Background: an optimization exercise with open tools, aiming at small area. Do not read the settings as production practice. Function was checked by simulation only, so behaviour that the tests miss may differ from the original. The series may have gaps, and a smaller design here may also do less where the tests do not look.

### Power grid, run 1

The bar under the picture is 100 microns long. Pins as bars on the die edge. Tap cells in gray.
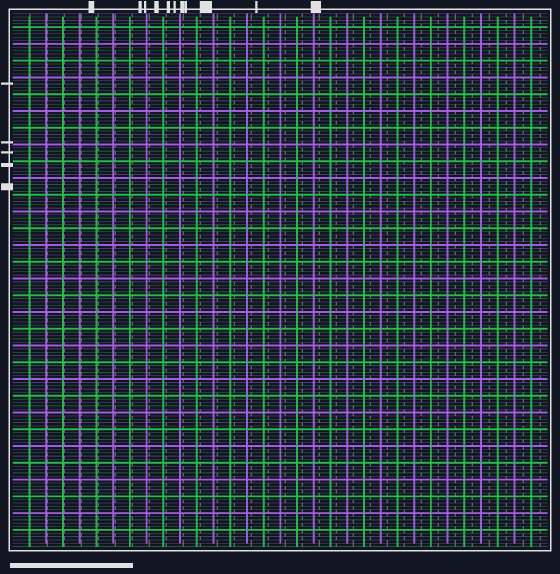
### Critical path on the layout, run 1

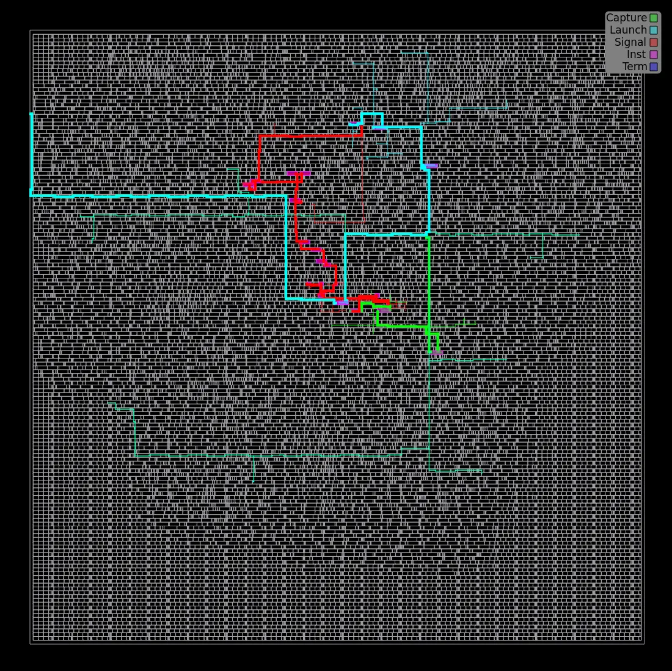
### Placed cells, one color a class, run 1

Fill, decap, tap and diode cells in gray.
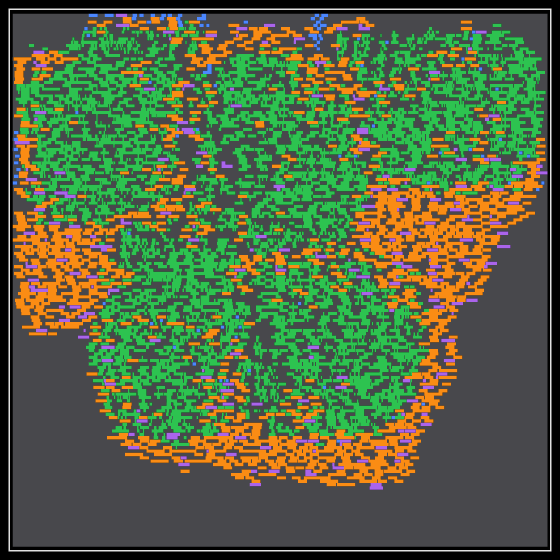
`design/flow/design.v`:
```
module line_buf #(parameter D=129)
	(input iCLK,
	 input [7:0] iX,
	 output [8*D-1:0] oP);
reg [8*D-1:0] sr;
always @(posedge iCLK)
	sr <= {sr[8*(D-1)-1:0], iX};
assign oP = sr;
endmodule
module fa(input a, b, c, output s, co);
  assign s = a ^ b ^ c;
  assign co = (a & b) | (a & c) | (b & c);
endmodule
module ha(input a, b, output s, co);
  assign s = a ^ b;
  assign co = a & b;
endmodule
module rowstage0(
  input [7:0] x0, x1, x2, x3, x4,
  input [7:0] w0, w1, w2, w3, w4,
  output [15:0] s,
  output [15:0] so);
  wire n0 = ~(x0[0] & w0[0]);
  wire n1 = ~(x0[0] & w0[1]);
  wire n2 = ~(x0[0] & w0[2]);
  wire n3 = ~(x0[0] & w0[3]);
  wire n4 = ~(x0[0] & w0[4]);
  wire n5 = ~(x0[0] & w0[5]);
  wire n6 = ~(x0[0] & w0[6]);
  wire n7 = x0[0] & w0[7];
  wire n8 = ~(x0[1] & w0[0]);
  wire n9 = ~(x0[1] & w0[1]);
  wire n10 = ~(x0[1] & w0[2]);
  wire n11 = ~(x0[1] & w0[3]);
  wire n12 = ~(x0[1] & w0[4]);
  wire n13 = ~(x0[1] & w0[5]);
  wire n14 = ~(x0[1] & w0[6]);
  wire n15 = x0[1] & w0[7];
  wire n16 = ~(x0[2] & w0[0]);
  wire n17 = ~(x0[2] & w0[1]);
  wire n18 = ~(x0[2] & w0[2]);
  wire n19 = ~(x0[2] & w0[3]);
  wire n20 = ~(x0[2] & w0[4]);
  wire n21 = ~(x0[2] & w0[5]);
  wire n22 = ~(x0[2] & w0[6]);
  wire n23 = x0[2] & w0[7];
  wire n24 = ~(x0[3] & w0[0]);
  wire n25 = ~(x0[3] & w0[1]);
  wire n26 = ~(x0[3] & w0[2]);
  wire n27 = ~(x0[3] & w0[3]);
  wire n28 = ~(x0[3] & w0[4]);
  wire n29 = ~(x0[3] & w0[5]);
  wire n30 = ~(x0[3] & w0[6]);
  wire n31 = x0[3] & w0[7];
  wire n32 = ~(x0[4] & w0[0]);
  wire n33 = ~(x0[4] & w0[1]);
  wire n34 = ~(x0[4] & w0[2]);
  wire n35 = ~(x0[4] & w0[3]);
  wire n36 = ~(x0[4] & w0[4]);
  wire n37 = ~(x0[4] & w0[5]);
  wire n38 = ~(x0[4] & w0[6]);
  wire n39 = x0[4] & w0[7];
  wire n40 = ~(x0[5] & w0[0]);
  wire n41 = ~(x0[5] & w0[1]);
  wire n42 = ~(x0[5] & w0[2]);
  wire n43 = ~(x0[5] & w0[3]);
  wire n44 = ~(x0[5] & w0[4]);
  wire n45 = ~(x0[5] & w0[5]);
  wire n46 = ~(x0[5] & w0[6]);
  wire n47 = x0[5] & w0[7];
  wire n48 = ~(x0[6] & w0[0]);
  wire n49 = ~(x0[6] & w0[1]);
  wire n50 = ~(x0[6] & w0[2]);
  wire n51 = ~(x0[6] & w0[3]);
  wire n52 = ~(x0[6] & w0[4]);
  wire n53 = ~(x0[6] & w0[5]);
  wire n54 = ~(x0[6] & w0[6]);
  wire n55 = x0[6] & w0[7];
  wire n56 = x0[7] & w0[0];
  wire n57 = x0[7] & w0[1];
  wire n58 = x0[7] & w0[2];
  wire n59 = x0[7] & w0[3];
  wire n60 = x0[7] & w0[4];
  wire n61 = x0[7] & w0[5];
  wire n62 = x0[7] & w0[6];
  wire n63 = ~(x0[7] & w0[7]);
  wire n64 = ~(x1[0] & w1[0]);
  wire n65 = ~(x1[0] & w1[1]);
  wire n66 = ~(x1[0] & w1[2]);
  wire n67 = ~(x1[0] & w1[3]);
  wire n68 = ~(x1[0] & w1[4]);
  wire n69 = ~(x1[0] & w1[5]);
  wire n70 = ~(x1[0] & w1[6]);
  wire n71 = x1[0] & w1[7];
  wire n72 = ~(x1[1] & w1[0]);
  wire n73 = ~(x1[1] & w1[1]);
  wire n74 = ~(x1[1] & w1[2]);
  wire n75 = ~(x1[1] & w1[3]);
  wire n76 = ~(x1[1] & w1[4]);
  wire n77 = ~(x1[1] & w1[5]);
  wire n78 = ~(x1[1] & w1[6]);
  wire n79 = x1[1] & w1[7];
  wire n80 = ~(x1[2] & w1[0]);
  wire n81 = ~(x1[2] & w1[1]);
  wire n82 = ~(x1[2] & w1[2]);
  wire n83 = ~(x1[2] & w1[3]);
  wire n84 = ~(x1[2] & w1[4]);
  wire n85 = ~(x1[2] & w1[5]);
  wire n86 = ~(x1[2] & w1[6]);
  wire n87 = x1[2] & w1[7];
  wire n88 = ~(x1[3] & w1[0]);
  wire n89 = ~(x1[3] & w1[1]);
  wire n90 = ~(x1[3] & w1[2]);
  wire n91 = ~(x1[3] & w1[3]);
  wire n92 = ~(x1[3] & w1[4]);
  wire n93 = ~(x1[3] & w1[5]);
  wire n94 = ~(x1[3] & w1[6]);
  wire n95 = x1[3] & w1[7];
  wire n96 = ~(x1[4] & w1[0]);
  wire n97 = ~(x1[4] & w1[1]);
  wire n98 = ~(x1[4] & w1[2]);
  wire n99 = ~(x1[4] & w1[3]);
  wire n100 = ~(x1[4] & w1[4]);
  wire n101 = ~(x1[4] & w1[5]);
  wire n102 = ~(x1[4] & w1[6]);
  wire n103 = x1[4] & w1[7];
  wire n104 = ~(x1[5] & w1[0]);
  wire n105 = ~(x1[5] & w1[1]);
  wire n106 = ~(x1[5] & w1[2]);
  wire n107 = ~(x1[5] & w1[3]);
  wire n108 = ~(x1[5] & w1[4]);
  wire n109 = ~(x1[5] & w1[5]);
  wire n110 = ~(x1[5] & w1[6]);
  wire n111 = x1[5] & w1[7];
  wire n112 = ~(x1[6] & w1[0]);
  wire n113 = ~(x1[6] & w1[1]);
  wire n114 = ~(x1[6] & w1[2]);
  wire n115 = ~(x1[6] & w1[3]);
  wire n116 = ~(x1[6] & w1[4]);
  wire n117 = ~(x1[6] & w1[5]);
  wire n118 = ~(x1[6] & w1[6]);
  wire n119 = x1[6] & w1[7];
  wire n120 = x1[7] & w1[0];
  wire n121 = x1[7] & w1[1];
  wire n122 = x1[7] & w1[2];
  wire n123 = x1[7] & w1[3];
  wire n124 = x1[7] & w1[4];
  wire n125 = x1[7] & w1[5];
  wire n126 = x1[7] & w1[6];
  wire n127 = ~(x1[7] & w1[7]);
  wire n128 = ~(x2[0] & w2[0]);
  wire n129 = ~(x2[0] & w2[1]);
  wire n130 = ~(x2[0] & w2[2]);
  wire n131 = ~(x2[0] & w2[3]);
  wire n132 = ~(x2[0] & w2[4]);
  wire n133 = ~(x2[0] & w2[5]);
  wire n134 = ~(x2[0] & w2[6]);
  wire n135 = x2[0] & w2[7];
  wire n136 = ~(x2[1] & w2[0]);
  wire n137 = ~(x2[1] & w2[1]);
  wire n138 = ~(x2[1] & w2[2]);
  wire n139 = ~(x2[1] & w2[3]);
  wire n140 = ~(x2[1] & w2[4]);
  wire n141 = ~(x2[1] & w2[5]);
  wire n142 = ~(x2[1] & w2[6]);
  wire n143 = x2[1] & w2[7];
  wire n144 = ~(x2[2] & w2[0]);
  wire n145 = ~(x2[2] & w2[1]);
  wire n146 = ~(x2[2] & w2[2]);
  wire n147 = ~(x2[2] & w2[3]);
  wire n148 = ~(x2[2] & w2[4]);
  wire n149 = ~(x2[2] & w2[5]);
  wire n150 = ~(x2[2] & w2[6]);
  wire n151 = x2[2] & w2[7];
  wire n152 = ~(x2[3] & w2[0]);
  wire n153 = ~(x2[3] & w2[1]);
  wire n154 = ~(x2[3] & w2[2]);
  wire n155 = ~(x2[3] & w2[3]);
  wire n156 = ~(x2[3] & w2[4]);
  wire n157 = ~(x2[3] & w2[5]);
  wire n158 = ~(x2[3] & w2[6]);
  wire n159 = x2[3] & w2[7];
  wire n160 = ~(x2[4] & w2[0]);
  wire n161 = ~(x2[4] & w2[1]);
  wire n162 = ~(x2[4] & w2[2]);
  wire n163 = ~(x2[4] & w2[3]);
  wire n164 = ~(x2[4] & w2[4]);
  wire n165 = ~(x2[4] & w2[5]);
  wire n166 = ~(x2[4] & w2[6]);
  wire n167 = x2[4] & w2[7];
  wire n168 = ~(x2[5] & w2[0]);
  wire n169 = ~(x2[5] & w2[1]);
  wire n170 = ~(x2[5] & w2[2]);
  wire n171 = ~(x2[5] & w2[3]);
  wire n172 = ~(x2[5] & w2[4]);
  wire n173 = ~(x2[5] & w2[5]);
  wire n174 = ~(x2[5] & w2[6]);
  wire n175 = x2[5] & w2[7];
  wire n176 = ~(x2[6] & w2[0]);
  wire n177 = ~(x2[6] & w2[1]);
  wire n178 = ~(x2[6] & w2[2]);
  wire n179 = ~(x2[6] & w2[3]);
  wire n180 = ~(x2[6] & w2[4]);
  wire n181 = ~(x2[6] & w2[5]);
  wire n182 = ~(x2[6] & w2[6]);
  wire n183 = x2[6] & w2[7];
  wire n184 = x2[7] & w2[0];
  wire n185 = x2[7] & w2[1];
  wire n186 = x2[7] & w2[2];
  wire n187 = x2[7] & w2[3];
  wire n188 = x2[7] & w2[4];
  wire n189 = x2[7] & w2[5];
  wire n190 = x2[7] & w2[6];
  wire n191 = ~(x2[7] & w2[7]);
  wire n192 = ~(x3[0] & w3[0]);
  wire n193 = ~(x3[0] & w3[1]);
  wire n194 = ~(x3[0] & w3[2]);
  wire n195 = ~(x3[0] & w3[3]);
  wire n196 = ~(x3[0] & w3[4]);
  wire n197 = ~(x3[0] & w3[5]);
  wire n198 = ~(x3[0] & w3[6]);
  wire n199 = x3[0] & w3[7];
  wire n200 = ~(x3[1] & w3[0]);
  wire n201 = ~(x3[1] & w3[1]);
  wire n202 = ~(x3[1] & w3[2]);
  wire n203 = ~(x3[1] & w3[3]);
  wire n204 = ~(x3[1] & w3[4]);
  wire n205 = ~(x3[1] & w3[5]);
  wire n206 = ~(x3[1] & w3[6]);
  wire n207 = x3[1] & w3[7];
  wire n208 = ~(x3[2] & w3[0]);
  wire n209 = ~(x3[2] & w3[1]);
  wire n210 = ~(x3[2] & w3[2]);
  wire n211 = ~(x3[2] & w3[3]);
  wire n212 = ~(x3[2] & w3[4]);
  wire n213 = ~(x3[2] & w3[5]);
  wire n214 = ~(x3[2] & w3[6]);
  wire n215 = x3[2] & w3[7];
  wire n216 = ~(x3[3] & w3[0]);
  wire n217 = ~(x3[3] & w3[1]);
  wire n218 = ~(x3[3] & w3[2]);
  wire n219 = ~(x3[3] & w3[3]);
  wire n220 = ~(x3[3] & w3[4]);
  wire n221 = ~(x3[3] & w3[5]);
  wire n222 = ~(x3[3] & w3[6]);
  wire n223 = x3[3] & w3[7];
  wire n224 = ~(x3[4] & w3[0]);
  wire n225 = ~(x3[4] & w3[1]);
  wire n226 = ~(x3[4] & w3[2]);
  wire n227 = ~(x3[4] & w3[3]);
  wire n228 = ~(x3[4] & w3[4]);
  wire n229 = ~(x3[4] & w3[5]);
  wire n230 = ~(x3[4] & w3[6]);
  wire n231 = x3[4] & w3[7];
  wire n232 = ~(x3[5] & w3[0]);
  wire n233 = ~(x3[5] & w3[1]);
  wire n234 = ~(x3[5] & w3[2]);
  wire n235 = ~(x3[5] & w3[3]);
  wire n236 = ~(x3[5] & w3[4]);
  wire n237 = ~(x3[5] & w3[5]);
  wire n238 = ~(x3[5] & w3[6]);
  wire n239 = x3[5] & w3[7];
  wire n240 = ~(x3[6] & w3[0]);
  wire n241 = ~(x3[6] & w3[1]);
  wire n242 = ~(x3[6] & w3[2]);
  wire n243 = ~(x3[6] & w3[3]);
  wire n244 = ~(x3[6] & w3[4]);
  wire n245 = ~(x3[6] & w3[5]);
  wire n246 = ~(x3[6] & w3[6]);
  wire n247 = x3[6] & w3[7];
  wire n248 = x3[7] & w3[0];
  wire n249 = x3[7] & w3[1];
  wire n250 = x3[7] & w3[2];
  wire n251 = x3[7] & w3[3];
  wire n252 = x3[7] & w3[4];
  wire n253 = x3[7] & w3[5];
  wire n254 = x3[7] & w3[6];
  wire n255 = ~(x3[7] & w3[7]);
  wire n256 = ~(x4[0] & w4[0]);
  wire n257 = ~(x4[0] & w4[1]);
  wire n258 = ~(x4[0] & w4[2]);
  wire n259 = ~(x4[0] & w4[3]);
  wire n260 = ~(x4[0] & w4[4]);
  wire n261 = ~(x4[0] & w4[5]);
  wire n262 = ~(x4[0] & w4[6]);
  wire n263 = x4[0] & w4[7];
  wire n264 = ~(x4[1] & w4[0]);
  wire n265 = ~(x4[1] & w4[1]);
  wire n266 = ~(x4[1] & w4[2]);
  wire n267 = ~(x4[1] & w4[3]);
  wire n268 = ~(x4[1] & w4[4]);
  wire n269 = ~(x4[1] & w4[5]);
  wire n270 = ~(x4[1] & w4[6]);
  wire n271 = x4[1] & w4[7];
  wire n272 = ~(x4[2] & w4[0]);
  wire n273 = ~(x4[2] & w4[1]);
  wire n274 = ~(x4[2] & w4[2]);
  wire n275 = ~(x4[2] & w4[3]);
  wire n276 = ~(x4[2] & w4[4]);
  wire n277 = ~(x4[2] & w4[5]);
  wire n278 = ~(x4[2] & w4[6]);
  wire n279 = x4[2] & w4[7];
  wire n280 = ~(x4[3] & w4[0]);
  wire n281 = ~(x4[3] & w4[1]);
  wire n282 = ~(x4[3] & w4[2]);
  wire n283 = ~(x4[3] & w4[3]);
  wire n284 = ~(x4[3] & w4[4]);
  wire n285 = ~(x4[3] & w4[5]);
  wire n286 = ~(x4[3] & w4[6]);
  wire n287 = x4[3] & w4[7];
  wire n288 = ~(x4[4] & w4[0]);
  wire n289 = ~(x4[4] & w4[1]);
  wire n290 = ~(x4[4] & w4[2]);
  wire n291 = ~(x4[4] & w4[3]);
  wire n292 = ~(x4[4] & w4[4]);
  wire n293 = ~(x4[4] & w4[5]);
  wire n294 = ~(x4[4] & w4[6]);
  wire n295 = x4[4] & w4[7];
  wire n296 = ~(x4[5] & w4[0]);
  wire n297 = ~(x4[5] & w4[1]);
  wire n298 = ~(x4[5] & w4[2]);
  wire n299 = ~(x4[5] & w4[3]);
  wire n300 = ~(x4[5] & w4[4]);
  wire n301 = ~(x4[5] & w4[5]);
  wire n302 = ~(x4[5] & w4[6]);
  wire n303 = x4[5] & w4[7];
  wire n304 = ~(x4[6] & w4[0]);
  wire n305 = ~(x4[6] & w4[1]);
  wire n306 = ~(x4[6] & w4[2]);
  wire n307 = ~(x4[6] & w4[3]);
  wire n308 = ~(x4[6] & w4[4]);
  wire n309 = ~(x4[6] & w4[5]);
  wire n310 = ~(x4[6] & w4[6]);
  wire n311 = x4[6] & w4[7];
  wire n312 = x4[7] & w4[0];
  wire n313 = x4[7] & w4[1];
  wire n314 = x4[7] & w4[2];
  wire n315 = x4[7] & w4[3];
  wire n316 = x4[7] & w4[4];
  wire n317 = x4[7] & w4[5];
  wire n318 = x4[7] & w4[6];
  wire n319 = ~(x4[7] & w4[7]);
  wire n320, n321;
  fa u0(.a(n5), .b(n12), .c(n19), .s(n320), .co(n321));
  wire n322 = ~n26;
  wire n323, n324;
  fa u1(.a(n6), .b(n13), .c(n20), .s(n323), .co(n324));
  wire n325, n326;
  fa u2(.a(n27), .b(n34), .c(n41), .s(n325), .co(n326));
  wire n327, n328;
  fa u3(.a(n48), .b(n70), .c(n77), .s(n327), .co(n328));
  wire n329, n330;
  fa u4(.a(n84), .b(n91), .c(n98), .s(n329), .co(n330));
  wire n331, n332;
  fa u5(.a(n105), .b(n112), .c(n134), .s(n331), .co(n332));
  wire n333, n334;
  fa u6(.a(n7), .b(n14), .c(n21), .s(n333), .co(n334));
  wire n335, n336;
  fa u7(.a(n28), .b(n35), .c(n42), .s(n335), .co(n336));
  wire n337, n338;
  fa u8(.a(n49), .b(n56), .c(n71), .s(n337), .co(n338));
  wire n339, n340;
  fa u9(.a(n78), .b(n85), .c(n92), .s(n339), .co(n340));
  wire n341, n342;
  fa u10(.a(n99), .b(n106), .c(n113), .s(n341), .co(n342));
  wire n343, n344;
  fa u11(.a(n120), .b(n135), .c(n142), .s(n343), .co(n344));
  wire n345, n346;
  fa u12(.a(n149), .b(n156), .c(n163), .s(n345), .co(n346));
  wire n347, n348;
  fa u13(.a(n170), .b(n177), .c(n184), .s(n347), .co(n348));
  wire n349, n350;
  fa u14(.a(n199), .b(n206), .c(n213), .s(n349), .co(n350));
  wire n351, n352;
  fa u15(.a(n15), .b(n22), .c(n29), .s(n351), .co(n352));
  wire n353, n354;
  fa u16(.a(n36), .b(n43), .c(n50), .s(n353), .co(n354));
  wire n355, n356;
  fa u17(.a(n57), .b(n79), .c(n86), .s(n355), .co(n356));
  wire n357, n358;
  fa u18(.a(n93), .b(n100), .c(n107), .s(n357), .co(n358));
  wire n359, n360;
  fa u19(.a(n114), .b(n121), .c(n143), .s(n359), .co(n360));
  wire n361, n362;
  fa u20(.a(n150), .b(n157), .c(n164), .s(n361), .co(n362));
  wire n363, n364;
  fa u21(.a(n171), .b(n178), .c(n185), .s(n363), .co(n364));
  wire n365, n366;
  fa u22(.a(n207), .b(n214), .c(n221), .s(n365), .co(n366));
  wire n367, n368;
  fa u23(.a(n23), .b(n30), .c(n37), .s(n367), .co(n368));
  wire n369, n370;
  fa u24(.a(n44), .b(n51), .c(n58), .s(n369), .co(n370));
  wire n371, n372;
  fa u25(.a(n87), .b(n94), .c(n101), .s(n371), .co(n372));
  wire n373, n374;
  fa u26(.a(n108), .b(n115), .c(n122), .s(n373), .co(n374));
  wire n375, n376;
  fa u27(.a(n151), .b(n158), .c(n165), .s(n375), .co(n376));
  wire n377, n378;
  fa u28(.a(n31), .b(n38), .c(n45), .s(n377), .co(n378));
  wire n379 = ~n52;
  wire n380, n381;
  fa u29(.a(n3), .b(n10), .c(n17), .s(n380), .co(n381));
  wire n382, n383;
  fa u30(.a(n4), .b(n11), .c(n18), .s(n382), .co(n383));
  wire n384, n385;
  fa u31(.a(n25), .b(n32), .c(n68), .s(n384), .co(n385));
  wire n386, n387;
  fa u32(.a(n75), .b(n82), .c(n89), .s(n386), .co(n387));
  wire n388, n389;
  fa u33(.a(n96), .b(n132), .c(n139), .s(n388), .co(n389));
  wire n390, n391;
  fa u34(.a(n322), .b(n33), .c(n40), .s(n390), .co(n391));
  wire n392, n393;
  fa u35(.a(n69), .b(n76), .c(n83), .s(n392), .co(n393));
  wire n394, n395;
  fa u36(.a(n90), .b(n97), .c(n104), .s(n394), .co(n395));
  wire n396, n397;
  fa u37(.a(n133), .b(n140), .c(n147), .s(n396), .co(n397));
  wire n398, n399;
  fa u38(.a(n154), .b(n161), .c(n168), .s(n398), .co(n399));
  wire n400, n401;
  fa u39(.a(n197), .b(n204), .c(n211), .s(n400), .co(n401));
  wire n402, n403;
  ha h0(.a(n218), .b(n225), .s(n402), .co(n403));
  wire n404, n405;
  fa u40(.a(n26), .b(n141), .c(n148), .s(n404), .co(n405));
  wire n406, n407;
  fa u41(.a(n155), .b(n162), .c(n169), .s(n406), .co(n407));
  wire n408, n409;
  fa u42(.a(n176), .b(n198), .c(n205), .s(n408), .co(n409));
  wire n410, n411;
  fa u43(.a(n212), .b(n219), .c(n226), .s(n410), .co(n411));
  wire n412, n413;
  fa u44(.a(n233), .b(n240), .c(n262), .s(n412), .co(n413));
  wire n414, n415;
  fa u45(.a(n269), .b(n276), .c(n283), .s(n414), .co(n415));
  wire n416, n417;
  fa u46(.a(n290), .b(n297), .c(n304), .s(n416), .co(n417));
  wire n418, n419;
  fa u47(.a(n321), .b(n323), .c(n325), .s(n418), .co(n419));
  wire n420, n421;
  fa u48(.a(n220), .b(n227), .c(n234), .s(n420), .co(n421));
  wire n422, n423;
  fa u49(.a(n241), .b(n248), .c(n263), .s(n422), .co(n423));
  wire n424, n425;
  fa u50(.a(n270), .b(n277), .c(n284), .s(n424), .co(n425));
  wire n426, n427;
  fa u51(.a(n291), .b(n298), .c(n305), .s(n426), .co(n427));
  wire n428, n429;
  fa u52(.a(n312), .b(n324), .c(n326), .s(n428), .co(n429));
  wire n430, n431;
  fa u53(.a(n328), .b(n330), .c(n332), .s(n430), .co(n431));
  wire n432, n433;
  fa u54(.a(n333), .b(n335), .c(n337), .s(n432), .co(n433));
  wire n434, n435;
  fa u55(.a(n339), .b(n341), .c(n343), .s(n434), .co(n435));
  wire n436 = ~n345;
  wire n437, n438;
  fa u56(.a(n228), .b(n235), .c(n242), .s(n437), .co(n438));
  wire n439, n440;
  fa u57(.a(n249), .b(n271), .c(n278), .s(n439), .co(n440));
  wire n441, n442;
  fa u58(.a(n285), .b(n292), .c(n299), .s(n441), .co(n442));
  wire n443, n444;
  fa u59(.a(n306), .b(n313), .c(n334), .s(n443), .co(n444));
  wire n445, n446;
  fa u60(.a(n336), .b(n338), .c(n340), .s(n445), .co(n446));
  wire n447, n448;
  fa u61(.a(n342), .b(n344), .c(n346), .s(n447), .co(n448));
  wire n449, n450;
  fa u62(.a(n348), .b(n350), .c(n351), .s(n449), .co(n450));
  wire n451, n452;
  fa u63(.a(n353), .b(n355), .c(n357), .s(n451), .co(n452));
  wire n453, n454;
  fa u64(.a(n359), .b(n361), .c(n363), .s(n453), .co(n454));
  wire n455, n456;
  fa u65(.a(n172), .b(n179), .c(n186), .s(n455), .co(n456));
  wire n457, n458;
  fa u66(.a(n215), .b(n222), .c(n229), .s(n457), .co(n458));
  wire n459, n460;
  fa u67(.a(n236), .b(n243), .c(n250), .s(n459), .co(n460));
  wire n461, n462;
  fa u68(.a(n279), .b(n286), .c(n293), .s(n461), .co(n462));
  wire n463, n464;
  fa u69(.a(n300), .b(n307), .c(n314), .s(n463), .co(n464));
  wire n465, n466;
  fa u70(.a(n352), .b(n354), .c(n356), .s(n465), .co(n466));
  wire n467, n468;
  fa u71(.a(n358), .b(n360), .c(n362), .s(n467), .co(n468));
  wire n469, n470;
  fa u72(.a(n364), .b(n366), .c(n367), .s(n469), .co(n470));
  wire n471, n472;
  fa u73(.a(n369), .b(n371), .c(n373), .s(n471), .co(n472));
  wire n473, n474;
  fa u74(.a(n379), .b(n59), .c(n95), .s(n473), .co(n474));
  wire n475, n476;
  fa u75(.a(n102), .b(n109), .c(n116), .s(n475), .co(n476));
  wire n477, n478;
  fa u76(.a(n123), .b(n159), .c(n166), .s(n477), .co(n478));
  wire n479, n480;
  fa u77(.a(n173), .b(n180), .c(n187), .s(n479), .co(n480));
  wire n481, n482;
  fa u78(.a(n223), .b(n230), .c(n237), .s(n481), .co(n482));
  wire n483, n484;
  fa u79(.a(n244), .b(n251), .c(n287), .s(n483), .co(n484));
  wire n485, n486;
  fa u80(.a(n294), .b(n301), .c(n308), .s(n485), .co(n486));
  wire n487, n488;
  fa u81(.a(n315), .b(n368), .c(n370), .s(n487), .co(n488));
  wire n489, n490;
  fa u82(.a(n372), .b(n374), .c(n376), .s(n489), .co(n490));
  wire n491, n492;
  fa u83(.a(n52), .b(n39), .c(n46), .s(n491), .co(n492));
  wire n493, n494;
  fa u84(.a(n53), .b(n60), .c(n103), .s(n493), .co(n494));
  wire n495, n496;
  fa u85(.a(n110), .b(n117), .c(n124), .s(n495), .co(n496));
  wire n497, n498;
  fa u86(.a(n167), .b(n174), .c(n181), .s(n497), .co(n498));
  wire n499, n500;
  fa u87(.a(n188), .b(n231), .c(n238), .s(n499), .co(n500));
  wire n501, n502;
  fa u88(.a(n245), .b(n252), .c(n295), .s(n501), .co(n502));
  wire n503, n504;
  fa u89(.a(n47), .b(n54), .c(n61), .s(n503), .co(n504));
  wire n505, n506;
  fa u90(.a(n2), .b(n9), .c(n16), .s(n505), .co(n506));
  wire n507, n508;
  fa u91(.a(n24), .b(n67), .c(n74), .s(n507), .co(n508));
  wire n509, n510;
  fa u92(.a(n81), .b(n88), .c(n131), .s(n509), .co(n510));
  wire n511, n512;
  fa u93(.a(n138), .b(n145), .c(n152), .s(n511), .co(n512));
  wire n513 = ~n195;
  wire n514, n515;
  fa u94(.a(n146), .b(n153), .c(n160), .s(n514), .co(n515));
  wire n516, n517;
  fa u95(.a(n196), .b(n203), .c(n210), .s(n516), .co(n517));
  wire n518, n519;
  fa u96(.a(n217), .b(n224), .c(n260), .s(n518), .co(n519));
  wire n520, n521;
  fa u97(.a(n267), .b(n274), .c(n281), .s(n520), .co(n521));
  wire n522, n523;
  fa u98(.a(n288), .b(n381), .c(n382), .s(n522), .co(n523));
  wire n524, n525;
  fa u99(.a(n232), .b(n261), .c(n268), .s(n524), .co(n525));
  wire n526, n527;
  fa u100(.a(n275), .b(n282), .c(n289), .s(n526), .co(n527));
  wire n528, n529;
  fa u101(.a(n296), .b(n383), .c(n385), .s(n528), .co(n529));
  wire n530, n531;
  fa u102(.a(n387), .b(n389), .c(n390), .s(n530), .co(n531));
  wire n532, n533;
  fa u103(.a(n392), .b(n394), .c(n396), .s(n532), .co(n533));
  wire n534, n535;
  ha h1(.a(n398), .b(n400), .s(n534), .co(n535));
  wire n536, n537;
  fa u104(.a(n391), .b(n393), .c(n395), .s(n536), .co(n537));
  wire n538, n539;
  fa u105(.a(n397), .b(n399), .c(n401), .s(n538), .co(n539));
  wire n540, n541;
  fa u106(.a(n403), .b(n404), .c(n406), .s(n540), .co(n541));
  wire n542, n543;
  fa u107(.a(n408), .b(n410), .c(n412), .s(n542), .co(n543));
  wire n544, n545;
  fa u108(.a(n414), .b(n416), .c(n327), .s(n544), .co(n545));
  wire n546, n547;
  fa u109(.a(n329), .b(n331), .c(n418), .s(n546), .co(n547));
  wire n548, n549;
  fa u110(.a(n405), .b(n407), .c(n409), .s(n548), .co(n549));
  wire n550, n551;
  fa u111(.a(n411), .b(n413), .c(n415), .s(n550), .co(n551));
  wire n552, n553;
  fa u112(.a(n417), .b(n420), .c(n422), .s(n552), .co(n553));
  wire n554, n555;
  fa u113(.a(n424), .b(n426), .c(n436), .s(n554), .co(n555));
  wire n556, n557;
  fa u114(.a(n347), .b(n349), .c(n419), .s(n556), .co(n557));
  wire n558, n559;
  fa u115(.a(n428), .b(n430), .c(n432), .s(n558), .co(n559));
  wire n560, n561;
  fa u116(.a(n421), .b(n423), .c(n425), .s(n560), .co(n561));
  wire n562, n563;
  fa u117(.a(n427), .b(n345), .c(n437), .s(n562), .co(n563));
  wire n564, n565;
  fa u118(.a(n439), .b(n441), .c(n365), .s(n564), .co(n565));
  wire n566, n567;
  fa u119(.a(n429), .b(n431), .c(n433), .s(n566), .co(n567));
  wire n568, n569;
  fa u120(.a(n435), .b(n443), .c(n445), .s(n568), .co(n569));
  wire n570, n571;
  fa u121(.a(n447), .b(n449), .c(n451), .s(n570), .co(n571));
  wire n572, n573;
  fa u122(.a(n438), .b(n440), .c(n442), .s(n572), .co(n573));
  wire n574, n575;
  fa u123(.a(n455), .b(n457), .c(n459), .s(n574), .co(n575));
  wire n576, n577;
  fa u124(.a(n461), .b(n463), .c(n375), .s(n576), .co(n577));
  wire n578, n579;
  fa u125(.a(n444), .b(n446), .c(n448), .s(n578), .co(n579));
  wire n580, n581;
  fa u126(.a(n450), .b(n452), .c(n454), .s(n580), .co(n581));
  wire n582, n583;
  fa u127(.a(n465), .b(n467), .c(n469), .s(n582), .co(n583));
  wire n584, n585;
  fa u128(.a(n456), .b(n458), .c(n460), .s(n584), .co(n585));
  wire n586, n587;
  fa u129(.a(n462), .b(n464), .c(n473), .s(n586), .co(n587));
  wire n588, n589;
  fa u130(.a(n475), .b(n477), .c(n479), .s(n588), .co(n589));
  wire n590, n591;
  fa u131(.a(n481), .b(n483), .c(n485), .s(n590), .co(n591));
  wire n592, n593;
  fa u132(.a(n377), .b(n466), .c(n468), .s(n592), .co(n593));
  wire n594, n595;
  fa u133(.a(n470), .b(n472), .c(n487), .s(n594), .co(n595));
  wire n596, n597;
  fa u134(.a(n302), .b(n309), .c(n316), .s(n596), .co(n597));
  wire n598, n599;
  fa u135(.a(n474), .b(n476), .c(n478), .s(n598), .co(n599));
  wire n600, n601;
  fa u136(.a(n480), .b(n482), .c(n484), .s(n600), .co(n601));
  wire n602, n603;
  fa u137(.a(n486), .b(n491), .c(n493), .s(n602), .co(n603));
  wire n604, n605;
  fa u138(.a(n495), .b(n497), .c(n499), .s(n604), .co(n605));
  wire n606, n607;
  fa u139(.a(n501), .b(n378), .c(n488), .s(n606), .co(n607));
  wire n608, n609;
  fa u140(.a(n111), .b(n118), .c(n125), .s(n608), .co(n609));
  wire n610, n611;
  fa u141(.a(n175), .b(n182), .c(n189), .s(n610), .co(n611));
  wire n612, n613;
  fa u142(.a(n239), .b(n246), .c(n253), .s(n612), .co(n613));
  wire n614, n615;
  fa u143(.a(n303), .b(n310), .c(n317), .s(n614), .co(n615));
  wire n616, n617;
  fa u144(.a(n492), .b(n494), .c(n496), .s(n616), .co(n617));
  wire n618, n619;
  fa u145(.a(n498), .b(n500), .c(n502), .s(n618), .co(n619));
  wire n620, n621;
  fa u146(.a(n55), .b(n62), .c(n119), .s(n620), .co(n621));
  wire n622, n623;
  fa u147(.a(n126), .b(n183), .c(n190), .s(n622), .co(n623));
  wire n624, n625;
  fa u148(.a(n1), .b(n8), .c(n65), .s(n624), .co(n625));
  wire n626, n627;
  fa u149(.a(n66), .b(n73), .c(n80), .s(n626), .co(n627));
  wire n628, n629;
  fa u150(.a(n130), .b(n137), .c(n144), .s(n628), .co(n629));
  wire n630, n631;
  ha h2(.a(n194), .b(n201), .s(n630), .co(n631));
  wire n632, n633;
  fa u151(.a(n513), .b(n202), .c(n209), .s(n632), .co(n633));
  wire n634, n635;
  fa u152(.a(n216), .b(n259), .c(n266), .s(n634), .co(n635));
  wire n636, n637;
  fa u153(.a(n273), .b(n280), .c(n506), .s(n636), .co(n637));
  wire n638, n639;
  ha h3(.a(n507), .b(n509), .s(n638), .co(n639));
  wire n640, n641;
  fa u154(.a(n195), .b(n508), .c(n510), .s(n640), .co(n641));
  wire n642, n643;
  fa u155(.a(n512), .b(n514), .c(n516), .s(n642), .co(n643));
  wire n644, n645;
  fa u156(.a(n518), .b(n520), .c(n384), .s(n644), .co(n645));
  wire n646, n647;
  fa u157(.a(n386), .b(n388), .c(n522), .s(n646), .co(n647));
  wire n648, n649;
  fa u158(.a(n515), .b(n517), .c(n519), .s(n648), .co(n649));
  wire n650, n651;
  fa u159(.a(n521), .b(n524), .c(n526), .s(n650), .co(n651));
  wire n652, n653;
  fa u160(.a(n402), .b(n320), .c(n523), .s(n652), .co(n653));
  wire n654, n655;
  fa u161(.a(n528), .b(n530), .c(n532), .s(n654), .co(n655));
  wire n656, n657;
  fa u162(.a(n525), .b(n527), .c(n529), .s(n656), .co(n657));
  wire n658, n659;
  fa u163(.a(n531), .b(n533), .c(n535), .s(n658), .co(n659));
  wire n660, n661;
  fa u164(.a(n536), .b(n538), .c(n540), .s(n660), .co(n661));
  wire n662, n663;
  fa u165(.a(n542), .b(n544), .c(n546), .s(n662), .co(n663));
  wire n664, n665;
  fa u166(.a(n537), .b(n539), .c(n541), .s(n664), .co(n665));
  wire n666, n667;
  fa u167(.a(n543), .b(n545), .c(n548), .s(n666), .co(n667));
  wire n668, n669;
  fa u168(.a(n550), .b(n552), .c(n554), .s(n668), .co(n669));
  wire n670, n671;
  fa u169(.a(n434), .b(n547), .c(n556), .s(n670), .co(n671));
  wire n672, n673;
  fa u170(.a(n549), .b(n551), .c(n553), .s(n672), .co(n673));
  wire n674, n675;
  fa u171(.a(n555), .b(n560), .c(n562), .s(n674), .co(n675));
  wire n676, n677;
  fa u172(.a(n564), .b(n453), .c(n557), .s(n676), .co(n677));
  wire n678, n679;
  fa u173(.a(n559), .b(n566), .c(n568), .s(n678), .co(n679));
  wire n680, n681;
  fa u174(.a(n561), .b(n563), .c(n565), .s(n680), .co(n681));
  wire n682, n683;
  fa u175(.a(n572), .b(n574), .c(n576), .s(n682), .co(n683));
  wire n684, n685;
  fa u176(.a(n471), .b(n567), .c(n569), .s(n684), .co(n685));
  wire n686, n687;
  fa u177(.a(n571), .b(n578), .c(n580), .s(n686), .co(n687));
  wire n688, n689;
  fa u178(.a(n573), .b(n575), .c(n577), .s(n688), .co(n689));
  wire n690, n691;
  fa u179(.a(n584), .b(n586), .c(n588), .s(n690), .co(n691));
  wire n692, n693;
  fa u180(.a(n590), .b(n489), .c(n579), .s(n692), .co(n693));
  wire n694, n695;
  fa u181(.a(n581), .b(n583), .c(n592), .s(n694), .co(n695));
  wire n696, n697;
  fa u182(.a(n596), .b(n585), .c(n587), .s(n696), .co(n697));
  wire n698, n699;
  fa u183(.a(n589), .b(n591), .c(n598), .s(n698), .co(n699));
  wire n700, n701;
  fa u184(.a(n600), .b(n602), .c(n604), .s(n700), .co(n701));
  wire n702, n703;
  fa u185(.a(n490), .b(n593), .c(n595), .s(n702), .co(n703));
  wire n704, n705;
  fa u186(.a(n597), .b(n608), .c(n610), .s(n704), .co(n705));
  wire n706, n707;
  fa u187(.a(n612), .b(n614), .c(n503), .s(n706), .co(n707));
  wire n708, n709;
  fa u188(.a(n599), .b(n601), .c(n603), .s(n708), .co(n709));
  wire n710, n711;
  fa u189(.a(n605), .b(n616), .c(n618), .s(n710), .co(n711));
  wire n712, n713;
  fa u190(.a(n247), .b(n254), .c(n311), .s(n712), .co(n713));
  wire n714, n715;
  fa u191(.a(n318), .b(n609), .c(n611), .s(n714), .co(n715));
  wire n716, n717;
  fa u192(.a(n613), .b(n615), .c(n620), .s(n716), .co(n717));
  wire n718, n719;
  fa u193(.a(n622), .b(n504), .c(n617), .s(n718), .co(n719));
  wire n720, n721;
  fa u194(.a(n63), .b(n127), .c(n191), .s(n720), .co(n721));
  wire n722, n723;
  fa u195(.a(n72), .b(n129), .c(n136), .s(n722), .co(n723));
  wire n724 = ~n193;
  wire n725, n726;
  fa u196(.a(n208), .b(n258), .c(n265), .s(n725), .co(n726));
  wire n727, n728;
  fa u197(.a(n272), .b(n625), .c(n626), .s(n727), .co(n728));
  wire n729, n730;
  ha h4(.a(n628), .b(n630), .s(n729), .co(n730));
  wire n731, n732;
  fa u198(.a(n627), .b(n629), .c(n631), .s(n731), .co(n732));
  wire n733, n734;
  fa u199(.a(n632), .b(n634), .c(n511), .s(n733), .co(n734));
  wire n735, n736;
  fa u200(.a(n380), .b(n636), .c(n638), .s(n735), .co(n736));
  wire n737, n738;
  fa u201(.a(n633), .b(n635), .c(n637), .s(n737), .co(n738));
  wire n739, n740;
  fa u202(.a(n639), .b(n640), .c(n642), .s(n739), .co(n740));
  wire n741 = ~(n644 ^ n646);
  wire n742 = n644 | n646;
  wire n743, n744;
  fa u203(.a(n641), .b(n643), .c(n645), .s(n743), .co(n744));
  wire n745, n746;
  fa u204(.a(n648), .b(n650), .c(n534), .s(n745), .co(n746));
  wire n747, n748;
  fa u205(.a(n647), .b(n652), .c(n654), .s(n747), .co(n748));
  wire n749, n750;
  fa u206(.a(n649), .b(n651), .c(n653), .s(n749), .co(n750));
  wire n751, n752;
  fa u207(.a(n655), .b(n656), .c(n658), .s(n751), .co(n752));
  wire n753 = ~(n660 ^ n662);
  wire n754 = n660 | n662;
  wire n755, n756;
  fa u208(.a(n657), .b(n659), .c(n661), .s(n755), .co(n756));
  wire n757, n758;
  fa u209(.a(n664), .b(n666), .c(n668), .s(n757), .co(n758));
  wire n759, n760;
  fa u210(.a(n558), .b(n663), .c(n670), .s(n759), .co(n760));
  wire n761, n762;
  fa u211(.a(n665), .b(n667), .c(n669), .s(n761), .co(n762));
  wire n763, n764;
  fa u212(.a(n672), .b(n674), .c(n570), .s(n763), .co(n764));
  wire n765, n766;
  fa u213(.a(n671), .b(n676), .c(n678), .s(n765), .co(n766));
  wire n767, n768;
  fa u214(.a(n673), .b(n675), .c(n680), .s(n767), .co(n768));
  wire n769, n770;
  fa u215(.a(n682), .b(n582), .c(n677), .s(n769), .co(n770));
  wire n771, n772;
  fa u216(.a(n679), .b(n684), .c(n686), .s(n771), .co(n772));
  wire n773, n774;
  fa u217(.a(n681), .b(n683), .c(n688), .s(n773), .co(n774));
  wire n775, n776;
  fa u218(.a(n690), .b(n594), .c(n685), .s(n775), .co(n776));
  wire n777, n778;
  fa u219(.a(n687), .b(n692), .c(n694), .s(n777), .co(n778));
  wire n779, n780;
  fa u220(.a(n689), .b(n691), .c(n696), .s(n779), .co(n780));
  wire n781, n782;
  fa u221(.a(n698), .b(n700), .c(n606), .s(n781), .co(n782));
  wire n783, n784;
  fa u222(.a(n693), .b(n695), .c(n702), .s(n783), .co(n784));
  wire n785, n786;
  fa u223(.a(n704), .b(n706), .c(n697), .s(n785), .co(n786));
  wire n787, n788;
  fa u224(.a(n699), .b(n701), .c(n708), .s(n787), .co(n788));
  wire n789, n790;
  fa u225(.a(n710), .b(n607), .c(n703), .s(n789), .co(n790));
  wire n791, n792;
  fa u226(.a(n712), .b(n705), .c(n707), .s(n791), .co(n792));
  wire n793, n794;
  fa u227(.a(n714), .b(n716), .c(n619), .s(n793), .co(n794));
  wire n795, n796;
  fa u228(.a(n709), .b(n711), .c(n718), .s(n795), .co(n796));
  wire n797, n798;
  fa u229(.a(n255), .b(n319), .c(n713), .s(n797), .co(n798));
  wire n799, n800;
  fa u230(.a(n720), .b(n621), .c(n623), .s(n799), .co(n800));
  wire n801, n802;
  fa u231(.a(n715), .b(n717), .c(n719), .s(n801), .co(n802));
  wire n803, n804;
  ha h5(.a(n0), .b(n64), .s(n803), .co(n804));
  wire n805, n806;
  fa u232(.a(n724), .b(n200), .c(n257), .s(n805), .co(n806));
  wire n807, n808;
  ha h6(.a(n264), .b(n722), .s(n807), .co(n808));
  wire n809, n810;
  fa u233(.a(n193), .b(n723), .c(n725), .s(n809), .co(n810));
  wire n811, n812;
  fa u234(.a(n505), .b(n727), .c(n729), .s(n811), .co(n812));
  wire n813, n814;
  fa u235(.a(n726), .b(n728), .c(n730), .s(n813), .co(n814));
  wire n815, n816;
  fa u236(.a(n731), .b(n733), .c(n735), .s(n815), .co(n816));
  wire n817, n818;
  fa u237(.a(n732), .b(n734), .c(n736), .s(n817), .co(n818));
  wire n819, n820;
  fa u238(.a(n737), .b(n739), .c(n741), .s(n819), .co(n820));
  wire n821, n822;
  fa u239(.a(n738), .b(n740), .c(n743), .s(n821), .co(n822));
  wire n823, n824;
  fa u240(.a(n745), .b(n742), .c(n747), .s(n823), .co(n824));
  wire n825, n826;
  fa u241(.a(n744), .b(n746), .c(n748), .s(n825), .co(n826));
  wire n827, n828;
  fa u242(.a(n749), .b(n751), .c(n753), .s(n827), .co(n828));
  wire n829, n830;
  fa u243(.a(n750), .b(n752), .c(n755), .s(n829), .co(n830));
  wire n831, n832;
  fa u244(.a(n757), .b(n754), .c(n759), .s(n831), .co(n832));
  wire n833, n834;
  fa u245(.a(n756), .b(n758), .c(n761), .s(n833), .co(n834));
  wire n835, n836;
  fa u246(.a(n763), .b(n760), .c(n765), .s(n835), .co(n836));
  wire n837, n838;
  fa u247(.a(n762), .b(n764), .c(n767), .s(n837), .co(n838));
  wire n839, n840;
  fa u248(.a(n766), .b(n769), .c(n771), .s(n839), .co(n840));
  wire n841, n842;
  fa u249(.a(n768), .b(n773), .c(n770), .s(n841), .co(n842));
  wire n843, n844;
  fa u250(.a(n772), .b(n775), .c(n777), .s(n843), .co(n844));
  wire n845, n846;
  fa u251(.a(n774), .b(n779), .c(n781), .s(n845), .co(n846));
  wire n847, n848;
  fa u252(.a(n776), .b(n778), .c(n783), .s(n847), .co(n848));
  wire n849, n850;
  fa u253(.a(n780), .b(n782), .c(n785), .s(n849), .co(n850));
  wire n851, n852;
  fa u254(.a(n787), .b(n784), .c(n789), .s(n851), .co(n852));
  wire n853, n854;
  fa u255(.a(n791), .b(n793), .c(n786), .s(n853), .co(n854));
  wire n855, n856;
  fa u256(.a(n788), .b(n795), .c(n790), .s(n855), .co(n856));
  wire n857, n858;
  fa u257(.a(n797), .b(n799), .c(n792), .s(n857), .co(n858));
  wire n859, n860;
  fa u258(.a(n794), .b(n796), .c(n801), .s(n859), .co(n860));
  wire n861, n862;
  fa u259(.a(n721), .b(n798), .c(n800), .s(n861), .co(n862));
  wire n863 = ~n802;
  wire n864, n865;
  ha h7(.a(n128), .b(n192), .s(n864), .co(n865));
  wire n866, n867;
  fa u260(.a(n804), .b(n805), .c(n624), .s(n866), .co(n867));
  wire n868, n869;
  fa u261(.a(n806), .b(n808), .c(n809), .s(n868), .co(n869));
  wire n870, n871;
  fa u262(.a(n810), .b(n812), .c(n813), .s(n870), .co(n871));
  wire n872, n873;
  fa u263(.a(n814), .b(n816), .c(n817), .s(n872), .co(n873));
  wire n874, n875;
  fa u264(.a(n818), .b(n821), .c(n820), .s(n874), .co(n875));
  wire n876, n877;
  fa u265(.a(n822), .b(n824), .c(n825), .s(n876), .co(n877));
  wire n878, n879;
  fa u266(.a(n826), .b(n829), .c(n828), .s(n878), .co(n879));
  wire n880, n881;
  fa u267(.a(n830), .b(n833), .c(n832), .s(n880), .co(n881));
  wire n882, n883;
  fa u268(.a(n834), .b(n837), .c(n836), .s(n882), .co(n883));
  wire n884, n885;
  fa u269(.a(n838), .b(n840), .c(n841), .s(n884), .co(n885));
  wire n886, n887;
  fa u270(.a(n845), .b(n842), .c(n844), .s(n886), .co(n887));
  wire n888, n889;
  fa u271(.a(n846), .b(n849), .c(n848), .s(n888), .co(n889));
  wire n890, n891;
  fa u272(.a(n850), .b(n853), .c(n852), .s(n890), .co(n891));
  wire n892, n893;
  fa u273(.a(n857), .b(n854), .c(n859), .s(n892), .co(n893));
  wire n894, n895;
  fa u274(.a(n861), .b(n858), .c(n863), .s(n894), .co(n895));
  wire n896 = ~n862;
  wire n897, n898;
  ha h8(.a(n256), .b(n864), .s(n897), .co(n898));
  wire n899, n900;
  fa u275(.a(n865), .b(n866), .c(n807), .s(n899), .co(n900));
  wire n901, n902;
  fa u276(.a(n867), .b(n868), .c(n811), .s(n901), .co(n902));
  wire n903, n904;
  fa u277(.a(n869), .b(n870), .c(n815), .s(n903), .co(n904));
  wire n905, n906;
  fa u278(.a(n871), .b(n872), .c(n819), .s(n905), .co(n906));
  wire n907, n908;
  fa u279(.a(n873), .b(n823), .c(n874), .s(n907), .co(n908));
  wire n909, n910;
  fa u280(.a(n875), .b(n876), .c(n827), .s(n909), .co(n910));
  wire n911, n912;
  fa u281(.a(n877), .b(n831), .c(n878), .s(n911), .co(n912));
  wire n913, n914;
  fa u282(.a(n835), .b(n879), .c(n880), .s(n913), .co(n914));
  wire n915, n916;
  fa u283(.a(n839), .b(n881), .c(n882), .s(n915), .co(n916));
  wire n917, n918;
  fa u284(.a(n843), .b(n883), .c(n884), .s(n917), .co(n918));
  wire n919, n920;
  fa u285(.a(n847), .b(n885), .c(n886), .s(n919), .co(n920));
  wire n921, n922;
  fa u286(.a(n851), .b(n887), .c(n888), .s(n921), .co(n922));
  wire n923, n924;
  fa u287(.a(n855), .b(n889), .c(n890), .s(n923), .co(n924));
  wire n925, n926;
  fa u288(.a(n892), .b(n856), .c(n891), .s(n925), .co(n926));
  wire n927, n928;
  fa u289(.a(n894), .b(n860), .c(n893), .s(n927), .co(n928));
  wire n929, n930;
  fa u290(.a(n896), .b(n802), .c(n895), .s(n929), .co(n930));
  wire [17:0] ra = {n930, n928, n926, n924, n922, n920, n918, n916, n914, n912, n910, n908, n906, n904, n902, n900, n898, n897};
  wire [17:0] rb = {n862, n929, n927, n925, n923, n921, n919, n917, n915, n913, n911, n909, n907, n905, n903, n901, n899, n803};
  wire [17:0] v = ra + rb;
  wire [17:0] t = ~v;
  wire ovf = (t[17:15] != 3'b000) && (t[17:15] != 3'b111);
  assign s = ovf ? {t[17], {15{~t[17]}}} : t[15:0];
  assign so = {s[15], ~s[14:0]};
endmodule
module rowstage(
  input [7:0] x0, x1, x2, x3, x4,
  input [7:0] w0, w1, w2, w3, w4,
  input [15:0] sw,
  output [15:0] s,
  output [15:0] so);
  wire n0 = ~(x0[0] & w0[0]);
  wire n1 = ~(x0[0] & w0[1]);
  wire n2 = ~(x0[0] & w0[2]);
  wire n3 = ~(x0[0] & w0[3]);
  wire n4 = ~(x0[0] & w0[4]);
  wire n5 = ~(x0[0] & w0[5]);
  wire n6 = ~(x0[0] & w0[6]);
  wire n7 = x0[0] & w0[7];
  wire n8 = ~(x0[1] & w0[0]);
  wire n9 = ~(x0[1] & w0[1]);
  wire n10 = ~(x0[1] & w0[2]);
  wire n11 = ~(x0[1] & w0[3]);
  wire n12 = ~(x0[1] & w0[4]);
  wire n13 = ~(x0[1] & w0[5]);
  wire n14 = ~(x0[1] & w0[6]);
  wire n15 = x0[1] & w0[7];
  wire n16 = ~(x0[2] & w0[0]);
  wire n17 = ~(x0[2] & w0[1]);
  wire n18 = ~(x0[2] & w0[2]);
  wire n19 = ~(x0[2] & w0[3]);
  wire n20 = ~(x0[2] & w0[4]);
  wire n21 = ~(x0[2] & w0[5]);
  wire n22 = ~(x0[2] & w0[6]);
  wire n23 = x0[2] & w0[7];
  wire n24 = ~(x0[3] & w0[0]);
  wire n25 = ~(x0[3] & w0[1]);
  wire n26 = ~(x0[3] & w0[2]);
  wire n27 = ~(x0[3] & w0[3]);
  wire n28 = ~(x0[3] & w0[4]);
  wire n29 = ~(x0[3] & w0[5]);
  wire n30 = ~(x0[3] & w0[6]);
  wire n31 = x0[3] & w0[7];
  wire n32 = ~(x0[4] & w0[0]);
  wire n33 = ~(x0[4] & w0[1]);
  wire n34 = ~(x0[4] & w0[2]);
  wire n35 = ~(x0[4] & w0[3]);
  wire n36 = ~(x0[4] & w0[4]);
  wire n37 = ~(x0[4] & w0[5]);
  wire n38 = ~(x0[4] & w0[6]);
  wire n39 = x0[4] & w0[7];
  wire n40 = ~(x0[5] & w0[0]);
  wire n41 = ~(x0[5] & w0[1]);
  wire n42 = ~(x0[5] & w0[2]);
  wire n43 = ~(x0[5] & w0[3]);
  wire n44 = ~(x0[5] & w0[4]);
  wire n45 = ~(x0[5] & w0[5]);
  wire n46 = ~(x0[5] & w0[6]);
  wire n47 = x0[5] & w0[7];
  wire n48 = ~(x0[6] & w0[0]);
  wire n49 = ~(x0[6] & w0[1]);
  wire n50 = ~(x0[6] & w0[2]);
  wire n51 = ~(x0[6] & w0[3]);
  wire n52 = ~(x0[6] & w0[4]);
  wire n53 = ~(x0[6] & w0[5]);
  wire n54 = ~(x0[6] & w0[6]);
  wire n55 = x0[6] & w0[7];
  wire n56 = x0[7] & w0[0];
  wire n57 = x0[7] & w0[1];
  wire n58 = x0[7] & w0[2];
  wire n59 = x0[7] & w0[3];
  wire n60 = x0[7] & w0[4];
  wire n61 = x0[7] & w0[5];
  wire n62 = x0[7] & w0[6];
  wire n63 = ~(x0[7] & w0[7]);
  wire n64 = ~(x1[0] & w1[0]);
  wire n65 = ~(x1[0] & w1[1]);
  wire n66 = ~(x1[0] & w1[2]);
  wire n67 = ~(x1[0] & w1[3]);
  wire n68 = ~(x1[0] & w1[4]);
  wire n69 = ~(x1[0] & w1[5]);
  wire n70 = ~(x1[0] & w1[6]);
  wire n71 = x1[0] & w1[7];
  wire n72 = ~(x1[1] & w1[0]);
  wire n73 = ~(x1[1] & w1[1]);
  wire n74 = ~(x1[1] & w1[2]);
  wire n75 = ~(x1[1] & w1[3]);
  wire n76 = ~(x1[1] & w1[4]);
  wire n77 = ~(x1[1] & w1[5]);
  wire n78 = ~(x1[1] & w1[6]);
  wire n79 = x1[1] & w1[7];
  wire n80 = ~(x1[2] & w1[0]);
  wire n81 = ~(x1[2] & w1[1]);
  wire n82 = ~(x1[2] & w1[2]);
  wire n83 = ~(x1[2] & w1[3]);
  wire n84 = ~(x1[2] & w1[4]);
  wire n85 = ~(x1[2] & w1[5]);
  wire n86 = ~(x1[2] & w1[6]);
  wire n87 = x1[2] & w1[7];
  wire n88 = ~(x1[3] & w1[0]);
  wire n89 = ~(x1[3] & w1[1]);
  wire n90 = ~(x1[3] & w1[2]);
  wire n91 = ~(x1[3] & w1[3]);
  wire n92 = ~(x1[3] & w1[4]);
  wire n93 = ~(x1[3] & w1[5]);
  wire n94 = ~(x1[3] & w1[6]);
  wire n95 = x1[3] & w1[7];
  wire n96 = ~(x1[4] & w1[0]);
  wire n97 = ~(x1[4] & w1[1]);
  wire n98 = ~(x1[4] & w1[2]);
  wire n99 = ~(x1[4] & w1[3]);
  wire n100 = ~(x1[4] & w1[4]);
  wire n101 = ~(x1[4] & w1[5]);
  wire n102 = ~(x1[4] & w1[6]);
  wire n103 = x1[4] & w1[7];
  wire n104 = ~(x1[5] & w1[0]);
  wire n105 = ~(x1[5] & w1[1]);
  wire n106 = ~(x1[5] & w1[2]);
  wire n107 = ~(x1[5] & w1[3]);
  wire n108 = ~(x1[5] & w1[4]);
  wire n109 = ~(x1[5] & w1[5]);
  wire n110 = ~(x1[5] & w1[6]);
  wire n111 = x1[5] & w1[7];
  wire n112 = ~(x1[6] & w1[0]);
  wire n113 = ~(x1[6] & w1[1]);
  wire n114 = ~(x1[6] & w1[2]);
  wire n115 = ~(x1[6] & w1[3]);
  wire n116 = ~(x1[6] & w1[4]);
  wire n117 = ~(x1[6] & w1[5]);
  wire n118 = ~(x1[6] & w1[6]);
  wire n119 = x1[6] & w1[7];
  wire n120 = x1[7] & w1[0];
  wire n121 = x1[7] & w1[1];
  wire n122 = x1[7] & w1[2];
  wire n123 = x1[7] & w1[3];
  wire n124 = x1[7] & w1[4];
  wire n125 = x1[7] & w1[5];
  wire n126 = x1[7] & w1[6];
  wire n127 = ~(x1[7] & w1[7]);
  wire n128 = ~(x2[0] & w2[0]);
  wire n129 = ~(x2[0] & w2[1]);
  wire n130 = ~(x2[0] & w2[2]);
  wire n131 = ~(x2[0] & w2[3]);
  wire n132 = ~(x2[0] & w2[4]);
  wire n133 = ~(x2[0] & w2[5]);
  wire n134 = ~(x2[0] & w2[6]);
  wire n135 = x2[0] & w2[7];
  wire n136 = ~(x2[1] & w2[0]);
  wire n137 = ~(x2[1] & w2[1]);
  wire n138 = ~(x2[1] & w2[2]);
  wire n139 = ~(x2[1] & w2[3]);
  wire n140 = ~(x2[1] & w2[4]);
  wire n141 = ~(x2[1] & w2[5]);
  wire n142 = ~(x2[1] & w2[6]);
  wire n143 = x2[1] & w2[7];
  wire n144 = ~(x2[2] & w2[0]);
  wire n145 = ~(x2[2] & w2[1]);
  wire n146 = ~(x2[2] & w2[2]);
  wire n147 = ~(x2[2] & w2[3]);
  wire n148 = ~(x2[2] & w2[4]);
  wire n149 = ~(x2[2] & w2[5]);
  wire n150 = ~(x2[2] & w2[6]);
  wire n151 = x2[2] & w2[7];
  wire n152 = ~(x2[3] & w2[0]);
  wire n153 = ~(x2[3] & w2[1]);
  wire n154 = ~(x2[3] & w2[2]);
  wire n155 = ~(x2[3] & w2[3]);
  wire n156 = ~(x2[3] & w2[4]);
  wire n157 = ~(x2[3] & w2[5]);
  wire n158 = ~(x2[3] & w2[6]);
  wire n159 = x2[3] & w2[7];
  wire n160 = ~(x2[4] & w2[0]);
  wire n161 = ~(x2[4] & w2[1]);
  wire n162 = ~(x2[4] & w2[2]);
  wire n163 = ~(x2[4] & w2[3]);
  wire n164 = ~(x2[4] & w2[4]);
  wire n165 = ~(x2[4] & w2[5]);
  wire n166 = ~(x2[4] & w2[6]);
  wire n167 = x2[4] & w2[7];
  wire n168 = ~(x2[5] & w2[0]);
  wire n169 = ~(x2[5] & w2[1]);
  wire n170 = ~(x2[5] & w2[2]);
  wire n171 = ~(x2[5] & w2[3]);
  wire n172 = ~(x2[5] & w2[4]);
  wire n173 = ~(x2[5] & w2[5]);
  wire n174 = ~(x2[5] & w2[6]);
  wire n175 = x2[5] & w2[7];
  wire n176 = ~(x2[6] & w2[0]);
  wire n177 = ~(x2[6] & w2[1]);
  wire n178 = ~(x2[6] & w2[2]);
  wire n179 = ~(x2[6] & w2[3]);
  wire n180 = ~(x2[6] & w2[4]);
  wire n181 = ~(x2[6] & w2[5]);
  wire n182 = ~(x2[6] & w2[6]);
  wire n183 = x2[6] & w2[7];
  wire n184 = x2[7] & w2[0];
  wire n185 = x2[7] & w2[1];
  wire n186 = x2[7] & w2[2];
  wire n187 = x2[7] & w2[3];
  wire n188 = x2[7] & w2[4];
  wire n189 = x2[7] & w2[5];
  wire n190 = x2[7] & w2[6];
  wire n191 = ~(x2[7] & w2[7]);
  wire n192 = ~(x3[0] & w3[0]);
  wire n193 = ~(x3[0] & w3[1]);
  wire n194 = ~(x3[0] & w3[2]);
  wire n195 = ~(x3[0] & w3[3]);
  wire n196 = ~(x3[0] & w3[4]);
  wire n197 = ~(x3[0] & w3[5]);
  wire n198 = ~(x3[0] & w3[6]);
  wire n199 = x3[0] & w3[7];
  wire n200 = ~(x3[1] & w3[0]);
  wire n201 = ~(x3[1] & w3[1]);
  wire n202 = ~(x3[1] & w3[2]);
  wire n203 = ~(x3[1] & w3[3]);
  wire n204 = ~(x3[1] & w3[4]);
  wire n205 = ~(x3[1] & w3[5]);
  wire n206 = ~(x3[1] & w3[6]);
  wire n207 = x3[1] & w3[7];
  wire n208 = ~(x3[2] & w3[0]);
  wire n209 = ~(x3[2] & w3[1]);
  wire n210 = ~(x3[2] & w3[2]);
  wire n211 = ~(x3[2] & w3[3]);
  wire n212 = ~(x3[2] & w3[4]);
  wire n213 = ~(x3[2] & w3[5]);
  wire n214 = ~(x3[2] & w3[6]);
  wire n215 = x3[2] & w3[7];
  wire n216 = ~(x3[3] & w3[0]);
  wire n217 = ~(x3[3] & w3[1]);
  wire n218 = ~(x3[3] & w3[2]);
  wire n219 = ~(x3[3] & w3[3]);
  wire n220 = ~(x3[3] & w3[4]);
  wire n221 = ~(x3[3] & w3[5]);
  wire n222 = ~(x3[3] & w3[6]);
  wire n223 = x3[3] & w3[7];
  wire n224 = ~(x3[4] & w3[0]);
  wire n225 = ~(x3[4] & w3[1]);
  wire n226 = ~(x3[4] & w3[2]);
  wire n227 = ~(x3[4] & w3[3]);
  wire n228 = ~(x3[4] & w3[4]);
  wire n229 = ~(x3[4] & w3[5]);
  wire n230 = ~(x3[4] & w3[6]);
  wire n231 = x3[4] & w3[7];
  wire n232 = ~(x3[5] & w3[0]);
  wire n233 = ~(x3[5] & w3[1]);
  wire n234 = ~(x3[5] & w3[2]);
  wire n235 = ~(x3[5] & w3[3]);
  wire n236 = ~(x3[5] & w3[4]);
  wire n237 = ~(x3[5] & w3[5]);
  wire n238 = ~(x3[5] & w3[6]);
  wire n239 = x3[5] & w3[7];
  wire n240 = ~(x3[6] & w3[0]);
  wire n241 = ~(x3[6] & w3[1]);
  wire n242 = ~(x3[6] & w3[2]);
  wire n243 = ~(x3[6] & w3[3]);
  wire n244 = ~(x3[6] & w3[4]);
  wire n245 = ~(x3[6] & w3[5]);
  wire n246 = ~(x3[6] & w3[6]);
  wire n247 = x3[6] & w3[7];
  wire n248 = x3[7] & w3[0];
  wire n249 = x3[7] & w3[1];
  wire n250 = x3[7] & w3[2];
  wire n251 = x3[7] & w3[3];
  wire n252 = x3[7] & w3[4];
  wire n253 = x3[7] & w3[5];
  wire n254 = x3[7] & w3[6];
  wire n255 = ~(x3[7] & w3[7]);
  wire n256 = ~(x4[0] & w4[0]);
  wire n257 = ~(x4[0] & w4[1]);
  wire n258 = ~(x4[0] & w4[2]);
  wire n259 = ~(x4[0] & w4[3]);
  wire n260 = ~(x4[0] & w4[4]);
  wire n261 = ~(x4[0] & w4[5]);
  wire n262 = ~(x4[0] & w4[6]);
  wire n263 = x4[0] & w4[7];
  wire n264 = ~(x4[1] & w4[0]);
  wire n265 = ~(x4[1] & w4[1]);
  wire n266 = ~(x4[1] & w4[2]);
  wire n267 = ~(x4[1] & w4[3]);
  wire n268 = ~(x4[1] & w4[4]);
  wire n269 = ~(x4[1] & w4[5]);
  wire n270 = ~(x4[1] & w4[6]);
  wire n271 = x4[1] & w4[7];
  wire n272 = ~(x4[2] & w4[0]);
  wire n273 = ~(x4[2] & w4[1]);
  wire n274 = ~(x4[2] & w4[2]);
  wire n275 = ~(x4[2] & w4[3]);
  wire n276 = ~(x4[2] & w4[4]);
  wire n277 = ~(x4[2] & w4[5]);
  wire n278 = ~(x4[2] & w4[6]);
  wire n279 = x4[2] & w4[7];
  wire n280 = ~(x4[3] & w4[0]);
  wire n281 = ~(x4[3] & w4[1]);
  wire n282 = ~(x4[3] & w4[2]);
  wire n283 = ~(x4[3] & w4[3]);
  wire n284 = ~(x4[3] & w4[4]);
  wire n285 = ~(x4[3] & w4[5]);
  wire n286 = ~(x4[3] & w4[6]);
  wire n287 = x4[3] & w4[7];
  wire n288 = ~(x4[4] & w4[0]);
  wire n289 = ~(x4[4] & w4[1]);
  wire n290 = ~(x4[4] & w4[2]);
  wire n291 = ~(x4[4] & w4[3]);
  wire n292 = ~(x4[4] & w4[4]);
  wire n293 = ~(x4[4] & w4[5]);
  wire n294 = ~(x4[4] & w4[6]);
  wire n295 = x4[4] & w4[7];
  wire n296 = ~(x4[5] & w4[0]);
  wire n297 = ~(x4[5] & w4[1]);
  wire n298 = ~(x4[5] & w4[2]);
  wire n299 = ~(x4[5] & w4[3]);
  wire n300 = ~(x4[5] & w4[4]);
  wire n301 = ~(x4[5] & w4[5]);
  wire n302 = ~(x4[5] & w4[6]);
  wire n303 = x4[5] & w4[7];
  wire n304 = ~(x4[6] & w4[0]);
  wire n305 = ~(x4[6] & w4[1]);
  wire n306 = ~(x4[6] & w4[2]);
  wire n307 = ~(x4[6] & w4[3]);
  wire n308 = ~(x4[6] & w4[4]);
  wire n309 = ~(x4[6] & w4[5]);
  wire n310 = ~(x4[6] & w4[6]);
  wire n311 = x4[6] & w4[7];
  wire n312 = x4[7] & w4[0];
  wire n313 = x4[7] & w4[1];
  wire n314 = x4[7] & w4[2];
  wire n315 = x4[7] & w4[3];
  wire n316 = x4[7] & w4[4];
  wire n317 = x4[7] & w4[5];
  wire n318 = x4[7] & w4[6];
  wire n319 = ~(x4[7] & w4[7]);
  wire n320, n321;
  fa u0(.a(n5), .b(n12), .c(n19), .s(n320), .co(n321));
  wire n322, n323;
  fa u1(.a(n26), .b(n33), .c(n40), .s(n322), .co(n323));
  wire n324, n325;
  fa u2(.a(n6), .b(n13), .c(n20), .s(n324), .co(n325));
  wire n326, n327;
  fa u3(.a(n27), .b(n34), .c(n41), .s(n326), .co(n327));
  wire n328, n329;
  fa u4(.a(n48), .b(n70), .c(n77), .s(n328), .co(n329));
  wire n330, n331;
  fa u5(.a(n84), .b(n91), .c(n98), .s(n330), .co(n331));
  wire n332, n333;
  fa u6(.a(n105), .b(n112), .c(n134), .s(n332), .co(n333));
  wire n334 = ~n141;
  wire n335, n336;
  fa u7(.a(n7), .b(n14), .c(n21), .s(n335), .co(n336));
  wire n337, n338;
  fa u8(.a(n28), .b(n35), .c(n42), .s(n337), .co(n338));
  wire n339, n340;
  fa u9(.a(n49), .b(n56), .c(n71), .s(n339), .co(n340));
  wire n341, n342;
  fa u10(.a(n78), .b(n85), .c(n92), .s(n341), .co(n342));
  wire n343, n344;
  fa u11(.a(n99), .b(n106), .c(n113), .s(n343), .co(n344));
  wire n345, n346;
  fa u12(.a(n120), .b(n135), .c(n142), .s(n345), .co(n346));
  wire n347, n348;
  fa u13(.a(n149), .b(n156), .c(n163), .s(n347), .co(n348));
  wire n349, n350;
  fa u14(.a(n170), .b(n177), .c(n184), .s(n349), .co(n350));
  wire n351, n352;
  fa u15(.a(n199), .b(n206), .c(n213), .s(n351), .co(n352));
  wire n353, n354;
  fa u16(.a(n220), .b(n227), .c(n234), .s(n353), .co(n354));
  wire n355, n356;
  fa u17(.a(n15), .b(n22), .c(n29), .s(n355), .co(n356));
  wire n357, n358;
  fa u18(.a(n36), .b(n43), .c(n50), .s(n357), .co(n358));
  wire n359, n360;
  fa u19(.a(n57), .b(n79), .c(n86), .s(n359), .co(n360));
  wire n361, n362;
  fa u20(.a(n93), .b(n100), .c(n107), .s(n361), .co(n362));
  wire n363, n364;
  fa u21(.a(n114), .b(n121), .c(n143), .s(n363), .co(n364));
  wire n365, n366;
  fa u22(.a(n150), .b(n157), .c(n164), .s(n365), .co(n366));
  wire n367, n368;
  fa u23(.a(n171), .b(n178), .c(n185), .s(n367), .co(n368));
  wire n369, n370;
  fa u24(.a(n207), .b(n214), .c(n221), .s(n369), .co(n370));
  wire n371, n372;
  fa u25(.a(n228), .b(n235), .c(n242), .s(n371), .co(n372));
  wire n373, n374;
  fa u26(.a(n23), .b(n30), .c(n37), .s(n373), .co(n374));
  wire n375, n376;
  fa u27(.a(n44), .b(n51), .c(n58), .s(n375), .co(n376));
  wire n377, n378;
  fa u28(.a(n87), .b(n94), .c(n101), .s(n377), .co(n378));
  wire n379, n380;
  fa u29(.a(n108), .b(n115), .c(n122), .s(n379), .co(n380));
  wire n381, n382;
  fa u30(.a(n151), .b(n158), .c(n165), .s(n381), .co(n382));
  wire n383, n384;
  fa u31(.a(n172), .b(n179), .c(n186), .s(n383), .co(n384));
  wire n385, n386;
  fa u32(.a(n31), .b(n38), .c(n45), .s(n385), .co(n386));
  wire n387, n388;
  fa u33(.a(n52), .b(n59), .c(n95), .s(n387), .co(n388));
  wire n389 = ~n102;
  wire n390, n391;
  fa u34(.a(n3), .b(n10), .c(n17), .s(n390), .co(n391));
  wire n392 = ~n24;
  wire n393, n394;
  fa u35(.a(n4), .b(n11), .c(n18), .s(n393), .co(n394));
  wire n395, n396;
  fa u36(.a(n25), .b(n32), .c(n68), .s(n395), .co(n396));
  wire n397, n398;
  fa u37(.a(n75), .b(n82), .c(n89), .s(n397), .co(n398));
  wire n399, n400;
  fa u38(.a(n96), .b(n132), .c(n139), .s(n399), .co(n400));
  wire n401, n402;
  fa u39(.a(n146), .b(n153), .c(n160), .s(n401), .co(n402));
  wire n403, n404;
  fa u40(.a(n69), .b(n76), .c(n83), .s(n403), .co(n404));
  wire n405, n406;
  fa u41(.a(n90), .b(n97), .c(n104), .s(n405), .co(n406));
  wire n407, n408;
  fa u42(.a(n133), .b(n140), .c(n147), .s(n407), .co(n408));
  wire n409, n410;
  fa u43(.a(n154), .b(n161), .c(n168), .s(n409), .co(n410));
  wire n411, n412;
  fa u44(.a(n197), .b(n204), .c(n211), .s(n411), .co(n412));
  wire n413, n414;
  fa u45(.a(n218), .b(n225), .c(n232), .s(n413), .co(n414));
  wire n415, n416;
  fa u46(.a(n261), .b(n268), .c(n275), .s(n415), .co(n416));
  wire n417, n418;
  fa u47(.a(n334), .b(n148), .c(n155), .s(n417), .co(n418));
  wire n419, n420;
  fa u48(.a(n162), .b(n169), .c(n176), .s(n419), .co(n420));
  wire n421, n422;
  fa u49(.a(n198), .b(n205), .c(n212), .s(n421), .co(n422));
  wire n423, n424;
  fa u50(.a(n219), .b(n226), .c(n233), .s(n423), .co(n424));
  wire n425, n426;
  fa u51(.a(n240), .b(n262), .c(n269), .s(n425), .co(n426));
  wire n427, n428;
  fa u52(.a(n276), .b(n283), .c(n290), .s(n427), .co(n428));
  wire n429, n430;
  fa u53(.a(n297), .b(n304), .c(sw[6]), .s(n429), .co(n430));
  wire n431, n432;
  fa u54(.a(n321), .b(n323), .c(n324), .s(n431), .co(n432));
  wire n433, n434;
  fa u55(.a(n141), .b(n241), .c(n248), .s(n433), .co(n434));
  wire n435, n436;
  fa u56(.a(n263), .b(n270), .c(n277), .s(n435), .co(n436));
  wire n437, n438;
  fa u57(.a(n284), .b(n291), .c(n298), .s(n437), .co(n438));
  wire n439, n440;
  fa u58(.a(n305), .b(n312), .c(sw[7]), .s(n439), .co(n440));
  wire n441, n442;
  fa u59(.a(n325), .b(n327), .c(n329), .s(n441), .co(n442));
  wire n443, n444;
  fa u60(.a(n331), .b(n333), .c(n335), .s(n443), .co(n444));
  wire n445, n446;
  fa u61(.a(n337), .b(n339), .c(n341), .s(n445), .co(n446));
  wire n447, n448;
  fa u62(.a(n343), .b(n345), .c(n347), .s(n447), .co(n448));
  wire n449 = ~n349;
  wire n450, n451;
  fa u63(.a(n249), .b(n271), .c(n278), .s(n450), .co(n451));
  wire n452, n453;
  fa u64(.a(n285), .b(n292), .c(n299), .s(n452), .co(n453));
  wire n454, n455;
  fa u65(.a(n306), .b(n313), .c(sw[8]), .s(n454), .co(n455));
  wire n456, n457;
  fa u66(.a(n336), .b(n338), .c(n340), .s(n456), .co(n457));
  wire n458, n459;
  fa u67(.a(n342), .b(n344), .c(n346), .s(n458), .co(n459));
  wire n460, n461;
  fa u68(.a(n348), .b(n350), .c(n352), .s(n460), .co(n461));
  wire n462, n463;
  fa u69(.a(n354), .b(n355), .c(n357), .s(n462), .co(n463));
  wire n464, n465;
  fa u70(.a(n359), .b(n361), .c(n363), .s(n464), .co(n465));
  wire n466, n467;
  fa u71(.a(n365), .b(n367), .c(n369), .s(n466), .co(n467));
  wire n468, n469;
  fa u72(.a(n215), .b(n222), .c(n229), .s(n468), .co(n469));
  wire n470, n471;
  fa u73(.a(n236), .b(n243), .c(n250), .s(n470), .co(n471));
  wire n472, n473;
  fa u74(.a(n279), .b(n286), .c(n293), .s(n472), .co(n473));
  wire n474, n475;
  fa u75(.a(n300), .b(n307), .c(n314), .s(n474), .co(n475));
  wire n476, n477;
  fa u76(.a(sw[9]), .b(n356), .c(n358), .s(n476), .co(n477));
  wire n478, n479;
  fa u77(.a(n360), .b(n362), .c(n364), .s(n478), .co(n479));
  wire n480, n481;
  fa u78(.a(n366), .b(n368), .c(n370), .s(n480), .co(n481));
  wire n482, n483;
  fa u79(.a(n372), .b(n373), .c(n375), .s(n482), .co(n483));
  wire n484, n485;
  fa u80(.a(n377), .b(n379), .c(n381), .s(n484), .co(n485));
  wire n486, n487;
  fa u81(.a(n389), .b(n109), .c(n116), .s(n486), .co(n487));
  wire n488, n489;
  fa u82(.a(n123), .b(n159), .c(n166), .s(n488), .co(n489));
  wire n490, n491;
  fa u83(.a(n173), .b(n180), .c(n187), .s(n490), .co(n491));
  wire n492, n493;
  fa u84(.a(n223), .b(n230), .c(n237), .s(n492), .co(n493));
  wire n494, n495;
  fa u85(.a(n244), .b(n251), .c(n287), .s(n494), .co(n495));
  wire n496, n497;
  fa u86(.a(n294), .b(n301), .c(n308), .s(n496), .co(n497));
  wire n498, n499;
  fa u87(.a(n315), .b(sw[10]), .c(n374), .s(n498), .co(n499));
  wire n500, n501;
  fa u88(.a(n376), .b(n378), .c(n380), .s(n500), .co(n501));
  wire n502, n503;
  fa u89(.a(n382), .b(n384), .c(n385), .s(n502), .co(n503));
  wire n504, n505;
  fa u90(.a(n102), .b(n39), .c(n46), .s(n504), .co(n505));
  wire n506, n507;
  fa u91(.a(n53), .b(n60), .c(n103), .s(n506), .co(n507));
  wire n508, n509;
  fa u92(.a(n110), .b(n117), .c(n124), .s(n508), .co(n509));
  wire n510, n511;
  fa u93(.a(n167), .b(n174), .c(n181), .s(n510), .co(n511));
  wire n512, n513;
  fa u94(.a(n188), .b(n231), .c(n238), .s(n512), .co(n513));
  wire n514, n515;
  fa u95(.a(n245), .b(n252), .c(n295), .s(n514), .co(n515));
  wire n516, n517;
  fa u96(.a(n302), .b(n309), .c(n316), .s(n516), .co(n517));
  wire n518, n519;
  fa u97(.a(n47), .b(n54), .c(n61), .s(n518), .co(n519));
  wire n520, n521;
  fa u98(.a(n111), .b(n118), .c(n125), .s(n520), .co(n521));
  wire n522, n523;
  fa u99(.a(n2), .b(n9), .c(n16), .s(n522), .co(n523));
  wire n524, n525;
  ha h0(.a(n66), .b(n73), .s(n524), .co(n525));
  wire n526, n527;
  fa u100(.a(n392), .b(n67), .c(n74), .s(n526), .co(n527));
  wire n528, n529;
  fa u101(.a(n81), .b(n88), .c(n131), .s(n528), .co(n529));
  wire n530, n531;
  fa u102(.a(n138), .b(n145), .c(n152), .s(n530), .co(n531));
  wire n532, n533;
  fa u103(.a(n195), .b(n202), .c(n209), .s(n532), .co(n533));
  wire n534, n535;
  fa u104(.a(n24), .b(n196), .c(n203), .s(n534), .co(n535));
  wire n536, n537;
  fa u105(.a(n210), .b(n217), .c(n224), .s(n536), .co(n537));
  wire n538, n539;
  fa u106(.a(n260), .b(n267), .c(n274), .s(n538), .co(n539));
  wire n540, n541;
  fa u107(.a(n281), .b(n288), .c(sw[4]), .s(n540), .co(n541));
  wire n542, n543;
  fa u108(.a(n391), .b(n393), .c(n395), .s(n542), .co(n543));
  wire n544, n545;
  fa u109(.a(n282), .b(n289), .c(n296), .s(n544), .co(n545));
  wire n546, n547;
  fa u110(.a(sw[5]), .b(n394), .c(n396), .s(n546), .co(n547));
  wire n548, n549;
  fa u111(.a(n398), .b(n400), .c(n402), .s(n548), .co(n549));
  wire n550, n551;
  fa u112(.a(n403), .b(n405), .c(n407), .s(n550), .co(n551));
  wire n552, n553;
  fa u113(.a(n409), .b(n411), .c(n413), .s(n552), .co(n553));
  wire n554 = ~n415;
  wire n555, n556;
  fa u114(.a(n404), .b(n406), .c(n408), .s(n555), .co(n556));
  wire n557, n558;
  fa u115(.a(n410), .b(n412), .c(n414), .s(n557), .co(n558));
  wire n559, n560;
  fa u116(.a(n416), .b(n417), .c(n419), .s(n559), .co(n560));
  wire n561, n562;
  fa u117(.a(n421), .b(n423), .c(n425), .s(n561), .co(n562));
  wire n563, n564;
  fa u118(.a(n427), .b(n429), .c(n326), .s(n563), .co(n564));
  wire n565, n566;
  fa u119(.a(n328), .b(n330), .c(n332), .s(n565), .co(n566));
  wire n567, n568;
  fa u120(.a(n418), .b(n420), .c(n422), .s(n567), .co(n568));
  wire n569, n570;
  fa u121(.a(n424), .b(n426), .c(n428), .s(n569), .co(n570));
  wire n571, n572;
  fa u122(.a(n430), .b(n433), .c(n435), .s(n571), .co(n572));
  wire n573, n574;
  fa u123(.a(n437), .b(n439), .c(n449), .s(n573), .co(n574));
  wire n575, n576;
  fa u124(.a(n351), .b(n353), .c(n432), .s(n575), .co(n576));
  wire n577, n578;
  fa u125(.a(n441), .b(n443), .c(n445), .s(n577), .co(n578));
  wire n579, n580;
  fa u126(.a(n434), .b(n436), .c(n438), .s(n579), .co(n580));
  wire n581, n582;
  fa u127(.a(n440), .b(n349), .c(n450), .s(n581), .co(n582));
  wire n583, n584;
  fa u128(.a(n452), .b(n454), .c(n371), .s(n583), .co(n584));
  wire n585, n586;
  fa u129(.a(n442), .b(n444), .c(n446), .s(n585), .co(n586));
  wire n587, n588;
  fa u130(.a(n448), .b(n456), .c(n458), .s(n587), .co(n588));
  wire n589, n590;
  fa u131(.a(n460), .b(n462), .c(n464), .s(n589), .co(n590));
  wire n591, n592;
  fa u132(.a(n451), .b(n453), .c(n455), .s(n591), .co(n592));
  wire n593, n594;
  fa u133(.a(n468), .b(n470), .c(n472), .s(n593), .co(n594));
  wire n595, n596;
  fa u134(.a(n474), .b(n383), .c(n457), .s(n595), .co(n596));
  wire n597, n598;
  fa u135(.a(n459), .b(n461), .c(n463), .s(n597), .co(n598));
  wire n599, n600;
  fa u136(.a(n465), .b(n467), .c(n476), .s(n599), .co(n600));
  wire n601, n602;
  fa u137(.a(n478), .b(n480), .c(n482), .s(n601), .co(n602));
  wire n603, n604;
  fa u138(.a(n469), .b(n471), .c(n473), .s(n603), .co(n604));
  wire n605, n606;
  fa u139(.a(n475), .b(n486), .c(n488), .s(n605), .co(n606));
  wire n607, n608;
  fa u140(.a(n490), .b(n492), .c(n494), .s(n607), .co(n608));
  wire n609, n610;
  fa u141(.a(n496), .b(n387), .c(n477), .s(n609), .co(n610));
  wire n611, n612;
  fa u142(.a(n479), .b(n481), .c(n483), .s(n611), .co(n612));
  wire n613, n614;
  fa u143(.a(n485), .b(n498), .c(n500), .s(n613), .co(n614));
  wire n615, n616;
  fa u144(.a(sw[11]), .b(n487), .c(n489), .s(n615), .co(n616));
  wire n617, n618;
  fa u145(.a(n491), .b(n493), .c(n495), .s(n617), .co(n618));
  wire n619, n620;
  fa u146(.a(n497), .b(n504), .c(n506), .s(n619), .co(n620));
  wire n621, n622;
  fa u147(.a(n508), .b(n510), .c(n512), .s(n621), .co(n622));
  wire n623, n624;
  fa u148(.a(n514), .b(n516), .c(n386), .s(n623), .co(n624));
  wire n625, n626;
  fa u149(.a(n388), .b(n499), .c(n501), .s(n625), .co(n626));
  wire n627, n628;
  fa u150(.a(n175), .b(n182), .c(n189), .s(n627), .co(n628));
  wire n629, n630;
  fa u151(.a(n239), .b(n246), .c(n253), .s(n629), .co(n630));
  wire n631, n632;
  fa u152(.a(n303), .b(n310), .c(n317), .s(n631), .co(n632));
  wire n633, n634;
  fa u153(.a(sw[12]), .b(n505), .c(n507), .s(n633), .co(n634));
  wire n635, n636;
  fa u154(.a(n509), .b(n511), .c(n513), .s(n635), .co(n636));
  wire n637, n638;
  fa u155(.a(n515), .b(n517), .c(n518), .s(n637), .co(n638));
  wire n639, n640;
  fa u156(.a(n55), .b(n62), .c(n119), .s(n639), .co(n640));
  wire n641, n642;
  fa u157(.a(n126), .b(n183), .c(n190), .s(n641), .co(n642));
  wire n643, n644;
  fa u158(.a(n247), .b(n254), .c(n311), .s(n643), .co(n644));
  wire n645, n646;
  fa u159(.a(n1), .b(n8), .c(n65), .s(n645), .co(n646));
  wire n647 = ~n72;
  wire n648, n649;
  fa u160(.a(n80), .b(n130), .c(n137), .s(n648), .co(n649));
  wire n650, n651;
  fa u161(.a(n144), .b(n194), .c(n201), .s(n650), .co(n651));
  wire n652, n653;
  fa u162(.a(n208), .b(n258), .c(n265), .s(n652), .co(n653));
  wire n654, n655;
  fa u163(.a(n216), .b(n259), .c(n266), .s(n654), .co(n655));
  wire n656, n657;
  fa u164(.a(n273), .b(n280), .c(sw[3]), .s(n656), .co(n657));
  wire n658, n659;
  fa u165(.a(n523), .b(n525), .c(n526), .s(n658), .co(n659));
  wire n660, n661;
  ha h1(.a(n528), .b(n530), .s(n660), .co(n661));
  wire n662, n663;
  fa u166(.a(n527), .b(n529), .c(n531), .s(n662), .co(n663));
  wire n664, n665;
  fa u167(.a(n533), .b(n534), .c(n536), .s(n664), .co(n665));
  wire n666, n667;
  fa u168(.a(n538), .b(n540), .c(n397), .s(n666), .co(n667));
  wire n668, n669;
  fa u169(.a(n399), .b(n401), .c(n542), .s(n668), .co(n669));
  wire n670, n671;
  fa u170(.a(n535), .b(n537), .c(n539), .s(n670), .co(n671));
  wire n672, n673;
  fa u171(.a(n541), .b(n544), .c(n554), .s(n672), .co(n673));
  wire n674, n675;
  fa u172(.a(n320), .b(n322), .c(n543), .s(n674), .co(n675));
  wire n676, n677;
  fa u173(.a(n546), .b(n548), .c(n550), .s(n676), .co(n677));
  wire n678, n679;
  fa u174(.a(n545), .b(n415), .c(n547), .s(n678), .co(n679));
  wire n680, n681;
  fa u175(.a(n549), .b(n551), .c(n553), .s(n680), .co(n681));
  wire n682, n683;
  fa u176(.a(n555), .b(n557), .c(n559), .s(n682), .co(n683));
  wire n684, n685;
  fa u177(.a(n561), .b(n563), .c(n565), .s(n684), .co(n685));
  wire n686, n687;
  fa u178(.a(n556), .b(n558), .c(n560), .s(n686), .co(n687));
  wire n688, n689;
  fa u179(.a(n562), .b(n564), .c(n566), .s(n688), .co(n689));
  wire n690, n691;
  fa u180(.a(n567), .b(n569), .c(n571), .s(n690), .co(n691));
  wire n692, n693;
  fa u181(.a(n573), .b(n447), .c(n575), .s(n692), .co(n693));
  wire n694, n695;
  fa u182(.a(n568), .b(n570), .c(n572), .s(n694), .co(n695));
  wire n696, n697;
  fa u183(.a(n574), .b(n579), .c(n581), .s(n696), .co(n697));
  wire n698, n699;
  fa u184(.a(n583), .b(n466), .c(n576), .s(n698), .co(n699));
  wire n700, n701;
  fa u185(.a(n578), .b(n585), .c(n587), .s(n700), .co(n701));
  wire n702, n703;
  fa u186(.a(n580), .b(n582), .c(n584), .s(n702), .co(n703));
  wire n704, n705;
  fa u187(.a(n591), .b(n593), .c(n484), .s(n704), .co(n705));
  wire n706, n707;
  fa u188(.a(n586), .b(n588), .c(n590), .s(n706), .co(n707));
  wire n708, n709;
  fa u189(.a(n595), .b(n597), .c(n599), .s(n708), .co(n709));
  wire n710, n711;
  fa u190(.a(n592), .b(n594), .c(n603), .s(n710), .co(n711));
  wire n712, n713;
  fa u191(.a(n605), .b(n607), .c(n502), .s(n712), .co(n713));
  wire n714, n715;
  fa u192(.a(n596), .b(n598), .c(n600), .s(n714), .co(n715));
  wire n716, n717;
  fa u193(.a(n602), .b(n609), .c(n611), .s(n716), .co(n717));
  wire n718, n719;
  fa u194(.a(n604), .b(n606), .c(n608), .s(n718), .co(n719));
  wire n720, n721;
  fa u195(.a(n615), .b(n617), .c(n619), .s(n720), .co(n721));
  wire n722, n723;
  fa u196(.a(n621), .b(n623), .c(n503), .s(n722), .co(n723));
  wire n724, n725;
  fa u197(.a(n610), .b(n612), .c(n614), .s(n724), .co(n725));
  wire n726, n727;
  fa u198(.a(n627), .b(n629), .c(n631), .s(n726), .co(n727));
  wire n728, n729;
  fa u199(.a(n520), .b(n616), .c(n618), .s(n728), .co(n729));
  wire n730, n731;
  fa u200(.a(n620), .b(n622), .c(n624), .s(n730), .co(n731));
  wire n732, n733;
  fa u201(.a(n633), .b(n635), .c(n637), .s(n732), .co(n733));
  wire n734, n735;
  fa u202(.a(n318), .b(sw[13]), .c(n628), .s(n734), .co(n735));
  wire n736, n737;
  fa u203(.a(n630), .b(n632), .c(n639), .s(n736), .co(n737));
  wire n738, n739;
  fa u204(.a(n641), .b(n643), .c(n519), .s(n738), .co(n739));
  wire n740, n741;
  fa u205(.a(n521), .b(n634), .c(n636), .s(n740), .co(n741));
  wire n742, n743;
  fa u206(.a(n63), .b(n127), .c(n191), .s(n742), .co(n743));
  wire n744, n745;
  fa u207(.a(n255), .b(n319), .c(sw[14]), .s(n744), .co(n745));
  wire n746 = ~n0;
  wire n747, n748;
  fa u208(.a(n647), .b(n129), .c(n136), .s(n747), .co(n748));
  wire n749, n750;
  fa u209(.a(n193), .b(n200), .c(n257), .s(n749), .co(n750));
  wire n751, n752;
  fa u210(.a(n72), .b(n272), .c(sw[2]), .s(n751), .co(n752));
  wire n753, n754;
  fa u211(.a(n646), .b(n648), .c(n650), .s(n753), .co(n754));
  wire n755, n756;
  ha h2(.a(n652), .b(n522), .s(n755), .co(n756));
  wire n757, n758;
  fa u212(.a(n649), .b(n651), .c(n653), .s(n757), .co(n758));
  wire n759, n760;
  fa u213(.a(n654), .b(n656), .c(n532), .s(n759), .co(n760));
  wire n761, n762;
  fa u214(.a(n390), .b(n658), .c(n660), .s(n761), .co(n762));
  wire n763, n764;
  fa u215(.a(n655), .b(n657), .c(n659), .s(n763), .co(n764));
  wire n765, n766;
  fa u216(.a(n661), .b(n662), .c(n664), .s(n765), .co(n766));
  wire n767 = ~(n666 ^ n668);
  wire n768 = n666 | n668;
  wire n769, n770;
  fa u217(.a(n663), .b(n665), .c(n667), .s(n769), .co(n770));
  wire n771, n772;
  fa u218(.a(n670), .b(n672), .c(n552), .s(n771), .co(n772));
  wire n773, n774;
  fa u219(.a(n669), .b(n674), .c(n676), .s(n773), .co(n774));
  wire n775, n776;
  fa u220(.a(n671), .b(n673), .c(n431), .s(n775), .co(n776));
  wire n777, n778;
  fa u221(.a(n675), .b(n677), .c(n678), .s(n777), .co(n778));
  wire n779, n780;
  fa u222(.a(n680), .b(n682), .c(n684), .s(n779), .co(n780));
  wire n781, n782;
  fa u223(.a(n679), .b(n681), .c(n683), .s(n781), .co(n782));
  wire n783, n784;
  fa u224(.a(n685), .b(n686), .c(n688), .s(n783), .co(n784));
  wire n785, n786;
  fa u225(.a(n690), .b(n577), .c(n692), .s(n785), .co(n786));
  wire n787, n788;
  fa u226(.a(n687), .b(n689), .c(n691), .s(n787), .co(n788));
  wire n789, n790;
  fa u227(.a(n694), .b(n696), .c(n589), .s(n789), .co(n790));
  wire n791, n792;
  fa u228(.a(n693), .b(n698), .c(n700), .s(n791), .co(n792));
  wire n793, n794;
  fa u229(.a(n695), .b(n697), .c(n702), .s(n793), .co(n794));
  wire n795, n796;
  fa u230(.a(n704), .b(n601), .c(n699), .s(n795), .co(n796));
  wire n797, n798;
  fa u231(.a(n701), .b(n706), .c(n708), .s(n797), .co(n798));
  wire n799, n800;
  fa u232(.a(n703), .b(n705), .c(n710), .s(n799), .co(n800));
  wire n801, n802;
  fa u233(.a(n712), .b(n613), .c(n707), .s(n801), .co(n802));
  wire n803, n804;
  fa u234(.a(n709), .b(n714), .c(n716), .s(n803), .co(n804));
  wire n805, n806;
  fa u235(.a(n711), .b(n713), .c(n718), .s(n805), .co(n806));
  wire n807, n808;
  fa u236(.a(n720), .b(n722), .c(n625), .s(n807), .co(n808));
  wire n809, n810;
  fa u237(.a(n715), .b(n717), .c(n724), .s(n809), .co(n810));
  wire n811, n812;
  fa u238(.a(n726), .b(n719), .c(n721), .s(n811), .co(n812));
  wire n813, n814;
  fa u239(.a(n723), .b(n728), .c(n730), .s(n813), .co(n814));
  wire n815, n816;
  fa u240(.a(n732), .b(n626), .c(n725), .s(n815), .co(n816));
  wire n817, n818;
  fa u241(.a(n727), .b(n734), .c(n736), .s(n817), .co(n818));
  wire n819, n820;
  fa u242(.a(n738), .b(n638), .c(n729), .s(n819), .co(n820));
  wire n821, n822;
  fa u243(.a(n731), .b(n733), .c(n740), .s(n821), .co(n822));
  wire n823, n824;
  fa u244(.a(n742), .b(n744), .c(n640), .s(n823), .co(n824));
  wire n825, n826;
  fa u245(.a(n642), .b(n644), .c(n735), .s(n825), .co(n826));
  wire n827, n828;
  fa u246(.a(n737), .b(n739), .c(n741), .s(n827), .co(n828));
  wire n829, n830;
  fa u247(.a(n746), .b(n64), .c(n128), .s(n829), .co(n830));
  wire n831, n832;
  fa u248(.a(n0), .b(n264), .c(sw[1]), .s(n831), .co(n832));
  wire n833, n834;
  ha h3(.a(n747), .b(n749), .s(n833), .co(n834));
  wire n835, n836;
  fa u249(.a(n748), .b(n750), .c(n751), .s(n835), .co(n836));
  wire n837, n838;
  fa u250(.a(n524), .b(n753), .c(n755), .s(n837), .co(n838));
  wire n839, n840;
  fa u251(.a(n752), .b(n754), .c(n756), .s(n839), .co(n840));
  wire n841, n842;
  fa u252(.a(n757), .b(n759), .c(n761), .s(n841), .co(n842));
  wire n843, n844;
  fa u253(.a(n758), .b(n760), .c(n762), .s(n843), .co(n844));
  wire n845, n846;
  fa u254(.a(n763), .b(n765), .c(n767), .s(n845), .co(n846));
  wire n847, n848;
  fa u255(.a(n764), .b(n766), .c(n769), .s(n847), .co(n848));
  wire n849, n850;
  fa u256(.a(n771), .b(n768), .c(n773), .s(n849), .co(n850));
  wire n851, n852;
  fa u257(.a(n770), .b(n772), .c(n775), .s(n851), .co(n852));
  wire n853, n854;
  fa u258(.a(n774), .b(n777), .c(n779), .s(n853), .co(n854));
  wire n855, n856;
  fa u259(.a(n776), .b(n778), .c(n780), .s(n855), .co(n856));
  wire n857, n858;
  fa u260(.a(n781), .b(n783), .c(n785), .s(n857), .co(n858));
  wire n859, n860;
  fa u261(.a(n782), .b(n784), .c(n787), .s(n859), .co(n860));
  wire n861, n862;
  fa u262(.a(n789), .b(n786), .c(n791), .s(n861), .co(n862));
  wire n863, n864;
  fa u263(.a(n788), .b(n790), .c(n793), .s(n863), .co(n864));
  wire n865, n866;
  fa u264(.a(n792), .b(n795), .c(n797), .s(n865), .co(n866));
  wire n867, n868;
  fa u265(.a(n794), .b(n799), .c(n796), .s(n867), .co(n868));
  wire n869, n870;
  fa u266(.a(n798), .b(n801), .c(n803), .s(n869), .co(n870));
  wire n871, n872;
  fa u267(.a(n800), .b(n805), .c(n807), .s(n871), .co(n872));
  wire n873, n874;
  fa u268(.a(n802), .b(n804), .c(n809), .s(n873), .co(n874));
  wire n875, n876;
  fa u269(.a(n806), .b(n808), .c(n811), .s(n875), .co(n876));
  wire n877, n878;
  fa u270(.a(n813), .b(n810), .c(n815), .s(n877), .co(n878));
  wire n879, n880;
  fa u271(.a(n817), .b(n812), .c(n814), .s(n879), .co(n880));
  wire n881, n882;
  fa u272(.a(n819), .b(n821), .c(n816), .s(n881), .co(n882));
  wire n883, n884;
  fa u273(.a(n823), .b(n818), .c(n825), .s(n883), .co(n884));
  wire n885, n886;
  fa u274(.a(n820), .b(n822), .c(n827), .s(n885), .co(n886));
  wire n887, n888;
  fa u275(.a(sw[15]), .b(n743), .c(n745), .s(n887), .co(n888));
  wire n889, n890;
  fa u276(.a(n824), .b(n826), .c(n828), .s(n889), .co(n890));
  wire n891, n892;
  ha h4(.a(n192), .b(n256), .s(n891), .co(n892));
  wire n893, n894;
  fa u277(.a(n830), .b(n831), .c(n645), .s(n893), .co(n894));
  wire n895, n896;
  fa u278(.a(n832), .b(n834), .c(n835), .s(n895), .co(n896));
  wire n897, n898;
  fa u279(.a(n836), .b(n838), .c(n839), .s(n897), .co(n898));
  wire n899, n900;
  fa u280(.a(n840), .b(n842), .c(n843), .s(n899), .co(n900));
  wire n901, n902;
  fa u281(.a(n844), .b(n847), .c(n846), .s(n901), .co(n902));
  wire n903, n904;
  fa u282(.a(n848), .b(n851), .c(n850), .s(n903), .co(n904));
  wire n905, n906;
  fa u283(.a(n852), .b(n854), .c(n855), .s(n905), .co(n906));
  wire n907, n908;
  fa u284(.a(n856), .b(n859), .c(n858), .s(n907), .co(n908));
  wire n909, n910;
  fa u285(.a(n860), .b(n863), .c(n862), .s(n909), .co(n910));
  wire n911, n912;
  fa u286(.a(n864), .b(n866), .c(n867), .s(n911), .co(n912));
  wire n913, n914;
  fa u287(.a(n871), .b(n868), .c(n870), .s(n913), .co(n914));
  wire n915, n916;
  fa u288(.a(n872), .b(n875), .c(n874), .s(n915), .co(n916));
  wire n917, n918;
  fa u289(.a(n876), .b(n879), .c(n878), .s(n917), .co(n918));
  wire n919, n920;
  fa u290(.a(n883), .b(n880), .c(n885), .s(n919), .co(n920));
  wire n921, n922;
  fa u291(.a(n887), .b(n884), .c(n886), .s(n921), .co(n922));
  wire n923 = ~n888;
  wire n924, n925;
  ha h5(.a(sw[0]), .b(n891), .s(n924), .co(n925));
  wire n926, n927;
  fa u292(.a(n892), .b(n893), .c(n833), .s(n926), .co(n927));
  wire n928, n929;
  fa u293(.a(n894), .b(n895), .c(n837), .s(n928), .co(n929));
  wire n930, n931;
  fa u294(.a(n896), .b(n897), .c(n841), .s(n930), .co(n931));
  wire n932, n933;
  fa u295(.a(n898), .b(n899), .c(n845), .s(n932), .co(n933));
  wire n934, n935;
  fa u296(.a(n900), .b(n849), .c(n901), .s(n934), .co(n935));
  wire n936, n937;
  fa u297(.a(n853), .b(n902), .c(n903), .s(n936), .co(n937));
  wire n938, n939;
  fa u298(.a(n904), .b(n905), .c(n857), .s(n938), .co(n939));
  wire n940, n941;
  fa u299(.a(n906), .b(n861), .c(n907), .s(n940), .co(n941));
  wire n942, n943;
  fa u300(.a(n865), .b(n908), .c(n909), .s(n942), .co(n943));
  wire n944, n945;
  fa u301(.a(n869), .b(n910), .c(n911), .s(n944), .co(n945));
  wire n946, n947;
  fa u302(.a(n873), .b(n912), .c(n913), .s(n946), .co(n947));
  wire n948, n949;
  fa u303(.a(n877), .b(n914), .c(n915), .s(n948), .co(n949));
  wire n950, n951;
  fa u304(.a(n881), .b(n916), .c(n917), .s(n950), .co(n951));
  wire n952, n953;
  fa u305(.a(n919), .b(n882), .c(n918), .s(n952), .co(n953));
  wire n954, n955;
  fa u306(.a(n889), .b(n920), .c(n921), .s(n954), .co(n955));
  wire n956, n957;
  fa u307(.a(n923), .b(n890), .c(n922), .s(n956), .co(n957));
  wire [17:0] ra = {n957, n955, n953, n951, n949, n947, n945, n943, n941, n939, n937, n935, n933, n931, n929, n927, n925, n924};
  wire [17:0] rb = {n888, n956, n954, n952, n950, n948, n946, n944, n942, n940, n938, n936, n934, n932, n930, n928, n926, n829};
  wire [17:0] v = ra + rb;
  wire [17:0] t = ~v;
  wire ovf = (t[17:15] != 3'b000) && (t[17:15] != 3'b111);
  assign s = ovf ? {t[17], {15{~t[17]}}} : t[15:0];
  assign so = {s[15], ~s[14:0]};
endmodule
module decoder(input iCLK, iRSTn, iWren,
	input [4:0] iAddr,
	input [7:0] iWeight,
	output reg [199:0] oW);
integer a;
always @(posedge iCLK, negedge iRSTn)
	if (!iRSTn) oW <= 200'd0;
	else if (iWren)
		for (a = 0; a < 25; a = a + 1)
			if (iAddr == a) oW[8*a +: 8] <= iWeight;
endmodule
module control #(parameter STRIDE=1, xs=32, ws=5)
	(input iValid, iCLK, iRSTn,
	 output reg oValid);
reg [9:0] cnt;      
reg v;
always @(posedge iCLK, negedge iRSTn)
	if (!iRSTn) begin
		cnt <= 10'd0;
		v <= 1'b0;
		oValid <= 1'b0;
	end else begin
		if (iValid) cnt <= cnt + 10'd1;
		v <= iValid && cnt[9:7] != 3'd0 && cnt[4:2] != 3'd0;
		oValid <= v;
	end
endmodule
module convolution #(parameter BW1=16, BW2=16, STRIDE=1, xs=32, ws=5)
	(input iCLK, iRSTn, iWren,
	 input [4:0] iADDR,
	 input [7:0] iWeight,
	 input signed [7:0] iX,
	 input iValid,
	 output signed [BW2-1:0] oPsum,
	 output oValid);
wire [199:0] w;
wire [8*129-1:0] p;
decoder dec1(.iCLK(iCLK), .iRSTn(iRSTn), .iWren(iWren), .iAddr(iADDR),
             .iWeight(iWeight), .oW(w));
line_buf lb(.iCLK(iCLK), .iX(iX), .oP(p));
control cc1(.iCLK(iCLK), .iRSTn(iRSTn), .iValid(iValid), .oValid(oValid));
wire [15:0] s0, s1, s2, s3, s4;
wire [15:0] so0, so1, so2, so3, so4;
reg  [15:0] r0, r1, r2, r3;
reg  [15:0] rout;
rowstage0 st0(.x0(p[8*((4-(0))*31+4-(0)) +: 8]), .x1(p[8*((4-(0))*31+4-(1)) +: 8]), .x2(p[8*((4-(0))*31+4-(2)) +: 8]), .x3(p[8*((4-(0))*31+4-(3)) +: 8]), .x4(p[8*((4-(0))*31+4-(4)) +: 8]),
              .w0(w[8*(5*(0)+(0)) +: 8]), .w1(w[8*(5*(0)+(1)) +: 8]), .w2(w[8*(5*(0)+(2)) +: 8]), .w3(w[8*(5*(0)+(3)) +: 8]), .w4(w[8*(5*(0)+(4)) +: 8]),
              .s(s0), .so(so0));
rowstage st1(.x0(p[8*((4-(1))*31+4-(0)) +: 8]), .x1(p[8*((4-(1))*31+4-(1)) +: 8]), .x2(p[8*((4-(1))*31+4-(2)) +: 8]), .x3(p[8*((4-(1))*31+4-(3)) +: 8]), .x4(p[8*((4-(1))*31+4-(4)) +: 8]),
             .w0(w[8*(5*(1)+(0)) +: 8]), .w1(w[8*(5*(1)+(1)) +: 8]), .w2(w[8*(5*(1)+(2)) +: 8]), .w3(w[8*(5*(1)+(3)) +: 8]), .w4(w[8*(5*(1)+(4)) +: 8]),
             .sw(r0), .s(s1), .so(so1));
rowstage st2(.x0(p[8*((4-(2))*31+4-(0)) +: 8]), .x1(p[8*((4-(2))*31+4-(1)) +: 8]), .x2(p[8*((4-(2))*31+4-(2)) +: 8]), .x3(p[8*((4-(2))*31+4-(3)) +: 8]), .x4(p[8*((4-(2))*31+4-(4)) +: 8]),
             .w0(w[8*(5*(2)+(0)) +: 8]), .w1(w[8*(5*(2)+(1)) +: 8]), .w2(w[8*(5*(2)+(2)) +: 8]), .w3(w[8*(5*(2)+(3)) +: 8]), .w4(w[8*(5*(2)+(4)) +: 8]),
             .sw(r1), .s(s2), .so(so2));
rowstage st3(.x0(p[8*((4-(3))*31+4-(0)) +: 8]), .x1(p[8*((4-(3))*31+4-(1)) +: 8]), .x2(p[8*((4-(3))*31+4-(2)) +: 8]), .x3(p[8*((4-(3))*31+4-(3)) +: 8]), .x4(p[8*((4-(3))*31+4-(4)) +: 8]),
             .w0(w[8*(5*(3)+(0)) +: 8]), .w1(w[8*(5*(3)+(1)) +: 8]), .w2(w[8*(5*(3)+(2)) +: 8]), .w3(w[8*(5*(3)+(3)) +: 8]), .w4(w[8*(5*(3)+(4)) +: 8]),
             .sw(r2), .s(s3), .so(so3));
rowstage st4(.x0(p[8*((4-(4))*31+4-(0)) +: 8]), .x1(p[8*((4-(4))*31+4-(1)) +: 8]), .x2(p[8*((4-(4))*31+4-(2)) +: 8]), .x3(p[8*((4-(4))*31+4-(3)) +: 8]), .x4(p[8*((4-(4))*31+4-(4)) +: 8]),
             .w0(w[8*(5*(4)+(0)) +: 8]), .w1(w[8*(5*(4)+(1)) +: 8]), .w2(w[8*(5*(4)+(2)) +: 8]), .w3(w[8*(5*(4)+(3)) +: 8]), .w4(w[8*(5*(4)+(4)) +: 8]),
             .sw(r3), .s(s4), .so(so4));
always @(posedge iCLK) begin
	r0 <= so0;
	r1 <= so1;
	r2 <= so2;
	r3 <= so3;
	rout <= s4;
end
assign oPsum = rout;
endmodule
```
`design/flow/run.sh`:
```
#!/bin/bash
# synth_recipe.tcl (not shown) runs the flow's synth.tcl, then flattens the netlist and writes it again
# the make line also repeats each setting of config.mk as NAME=value (left out here)
make -C /OpenROAD-flow-scripts/flow DESIGN_CONFIG=/design/flow/config.mk WORK_HOME=/design/flow/orfs CLKGATE_MAP_FILE= SYNTH_SCRIPT=/design/flow/synth_recipe.tcl finish
```
`design/flow/config.mk`:
```
export PLATFORM = sky130hd
export DESIGN_NAME = convolution
export DESIGN_NICKNAME = convolution
export VERILOG_FILES = /design/flow/design.v
export SDC_FILE = /design/flow/constraint.sdc
export NUM_CORES = 4
export LEC_CHECK = 0
export CAP_MARGIN = 20
export CORE_MARGIN = 2
export CORE_UTILIZATION = 40
export PLACE_DENSITY = 0.6
export SLEW_MARGIN = 20
export SYNTH_HIERARCHICAL = 1
export SYNTH_MINIMUM_KEEP_SIZE = 0
```
`design/flow/constraint.sdc`:
```
create_clock -name core_clock -period 8.0 [get_ports {iCLK}]
set_input_delay 1.6000 -clock core_clock [delete_from_list [all_inputs] [get_ports {iCLK}]]
set_output_delay 1.6000 -clock core_clock [all_outputs]
set_load 0.01 [all_outputs]
```
==> flow_summary_export.csv, run 1 <==
group,metric,value,unit
cts,cts_sinks,1324,
placed_design,dpl_cell_area,0.0776,sq mm
layout,multi_input_area_share,0.558,
layout,buf_share,0.0104,
timing,slew_headroom,0.152,
timing,hold_violations,0,
layout,multi_input_area,0.0458,sq mm
setup_path,path_common_cell,"fa_1",
placed_design,place_inst,8119,
timing,hold_slack,0.312,ns
layout,diodes,2,
logic_synthesis,synth_nets,7638,
layout,final_util,0.438,
setup_path,r2r-start,"lb.sr[772]$_DFF_P_",
setup_path,arrival,8.17,ns
setup_path,crit_fanout,11,
timing,min_period,7.46,ns
detailed_routing,wl_per_cell,23.4,microns
worst_hold_path,hold_path.class,"flip-flop to flip-flop",
setup_path,path_class,"flip-flop to flip-flop",
layout,design.seq.count,1324,
layout,nNetsFinal,7438,
layout,top_register,"lb.sr",
setup_path,rrSetupSlack,0.54,ns
layout,regArea,0.0276,sq mm
placed_design,dp_hpwl,153,mm
grt,grt_overflow,0,
flow_run,drv_cap,0,
worst_hold_path,holdPathStages,0,
layout,nFillCells,17000,
worst_hold_path,worstHoldStart,"lb.sr[857]$_DFF_P_",
setup_path,path_delay_family,"adder cells",
run_status,outcome,"timing/DRC/antenna clean",
logic_synthesis,syn_inst,5960,
layout,stdcell_count,8363,
setup_path,critPathRequiredTime,8.71,ns
setup_path,cp.depth,17,
layout,final_cell_area,0.0822,sq mm
timing,final_max_slew_viol_count,0,
## Picture notes: 'Power grid'
[purple] VDD
[green] VSS
rows: 159
met4 straps: 31
tap cells: 2495
area of the core: 0.188 sq mm
Chip Width: 438 microns
Die Height: 438 microns

## Picture notes: 'Critical path on the layout'
final worst slack: 0.538 ns
Fin Setup TNS: 0 ns

## Picture notes: 'Placed cells, one color a class'
[purple] clock drivers and dummy loads | cells: 242
[green] all other logic | cells: 4202
[orange] flops | cells: 1324
[blue] other buffers and delay cells | cells: 98

[run 1: per-layer routing]
metal / GRT usage / up-vias / part of all wire / routed length, microns
li1: - / 18200 / - / -
met1: 0.284 / 23000 / 0.41 / 79900
met2: 0.340 / 1751 / 0.48 / 93400
met3: 0.0362 / 428 / 0.066 / 12900
met4: 0.0929 / 0 / 0.048 / 9460
met5: 0 / - / 0 / 0
[run 1: cells in the final DEF, fill, tap and decap left out, types with 13 or more instances in the layout]
cell type,instances
a211oi_1,16
o21ai_0,38
o211ai_1,27
clkdlybuf4s50_1,40
mux2_2,182
fa_1,1528
a211o_1,17
clkbuf_16,139
clkbuf_1,31
buf_4,56
dfrtp_1,212
dfxtp_1,1112
clkbuf_8,19
a21oi_1,86
nor2_1,33
nor3_1,23
xor2_1,37
o22a_1,33
inv_1,76
ha_1,125
xnor2_1,43
mux2_1,20
and2_1,357
o22ai_1,14
nand4_1,22
a21o_1,13
nand2_1,1332
[run 1: repair_timing]
action,4_1_cts,5_1_grt
endpoints found under the setup margin,0,27
resized for setup,0,3
endpoints found under the hold margin,0,0
==> run 2, diff against run 1 <==
--- a/design/flow/config.mk
+++ b/design/flow/config.mk
@@ -8,6 +8,8 @@
 export CAP_MARGIN = 20
 export CORE_MARGIN = 2
 export CORE_UTILIZATION = 40
+export CTS_BUF_LIST = sky130_fd_sc_hd__clkbuf_8
+export CTS_CLUSTER_SIZE = 30
 export PLACE_DENSITY = 0.6
 export SLEW_MARGIN = 20
 export SYNTH_HIERARCHICAL = 1
==> flow_summary_export.csv, run 2 <==
group,metric,value,unit
run_status,outcome,"timing/DRC/antenna clean",
layout,final_cell_area,0.0824,sq mm
logic_synthesis,syn_inst,5960,
timing,hold_violations,0,
layout,top_register,"lb.sr",
detailed_routing,met3_length,12.9,mm
grt,grt_use_met3,0.0385,
grt,grt_overflow,0,
placed_design,dp_hpwl,153,mm
worst_hold_path,hold_path.class,"flip-flop to flip-flop",
setup_path,cp.depth,17,
layout,final_util,0.439,
setup_path,critPathRequiredTime,8.88,ns
detailed_routing,wl_met2,93.7,mm
timing,hold_slack,0.293,ns
placed_design,dpl_cell_area,0.0776,sq mm
grt,grt_util_met2,0.339,
layout,nNetsFinal,7508,
worst_hold_path,holdPathStages,0,
[run 2: area by class of cell]
cell class | instances | area (sq um) | share of cell area
tap | 2495 | 3120 | 0.0379
clock inverter | 122 | 1200 | 0.0146
clock buffer | 255 | 3510 | 0.0426
inverter | 76 | 285 | 0.00346
antenna | 5 | 12.5 | 0.000152
multi-input combinational | 4126 | 45800 | 0.556
timing repair buffer | 99 | 863 | 0.0105
sequential | 1324 | 27600 | 0.335
[run 2: worst paths after layout]
check	startpoint	to	slack (ns)
max in group asynchronous	iRSTn	dec1.oW[90]$_DFFE_PN0P_	5.94
hold / removal	lb.sr[112]$_DFF_P_	lb.sr[120]$_DFF_P_	0.29
hold reg to reg	lb.sr[112]$_DFF_P_	lb.sr[120]$_DFF_P_	0.29
setup reg to reg	lb.sr[772]$_DFF_P_	r1[0]$_DFF_P_	0.57
setup / recovery	lb.sr[772]$_DFF_P_	r1[0]$_DFF_P_	0.57
min in group asynchronous	iRSTn	dec1.oW[61]$_DFFE_PN0P_	0.69
[run 2: what timing repair did]
item	CTS	global route
endpoints found under the setup margin	0	13
gates resized for setup	0	2
setup buffers	0	0
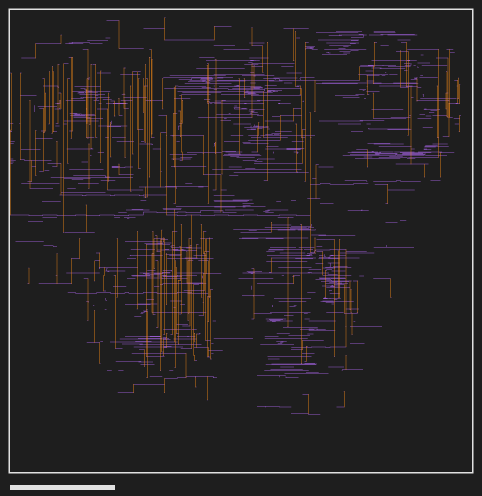
*Wiring by layer, run 2*
The bar under the picture is 100 microns long. Only two layers are drawn.
[orange] met4 | wire length: 9580 microns
[purple] met3 | wire length: 12900 microns
drt wl/cell: 23.1 microns
WL final: 196 mm
routed via count: 43800
global-route usage over all layers: 0.213

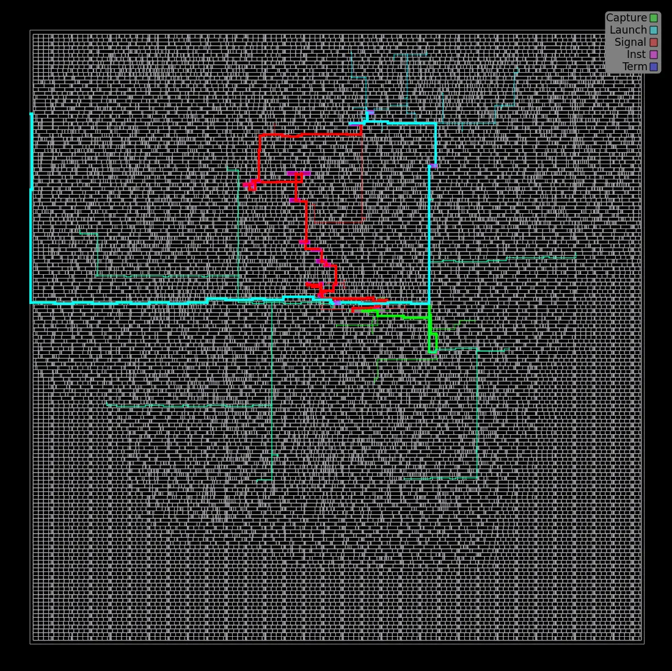
*Critical path on the layout, run 2*
final non-filler cell total: 8502
post-layout minimum cycle time: 7.43 ns

==> run 3, diff against run 2 <==
--- a/design/flow/config.mk
+++ b/design/flow/config.mk
@@ -8,7 +8,7 @@
 export CAP_MARGIN = 20
 export CORE_MARGIN = 2
 export CORE_UTILIZATION = 40
-export CTS_BUF_LIST = sky130_fd_sc_hd__clkbuf_8
+export CTS_CLUSTER_DIAMETER = 45
 export CTS_CLUSTER_SIZE = 30
 export PLACE_DENSITY = 0.6
 export SLEW_MARGIN = 20
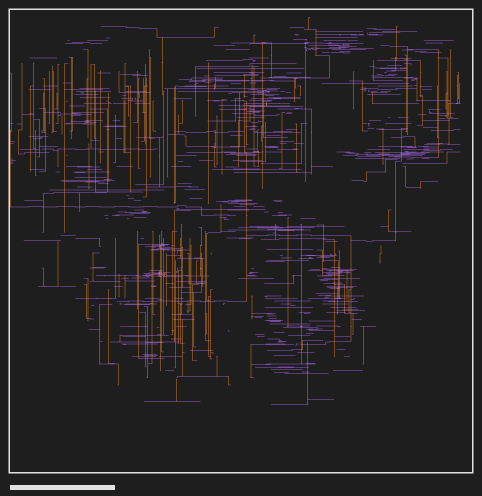
*Wiring by layer, run 3*
The bar under the picture is 100 microns long. Only two layers are drawn.
[orange] met4 | wire length: 9710 microns
[purple] met3 | wire length: 12500 microns

==> flow_summary_export.csv, run 3 <==
group,metric,value,unit
setup_path,worstReg2RegEnd,"r1[0]$_DFF_P_",
grt,grt_busiest_layer,"met2",
grt,grt_usage,0.211,
placed_design,dp_hpwl,153,mm
setup_path,cp.depth,16,
setup_path,cp-startpoint,"lb.sr[772]$_DFF_P_",
layout,stdcell_count,8364,
timing,min_period,7.65,ns
die,core,0.188,sq mm
cts,cts.repair.resized,0,
setup_path,path_delay_family,"adder cells",
grt,grt_use_met3,0.0359,
worst_hold_path,holdPathStages,0,
cts,post_cts_buffers,0,
setup_path,critPathRequiredTime,8.72,ns
grt,grt_overflow,0,
timing,slew_headroom,0.142,
layout,mostFrequentLayoutCells,"fa_1, nand2_1, dfxtp_1, and2_1, dfrtp_1",
grt,grtUsageMet1,0.282,
worst_hold_path,hold_path.class,"flip-flop to flip-flop",
setup_path,path_common_cell,"fa_1",
setup_path,critPathLaunchType,"flip-flop",
setup_path,crit_fanout,15,
run_status,outcome,"timing/DRC/antenna clean",
worst_hold_path,worstHoldStart,"lb.sr[318]$_DFF_P_",
logic_synthesis,synth_nets,7638,
timing,setup-tns-final,0,ns
layout,nNetsFinal,7437,
detailed_routing,wl_per_cell,23.3,microns
setup_path,r2r-start,"lb.sr[772]$_DFF_P_",
layout,top_register,"lb.sr",
setup_path,rrSetupSlack,0.35,ns
timing,final_max_slew_viol_count,0,
die,die_w,438,microns
die,fp.dieH,438,microns
worst_hold_path,min_to,"lb.sr[326]$_DFF_P_",
placed_design,place_inst,8119,
setup_path,crit_path_end,"r1[0]$_DFF_P_",
flow_run,drv_cap,0,
timing,hold_violations,0,
layout,final_common_cell,"fa_1",
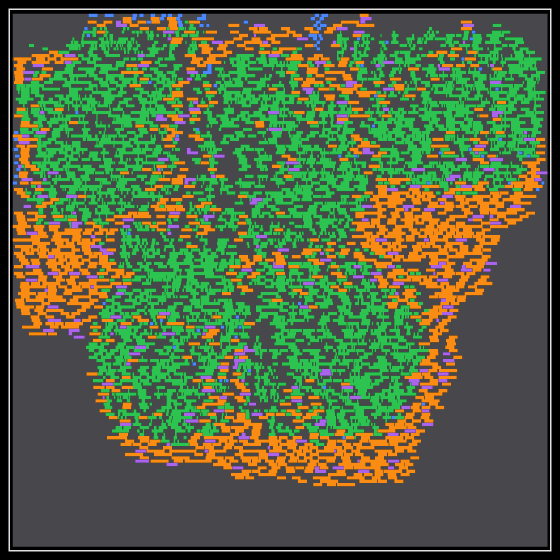
*Placed cells, one color a class, run 3*
Fill, decap, tap and diode cells in gray.
[green] all other logic | cells: 4202
[purple] clock drivers and dummy loads | cells: 245
[blue] other buffers and delay cells | cells: 98
[orange] flops | cells: 1324

run 3: stage by stage:
step,hold slack (ns),utilization,setup slack [ns],area [sq um]
CTS,0.280,0.440,0.438,82500
floorplan,0.310,-,1.47,75400
global route,0.284,0.440,0.0415,82500
global placement,0.310,0.414,0.591,77600
finish,0.292,0.440,0.351,82500
detailed placement,0.312,0.414,0.499,77600
run 3: metal layers:
layer,up-vias,routed length [microns]
met5,-,0
met4,0,9710
met3,441,12500
met2,1701,92900
met1,23000,80100
li1,18200,-
run 3: final cells by class:
class	count	area, sq um
clock buffers	145	3440
clock inverters	100	1400
fillers	16900	105000
inverters	76	285
multi-input cells	4126	45800
flip-flops and latches	1324	27600
well taps	2495	3120
repair buffers	98	856
==> run 4, diff against run 3 <==
--- a/design/flow/config.mk
+++ b/design/flow/config.mk
@@ -8,8 +8,8 @@
 export CAP_MARGIN = 20
 export CORE_MARGIN = 2
 export CORE_UTILIZATION = 40
-export CTS_CLUSTER_DIAMETER = 45
-export CTS_CLUSTER_SIZE = 30
+export CTS_CLUSTER_DIAMETER = 60
+export CTS_CLUSTER_SIZE = 25
 export PLACE_DENSITY = 0.6
 export SLEW_MARGIN = 20
 export SYNTH_HIERARCHICAL = 1
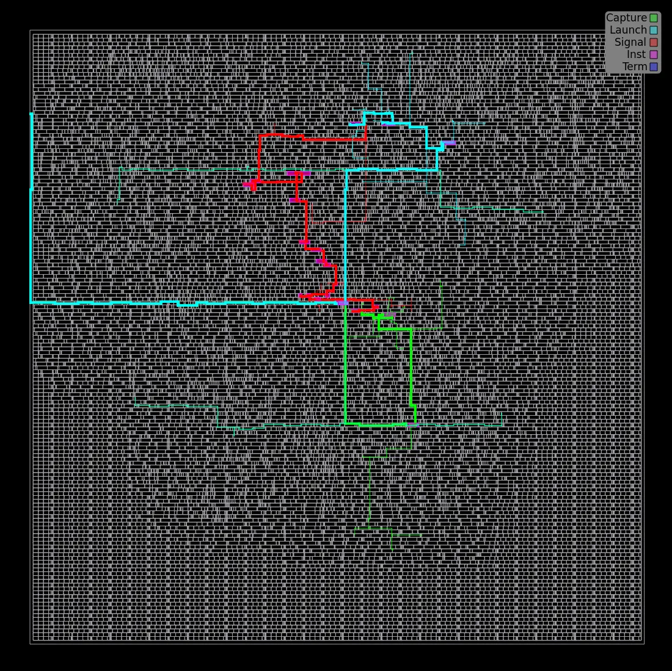
*Critical path on the layout, run 4*
post-layout minimum cycle time: 7.57 ns
final non-filler cell total: 8299
final worst slack: 0.425 ns
Final Util: 0.434

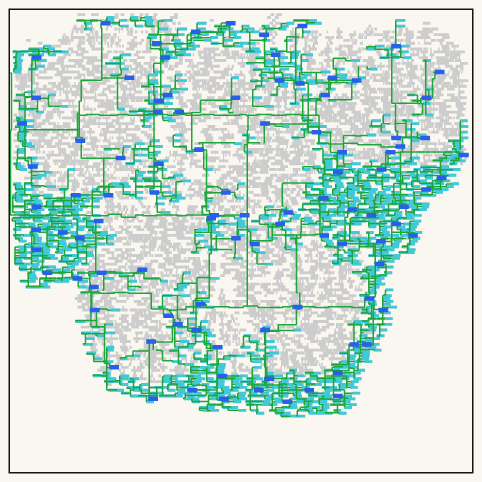
*Clock distribution, run 4*
[green] clock wires | length: 14900 microns
[cyan] flip-flops | count: 1324
[blue] cells driving clock nets | count: 98
routed clock nets: 99

==> flow_summary_export.csv, run 4 <==
group,metric,value,unit
run_status,outcome,"timing/DRC/antenna clean",
logic_synthesis,synth_nets,7638,
timing,hold_violations,0,
die,core,0.188,sq mm
flow_run,drv_cap,0,
layout,mostFrequentLayoutCells,"fa_1, nand2_1, dfxtp_1, and2_1, dfrtp_1",
detailed_routing,wl_per_cell,23.5,microns
cts,post_cts_buffers,0,
setup_path,rrSetupSlack,0.43,ns
timing,setup-tns-final,0,ns
layout,top_register,"lb.sr",
setup_path,crit_fanout,15,
setup_path,path_common_cell,"fa_1",
grt,grt_use_met3,0.0336,
detailed_routing,top_layer_used,"met4",
detailed_routing,met3_length,12.2,mm
grt,grt_util_met2,0.339,
setup_path,cp-startpoint,"lb.sr[772]$_DFF_P_",
worst_hold_path,holdPathStages,0,
setup_path,worstReg2RegEnd,"r1[0]$_DFF_P_",
layout,nFillCells,17000,
cts,cts_sinks,1324,
setup_path,path_delay_family,"adder cells",
die,fp.dieH,438,microns
detailed_routing,wl_met2,93.0,mm
==> run 4: through the flow <==
| step | worst slack, ns | hold WS (ns) | util | instance area [sq um] |
|---|---|---|---|---|
| after global routing | 0.0317 | 0.315 | 0.434 | 81300 |
| after global placement | 0.591 | 0.310 | 0.414 | 77600 |
| after CTS | 0.449 | 0.301 | 0.433 | 81300 |
| final | 0.425 | 0.302 | 0.434 | 81300 |
| after detailed placement | 0.499 | 0.312 | 0.414 | 77600 |
| after floorplan | 1.47 | 0.310 | - | 75400 |
==> run 4: final cells by class <==
cell class / count / area (sq um) / share of cell area
clock buffer: 110 / 2540 / 0.0312
sequential: 1324 / 27600 / 0.339
tap: 2495 / 3120 / 0.0384
antenna: 4 / 10.0 / 0.000123
clock inverter: 66 / 1150 / 0.0141
multi-input combinational: 4126 / 45800 / 0.563
inverter: 76 / 285 / 0.00351
timing repair buffer: 98 / 856 / 0.0105
==> run 4: what timing repair did <==
action	in CTS	in global routing
endpoints found under the hold margin	0	0
endpoints found under the setup margin	0	21
hold buffers	0	0
resized for setup	0	2
==> run 5, diff against run 4 <==
--- a/design/flow/config.mk
+++ b/design/flow/config.mk
@@ -7,10 +7,8 @@
 export LEC_CHECK = 0
 export CAP_MARGIN = 20
 export CORE_MARGIN = 2
-export CORE_UTILIZATION = 40
-export CTS_CLUSTER_DIAMETER = 60
-export CTS_CLUSTER_SIZE = 25
-export PLACE_DENSITY = 0.6
+export CORE_UTILIZATION = 60
+export PLACE_DENSITY = 0.7
 export SLEW_MARGIN = 20
 export SYNTH_HIERARCHICAL = 1
 export SYNTH_MINIMUM_KEEP_SIZE = 0
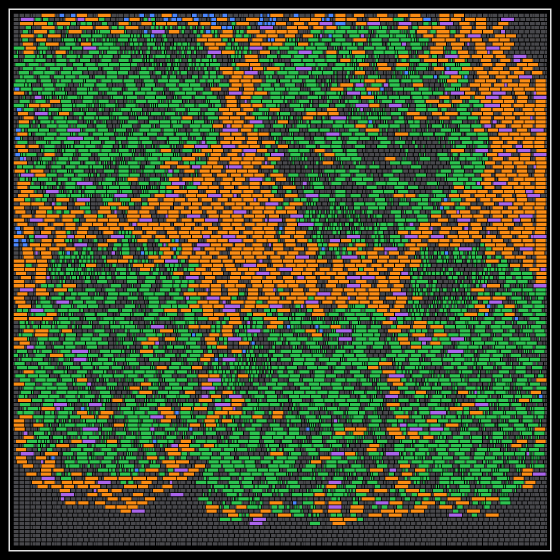
*Placed cells, one color a class, run 5*
Fill, decap, tap and diode cells in gray.
[orange] flops | cells: 1324
[green] all other logic | cells: 4202
[purple] clock drivers and dummy loads | cells: 242
[blue] other buffers and delay cells | cells: 87

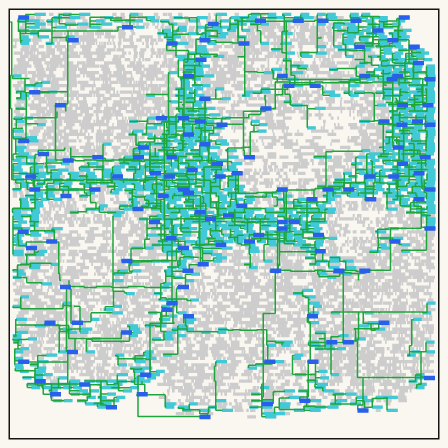
*Clock distribution, run 5*
[green] clock wires | length: 15200 microns
[blue] cells driving clock nets | count: 131
[cyan] flip-flops | count: 1324
flops lie: spread over the die
routed clock nets: 132

==> flow_summary_export.csv, run 5 <==
group,metric,value,unit
detailed_routing,wl_met1,74.3,mm
layout,multi_input_area,0.0458,sq mm
grt,grt_overflow,0,
run_status,outcome,"timing/DRC/antenna clean",
layout,stdcell_count,7509,
layout,mostFrequentLayoutCells,"fa_1, nand2_1, dfxtp_1, and2_1, dfrtp_1",
layout,buffers,87,
placed_design,pre_cts_ws,0.610,ns
layout,nNonClkInverters,76,
layout,final_common_cell,"fa_1",
layout,design.seq.count,1324,
layout,top_register,"lb.sr",
placed_design,place_inst,7263,
placed_design,dp_hpwl,151,mm
layout,multi_input_cells,4126,
detailed_routing,top_layer_used,"met5",
layout,seq_area_frac,0.340,
setup_path,cp-startpoint,"lb.sr[782]$_DFF_P_",
detailed_routing,met3_length,15.3,mm
setup_path,critPathLaunchType,"flip-flop",
worst_hold_path,holdPathStages,0,
die,taps,1650,
layout,clk_share,0.0564,
die,core,0.125,sq mm
setup_path,path_common_cell,"fa_1",
grt,grt_util_met2,0.511,
==> run 5: cell types whose count changed in the layout (fill, tap and decap cells not counted), sizes merged <==
| cell | change |
|---|---|
| inv | -33 |
| clkinvlp | +11 |
| bufinv | +4 |
| buf | -5 |
| clkbuf | +64 |
| clkdlybuf4s50 | -6 |
| clkinv | +20 |
==> run 5: worst register-to-register path: stages (launching register included) <==
cell	delay (ns)
dfxtp_1	0.73
nand2_1	0.17
fa_1	0.62
fa_1	0.44
fa_1	0.42
fa_1	0.46
fa_1	0.51
fa_1	0.41
fa_1	0.54
fa_1	0.42
ha_1	0.41
nand4_1	0.23
a2111oi_0	0.62
o211ai_1	0.18
and3_1	0.24
nor2_1	0.77
o22a_1	0.30
==> run 6, diff against run 5 <==
--- a/design/flow/config.mk
+++ b/design/flow/config.mk
@@ -7,8 +7,10 @@
 export LEC_CHECK = 0
 export CAP_MARGIN = 20
 export CORE_MARGIN = 2
-export CORE_UTILIZATION = 60
-export PLACE_DENSITY = 0.7
+export CORE_UTILIZATION = 55
+export CTS_CLUSTER_DIAMETER = 150
+export CTS_CLUSTER_SIZE = 22
+export PLACE_DENSITY = 0.75
 export SLEW_MARGIN = 20
 export SYNTH_HIERARCHICAL = 1
 export SYNTH_MINIMUM_KEEP_SIZE = 0
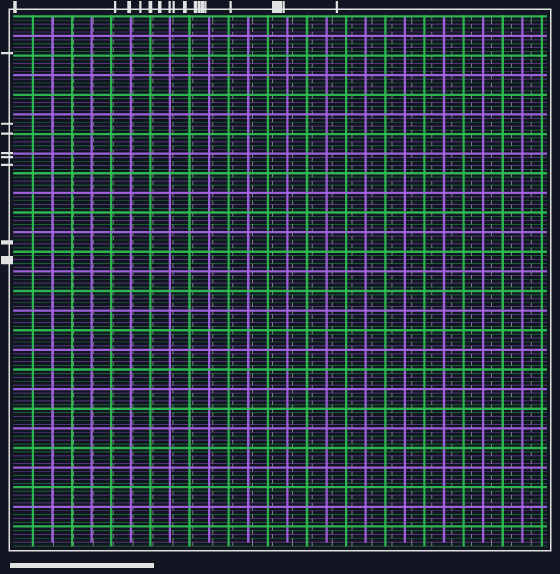
*Power grid, run 6*
The bar under the picture is 100 microns long. Pins as bars on the die edge. Tap cells in gray.
[purple] VDD
[green] VSS
met4 straps: 27
met1 rails: 136
met5 straps: 27
Die Height: 374 microns
Chip Width: 374 microns
area of the core: 0.136 sq mm

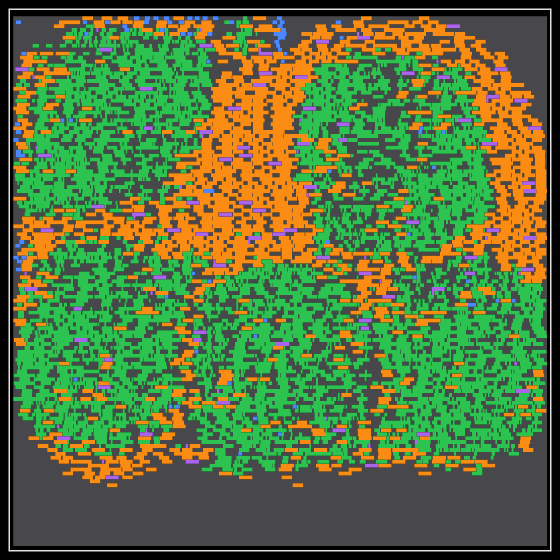
*Placed cells, one color a class, run 6*
Fill, decap, tap and diode cells in gray.
[green] all other logic | cells: 4202
[purple] clock drivers and dummy loads | cells: 112
[orange] flops | cells: 1324
[blue] other buffers and delay cells | cells: 82

==> flow_summary_export.csv, run 6 <==
group,metric,value,unit
timing,slew_headroom,0.312,
setup_path,crit_fanout,28,
layout,mostFrequentLayoutCells,"fa_1, nand2_1, dfxtp_1, and2_1, dfrtp_1",
detailed_routing,top_layer_used,"met5",
setup_path,critPathRequiredTime,8.58,ns
layout,final_common_cell,"fa_1",
layout,regArea,0.0276,sq mm
layout,clock_buffer_count,104,
layout,multi_input_area_share,0.583,
grt,grtUsageMet1,0.375,
grt,grt_overflow,0,
timing,min_period,7.47,ns
detailed_routing,wl_met1,72.4,mm
setup_path,critPathLaunchType,"flip-flop",
setup_path,path_class,"flip-flop to flip-flop",
layout,nFillCells,10800,
logic_synthesis,syn_inst,5960,
setup_path,path_delay_family,"adder cells",
layout,design.seq.count,1324,
detailed_routing,met3_length,15.7,mm
setup_path,path_common_cell,"fa_1",
layout,buf_share,0.00936,
logic_synthesis,synth_nets,7638,
cts,cts.repair.resized,0,
layout,seq_area_frac,0.351,
grt,grt_busiest_layer,"met2",
die,taps,1781,
detailed_routing,wl_met2,91.3,mm
run_status,outcome,"timing/DRC/antenna clean",
cts,post_cts_buffers,0,
layout,diodes,3,
setup_path,arrival,8.04,ns
layout,multi_input_cells,4126,
layout,buffers,82,
layout,top_register,"lb.sr",
timing,hold_violations,0,
layout,nNetsFinal,7358,
cts,hold_buffers,0,
layout,nNonClkInverters,76,
grt,grt_use_met3,0.0572,
detailed_routing,vias,43700,
layout,largestClassByArea,"multi-input combinational cells",
worst_hold_path,hold_path.class,"flip-flop to flip-flop",
flow_run,drv_cap,0,
timing,setup-tns-final,0,ns
grt,grt_util_met2,0.459,
detailed_routing,wl_per_cell,25.6,microns
cts,cts_sinks,1324,
[run 6: final timing paths]
| check | slack [ns] | cells past startpoint | to | from |
|---|---|---|---|---|
| min in group asynchronous | 0.94 | 1 | dec1.oW[75]$_DFFE_PN0P_ | iRSTn |
| worst max register to register | 0.53 | 16 | r0[14]$_DFF_P_ | dec1.oW[11]$_DFFE_PN0P_ |
| max in group asynchronous | 5.69 | 2 | dec1.oW[13]$_DFFE_PN0P_ | iRSTn |
| worst min register to register | 0.29 | 0 | lb.sr[77]$_DFF_P_ | lb.sr[69]$_DFF_P_ |
| worst min-delay path | 0.29 | 0 | lb.sr[77]$_DFF_P_ | lb.sr[69]$_DFF_P_ |
| worst max-delay path | 0.53 | 16 | r0[14]$_DFF_P_ | dec1.oW[11]$_DFFE_PN0P_ |
[run 6: through the flow]
stage / cells / hold WS, ns / area [sq um]
6_report: 7504 / 0.291 / 78600
4_1_cts: 7501 / 0.293 / 78600
5_1_grt: 7501 / 0.302 / 78600
3_3_place_gp: 7389 / 0.310 / 76600
3_5_place_dp: 7389 / 0.312 / 76600
2_1_floorplan: 5960 / 0.310 / 75400
### Critical path on the layout, run 6

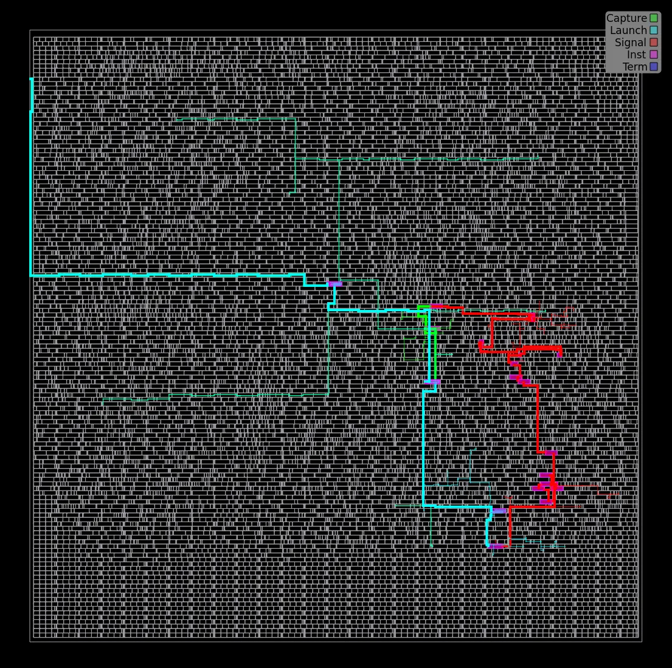

==> run 7, diff against run 6 <==
--- a/design/flow/config.mk
+++ b/design/flow/config.mk
@@ -7,10 +7,10 @@
 export LEC_CHECK = 0
 export CAP_MARGIN = 20
 export CORE_MARGIN = 2
-export CORE_UTILIZATION = 55
+export CORE_UTILIZATION = 40
 export CTS_CLUSTER_DIAMETER = 150
 export CTS_CLUSTER_SIZE = 22
-export PLACE_DENSITY = 0.75
+export PLACE_DENSITY = 0.6
 export SLEW_MARGIN = 20
 export SYNTH_HIERARCHICAL = 1
 export SYNTH_MINIMUM_KEEP_SIZE = 0
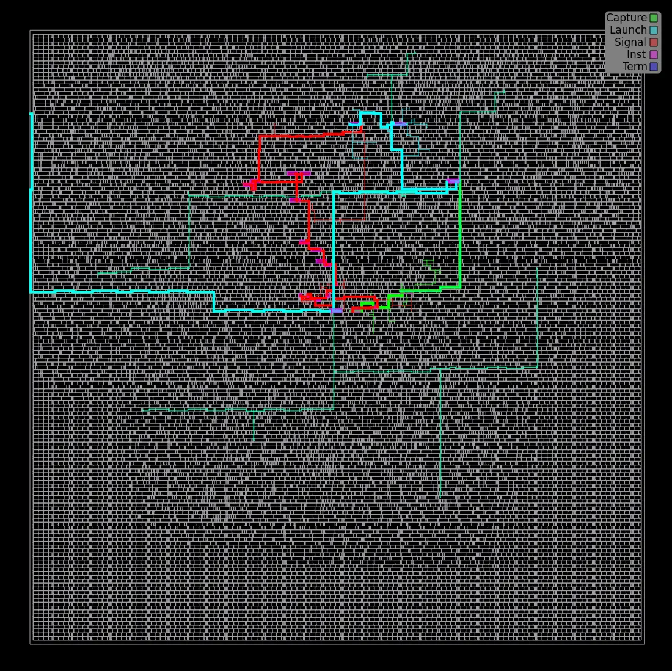
*Critical path on the layout, run 7*
final non-filler cell total: 8230
final worst slack: 0.349 ns
Final Util: 0.425
post-layout minimum cycle time: 7.65 ns

==> flow_summary_export.csv, run 7 <==
group,metric,value,unit
setup_path,crit_fanout,15,
setup_path,ff2ff_path_depth,16,
timing,setup-tns-final,0,ns
setup_path,path_common_cell,"fa_1",
worst_hold_path,hold_path.class,"flip-flop to flip-flop",
layout,nNetsFinal,7374,
setup_path,rrSetupSlack,0.35,ns
placed_design,dp_hpwl,153,mm
setup_path,critPathLaunchType,"flip-flop",
setup_path,path_delay_family,"adder cells",
detailed_routing,vias,42900,
setup_path,arrival,8.35,ns
timing,hold_slack,0.307,ns
setup_path,cp.depth,16,
placed_design,place_congestion,0.952,
die,fp.dieH,438,microns
layout,nFillCells,17200,
worst_hold_path,holdPathStages,0,
flow_run,drv_cap,0,
worst_hold_path,worstHoldStart,"lb.sr[696]$_DFF_P_",
setup_path,cp-startpoint,"lb.sr[772]$_DFF_P_",
setup_path,worstReg2RegEnd,"r1[0]$_DFF_P_",
cts,cts_sinks,1324,
timing,slew_headroom,0.170,
logic_synthesis,syn_inst,5960,
setup_path,crit_path_end,"r1[0]$_DFF_P_",
detailed_routing,postRouteWirelength,194,mm
worst_hold_path,min_to,"lb.sr[704]$_DFF_P_",
die,core,0.188,sq mm
setup_path,critPathRequiredTime,8.69,ns
setup_path,r2r-start,"lb.sr[772]$_DFF_P_",
layout,top_register,"lb.sr",
detailed_routing,wl_per_cell,23.6,microns
logic_synthesis,synth_nets,7638,
run_status,outcome,"timing/DRC/antenna clean",
timing,final_max_slew_viol_count,0,
grt,grt_overflow,0,
timing,hold_violations,0,
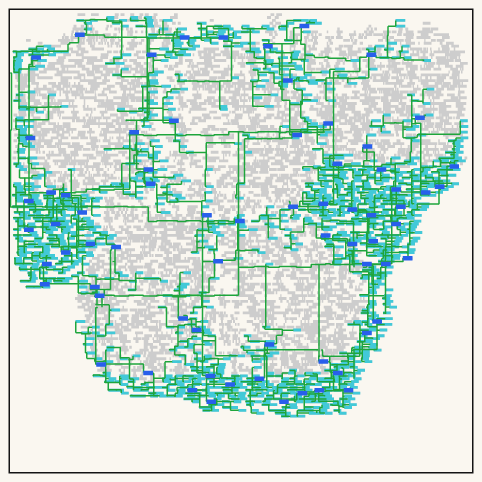
*Clock distribution, run 7*
[blue] cells driving clock nets | count: 70
[green] clock wires | length: 14900 microns
[cyan] flip-flops | count: 1324
routed clock nets: 71
flops lie: spread over the die

-- run 7: final cells by class --
class	count	area (sq um)	share of cell area
Antenna cell	2	5.00	0.0000628
Timing Repair Buffer	98	856	0.0107
Multi-Input combinational cell	4126	45800	0.575
Clock buffer	101	1890	0.0237
Tap cell	2495	3120	0.0392
Clock inverter	8	158	0.00198
Sequential cell	1324	27600	0.346
Inverter	76	285	0.00358
-- run 7: metal layers --
layer / share of wire / vias to the layer above / track usage
li1: - / 18000 / -
met1: 0.41 / 22800 / 0.283
met2: 0.48 / 1638 / 0.339
met3: 0.061 / 400 / 0.0328
met4: 0.050 / 0 / 0.0917
met5: 0 / - / 0
-- run 7: through the flow --
step | std cells | cell area, sq um | setup WS [ns]
after floorplan | 5960 | 75400 | 1.47
after global placement | 8119 | 77600 | 0.591
after detailed placement | 8119 | 77600 | 0.499
after CTS | 8228 | 79700 | 0.424
after global routing | 8229 | 79700 | 0.0154
final | 8230 | 79700 | 0.349
-- run 7: timing repair --
item | in CTS | in global routing
setup buffers | 0 | 0
setup endpoints to repair | 0 | 26
hold buffers | 0 | 0
resized for setup | 0 | 2
### Wiring by layer, run 7

The bar under the picture is 100 microns long. Only two layers are drawn.
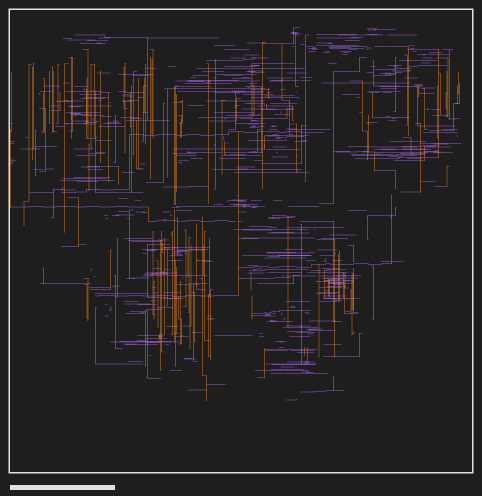

==> run 8, diff against run 7 <==
--- a/design/flow/design.v
+++ b/design/flow/design.v
@@ -1936,11 +1936,10 @@
 	input [7:0] iWeight,
 	output reg [199:0] oW);
 integer a;
-always @(posedge iCLK, negedge iRSTn)
-	if (!iRSTn) oW <= 200'd0;
-	else if (iWren)
-		for (a = 0; a < 25; a = a + 1)
-			if (iAddr == a) oW[8*a +: 8] <= iWeight;
+wire [7:0] d = iWeight & {8{iRSTn}};
+always @(posedge iCLK)
+	for (a = 0; a < 25; a = a + 1)
+		if (!iRSTn || (iWren && iAddr == a)) oW[8*a +: 8] <= d;
 endmodule
 module control #(parameter STRIDE=1, xs=32, ws=5)
 	(input iValid, iCLK, iRSTn,
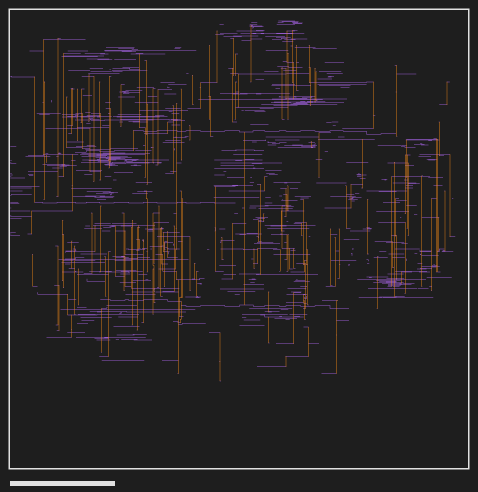
*Wiring by layer, run 8*
The bar under the picture is 100 microns long. Only two layers are drawn.
[orange] met4 | wire length: 8310 microns
[purple] met3 | wire length: 11400 microns

==> flow_summary_export.csv, run 8 <==
group,metric,value,unit
setup_path,critPathRequiredTime,8.63,ns
cts,cts-root-buf,"clkbuf_16",
logic_synthesis,syn_inst,5743,
setup_path,cp.depth,16,
setup_path,path_class,"flip-flop to flip-flop",
timing,slew_headroom,0.233,
cts,cts_sinks,1324,
placed_design,dp_hpwl,148,mm
worst_hold_path,hold_path.class,"flip-flop to flip-flop",
timing,min_period,7.59,ns
setup_path,crit_fanout,16,
setup_path,path_common_cell,"fa_1",
die,die_w,434,microns
placed_design,dpl_cell_area,0.0764,sq mm
timing,final_max_slew_viol_count,0,
worst_hold_path,worstHoldStart,"lb.sr[708]$_DFF_P_",
detailed_routing,vias,41200,
cts,hold_buffers,0,
layout,mostFrequentLayoutCells,"fa_1, nand2_1, dfxtp_1, and2_1, edfxtp_1",
setup_path,path_delay_family,"adder cells",
die,start_util,0.404,
setup_path,rrSetupSlack,0.41,ns
placed_design,place_congestion,0.923,
setup_path,crit_path_end,"r2[2]$_DFF_P_",
worst_hold_path,min_to,"lb.sr[716]$_DFF_P_",
grt,grt_overflow,0,
setup_path,cp-startpoint,"dec1.oW[86]$_DFFE_PP_",
grt,grt_usage,0.203,
layout,diodes,0,
cts,post_cts_buffers,0,
timing,hold_violations,0,
detailed_routing,wl_per_cell,22.9,microns
run_status,outcome,"timing/DRC/antenna clean",
worst_hold_path,holdPathStages,0,
setup_path,arrival,8.22,ns
die,fp.dieH,434,microns
setup_path,r2r-start,"dec1.oW[86]$_DFFE_PP_",
layout,final_common_cell,"fa_1",
flow_run,drv_cap,0,
layout,area_growth,5.75,%
layout,nNetsFinal,7188,
layout,nFillCells,16900,
logic_synthesis,synth_nets,7421,
layout,top_register,"lb.sr",
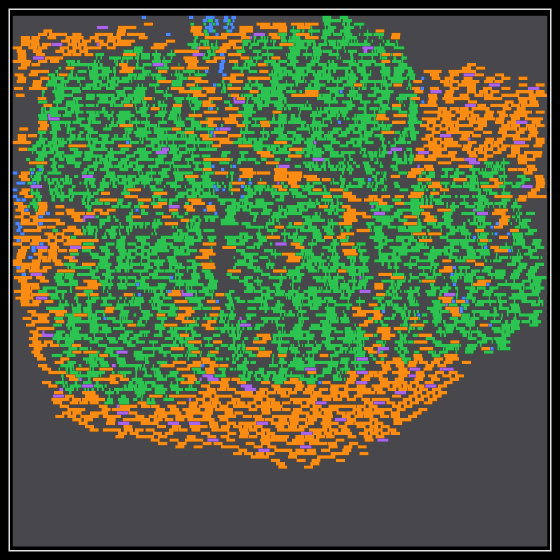
*Placed cells, one color a class, run 8*
Fill, decap, tap and diode cells in gray.
[purple] clock drivers and dummy loads | cells: 102
[blue] other buffers and delay cells | cells: 106
[orange] flops | cells: 1324
[green] all other logic | cells: 4008
row cnt: 157
Final Util: 0.427
area of the core: 0.183 sq mm
design area: 0.0783 sq mm
Seq/total area: 0.365

## run 8: metrics by stage
step	setup WS (ns)	hold WS (ns)	cells	util
2_1_floorplan	1.48	0.310	5743	-
6_report	0.413	0.311	8004	0.427
4_1_cts	0.454	0.315	8004	0.427
5_1_grt	0.00652	0.322	8004	0.427
3_3_place_gp	0.642	0.310	7902	0.416
3_5_place_dp	0.558	0.312	7902	0.416
## run 8: cell type report
type / instances / area, sq um / area share
timing repair buffer: 106 / 893 / 0.0114
tap: 2464 / 3080 / 0.0393
sequential: 1324 / 28600 / 0.365
clock inverter: 7 / 73.8 / 0.000942
multi-input combinational: 3932 / 43600 / 0.556
inverter: 76 / 285 / 0.00364
clock buffer: 95 / 1870 / 0.0238
## run 8: per-layer routing
metal / GRT usage / part of all wire
met5: 0 / 0
met4: 0.0788 / 0.045
met3: 0.0324 / 0.062
met2: 0.329 / 0.48
met1: 0.274 / 0.41
==> run 9, diff against run 8 <==
--- a/design/flow/config.mk
+++ b/design/flow/config.mk
@@ -8,8 +8,8 @@
 export CAP_MARGIN = 20
 export CORE_MARGIN = 2
 export CORE_UTILIZATION = 40
-export CTS_CLUSTER_DIAMETER = 150
-export CTS_CLUSTER_SIZE = 22
+export CTS_CLUSTER_DIAMETER = 100
+export CTS_CLUSTER_SIZE = 20
 export PLACE_DENSITY = 0.6
 export SLEW_MARGIN = 20
 export SYNTH_HIERARCHICAL = 1
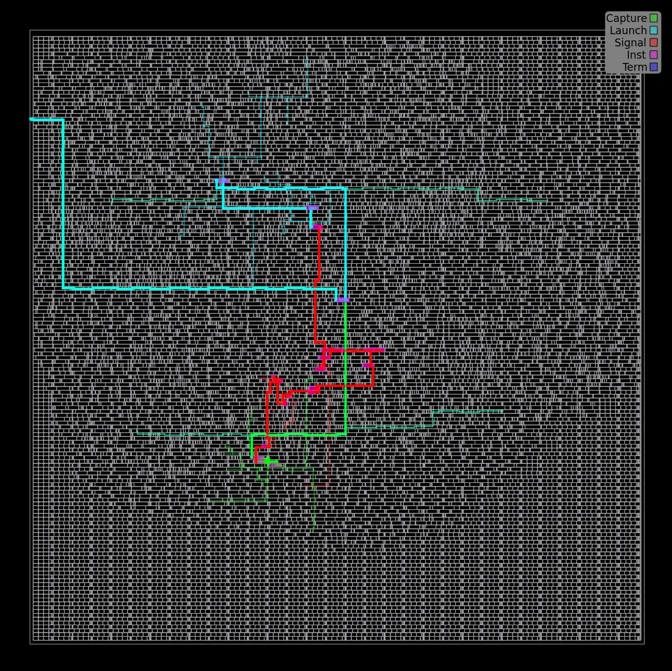
*Critical path on the layout, run 9*
final non-filler cell total: 8023
post-layout minimum cycle time: 7.56 ns

==> flow_summary_export.csv, run 9 <==
group,metric,value,unit
cts,cts_sinks,1324,
die,fp.dieH,434,microns
logic_synthesis,syn_inst,5743,
die,start_util,0.404,
cts,post_cts_buffers,0,
grt,grt_usage,0.203,
detailed_routing,postRouteWirelength,184,mm
placed_design,place_inst,7902,
run_status,outcome,"timing/DRC/antenna clean",
layout,final_util,0.430,
cts,cts-root-buf,"clkbuf_16",
setup_path,rrSetupSlack,0.44,ns
worst_hold_path,min_to,"lb.sr[669]$_DFF_P_",
grt,grt_overflow,0,
timing,final_max_slew_viol_count,0,
cts,hold_buffers,0,
setup_path,critPathRequiredTime,8.63,ns
placed_design,dp_hpwl,148,mm
setup_path,path_class,"flip-flop to flip-flop",
setup_path,ff2ff_path_depth,16,
layout,final_cell_area,0.0788,sq mm
detailed_routing,wl_per_cell,22.9,microns
timing,setup-tns-final,0,ns
worst_hold_path,worstHoldStart,"lb.sr[661]$_DFF_P_",
detailed_routing,vias,41500,
placed_design,place_congestion,0.923,
cts,cts.repair.resized,0,
die,core,0.183,sq mm
setup_path,cp-startpoint,"lb.sr[534]$_DFF_P_",
timing,hold_slack,0.296,ns
worst_hold_path,holdPathStages,0,
layout,nFillCells,16800,
placed_design,dpl_cell_area,0.0764,sq mm
layout,top_register,"lb.sr",
placed_design,pre_cts_ws,0.558,ns
setup_path,critPathLaunchType,"flip-flop",
logic_synthesis,synth_nets,7421,
die,die_w,434,microns
layout,mostFrequentLayoutCells,"fa_1, nand2_1, dfxtp_1, and2_1, edfxtp_1",
worst_hold_path,hold_path.class,"flip-flop to flip-flop",
flow_run,drv_cap,0,
timing,slew_headroom,0.241,
layout,area_growth,6.41,%
layout,nNetsFinal,7198,
setup_path,worstReg2RegEnd,"r2[2]$_DFF_P_",
die,num_rows,157,
setup_path,crit_fanout,16,
setup_path,r2r-start,"lb.sr[534]$_DFF_P_",
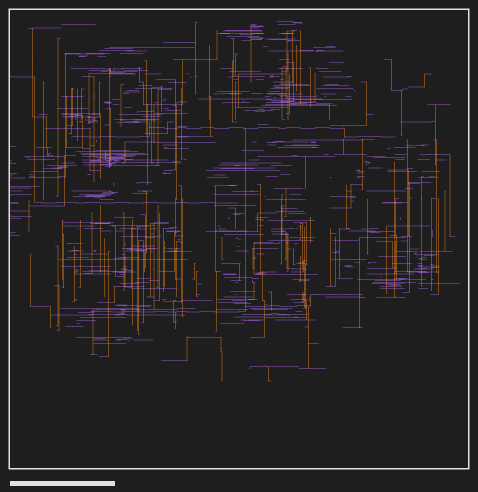
*Wiring by layer, run 9*
The bar under the picture is 100 microns long. Only two layers are drawn.
[purple] met3 | wire length: 12200 microns
[orange] met4 | wire length: 8430 microns

## run 9: critical path, cell delays in order (launching register included)
cell	delay, ns
dfxtp_1	0.66
nand2_1	0.16
fa_1	0.59
fa_1	0.44
fa_1	0.41
fa_1	0.59
fa_1	0.43
fa_1	0.40
fa_1	0.58
fa_1	0.44
ha_1	0.43
nand4_1	0.25
a2111oi_0	0.64
o211ai_1	0.18
and3_1	0.24
nor2_1	0.72
o22a_1	0.28
## run 9: final cells by class
type	count	area, sq um	share of cell area
sequential	1324	28600	0.362
multi-input combinational	3932	43600	0.553
inverter	76	285	0.00362
clock inverter	15	213	0.00270
clock buffer	106	2220	0.0281
timing repair buffer	106	893	0.0113
tap	2464	3080	0.0391
## run 9: layer usage
metal / vias up / track usage / share of wire
met1: 22000 / 0.273 / 0.41
met3: 386 / 0.0337 / 0.066
li1: 17400 / - / -
met2: 1670 / 0.330 / 0.48
met5: - / 0 / 0
met4: 0 / 0.0803 / 0.046
--- run 10: outline of the changes from run 9 ---
design/flow/design.v: 2001 -> 1809 lines; modules unchanged: 4
  sel3: new, 3 lines
  wsum: new, 9 lines
  rowstage0: edited, 944 -> 829 lines
  rowstage: edited, 972 -> 867 lines
  decoder: edited, 10 -> 11 lines
  convolution: edited, 42 -> 57 lines
==> module convolution as of run 10 <==
module convolution #(parameter BW1=16, BW2=16, STRIDE=1, xs=32, ws=5)
	(input iCLK, iRSTn, iWren,
	 input [4:0] iADDR,
	 input [7:0] iWeight,
	 input signed [7:0] iX,
	 input iValid,
	 output signed [BW2-1:0] oPsum,
	 output oValid);
wire [199:0] w;
wire [8*129-1:0] p;
decoder dec1(.iCLK(iCLK), .iRSTn(iRSTn), .iWren(iWren), .iAddr(iADDR),
             .iWeight(iWeight), .oW(w));
line_buf lb(.iCLK(iCLK), .iX(iX), .oP(p));
control cc1(.iCLK(iCLK), .iRSTn(iRSTn), .iValid(iValid), .oValid(oValid));
reg [8:0] ws01 [0:4];
reg [8:0] ws23 [0:4];
wire [8:0] sum01 [0:4];
wire [8:0] sum23 [0:4];
genvar g;
generate for (g = 0; g < 5; g = g + 1) begin : pairsum
	wsum a01(.a(w[40*g +: 8]), .b(w[40*g+8 +: 8]), .s(sum01[g]));
	wsum a23(.a(w[40*g+16 +: 8]), .b(w[40*g+24 +: 8]), .s(sum23[g]));
end endgenerate
integer k;
always @(posedge iCLK)
	for (k = 0; k < 5; k = k + 1) begin
		ws01[k] <= sum01[k];
		ws23[k] <= sum23[k];
	end
wire [15:0] s0, s1, s2, s3, s4;
wire [15:0] so0, so1, so2, so3, so4;
reg  [15:0] r0, r1, r2, r3;
reg  [15:0] rout;
rowstage0 st0(.x0(p[8*((4-(0))*31+4-(0)) +: 8]), .x1(p[8*((4-(0))*31+4-(1)) +: 8]), .x2(p[8*((4-(0))*31+4-(2)) +: 8]), .x3(p[8*((4-(0))*31+4-(3)) +: 8]), .x4(p[8*((4-(0))*31+4-(4)) +: 8]),
              .w0(w[8*(5*(0)+(0)) +: 8]), .w1(w[8*(5*(0)+(1)) +: 8]), .w2(w[8*(5*(0)+(2)) +: 8]), .w3(w[8*(5*(0)+(3)) +: 8]), .w4(w[8*(5*(0)+(4)) +: 8]), .w01(ws01[0]), .w23(ws23[0]),
              .s(s0), .so(so0));
rowstage st1(.x0(p[8*((4-(1))*31+4-(0)) +: 8]), .x1(p[8*((4-(1))*31+4-(1)) +: 8]), .x2(p[8*((4-(1))*31+4-(2)) +: 8]), .x3(p[8*((4-(1))*31+4-(3)) +: 8]), .x4(p[8*((4-(1))*31+4-(4)) +: 8]),
             .w0(w[8*(5*(1)+(0)) +: 8]), .w1(w[8*(5*(1)+(1)) +: 8]), .w2(w[8*(5*(1)+(2)) +: 8]), .w3(w[8*(5*(1)+(3)) +: 8]), .w4(w[8*(5*(1)+(4)) +: 8]), .w01(ws01[1]), .w23(ws23[1]),
             .sw(r0), .s(s1), .so(so1));
rowstage st2(.x0(p[8*((4-(2))*31+4-(0)) +: 8]), .x1(p[8*((4-(2))*31+4-(1)) +: 8]), .x2(p[8*((4-(2))*31+4-(2)) +: 8]), .x3(p[8*((4-(2))*31+4-(3)) +: 8]), .x4(p[8*((4-(2))*31+4-(4)) +: 8]),
             .w0(w[8*(5*(2)+(0)) +: 8]), .w1(w[8*(5*(2)+(1)) +: 8]), .w2(w[8*(5*(2)+(2)) +: 8]), .w3(w[8*(5*(2)+(3)) +: 8]), .w4(w[8*(5*(2)+(4)) +: 8]), .w01(ws01[2]), .w23(ws23[2]),
             .sw(r1), .s(s2), .so(so2));
rowstage st3(.x0(p[8*((4-(3))*31+4-(0)) +: 8]), .x1(p[8*((4-(3))*31+4-(1)) +: 8]), .x2(p[8*((4-(3))*31+4-(2)) +: 8]), .x3(p[8*((4-(3))*31+4-(3)) +: 8]), .x4(p[8*((4-(3))*31+4-(4)) +: 8]),
             .w0(w[8*(5*(3)+(0)) +: 8]), .w1(w[8*(5*(3)+(1)) +: 8]), .w2(w[8*(5*(3)+(2)) +: 8]), .w3(w[8*(5*(3)+(3)) +: 8]), .w4(w[8*(5*(3)+(4)) +: 8]), .w01(ws01[3]), .w23(ws23[3]),
             .sw(r2), .s(s3), .so(so3));
rowstage st4(.x0(p[8*((4-(4))*31+4-(0)) +: 8]), .x1(p[8*((4-(4))*31+4-(1)) +: 8]), .x2(p[8*((4-(4))*31+4-(2)) +: 8]), .x3(p[8*((4-(4))*31+4-(3)) +: 8]), .x4(p[8*((4-(4))*31+4-(4)) +: 8]),
             .w0(w[8*(5*(4)+(0)) +: 8]), .w1(w[8*(5*(4)+(1)) +: 8]), .w2(w[8*(5*(4)+(2)) +: 8]), .w3(w[8*(5*(4)+(3)) +: 8]), .w4(w[8*(5*(4)+(4)) +: 8]), .w01(ws01[4]), .w23(ws23[4]),
             .sw(r3), .s(s4), .so(so4));
always @(posedge iCLK) begin
	r0 <= so0;
	r1 <= so1;
	r2 <= so2;
	r3 <= so3;
	rout <= s4;
end
assign oPsum = rout;
endmodule
==> module wsum as of run 10 <==
module wsum(input [7:0] a, b, output [8:0] s);
  wire [8:0] c;
  ha h0(.a(a[0]), .b(b[0]), .s(s[0]), .co(c[1]));
  genvar i;
  generate for (i = 1; i < 8; i = i + 1) begin : g
    fa f(.a(a[i]), .b(b[i]), .c(c[i]), .s(s[i]), .co(c[i+1]));
  end endgenerate
  assign s[8] = a[7] ^ b[7] ^ c[8];
endmodule
==> module sel3 as of run 10 <==
module sel3(input d1, d2, d3, a, b, c, output yn);
  assign yn = ~((d1 & a) | (d2 & b) | (d3 & c));
endmodule
==> module decoder as of run 10 <==
module decoder(input iCLK, iRSTn, iWren,
	input [4:0] iAddr,
	input [7:0] iWeight,
	output reg [199:0] oW);
integer a;
always @(posedge iCLK, negedge iRSTn)
	if (!iRSTn) oW <= 200'd0;
	else if (iWren)
		for (a = 0; a < 25; a = a + 1)
			if (iAddr == a) oW[8*a +: 8] <= iWeight;
endmodule
--- a/design/flow/config.mk
+++ b/design/flow/config.mk
@@ -9,6 +9,6 @@
 export CORE_MARGIN = 2
 export CORE_UTILIZATION = 40
-export CTS_CLUSTER_DIAMETER = 100
-export CTS_CLUSTER_SIZE = 20
+export CTS_CLUSTER_DIAMETER = 150
+export CTS_CLUSTER_SIZE = 22
 export PLACE_DENSITY = 0.6
 export SLEW_MARGIN = 20
==> flow_summary_export.csv, run 10 <==
group,metric,value,unit
cts,cts_sinks,1414,
detailed_routing,top_layer_used,"met4",
setup_path,arrival,7.75,ns
setup_path,path_delay_family,"adder cells",
cts,hold_buffers,0,
detailed_routing,wl_per_cell,26.3,microns
logic_synthesis,syn_inst,5073,
grt,grt_util_met2,0.349,
detailed_routing,vias,45400,
worst_hold_path,worstHoldStart,"lb.sr[87]$_DFF_P_",
die,core,0.176,sq mm
die,die_w,424,microns
placed_design,dpl_cell_area,0.0736,sq mm
setup_path,r2r-start,"lb.sr[17]$_DFF_P_",
layout,mostFrequentLayoutCells,"dfxtp_1, fa_1, a222oi_1, nand2_1, inv_1",
grt,grt_overflow,0,
worst_hold_path,min_to,"lb.sr[95]$_DFF_P_",
setup_path,rrSetupSlack,0.91,ns
die,fp.dieH,424,microns
setup_path,path_class,"flip-flop to flip-flop",
die,num_rows,154,
timing,setup-tns-final,0,ns
placed_design,dp_hpwl,147,mm
timing,hold_violations,0,
setup_path,critPathLaunchType,"flip-flop",
layout,nNetsFinal,6324,
detailed_routing,postRouteWirelength,197,mm
run_status,outcome,"timing/DRC/antenna clean",
layout,stdcell_count,7494,
==> run 10: worst max-delay path by stage <==
| stage | startpoint | end | slack (ns) | cells past startpoint |
|---|---|---|---|---|
| 2_1_floorplan | dec1.oW[7]$_DFFE_PN0P_ | r0[11]$_DFF_P_ | 1.59 | 18 |
| 3_3_place_gp | lb.sr[1019]$_DFF_P_ | r0[9]$_DFF_P_ | 1.01 | 17 |
| 3_5_place_dp | lb.sr[1019]$_DFF_P_ | r0[12]$_DFF_P_ | 1.01 | 17 |
| 4_1_cts | lb.sr[1019]$_DFF_P_ | r0[12]$_DFF_P_ | 0.99 | 17 |
| 5_1_grt | lb.sr[1027]$_DFF_P_ | r0[12]$_DFF_P_ | 0.58 | 17 |
| 6_report | lb.sr[17]$_DFF_P_ | rout[3]$_DFF_P_ | 0.91 | 17 |
==> run 10: final cells by class <==
cell class                      count  area [sq um]  area share
Antenna cell                        4          10.0    0.000132
Clock buffer                      107          2040      0.0269
Clock inverter                      7          76.3     0.00101
Inverter                          235           882      0.0117
Multi-Input combinational cell   3297         39600       0.523
Sequential cell                  1414         29400       0.388
Tap cell                         2340          2930      0.0387
Timing Repair Buffer               90           783      0.0103
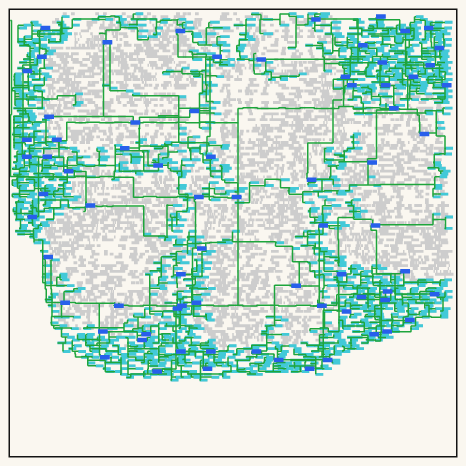
*Clock distribution, run 10*
[blue] cells driving clock nets | count: 74
[cyan] flip-flops | count: 1414
[green] clock wires | length: 15200 microns
routed clock nets: 75
Clock Skews: 0.0598 ns

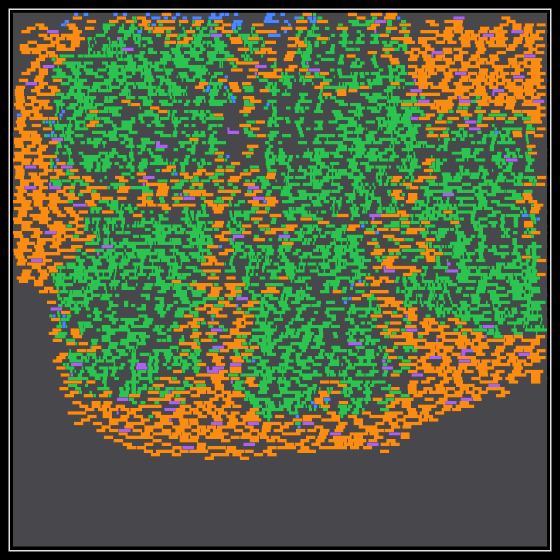
*Placed cells, one color a class, run 10*
Fill, decap, tap and diode cells in gray.
[blue] other buffers and delay cells | cells: 90
[purple] clock drivers and dummy loads | cells: 114
[orange] flops | cells: 1414
[green] all other logic | cells: 3532

==> run 11, diff against run 10 <==
--- a/design/flow/design.v
+++ b/design/flow/design.v
@@ -1728,11 +1728,10 @@
 	input [7:0] iWeight,
 	output reg [199:0] oW);
 integer a;
-always @(posedge iCLK, negedge iRSTn)
-	if (!iRSTn) oW <= 200'd0;
-	else if (iWren)
-		for (a = 0; a < 25; a = a + 1)
-			if (iAddr == a) oW[8*a +: 8] <= iWeight;
+wire [7:0] d = iWeight & {8{iRSTn}};
+always @(posedge iCLK)
+	for (a = 0; a < 25; a = a + 1)
+		if (!iRSTn || (iWren && iAddr == a)) oW[8*a +: 8] <= d;
 endmodule
 module control #(parameter STRIDE=1, xs=32, ws=5)
 	(input iValid, iCLK, iRSTn,
--- a/design/flow/config.mk
+++ b/design/flow/config.mk
@@ -10,6 +10,7 @@
 export CORE_UTILIZATION = 40
 export CTS_CLUSTER_DIAMETER = 150
 export CTS_CLUSTER_SIZE = 22
+export GPL_TIMING_DRIVEN = 0
 export PLACE_DENSITY = 0.6
 export SLEW_MARGIN = 20
 export SYNTH_HIERARCHICAL = 1
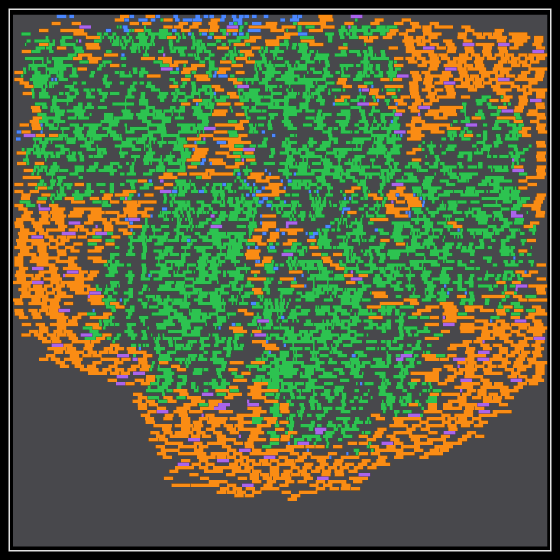
*Placed cells, one color a class, run 11*
Fill, decap, tap and diode cells in gray.
[purple] clock drivers and dummy loads | cells: 112
[green] all other logic | cells: 3338
[orange] flops | cells: 1414
[blue] other buffers and delay cells | cells: 167
design area: 0.0749 sq mm
row cnt: 152
Final Util: 0.436

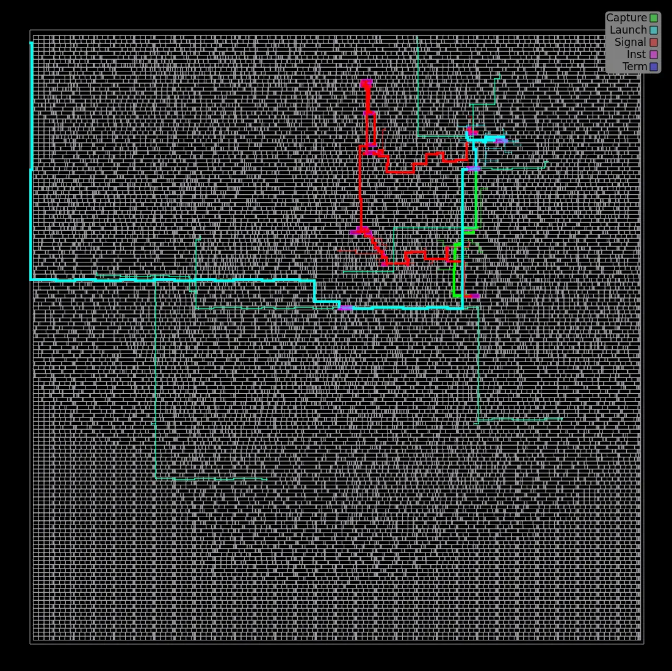
*Critical path on the layout, run 11*
final worst slack: 0.766 ns
post-layout minimum cycle time: 7.23 ns

==> flow_summary_export.csv, run 11 <==
group,metric,value,unit
setup_path,rrSetupSlack,0.77,ns
setup_path,crit_slowest_cell,"nor2b_1",
setup_path,slowest_delay,0.75,ns
run_status,outcome,"timing/DRC/antenna clean",
detailed_routing,vias,44000,
layout,area_growth,8.31,%
cts,hold_buffers,0,
timing,setup-tns-final,0,ns
layout,stdcell_count,7342,
placed_design,place_congestion,0.983,
setup_path,crit_path_end,"r0[4]$_DFF_P_",
timing,finClkSkew,0.0542,ns
layout,top_register,"lb.sr",
die,fp.dieH,420,microns
worst_hold_path,hold_path.class,"flip-flop to flip-flop",
setup_path,worstReg2RegEnd,"r0[4]$_DFF_P_",
setup_path,critPathRequiredTime,8.61,ns
worst_hold_path,min_to,"lb.sr[75]$_DFF_P_",
placed_design,dp_hpwl,147,mm
grt,grt_use_met3,0.0377,
worst_hold_path,holdPathStages,0,
flow_run,drv_cap,0,
grt,grtUsageMet1,0.307,
cts,cts-root-buf,"clkbuf_16",
setup_path,timing.critical_path.cells,"nor2b_1 > a222oi_1 > fa_1 > fa_1 > fa_1 > fa_1 > fa_1 > fa_1 > fa_1 > ha_1 > buf_2 > nand2_1 > nor2_1 > a21o_1 > mux2_2 > nor2_1 > clkbuf_1 > a21oi_1 > o21ai_0",
==> run 11: critical path, delay by kind of cell (launching register included) <==
family	cells	cell delay (ns)
flops	1	0.37
buf+inv	2	0.52
simple gates	4	1.37
compound gates	4	0.86
mux	1	0.36
fa+ha+maj	8	3.62
==> run 11: stage by stage <==
stage          hold slack, ns  setup slack (ns)  area (sq um)   util
5_1_grt                 0.319             0.475         74900  0.436
6_report                0.300             0.766         74900  0.436
2_1_floorplan           0.310              1.54         69200      -
3_5_place_dp            0.312             0.923         72800  0.424
4_1_cts                 0.291             0.884         74900  0.436
3_3_place_gp            0.310             0.934         72500  0.422
==> run 11: final cells by class <==
cell class,instances,area (sq um),area share
tap,2310,2890,0.0386
multi-input combinational,3103,37400,0.500
inverter,235,882,0.0118
buffer,104,541,0.00721
clock buffer,101,2040,0.0272
antenna,1,2.50,0.0000334
sequential,1414,30400,0.405
clock inverter,11,136,0.00182
timing repair buffer,63,648,0.00865
==> run 11: metal layers <==
metal,part of all wire,vias up
li1,-,18400
met2,0.47,2429
met4,0.040,0
met1,0.41,22800
met5,0,-
met3,0.087,376
==> run 12, diff against run 11 <==
--- a/design/flow/config.mk
+++ b/design/flow/config.mk
@@ -10,7 +10,6 @@
 export CORE_UTILIZATION = 40
 export CTS_CLUSTER_DIAMETER = 150
 export CTS_CLUSTER_SIZE = 22
-export GPL_TIMING_DRIVEN = 0
 export PLACE_DENSITY = 0.6
 export SLEW_MARGIN = 20
 export SYNTH_HIERARCHICAL = 1
==> flow_summary_export.csv, run 12 <==
group,metric,value,unit
die,num_rows,152,
layout,multi_input_cells,3103,
setup_path,ff2ff_path_depth,17,
timing,hold_slack,0.267,ns
layout,regArea,0.0304,sq mm
layout,final_cell_area,0.0746,sq mm
worst_hold_path,min_to,"lb.sr[176]$_DFF_P_",
layout,nFillCells,15600,
detailed_routing,wl_per_cell,26.8,microns
layout,diodes,1,
layout,design.seq.count,1414,
grt,grt_use_met3,0.0376,
setup_path,arrival,7.88,ns
layout,buf_share,0.0129,
cts,cts-root-buf,"clkbuf_16",
layout,largestClassByArea,"multi-input combinational cells",
placed_design,dp_hpwl,146,mm
detailed_routing,top_layer_used,"met4",
setup_path,rrSetupSlack,0.76,ns
placed_design,place_inst,7176,
run_status,outcome,"timing/DRC/antenna clean",
die,core,0.172,sq mm
setup_path,crit_path_end,"r0[12]$_DFF_P_",
die,fp.dieH,420,microns
placed_design,dpl_cell_area,0.0725,sq mm
setup_path,crit_fanout,11,
layout,area_growth,7.84,%
layout,seq_area_frac,0.407,
cts,hold_buffers,0,
grt,grt_busiest_layer,"met2",
layout,top_register,"lb.sr",
worst_hold_path,hold_path.class,"flip-flop to flip-flop",
die,start_util,0.403,
placed_design,place_congestion,0.933,
grt,grt_usage,0.223,
cts,post_cts_buffers,0,
timing,final_max_slew_viol_count,0,
setup_path,critPathRequiredTime,8.64,ns
layout,nNetsFinal,6155,
run 12: cell count changes in the layout (fill, tap and decap cells not counted), moves of 5 or more:
cell / previous run / this run
buf_4: 23 / 73
buf_6: 18 / 0
buf_12: 5 / 0
buf_2: 6 / 1
o21ai_0: 44 / 57
clkbuf_1: 97 / 26
and2_1: 155 / 163
o21ai_1: 21 / 12
run 12: critical path: stages (launching register included):
cell      delay, ns
dfxtp_1        0.46
nor2b_1        0.58
a222oi_1       0.24
fa_1           0.54
fa_1           0.47
fa_1           0.57
fa_1           0.47
fa_1           0.41
fa_1           0.51
fa_1           0.41
ha_1           0.42
nand2_1        0.09
nor2_1         0.36
a21o_1         0.20
mux2_2         0.34
nor2_1         0.47
o21a_1         0.41
o21a_1         0.18
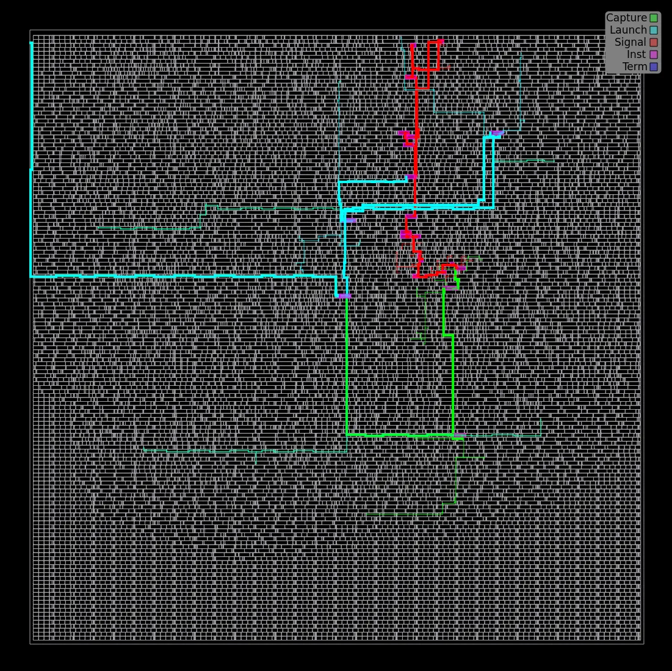
*Critical path on the layout, run 12*
final non-filler cell total: 7287
post-layout minimum cycle time: 7.24 ns
final worst slack: 0.756 ns
Final Util: 0.434

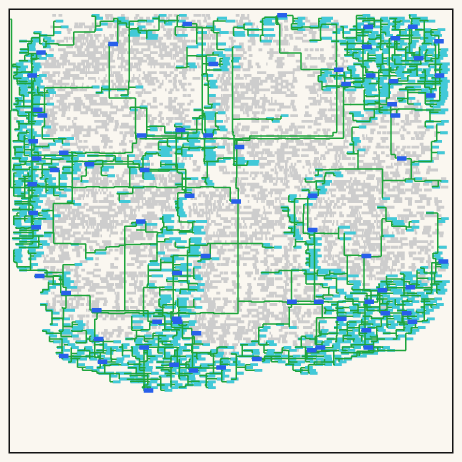
*Clock distribution, run 12*
[blue] cells driving clock nets | count: 74
[cyan] flip-flops | count: 1414
[green] clock wires | length: 15200 microns
flops lie: spread over the die
Worst-Skew Late Latency: 0.75 ns
Clock Skews: 0.0674 ns

==> run 13, diff against run 12 <==
--- a/design/flow/config.mk
+++ b/design/flow/config.mk
@@ -10,7 +10,7 @@
 export CORE_UTILIZATION = 40
 export CTS_CLUSTER_DIAMETER = 150
 export CTS_CLUSTER_SIZE = 22
-export PLACE_DENSITY = 0.6
+export PLACE_DENSITY = 0.5
 export SLEW_MARGIN = 20
 export SYNTH_HIERARCHICAL = 1
 export SYNTH_MINIMUM_KEEP_SIZE = 0
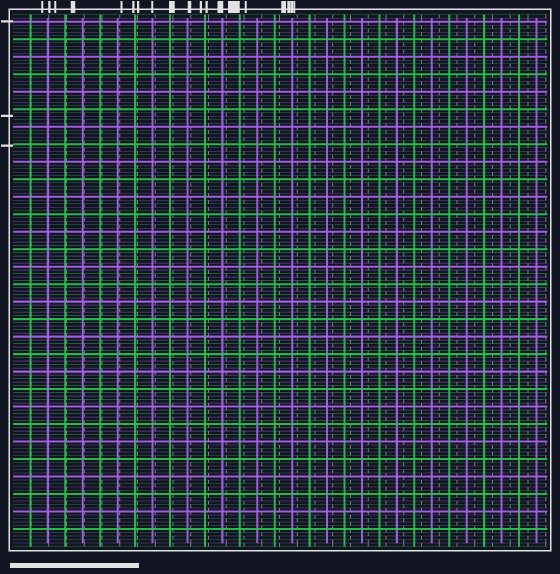
*Power grid, run 13*
The bar under the picture is 100 microns long. Pins as bars on the die edge. Tap cells in gray.
[green] VSS
[purple] VDD
tap cells: 2310
signal pins: 42
met4 straps: 30

==> flow_summary_export.csv, run 13 <==
group,metric,value,unit
layout,buf_share,0.0131,
grt,grt_use_met3,0.0435,
layout,design.seq.count,1414,
layout,largestClassByArea,"multi-input combinational cells",
layout,top_register,"lb.sr",
setup_path,ff2ff_path_depth,17,
setup_path,cp-startpoint,"lb.sr[1019]$_DFF_P_",
worst_hold_path,holdPathStages,0,
cts,cts.repair.resized,0,
layout,multi_input_area,0.0374,sq mm
setup_path,crit_fanout,11,
timing,slew_headroom,0.276,
layout,seq_area_frac,0.407,
setup_path,rrSetupSlack,0.69,ns
detailed_routing,top_layer_used,"met5",
die,fp.dieH,420,microns
worst_hold_path,min_to,"lb.sr[984]$_DFF_P_",
layout,clock_buffer_count,109,
setup_path,path_class,"flip-flop to flip-flop",
grt,grt_busiest_layer,"met2",
setup_path,crit_path_end,"r0[12]$_DFF_P_",
detailed_routing,met3_length,17.6,mm
layout,buffers,117,
cts,hold_buffers,0,
layout,final_common_cell,"dfxtp_1",
setup_path,r2r-start,"lb.sr[1019]$_DFF_P_",
logic_synthesis,synth_nets,6068,
grt,grtUsageMet1,0.323,
layout,nNonClkInverters,235,
detailed_routing,wl_met2,91.2,mm
flow_run,drv_cap,0,
timing,min_period,7.31,ns
placed_design,place_congestion,0.935,
worst_hold_path,hold_path.class,"flip-flop to flip-flop",
die,num_rows,152,
layout,nFillCells,15600,
cts,clk_latency,0.76,ns
timing,setup-tns-final,0,ns
run_status,outcome,"timing/DRC/antenna clean",
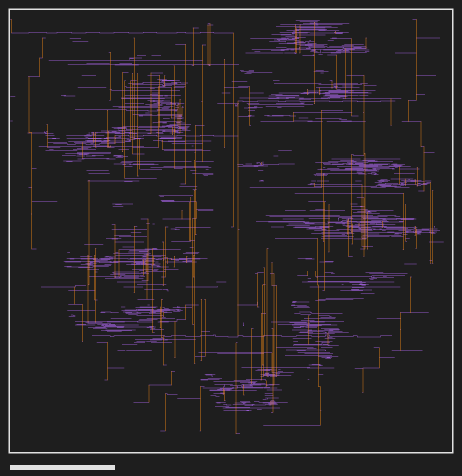
*Wiring by layer, run 13*
The bar under the picture is 100 microns long. Only two layers are drawn.
[orange] met4 | wire length: 6660 microns
[purple] met3 | wire length: 17600 microns
WL final: 199 mm
global-route usage over all layers: 0.229
drt wl/cell: 27.3 microns
routed via count: 43800

## run 13: through the flow
| step | setup slack (ns) | hold slack, ns |
|---|---|---|
| after floorplan | 1.54 | 0.310 |
| after global placement | 0.949 | 0.310 |
| after detailed placement | 0.837 | 0.312 |
| after CTS | 0.804 | 0.299 |
| after global routing | 0.409 | 0.301 |
| final | 0.689 | 0.284 |
## run 13: worst max-delay path, cell delays in order (launching register included)
cell	delay (ns)
dfxtp_1	0.36
nor2b_1	0.62
a222oi_1	0.29
fa_1	0.54
fa_1	0.47
fa_1	0.57
fa_1	0.45
fa_1	0.42
fa_1	0.53
fa_1	0.43
ha_1	0.42
nand2_1	0.11
nor2_1	0.39
a21o_1	0.20
mux2_2	0.35
nor2_1	0.48
o21a_1	0.43
o21a_1	0.17

## port drivers added, routing unchanged
In the flow no input, the clock included, has a driving cell. The finished layouts below were timed again as built, in two steps.
Step 1: set_driving_cell puts a clkbuf_16 on iCLK and a buf_2 on each other input, an assumption about the parent block.
Step 2, shift: input delay + t, output delay - t, t = (earliest + latest rising clock arrival at the registers) / 2. This alone moves slack from input paths to output paths.
Slacks: ideal / step 1 / step 2; pairs: ideal / step 1.
run	t, ns	slack for setup (ns)	worst slew at a driven data input, ns
run 1	0.853	0.538 / 0.538 / 0.538	0.06
run 2	1.018	0.574 / 0.574 / 0.574	0.06
run 3	0.856	0.351 / 0.351 / 0.351	0.06
run 4	0.830	0.425 / 0.425 / 0.425	0.05
run 5	0.835	0.477 / 0.477 / 0.477	0.05
run 6	0.766	0.534 / 0.534 / 0.534	0.06
run 7	0.800	0.349 / 0.349 / 0.349	0.06
run 8	0.766	0.413 / 0.413 / 0.413	0.06
run 9	0.784	0.439 / 0.439 / 0.439	0.06
run 10	0.799	0.912 / 0.912 / 0.912	0.05
run 11	0.780	0.766 / 0.766 / 0.766	0.05
run 12	0.791	0.756 / 0.756 / 0.756	0.04
run 13	0.819	0.689 / 0.689 / 0.689	0.04
After both steps every run listed still meets setup and hold.
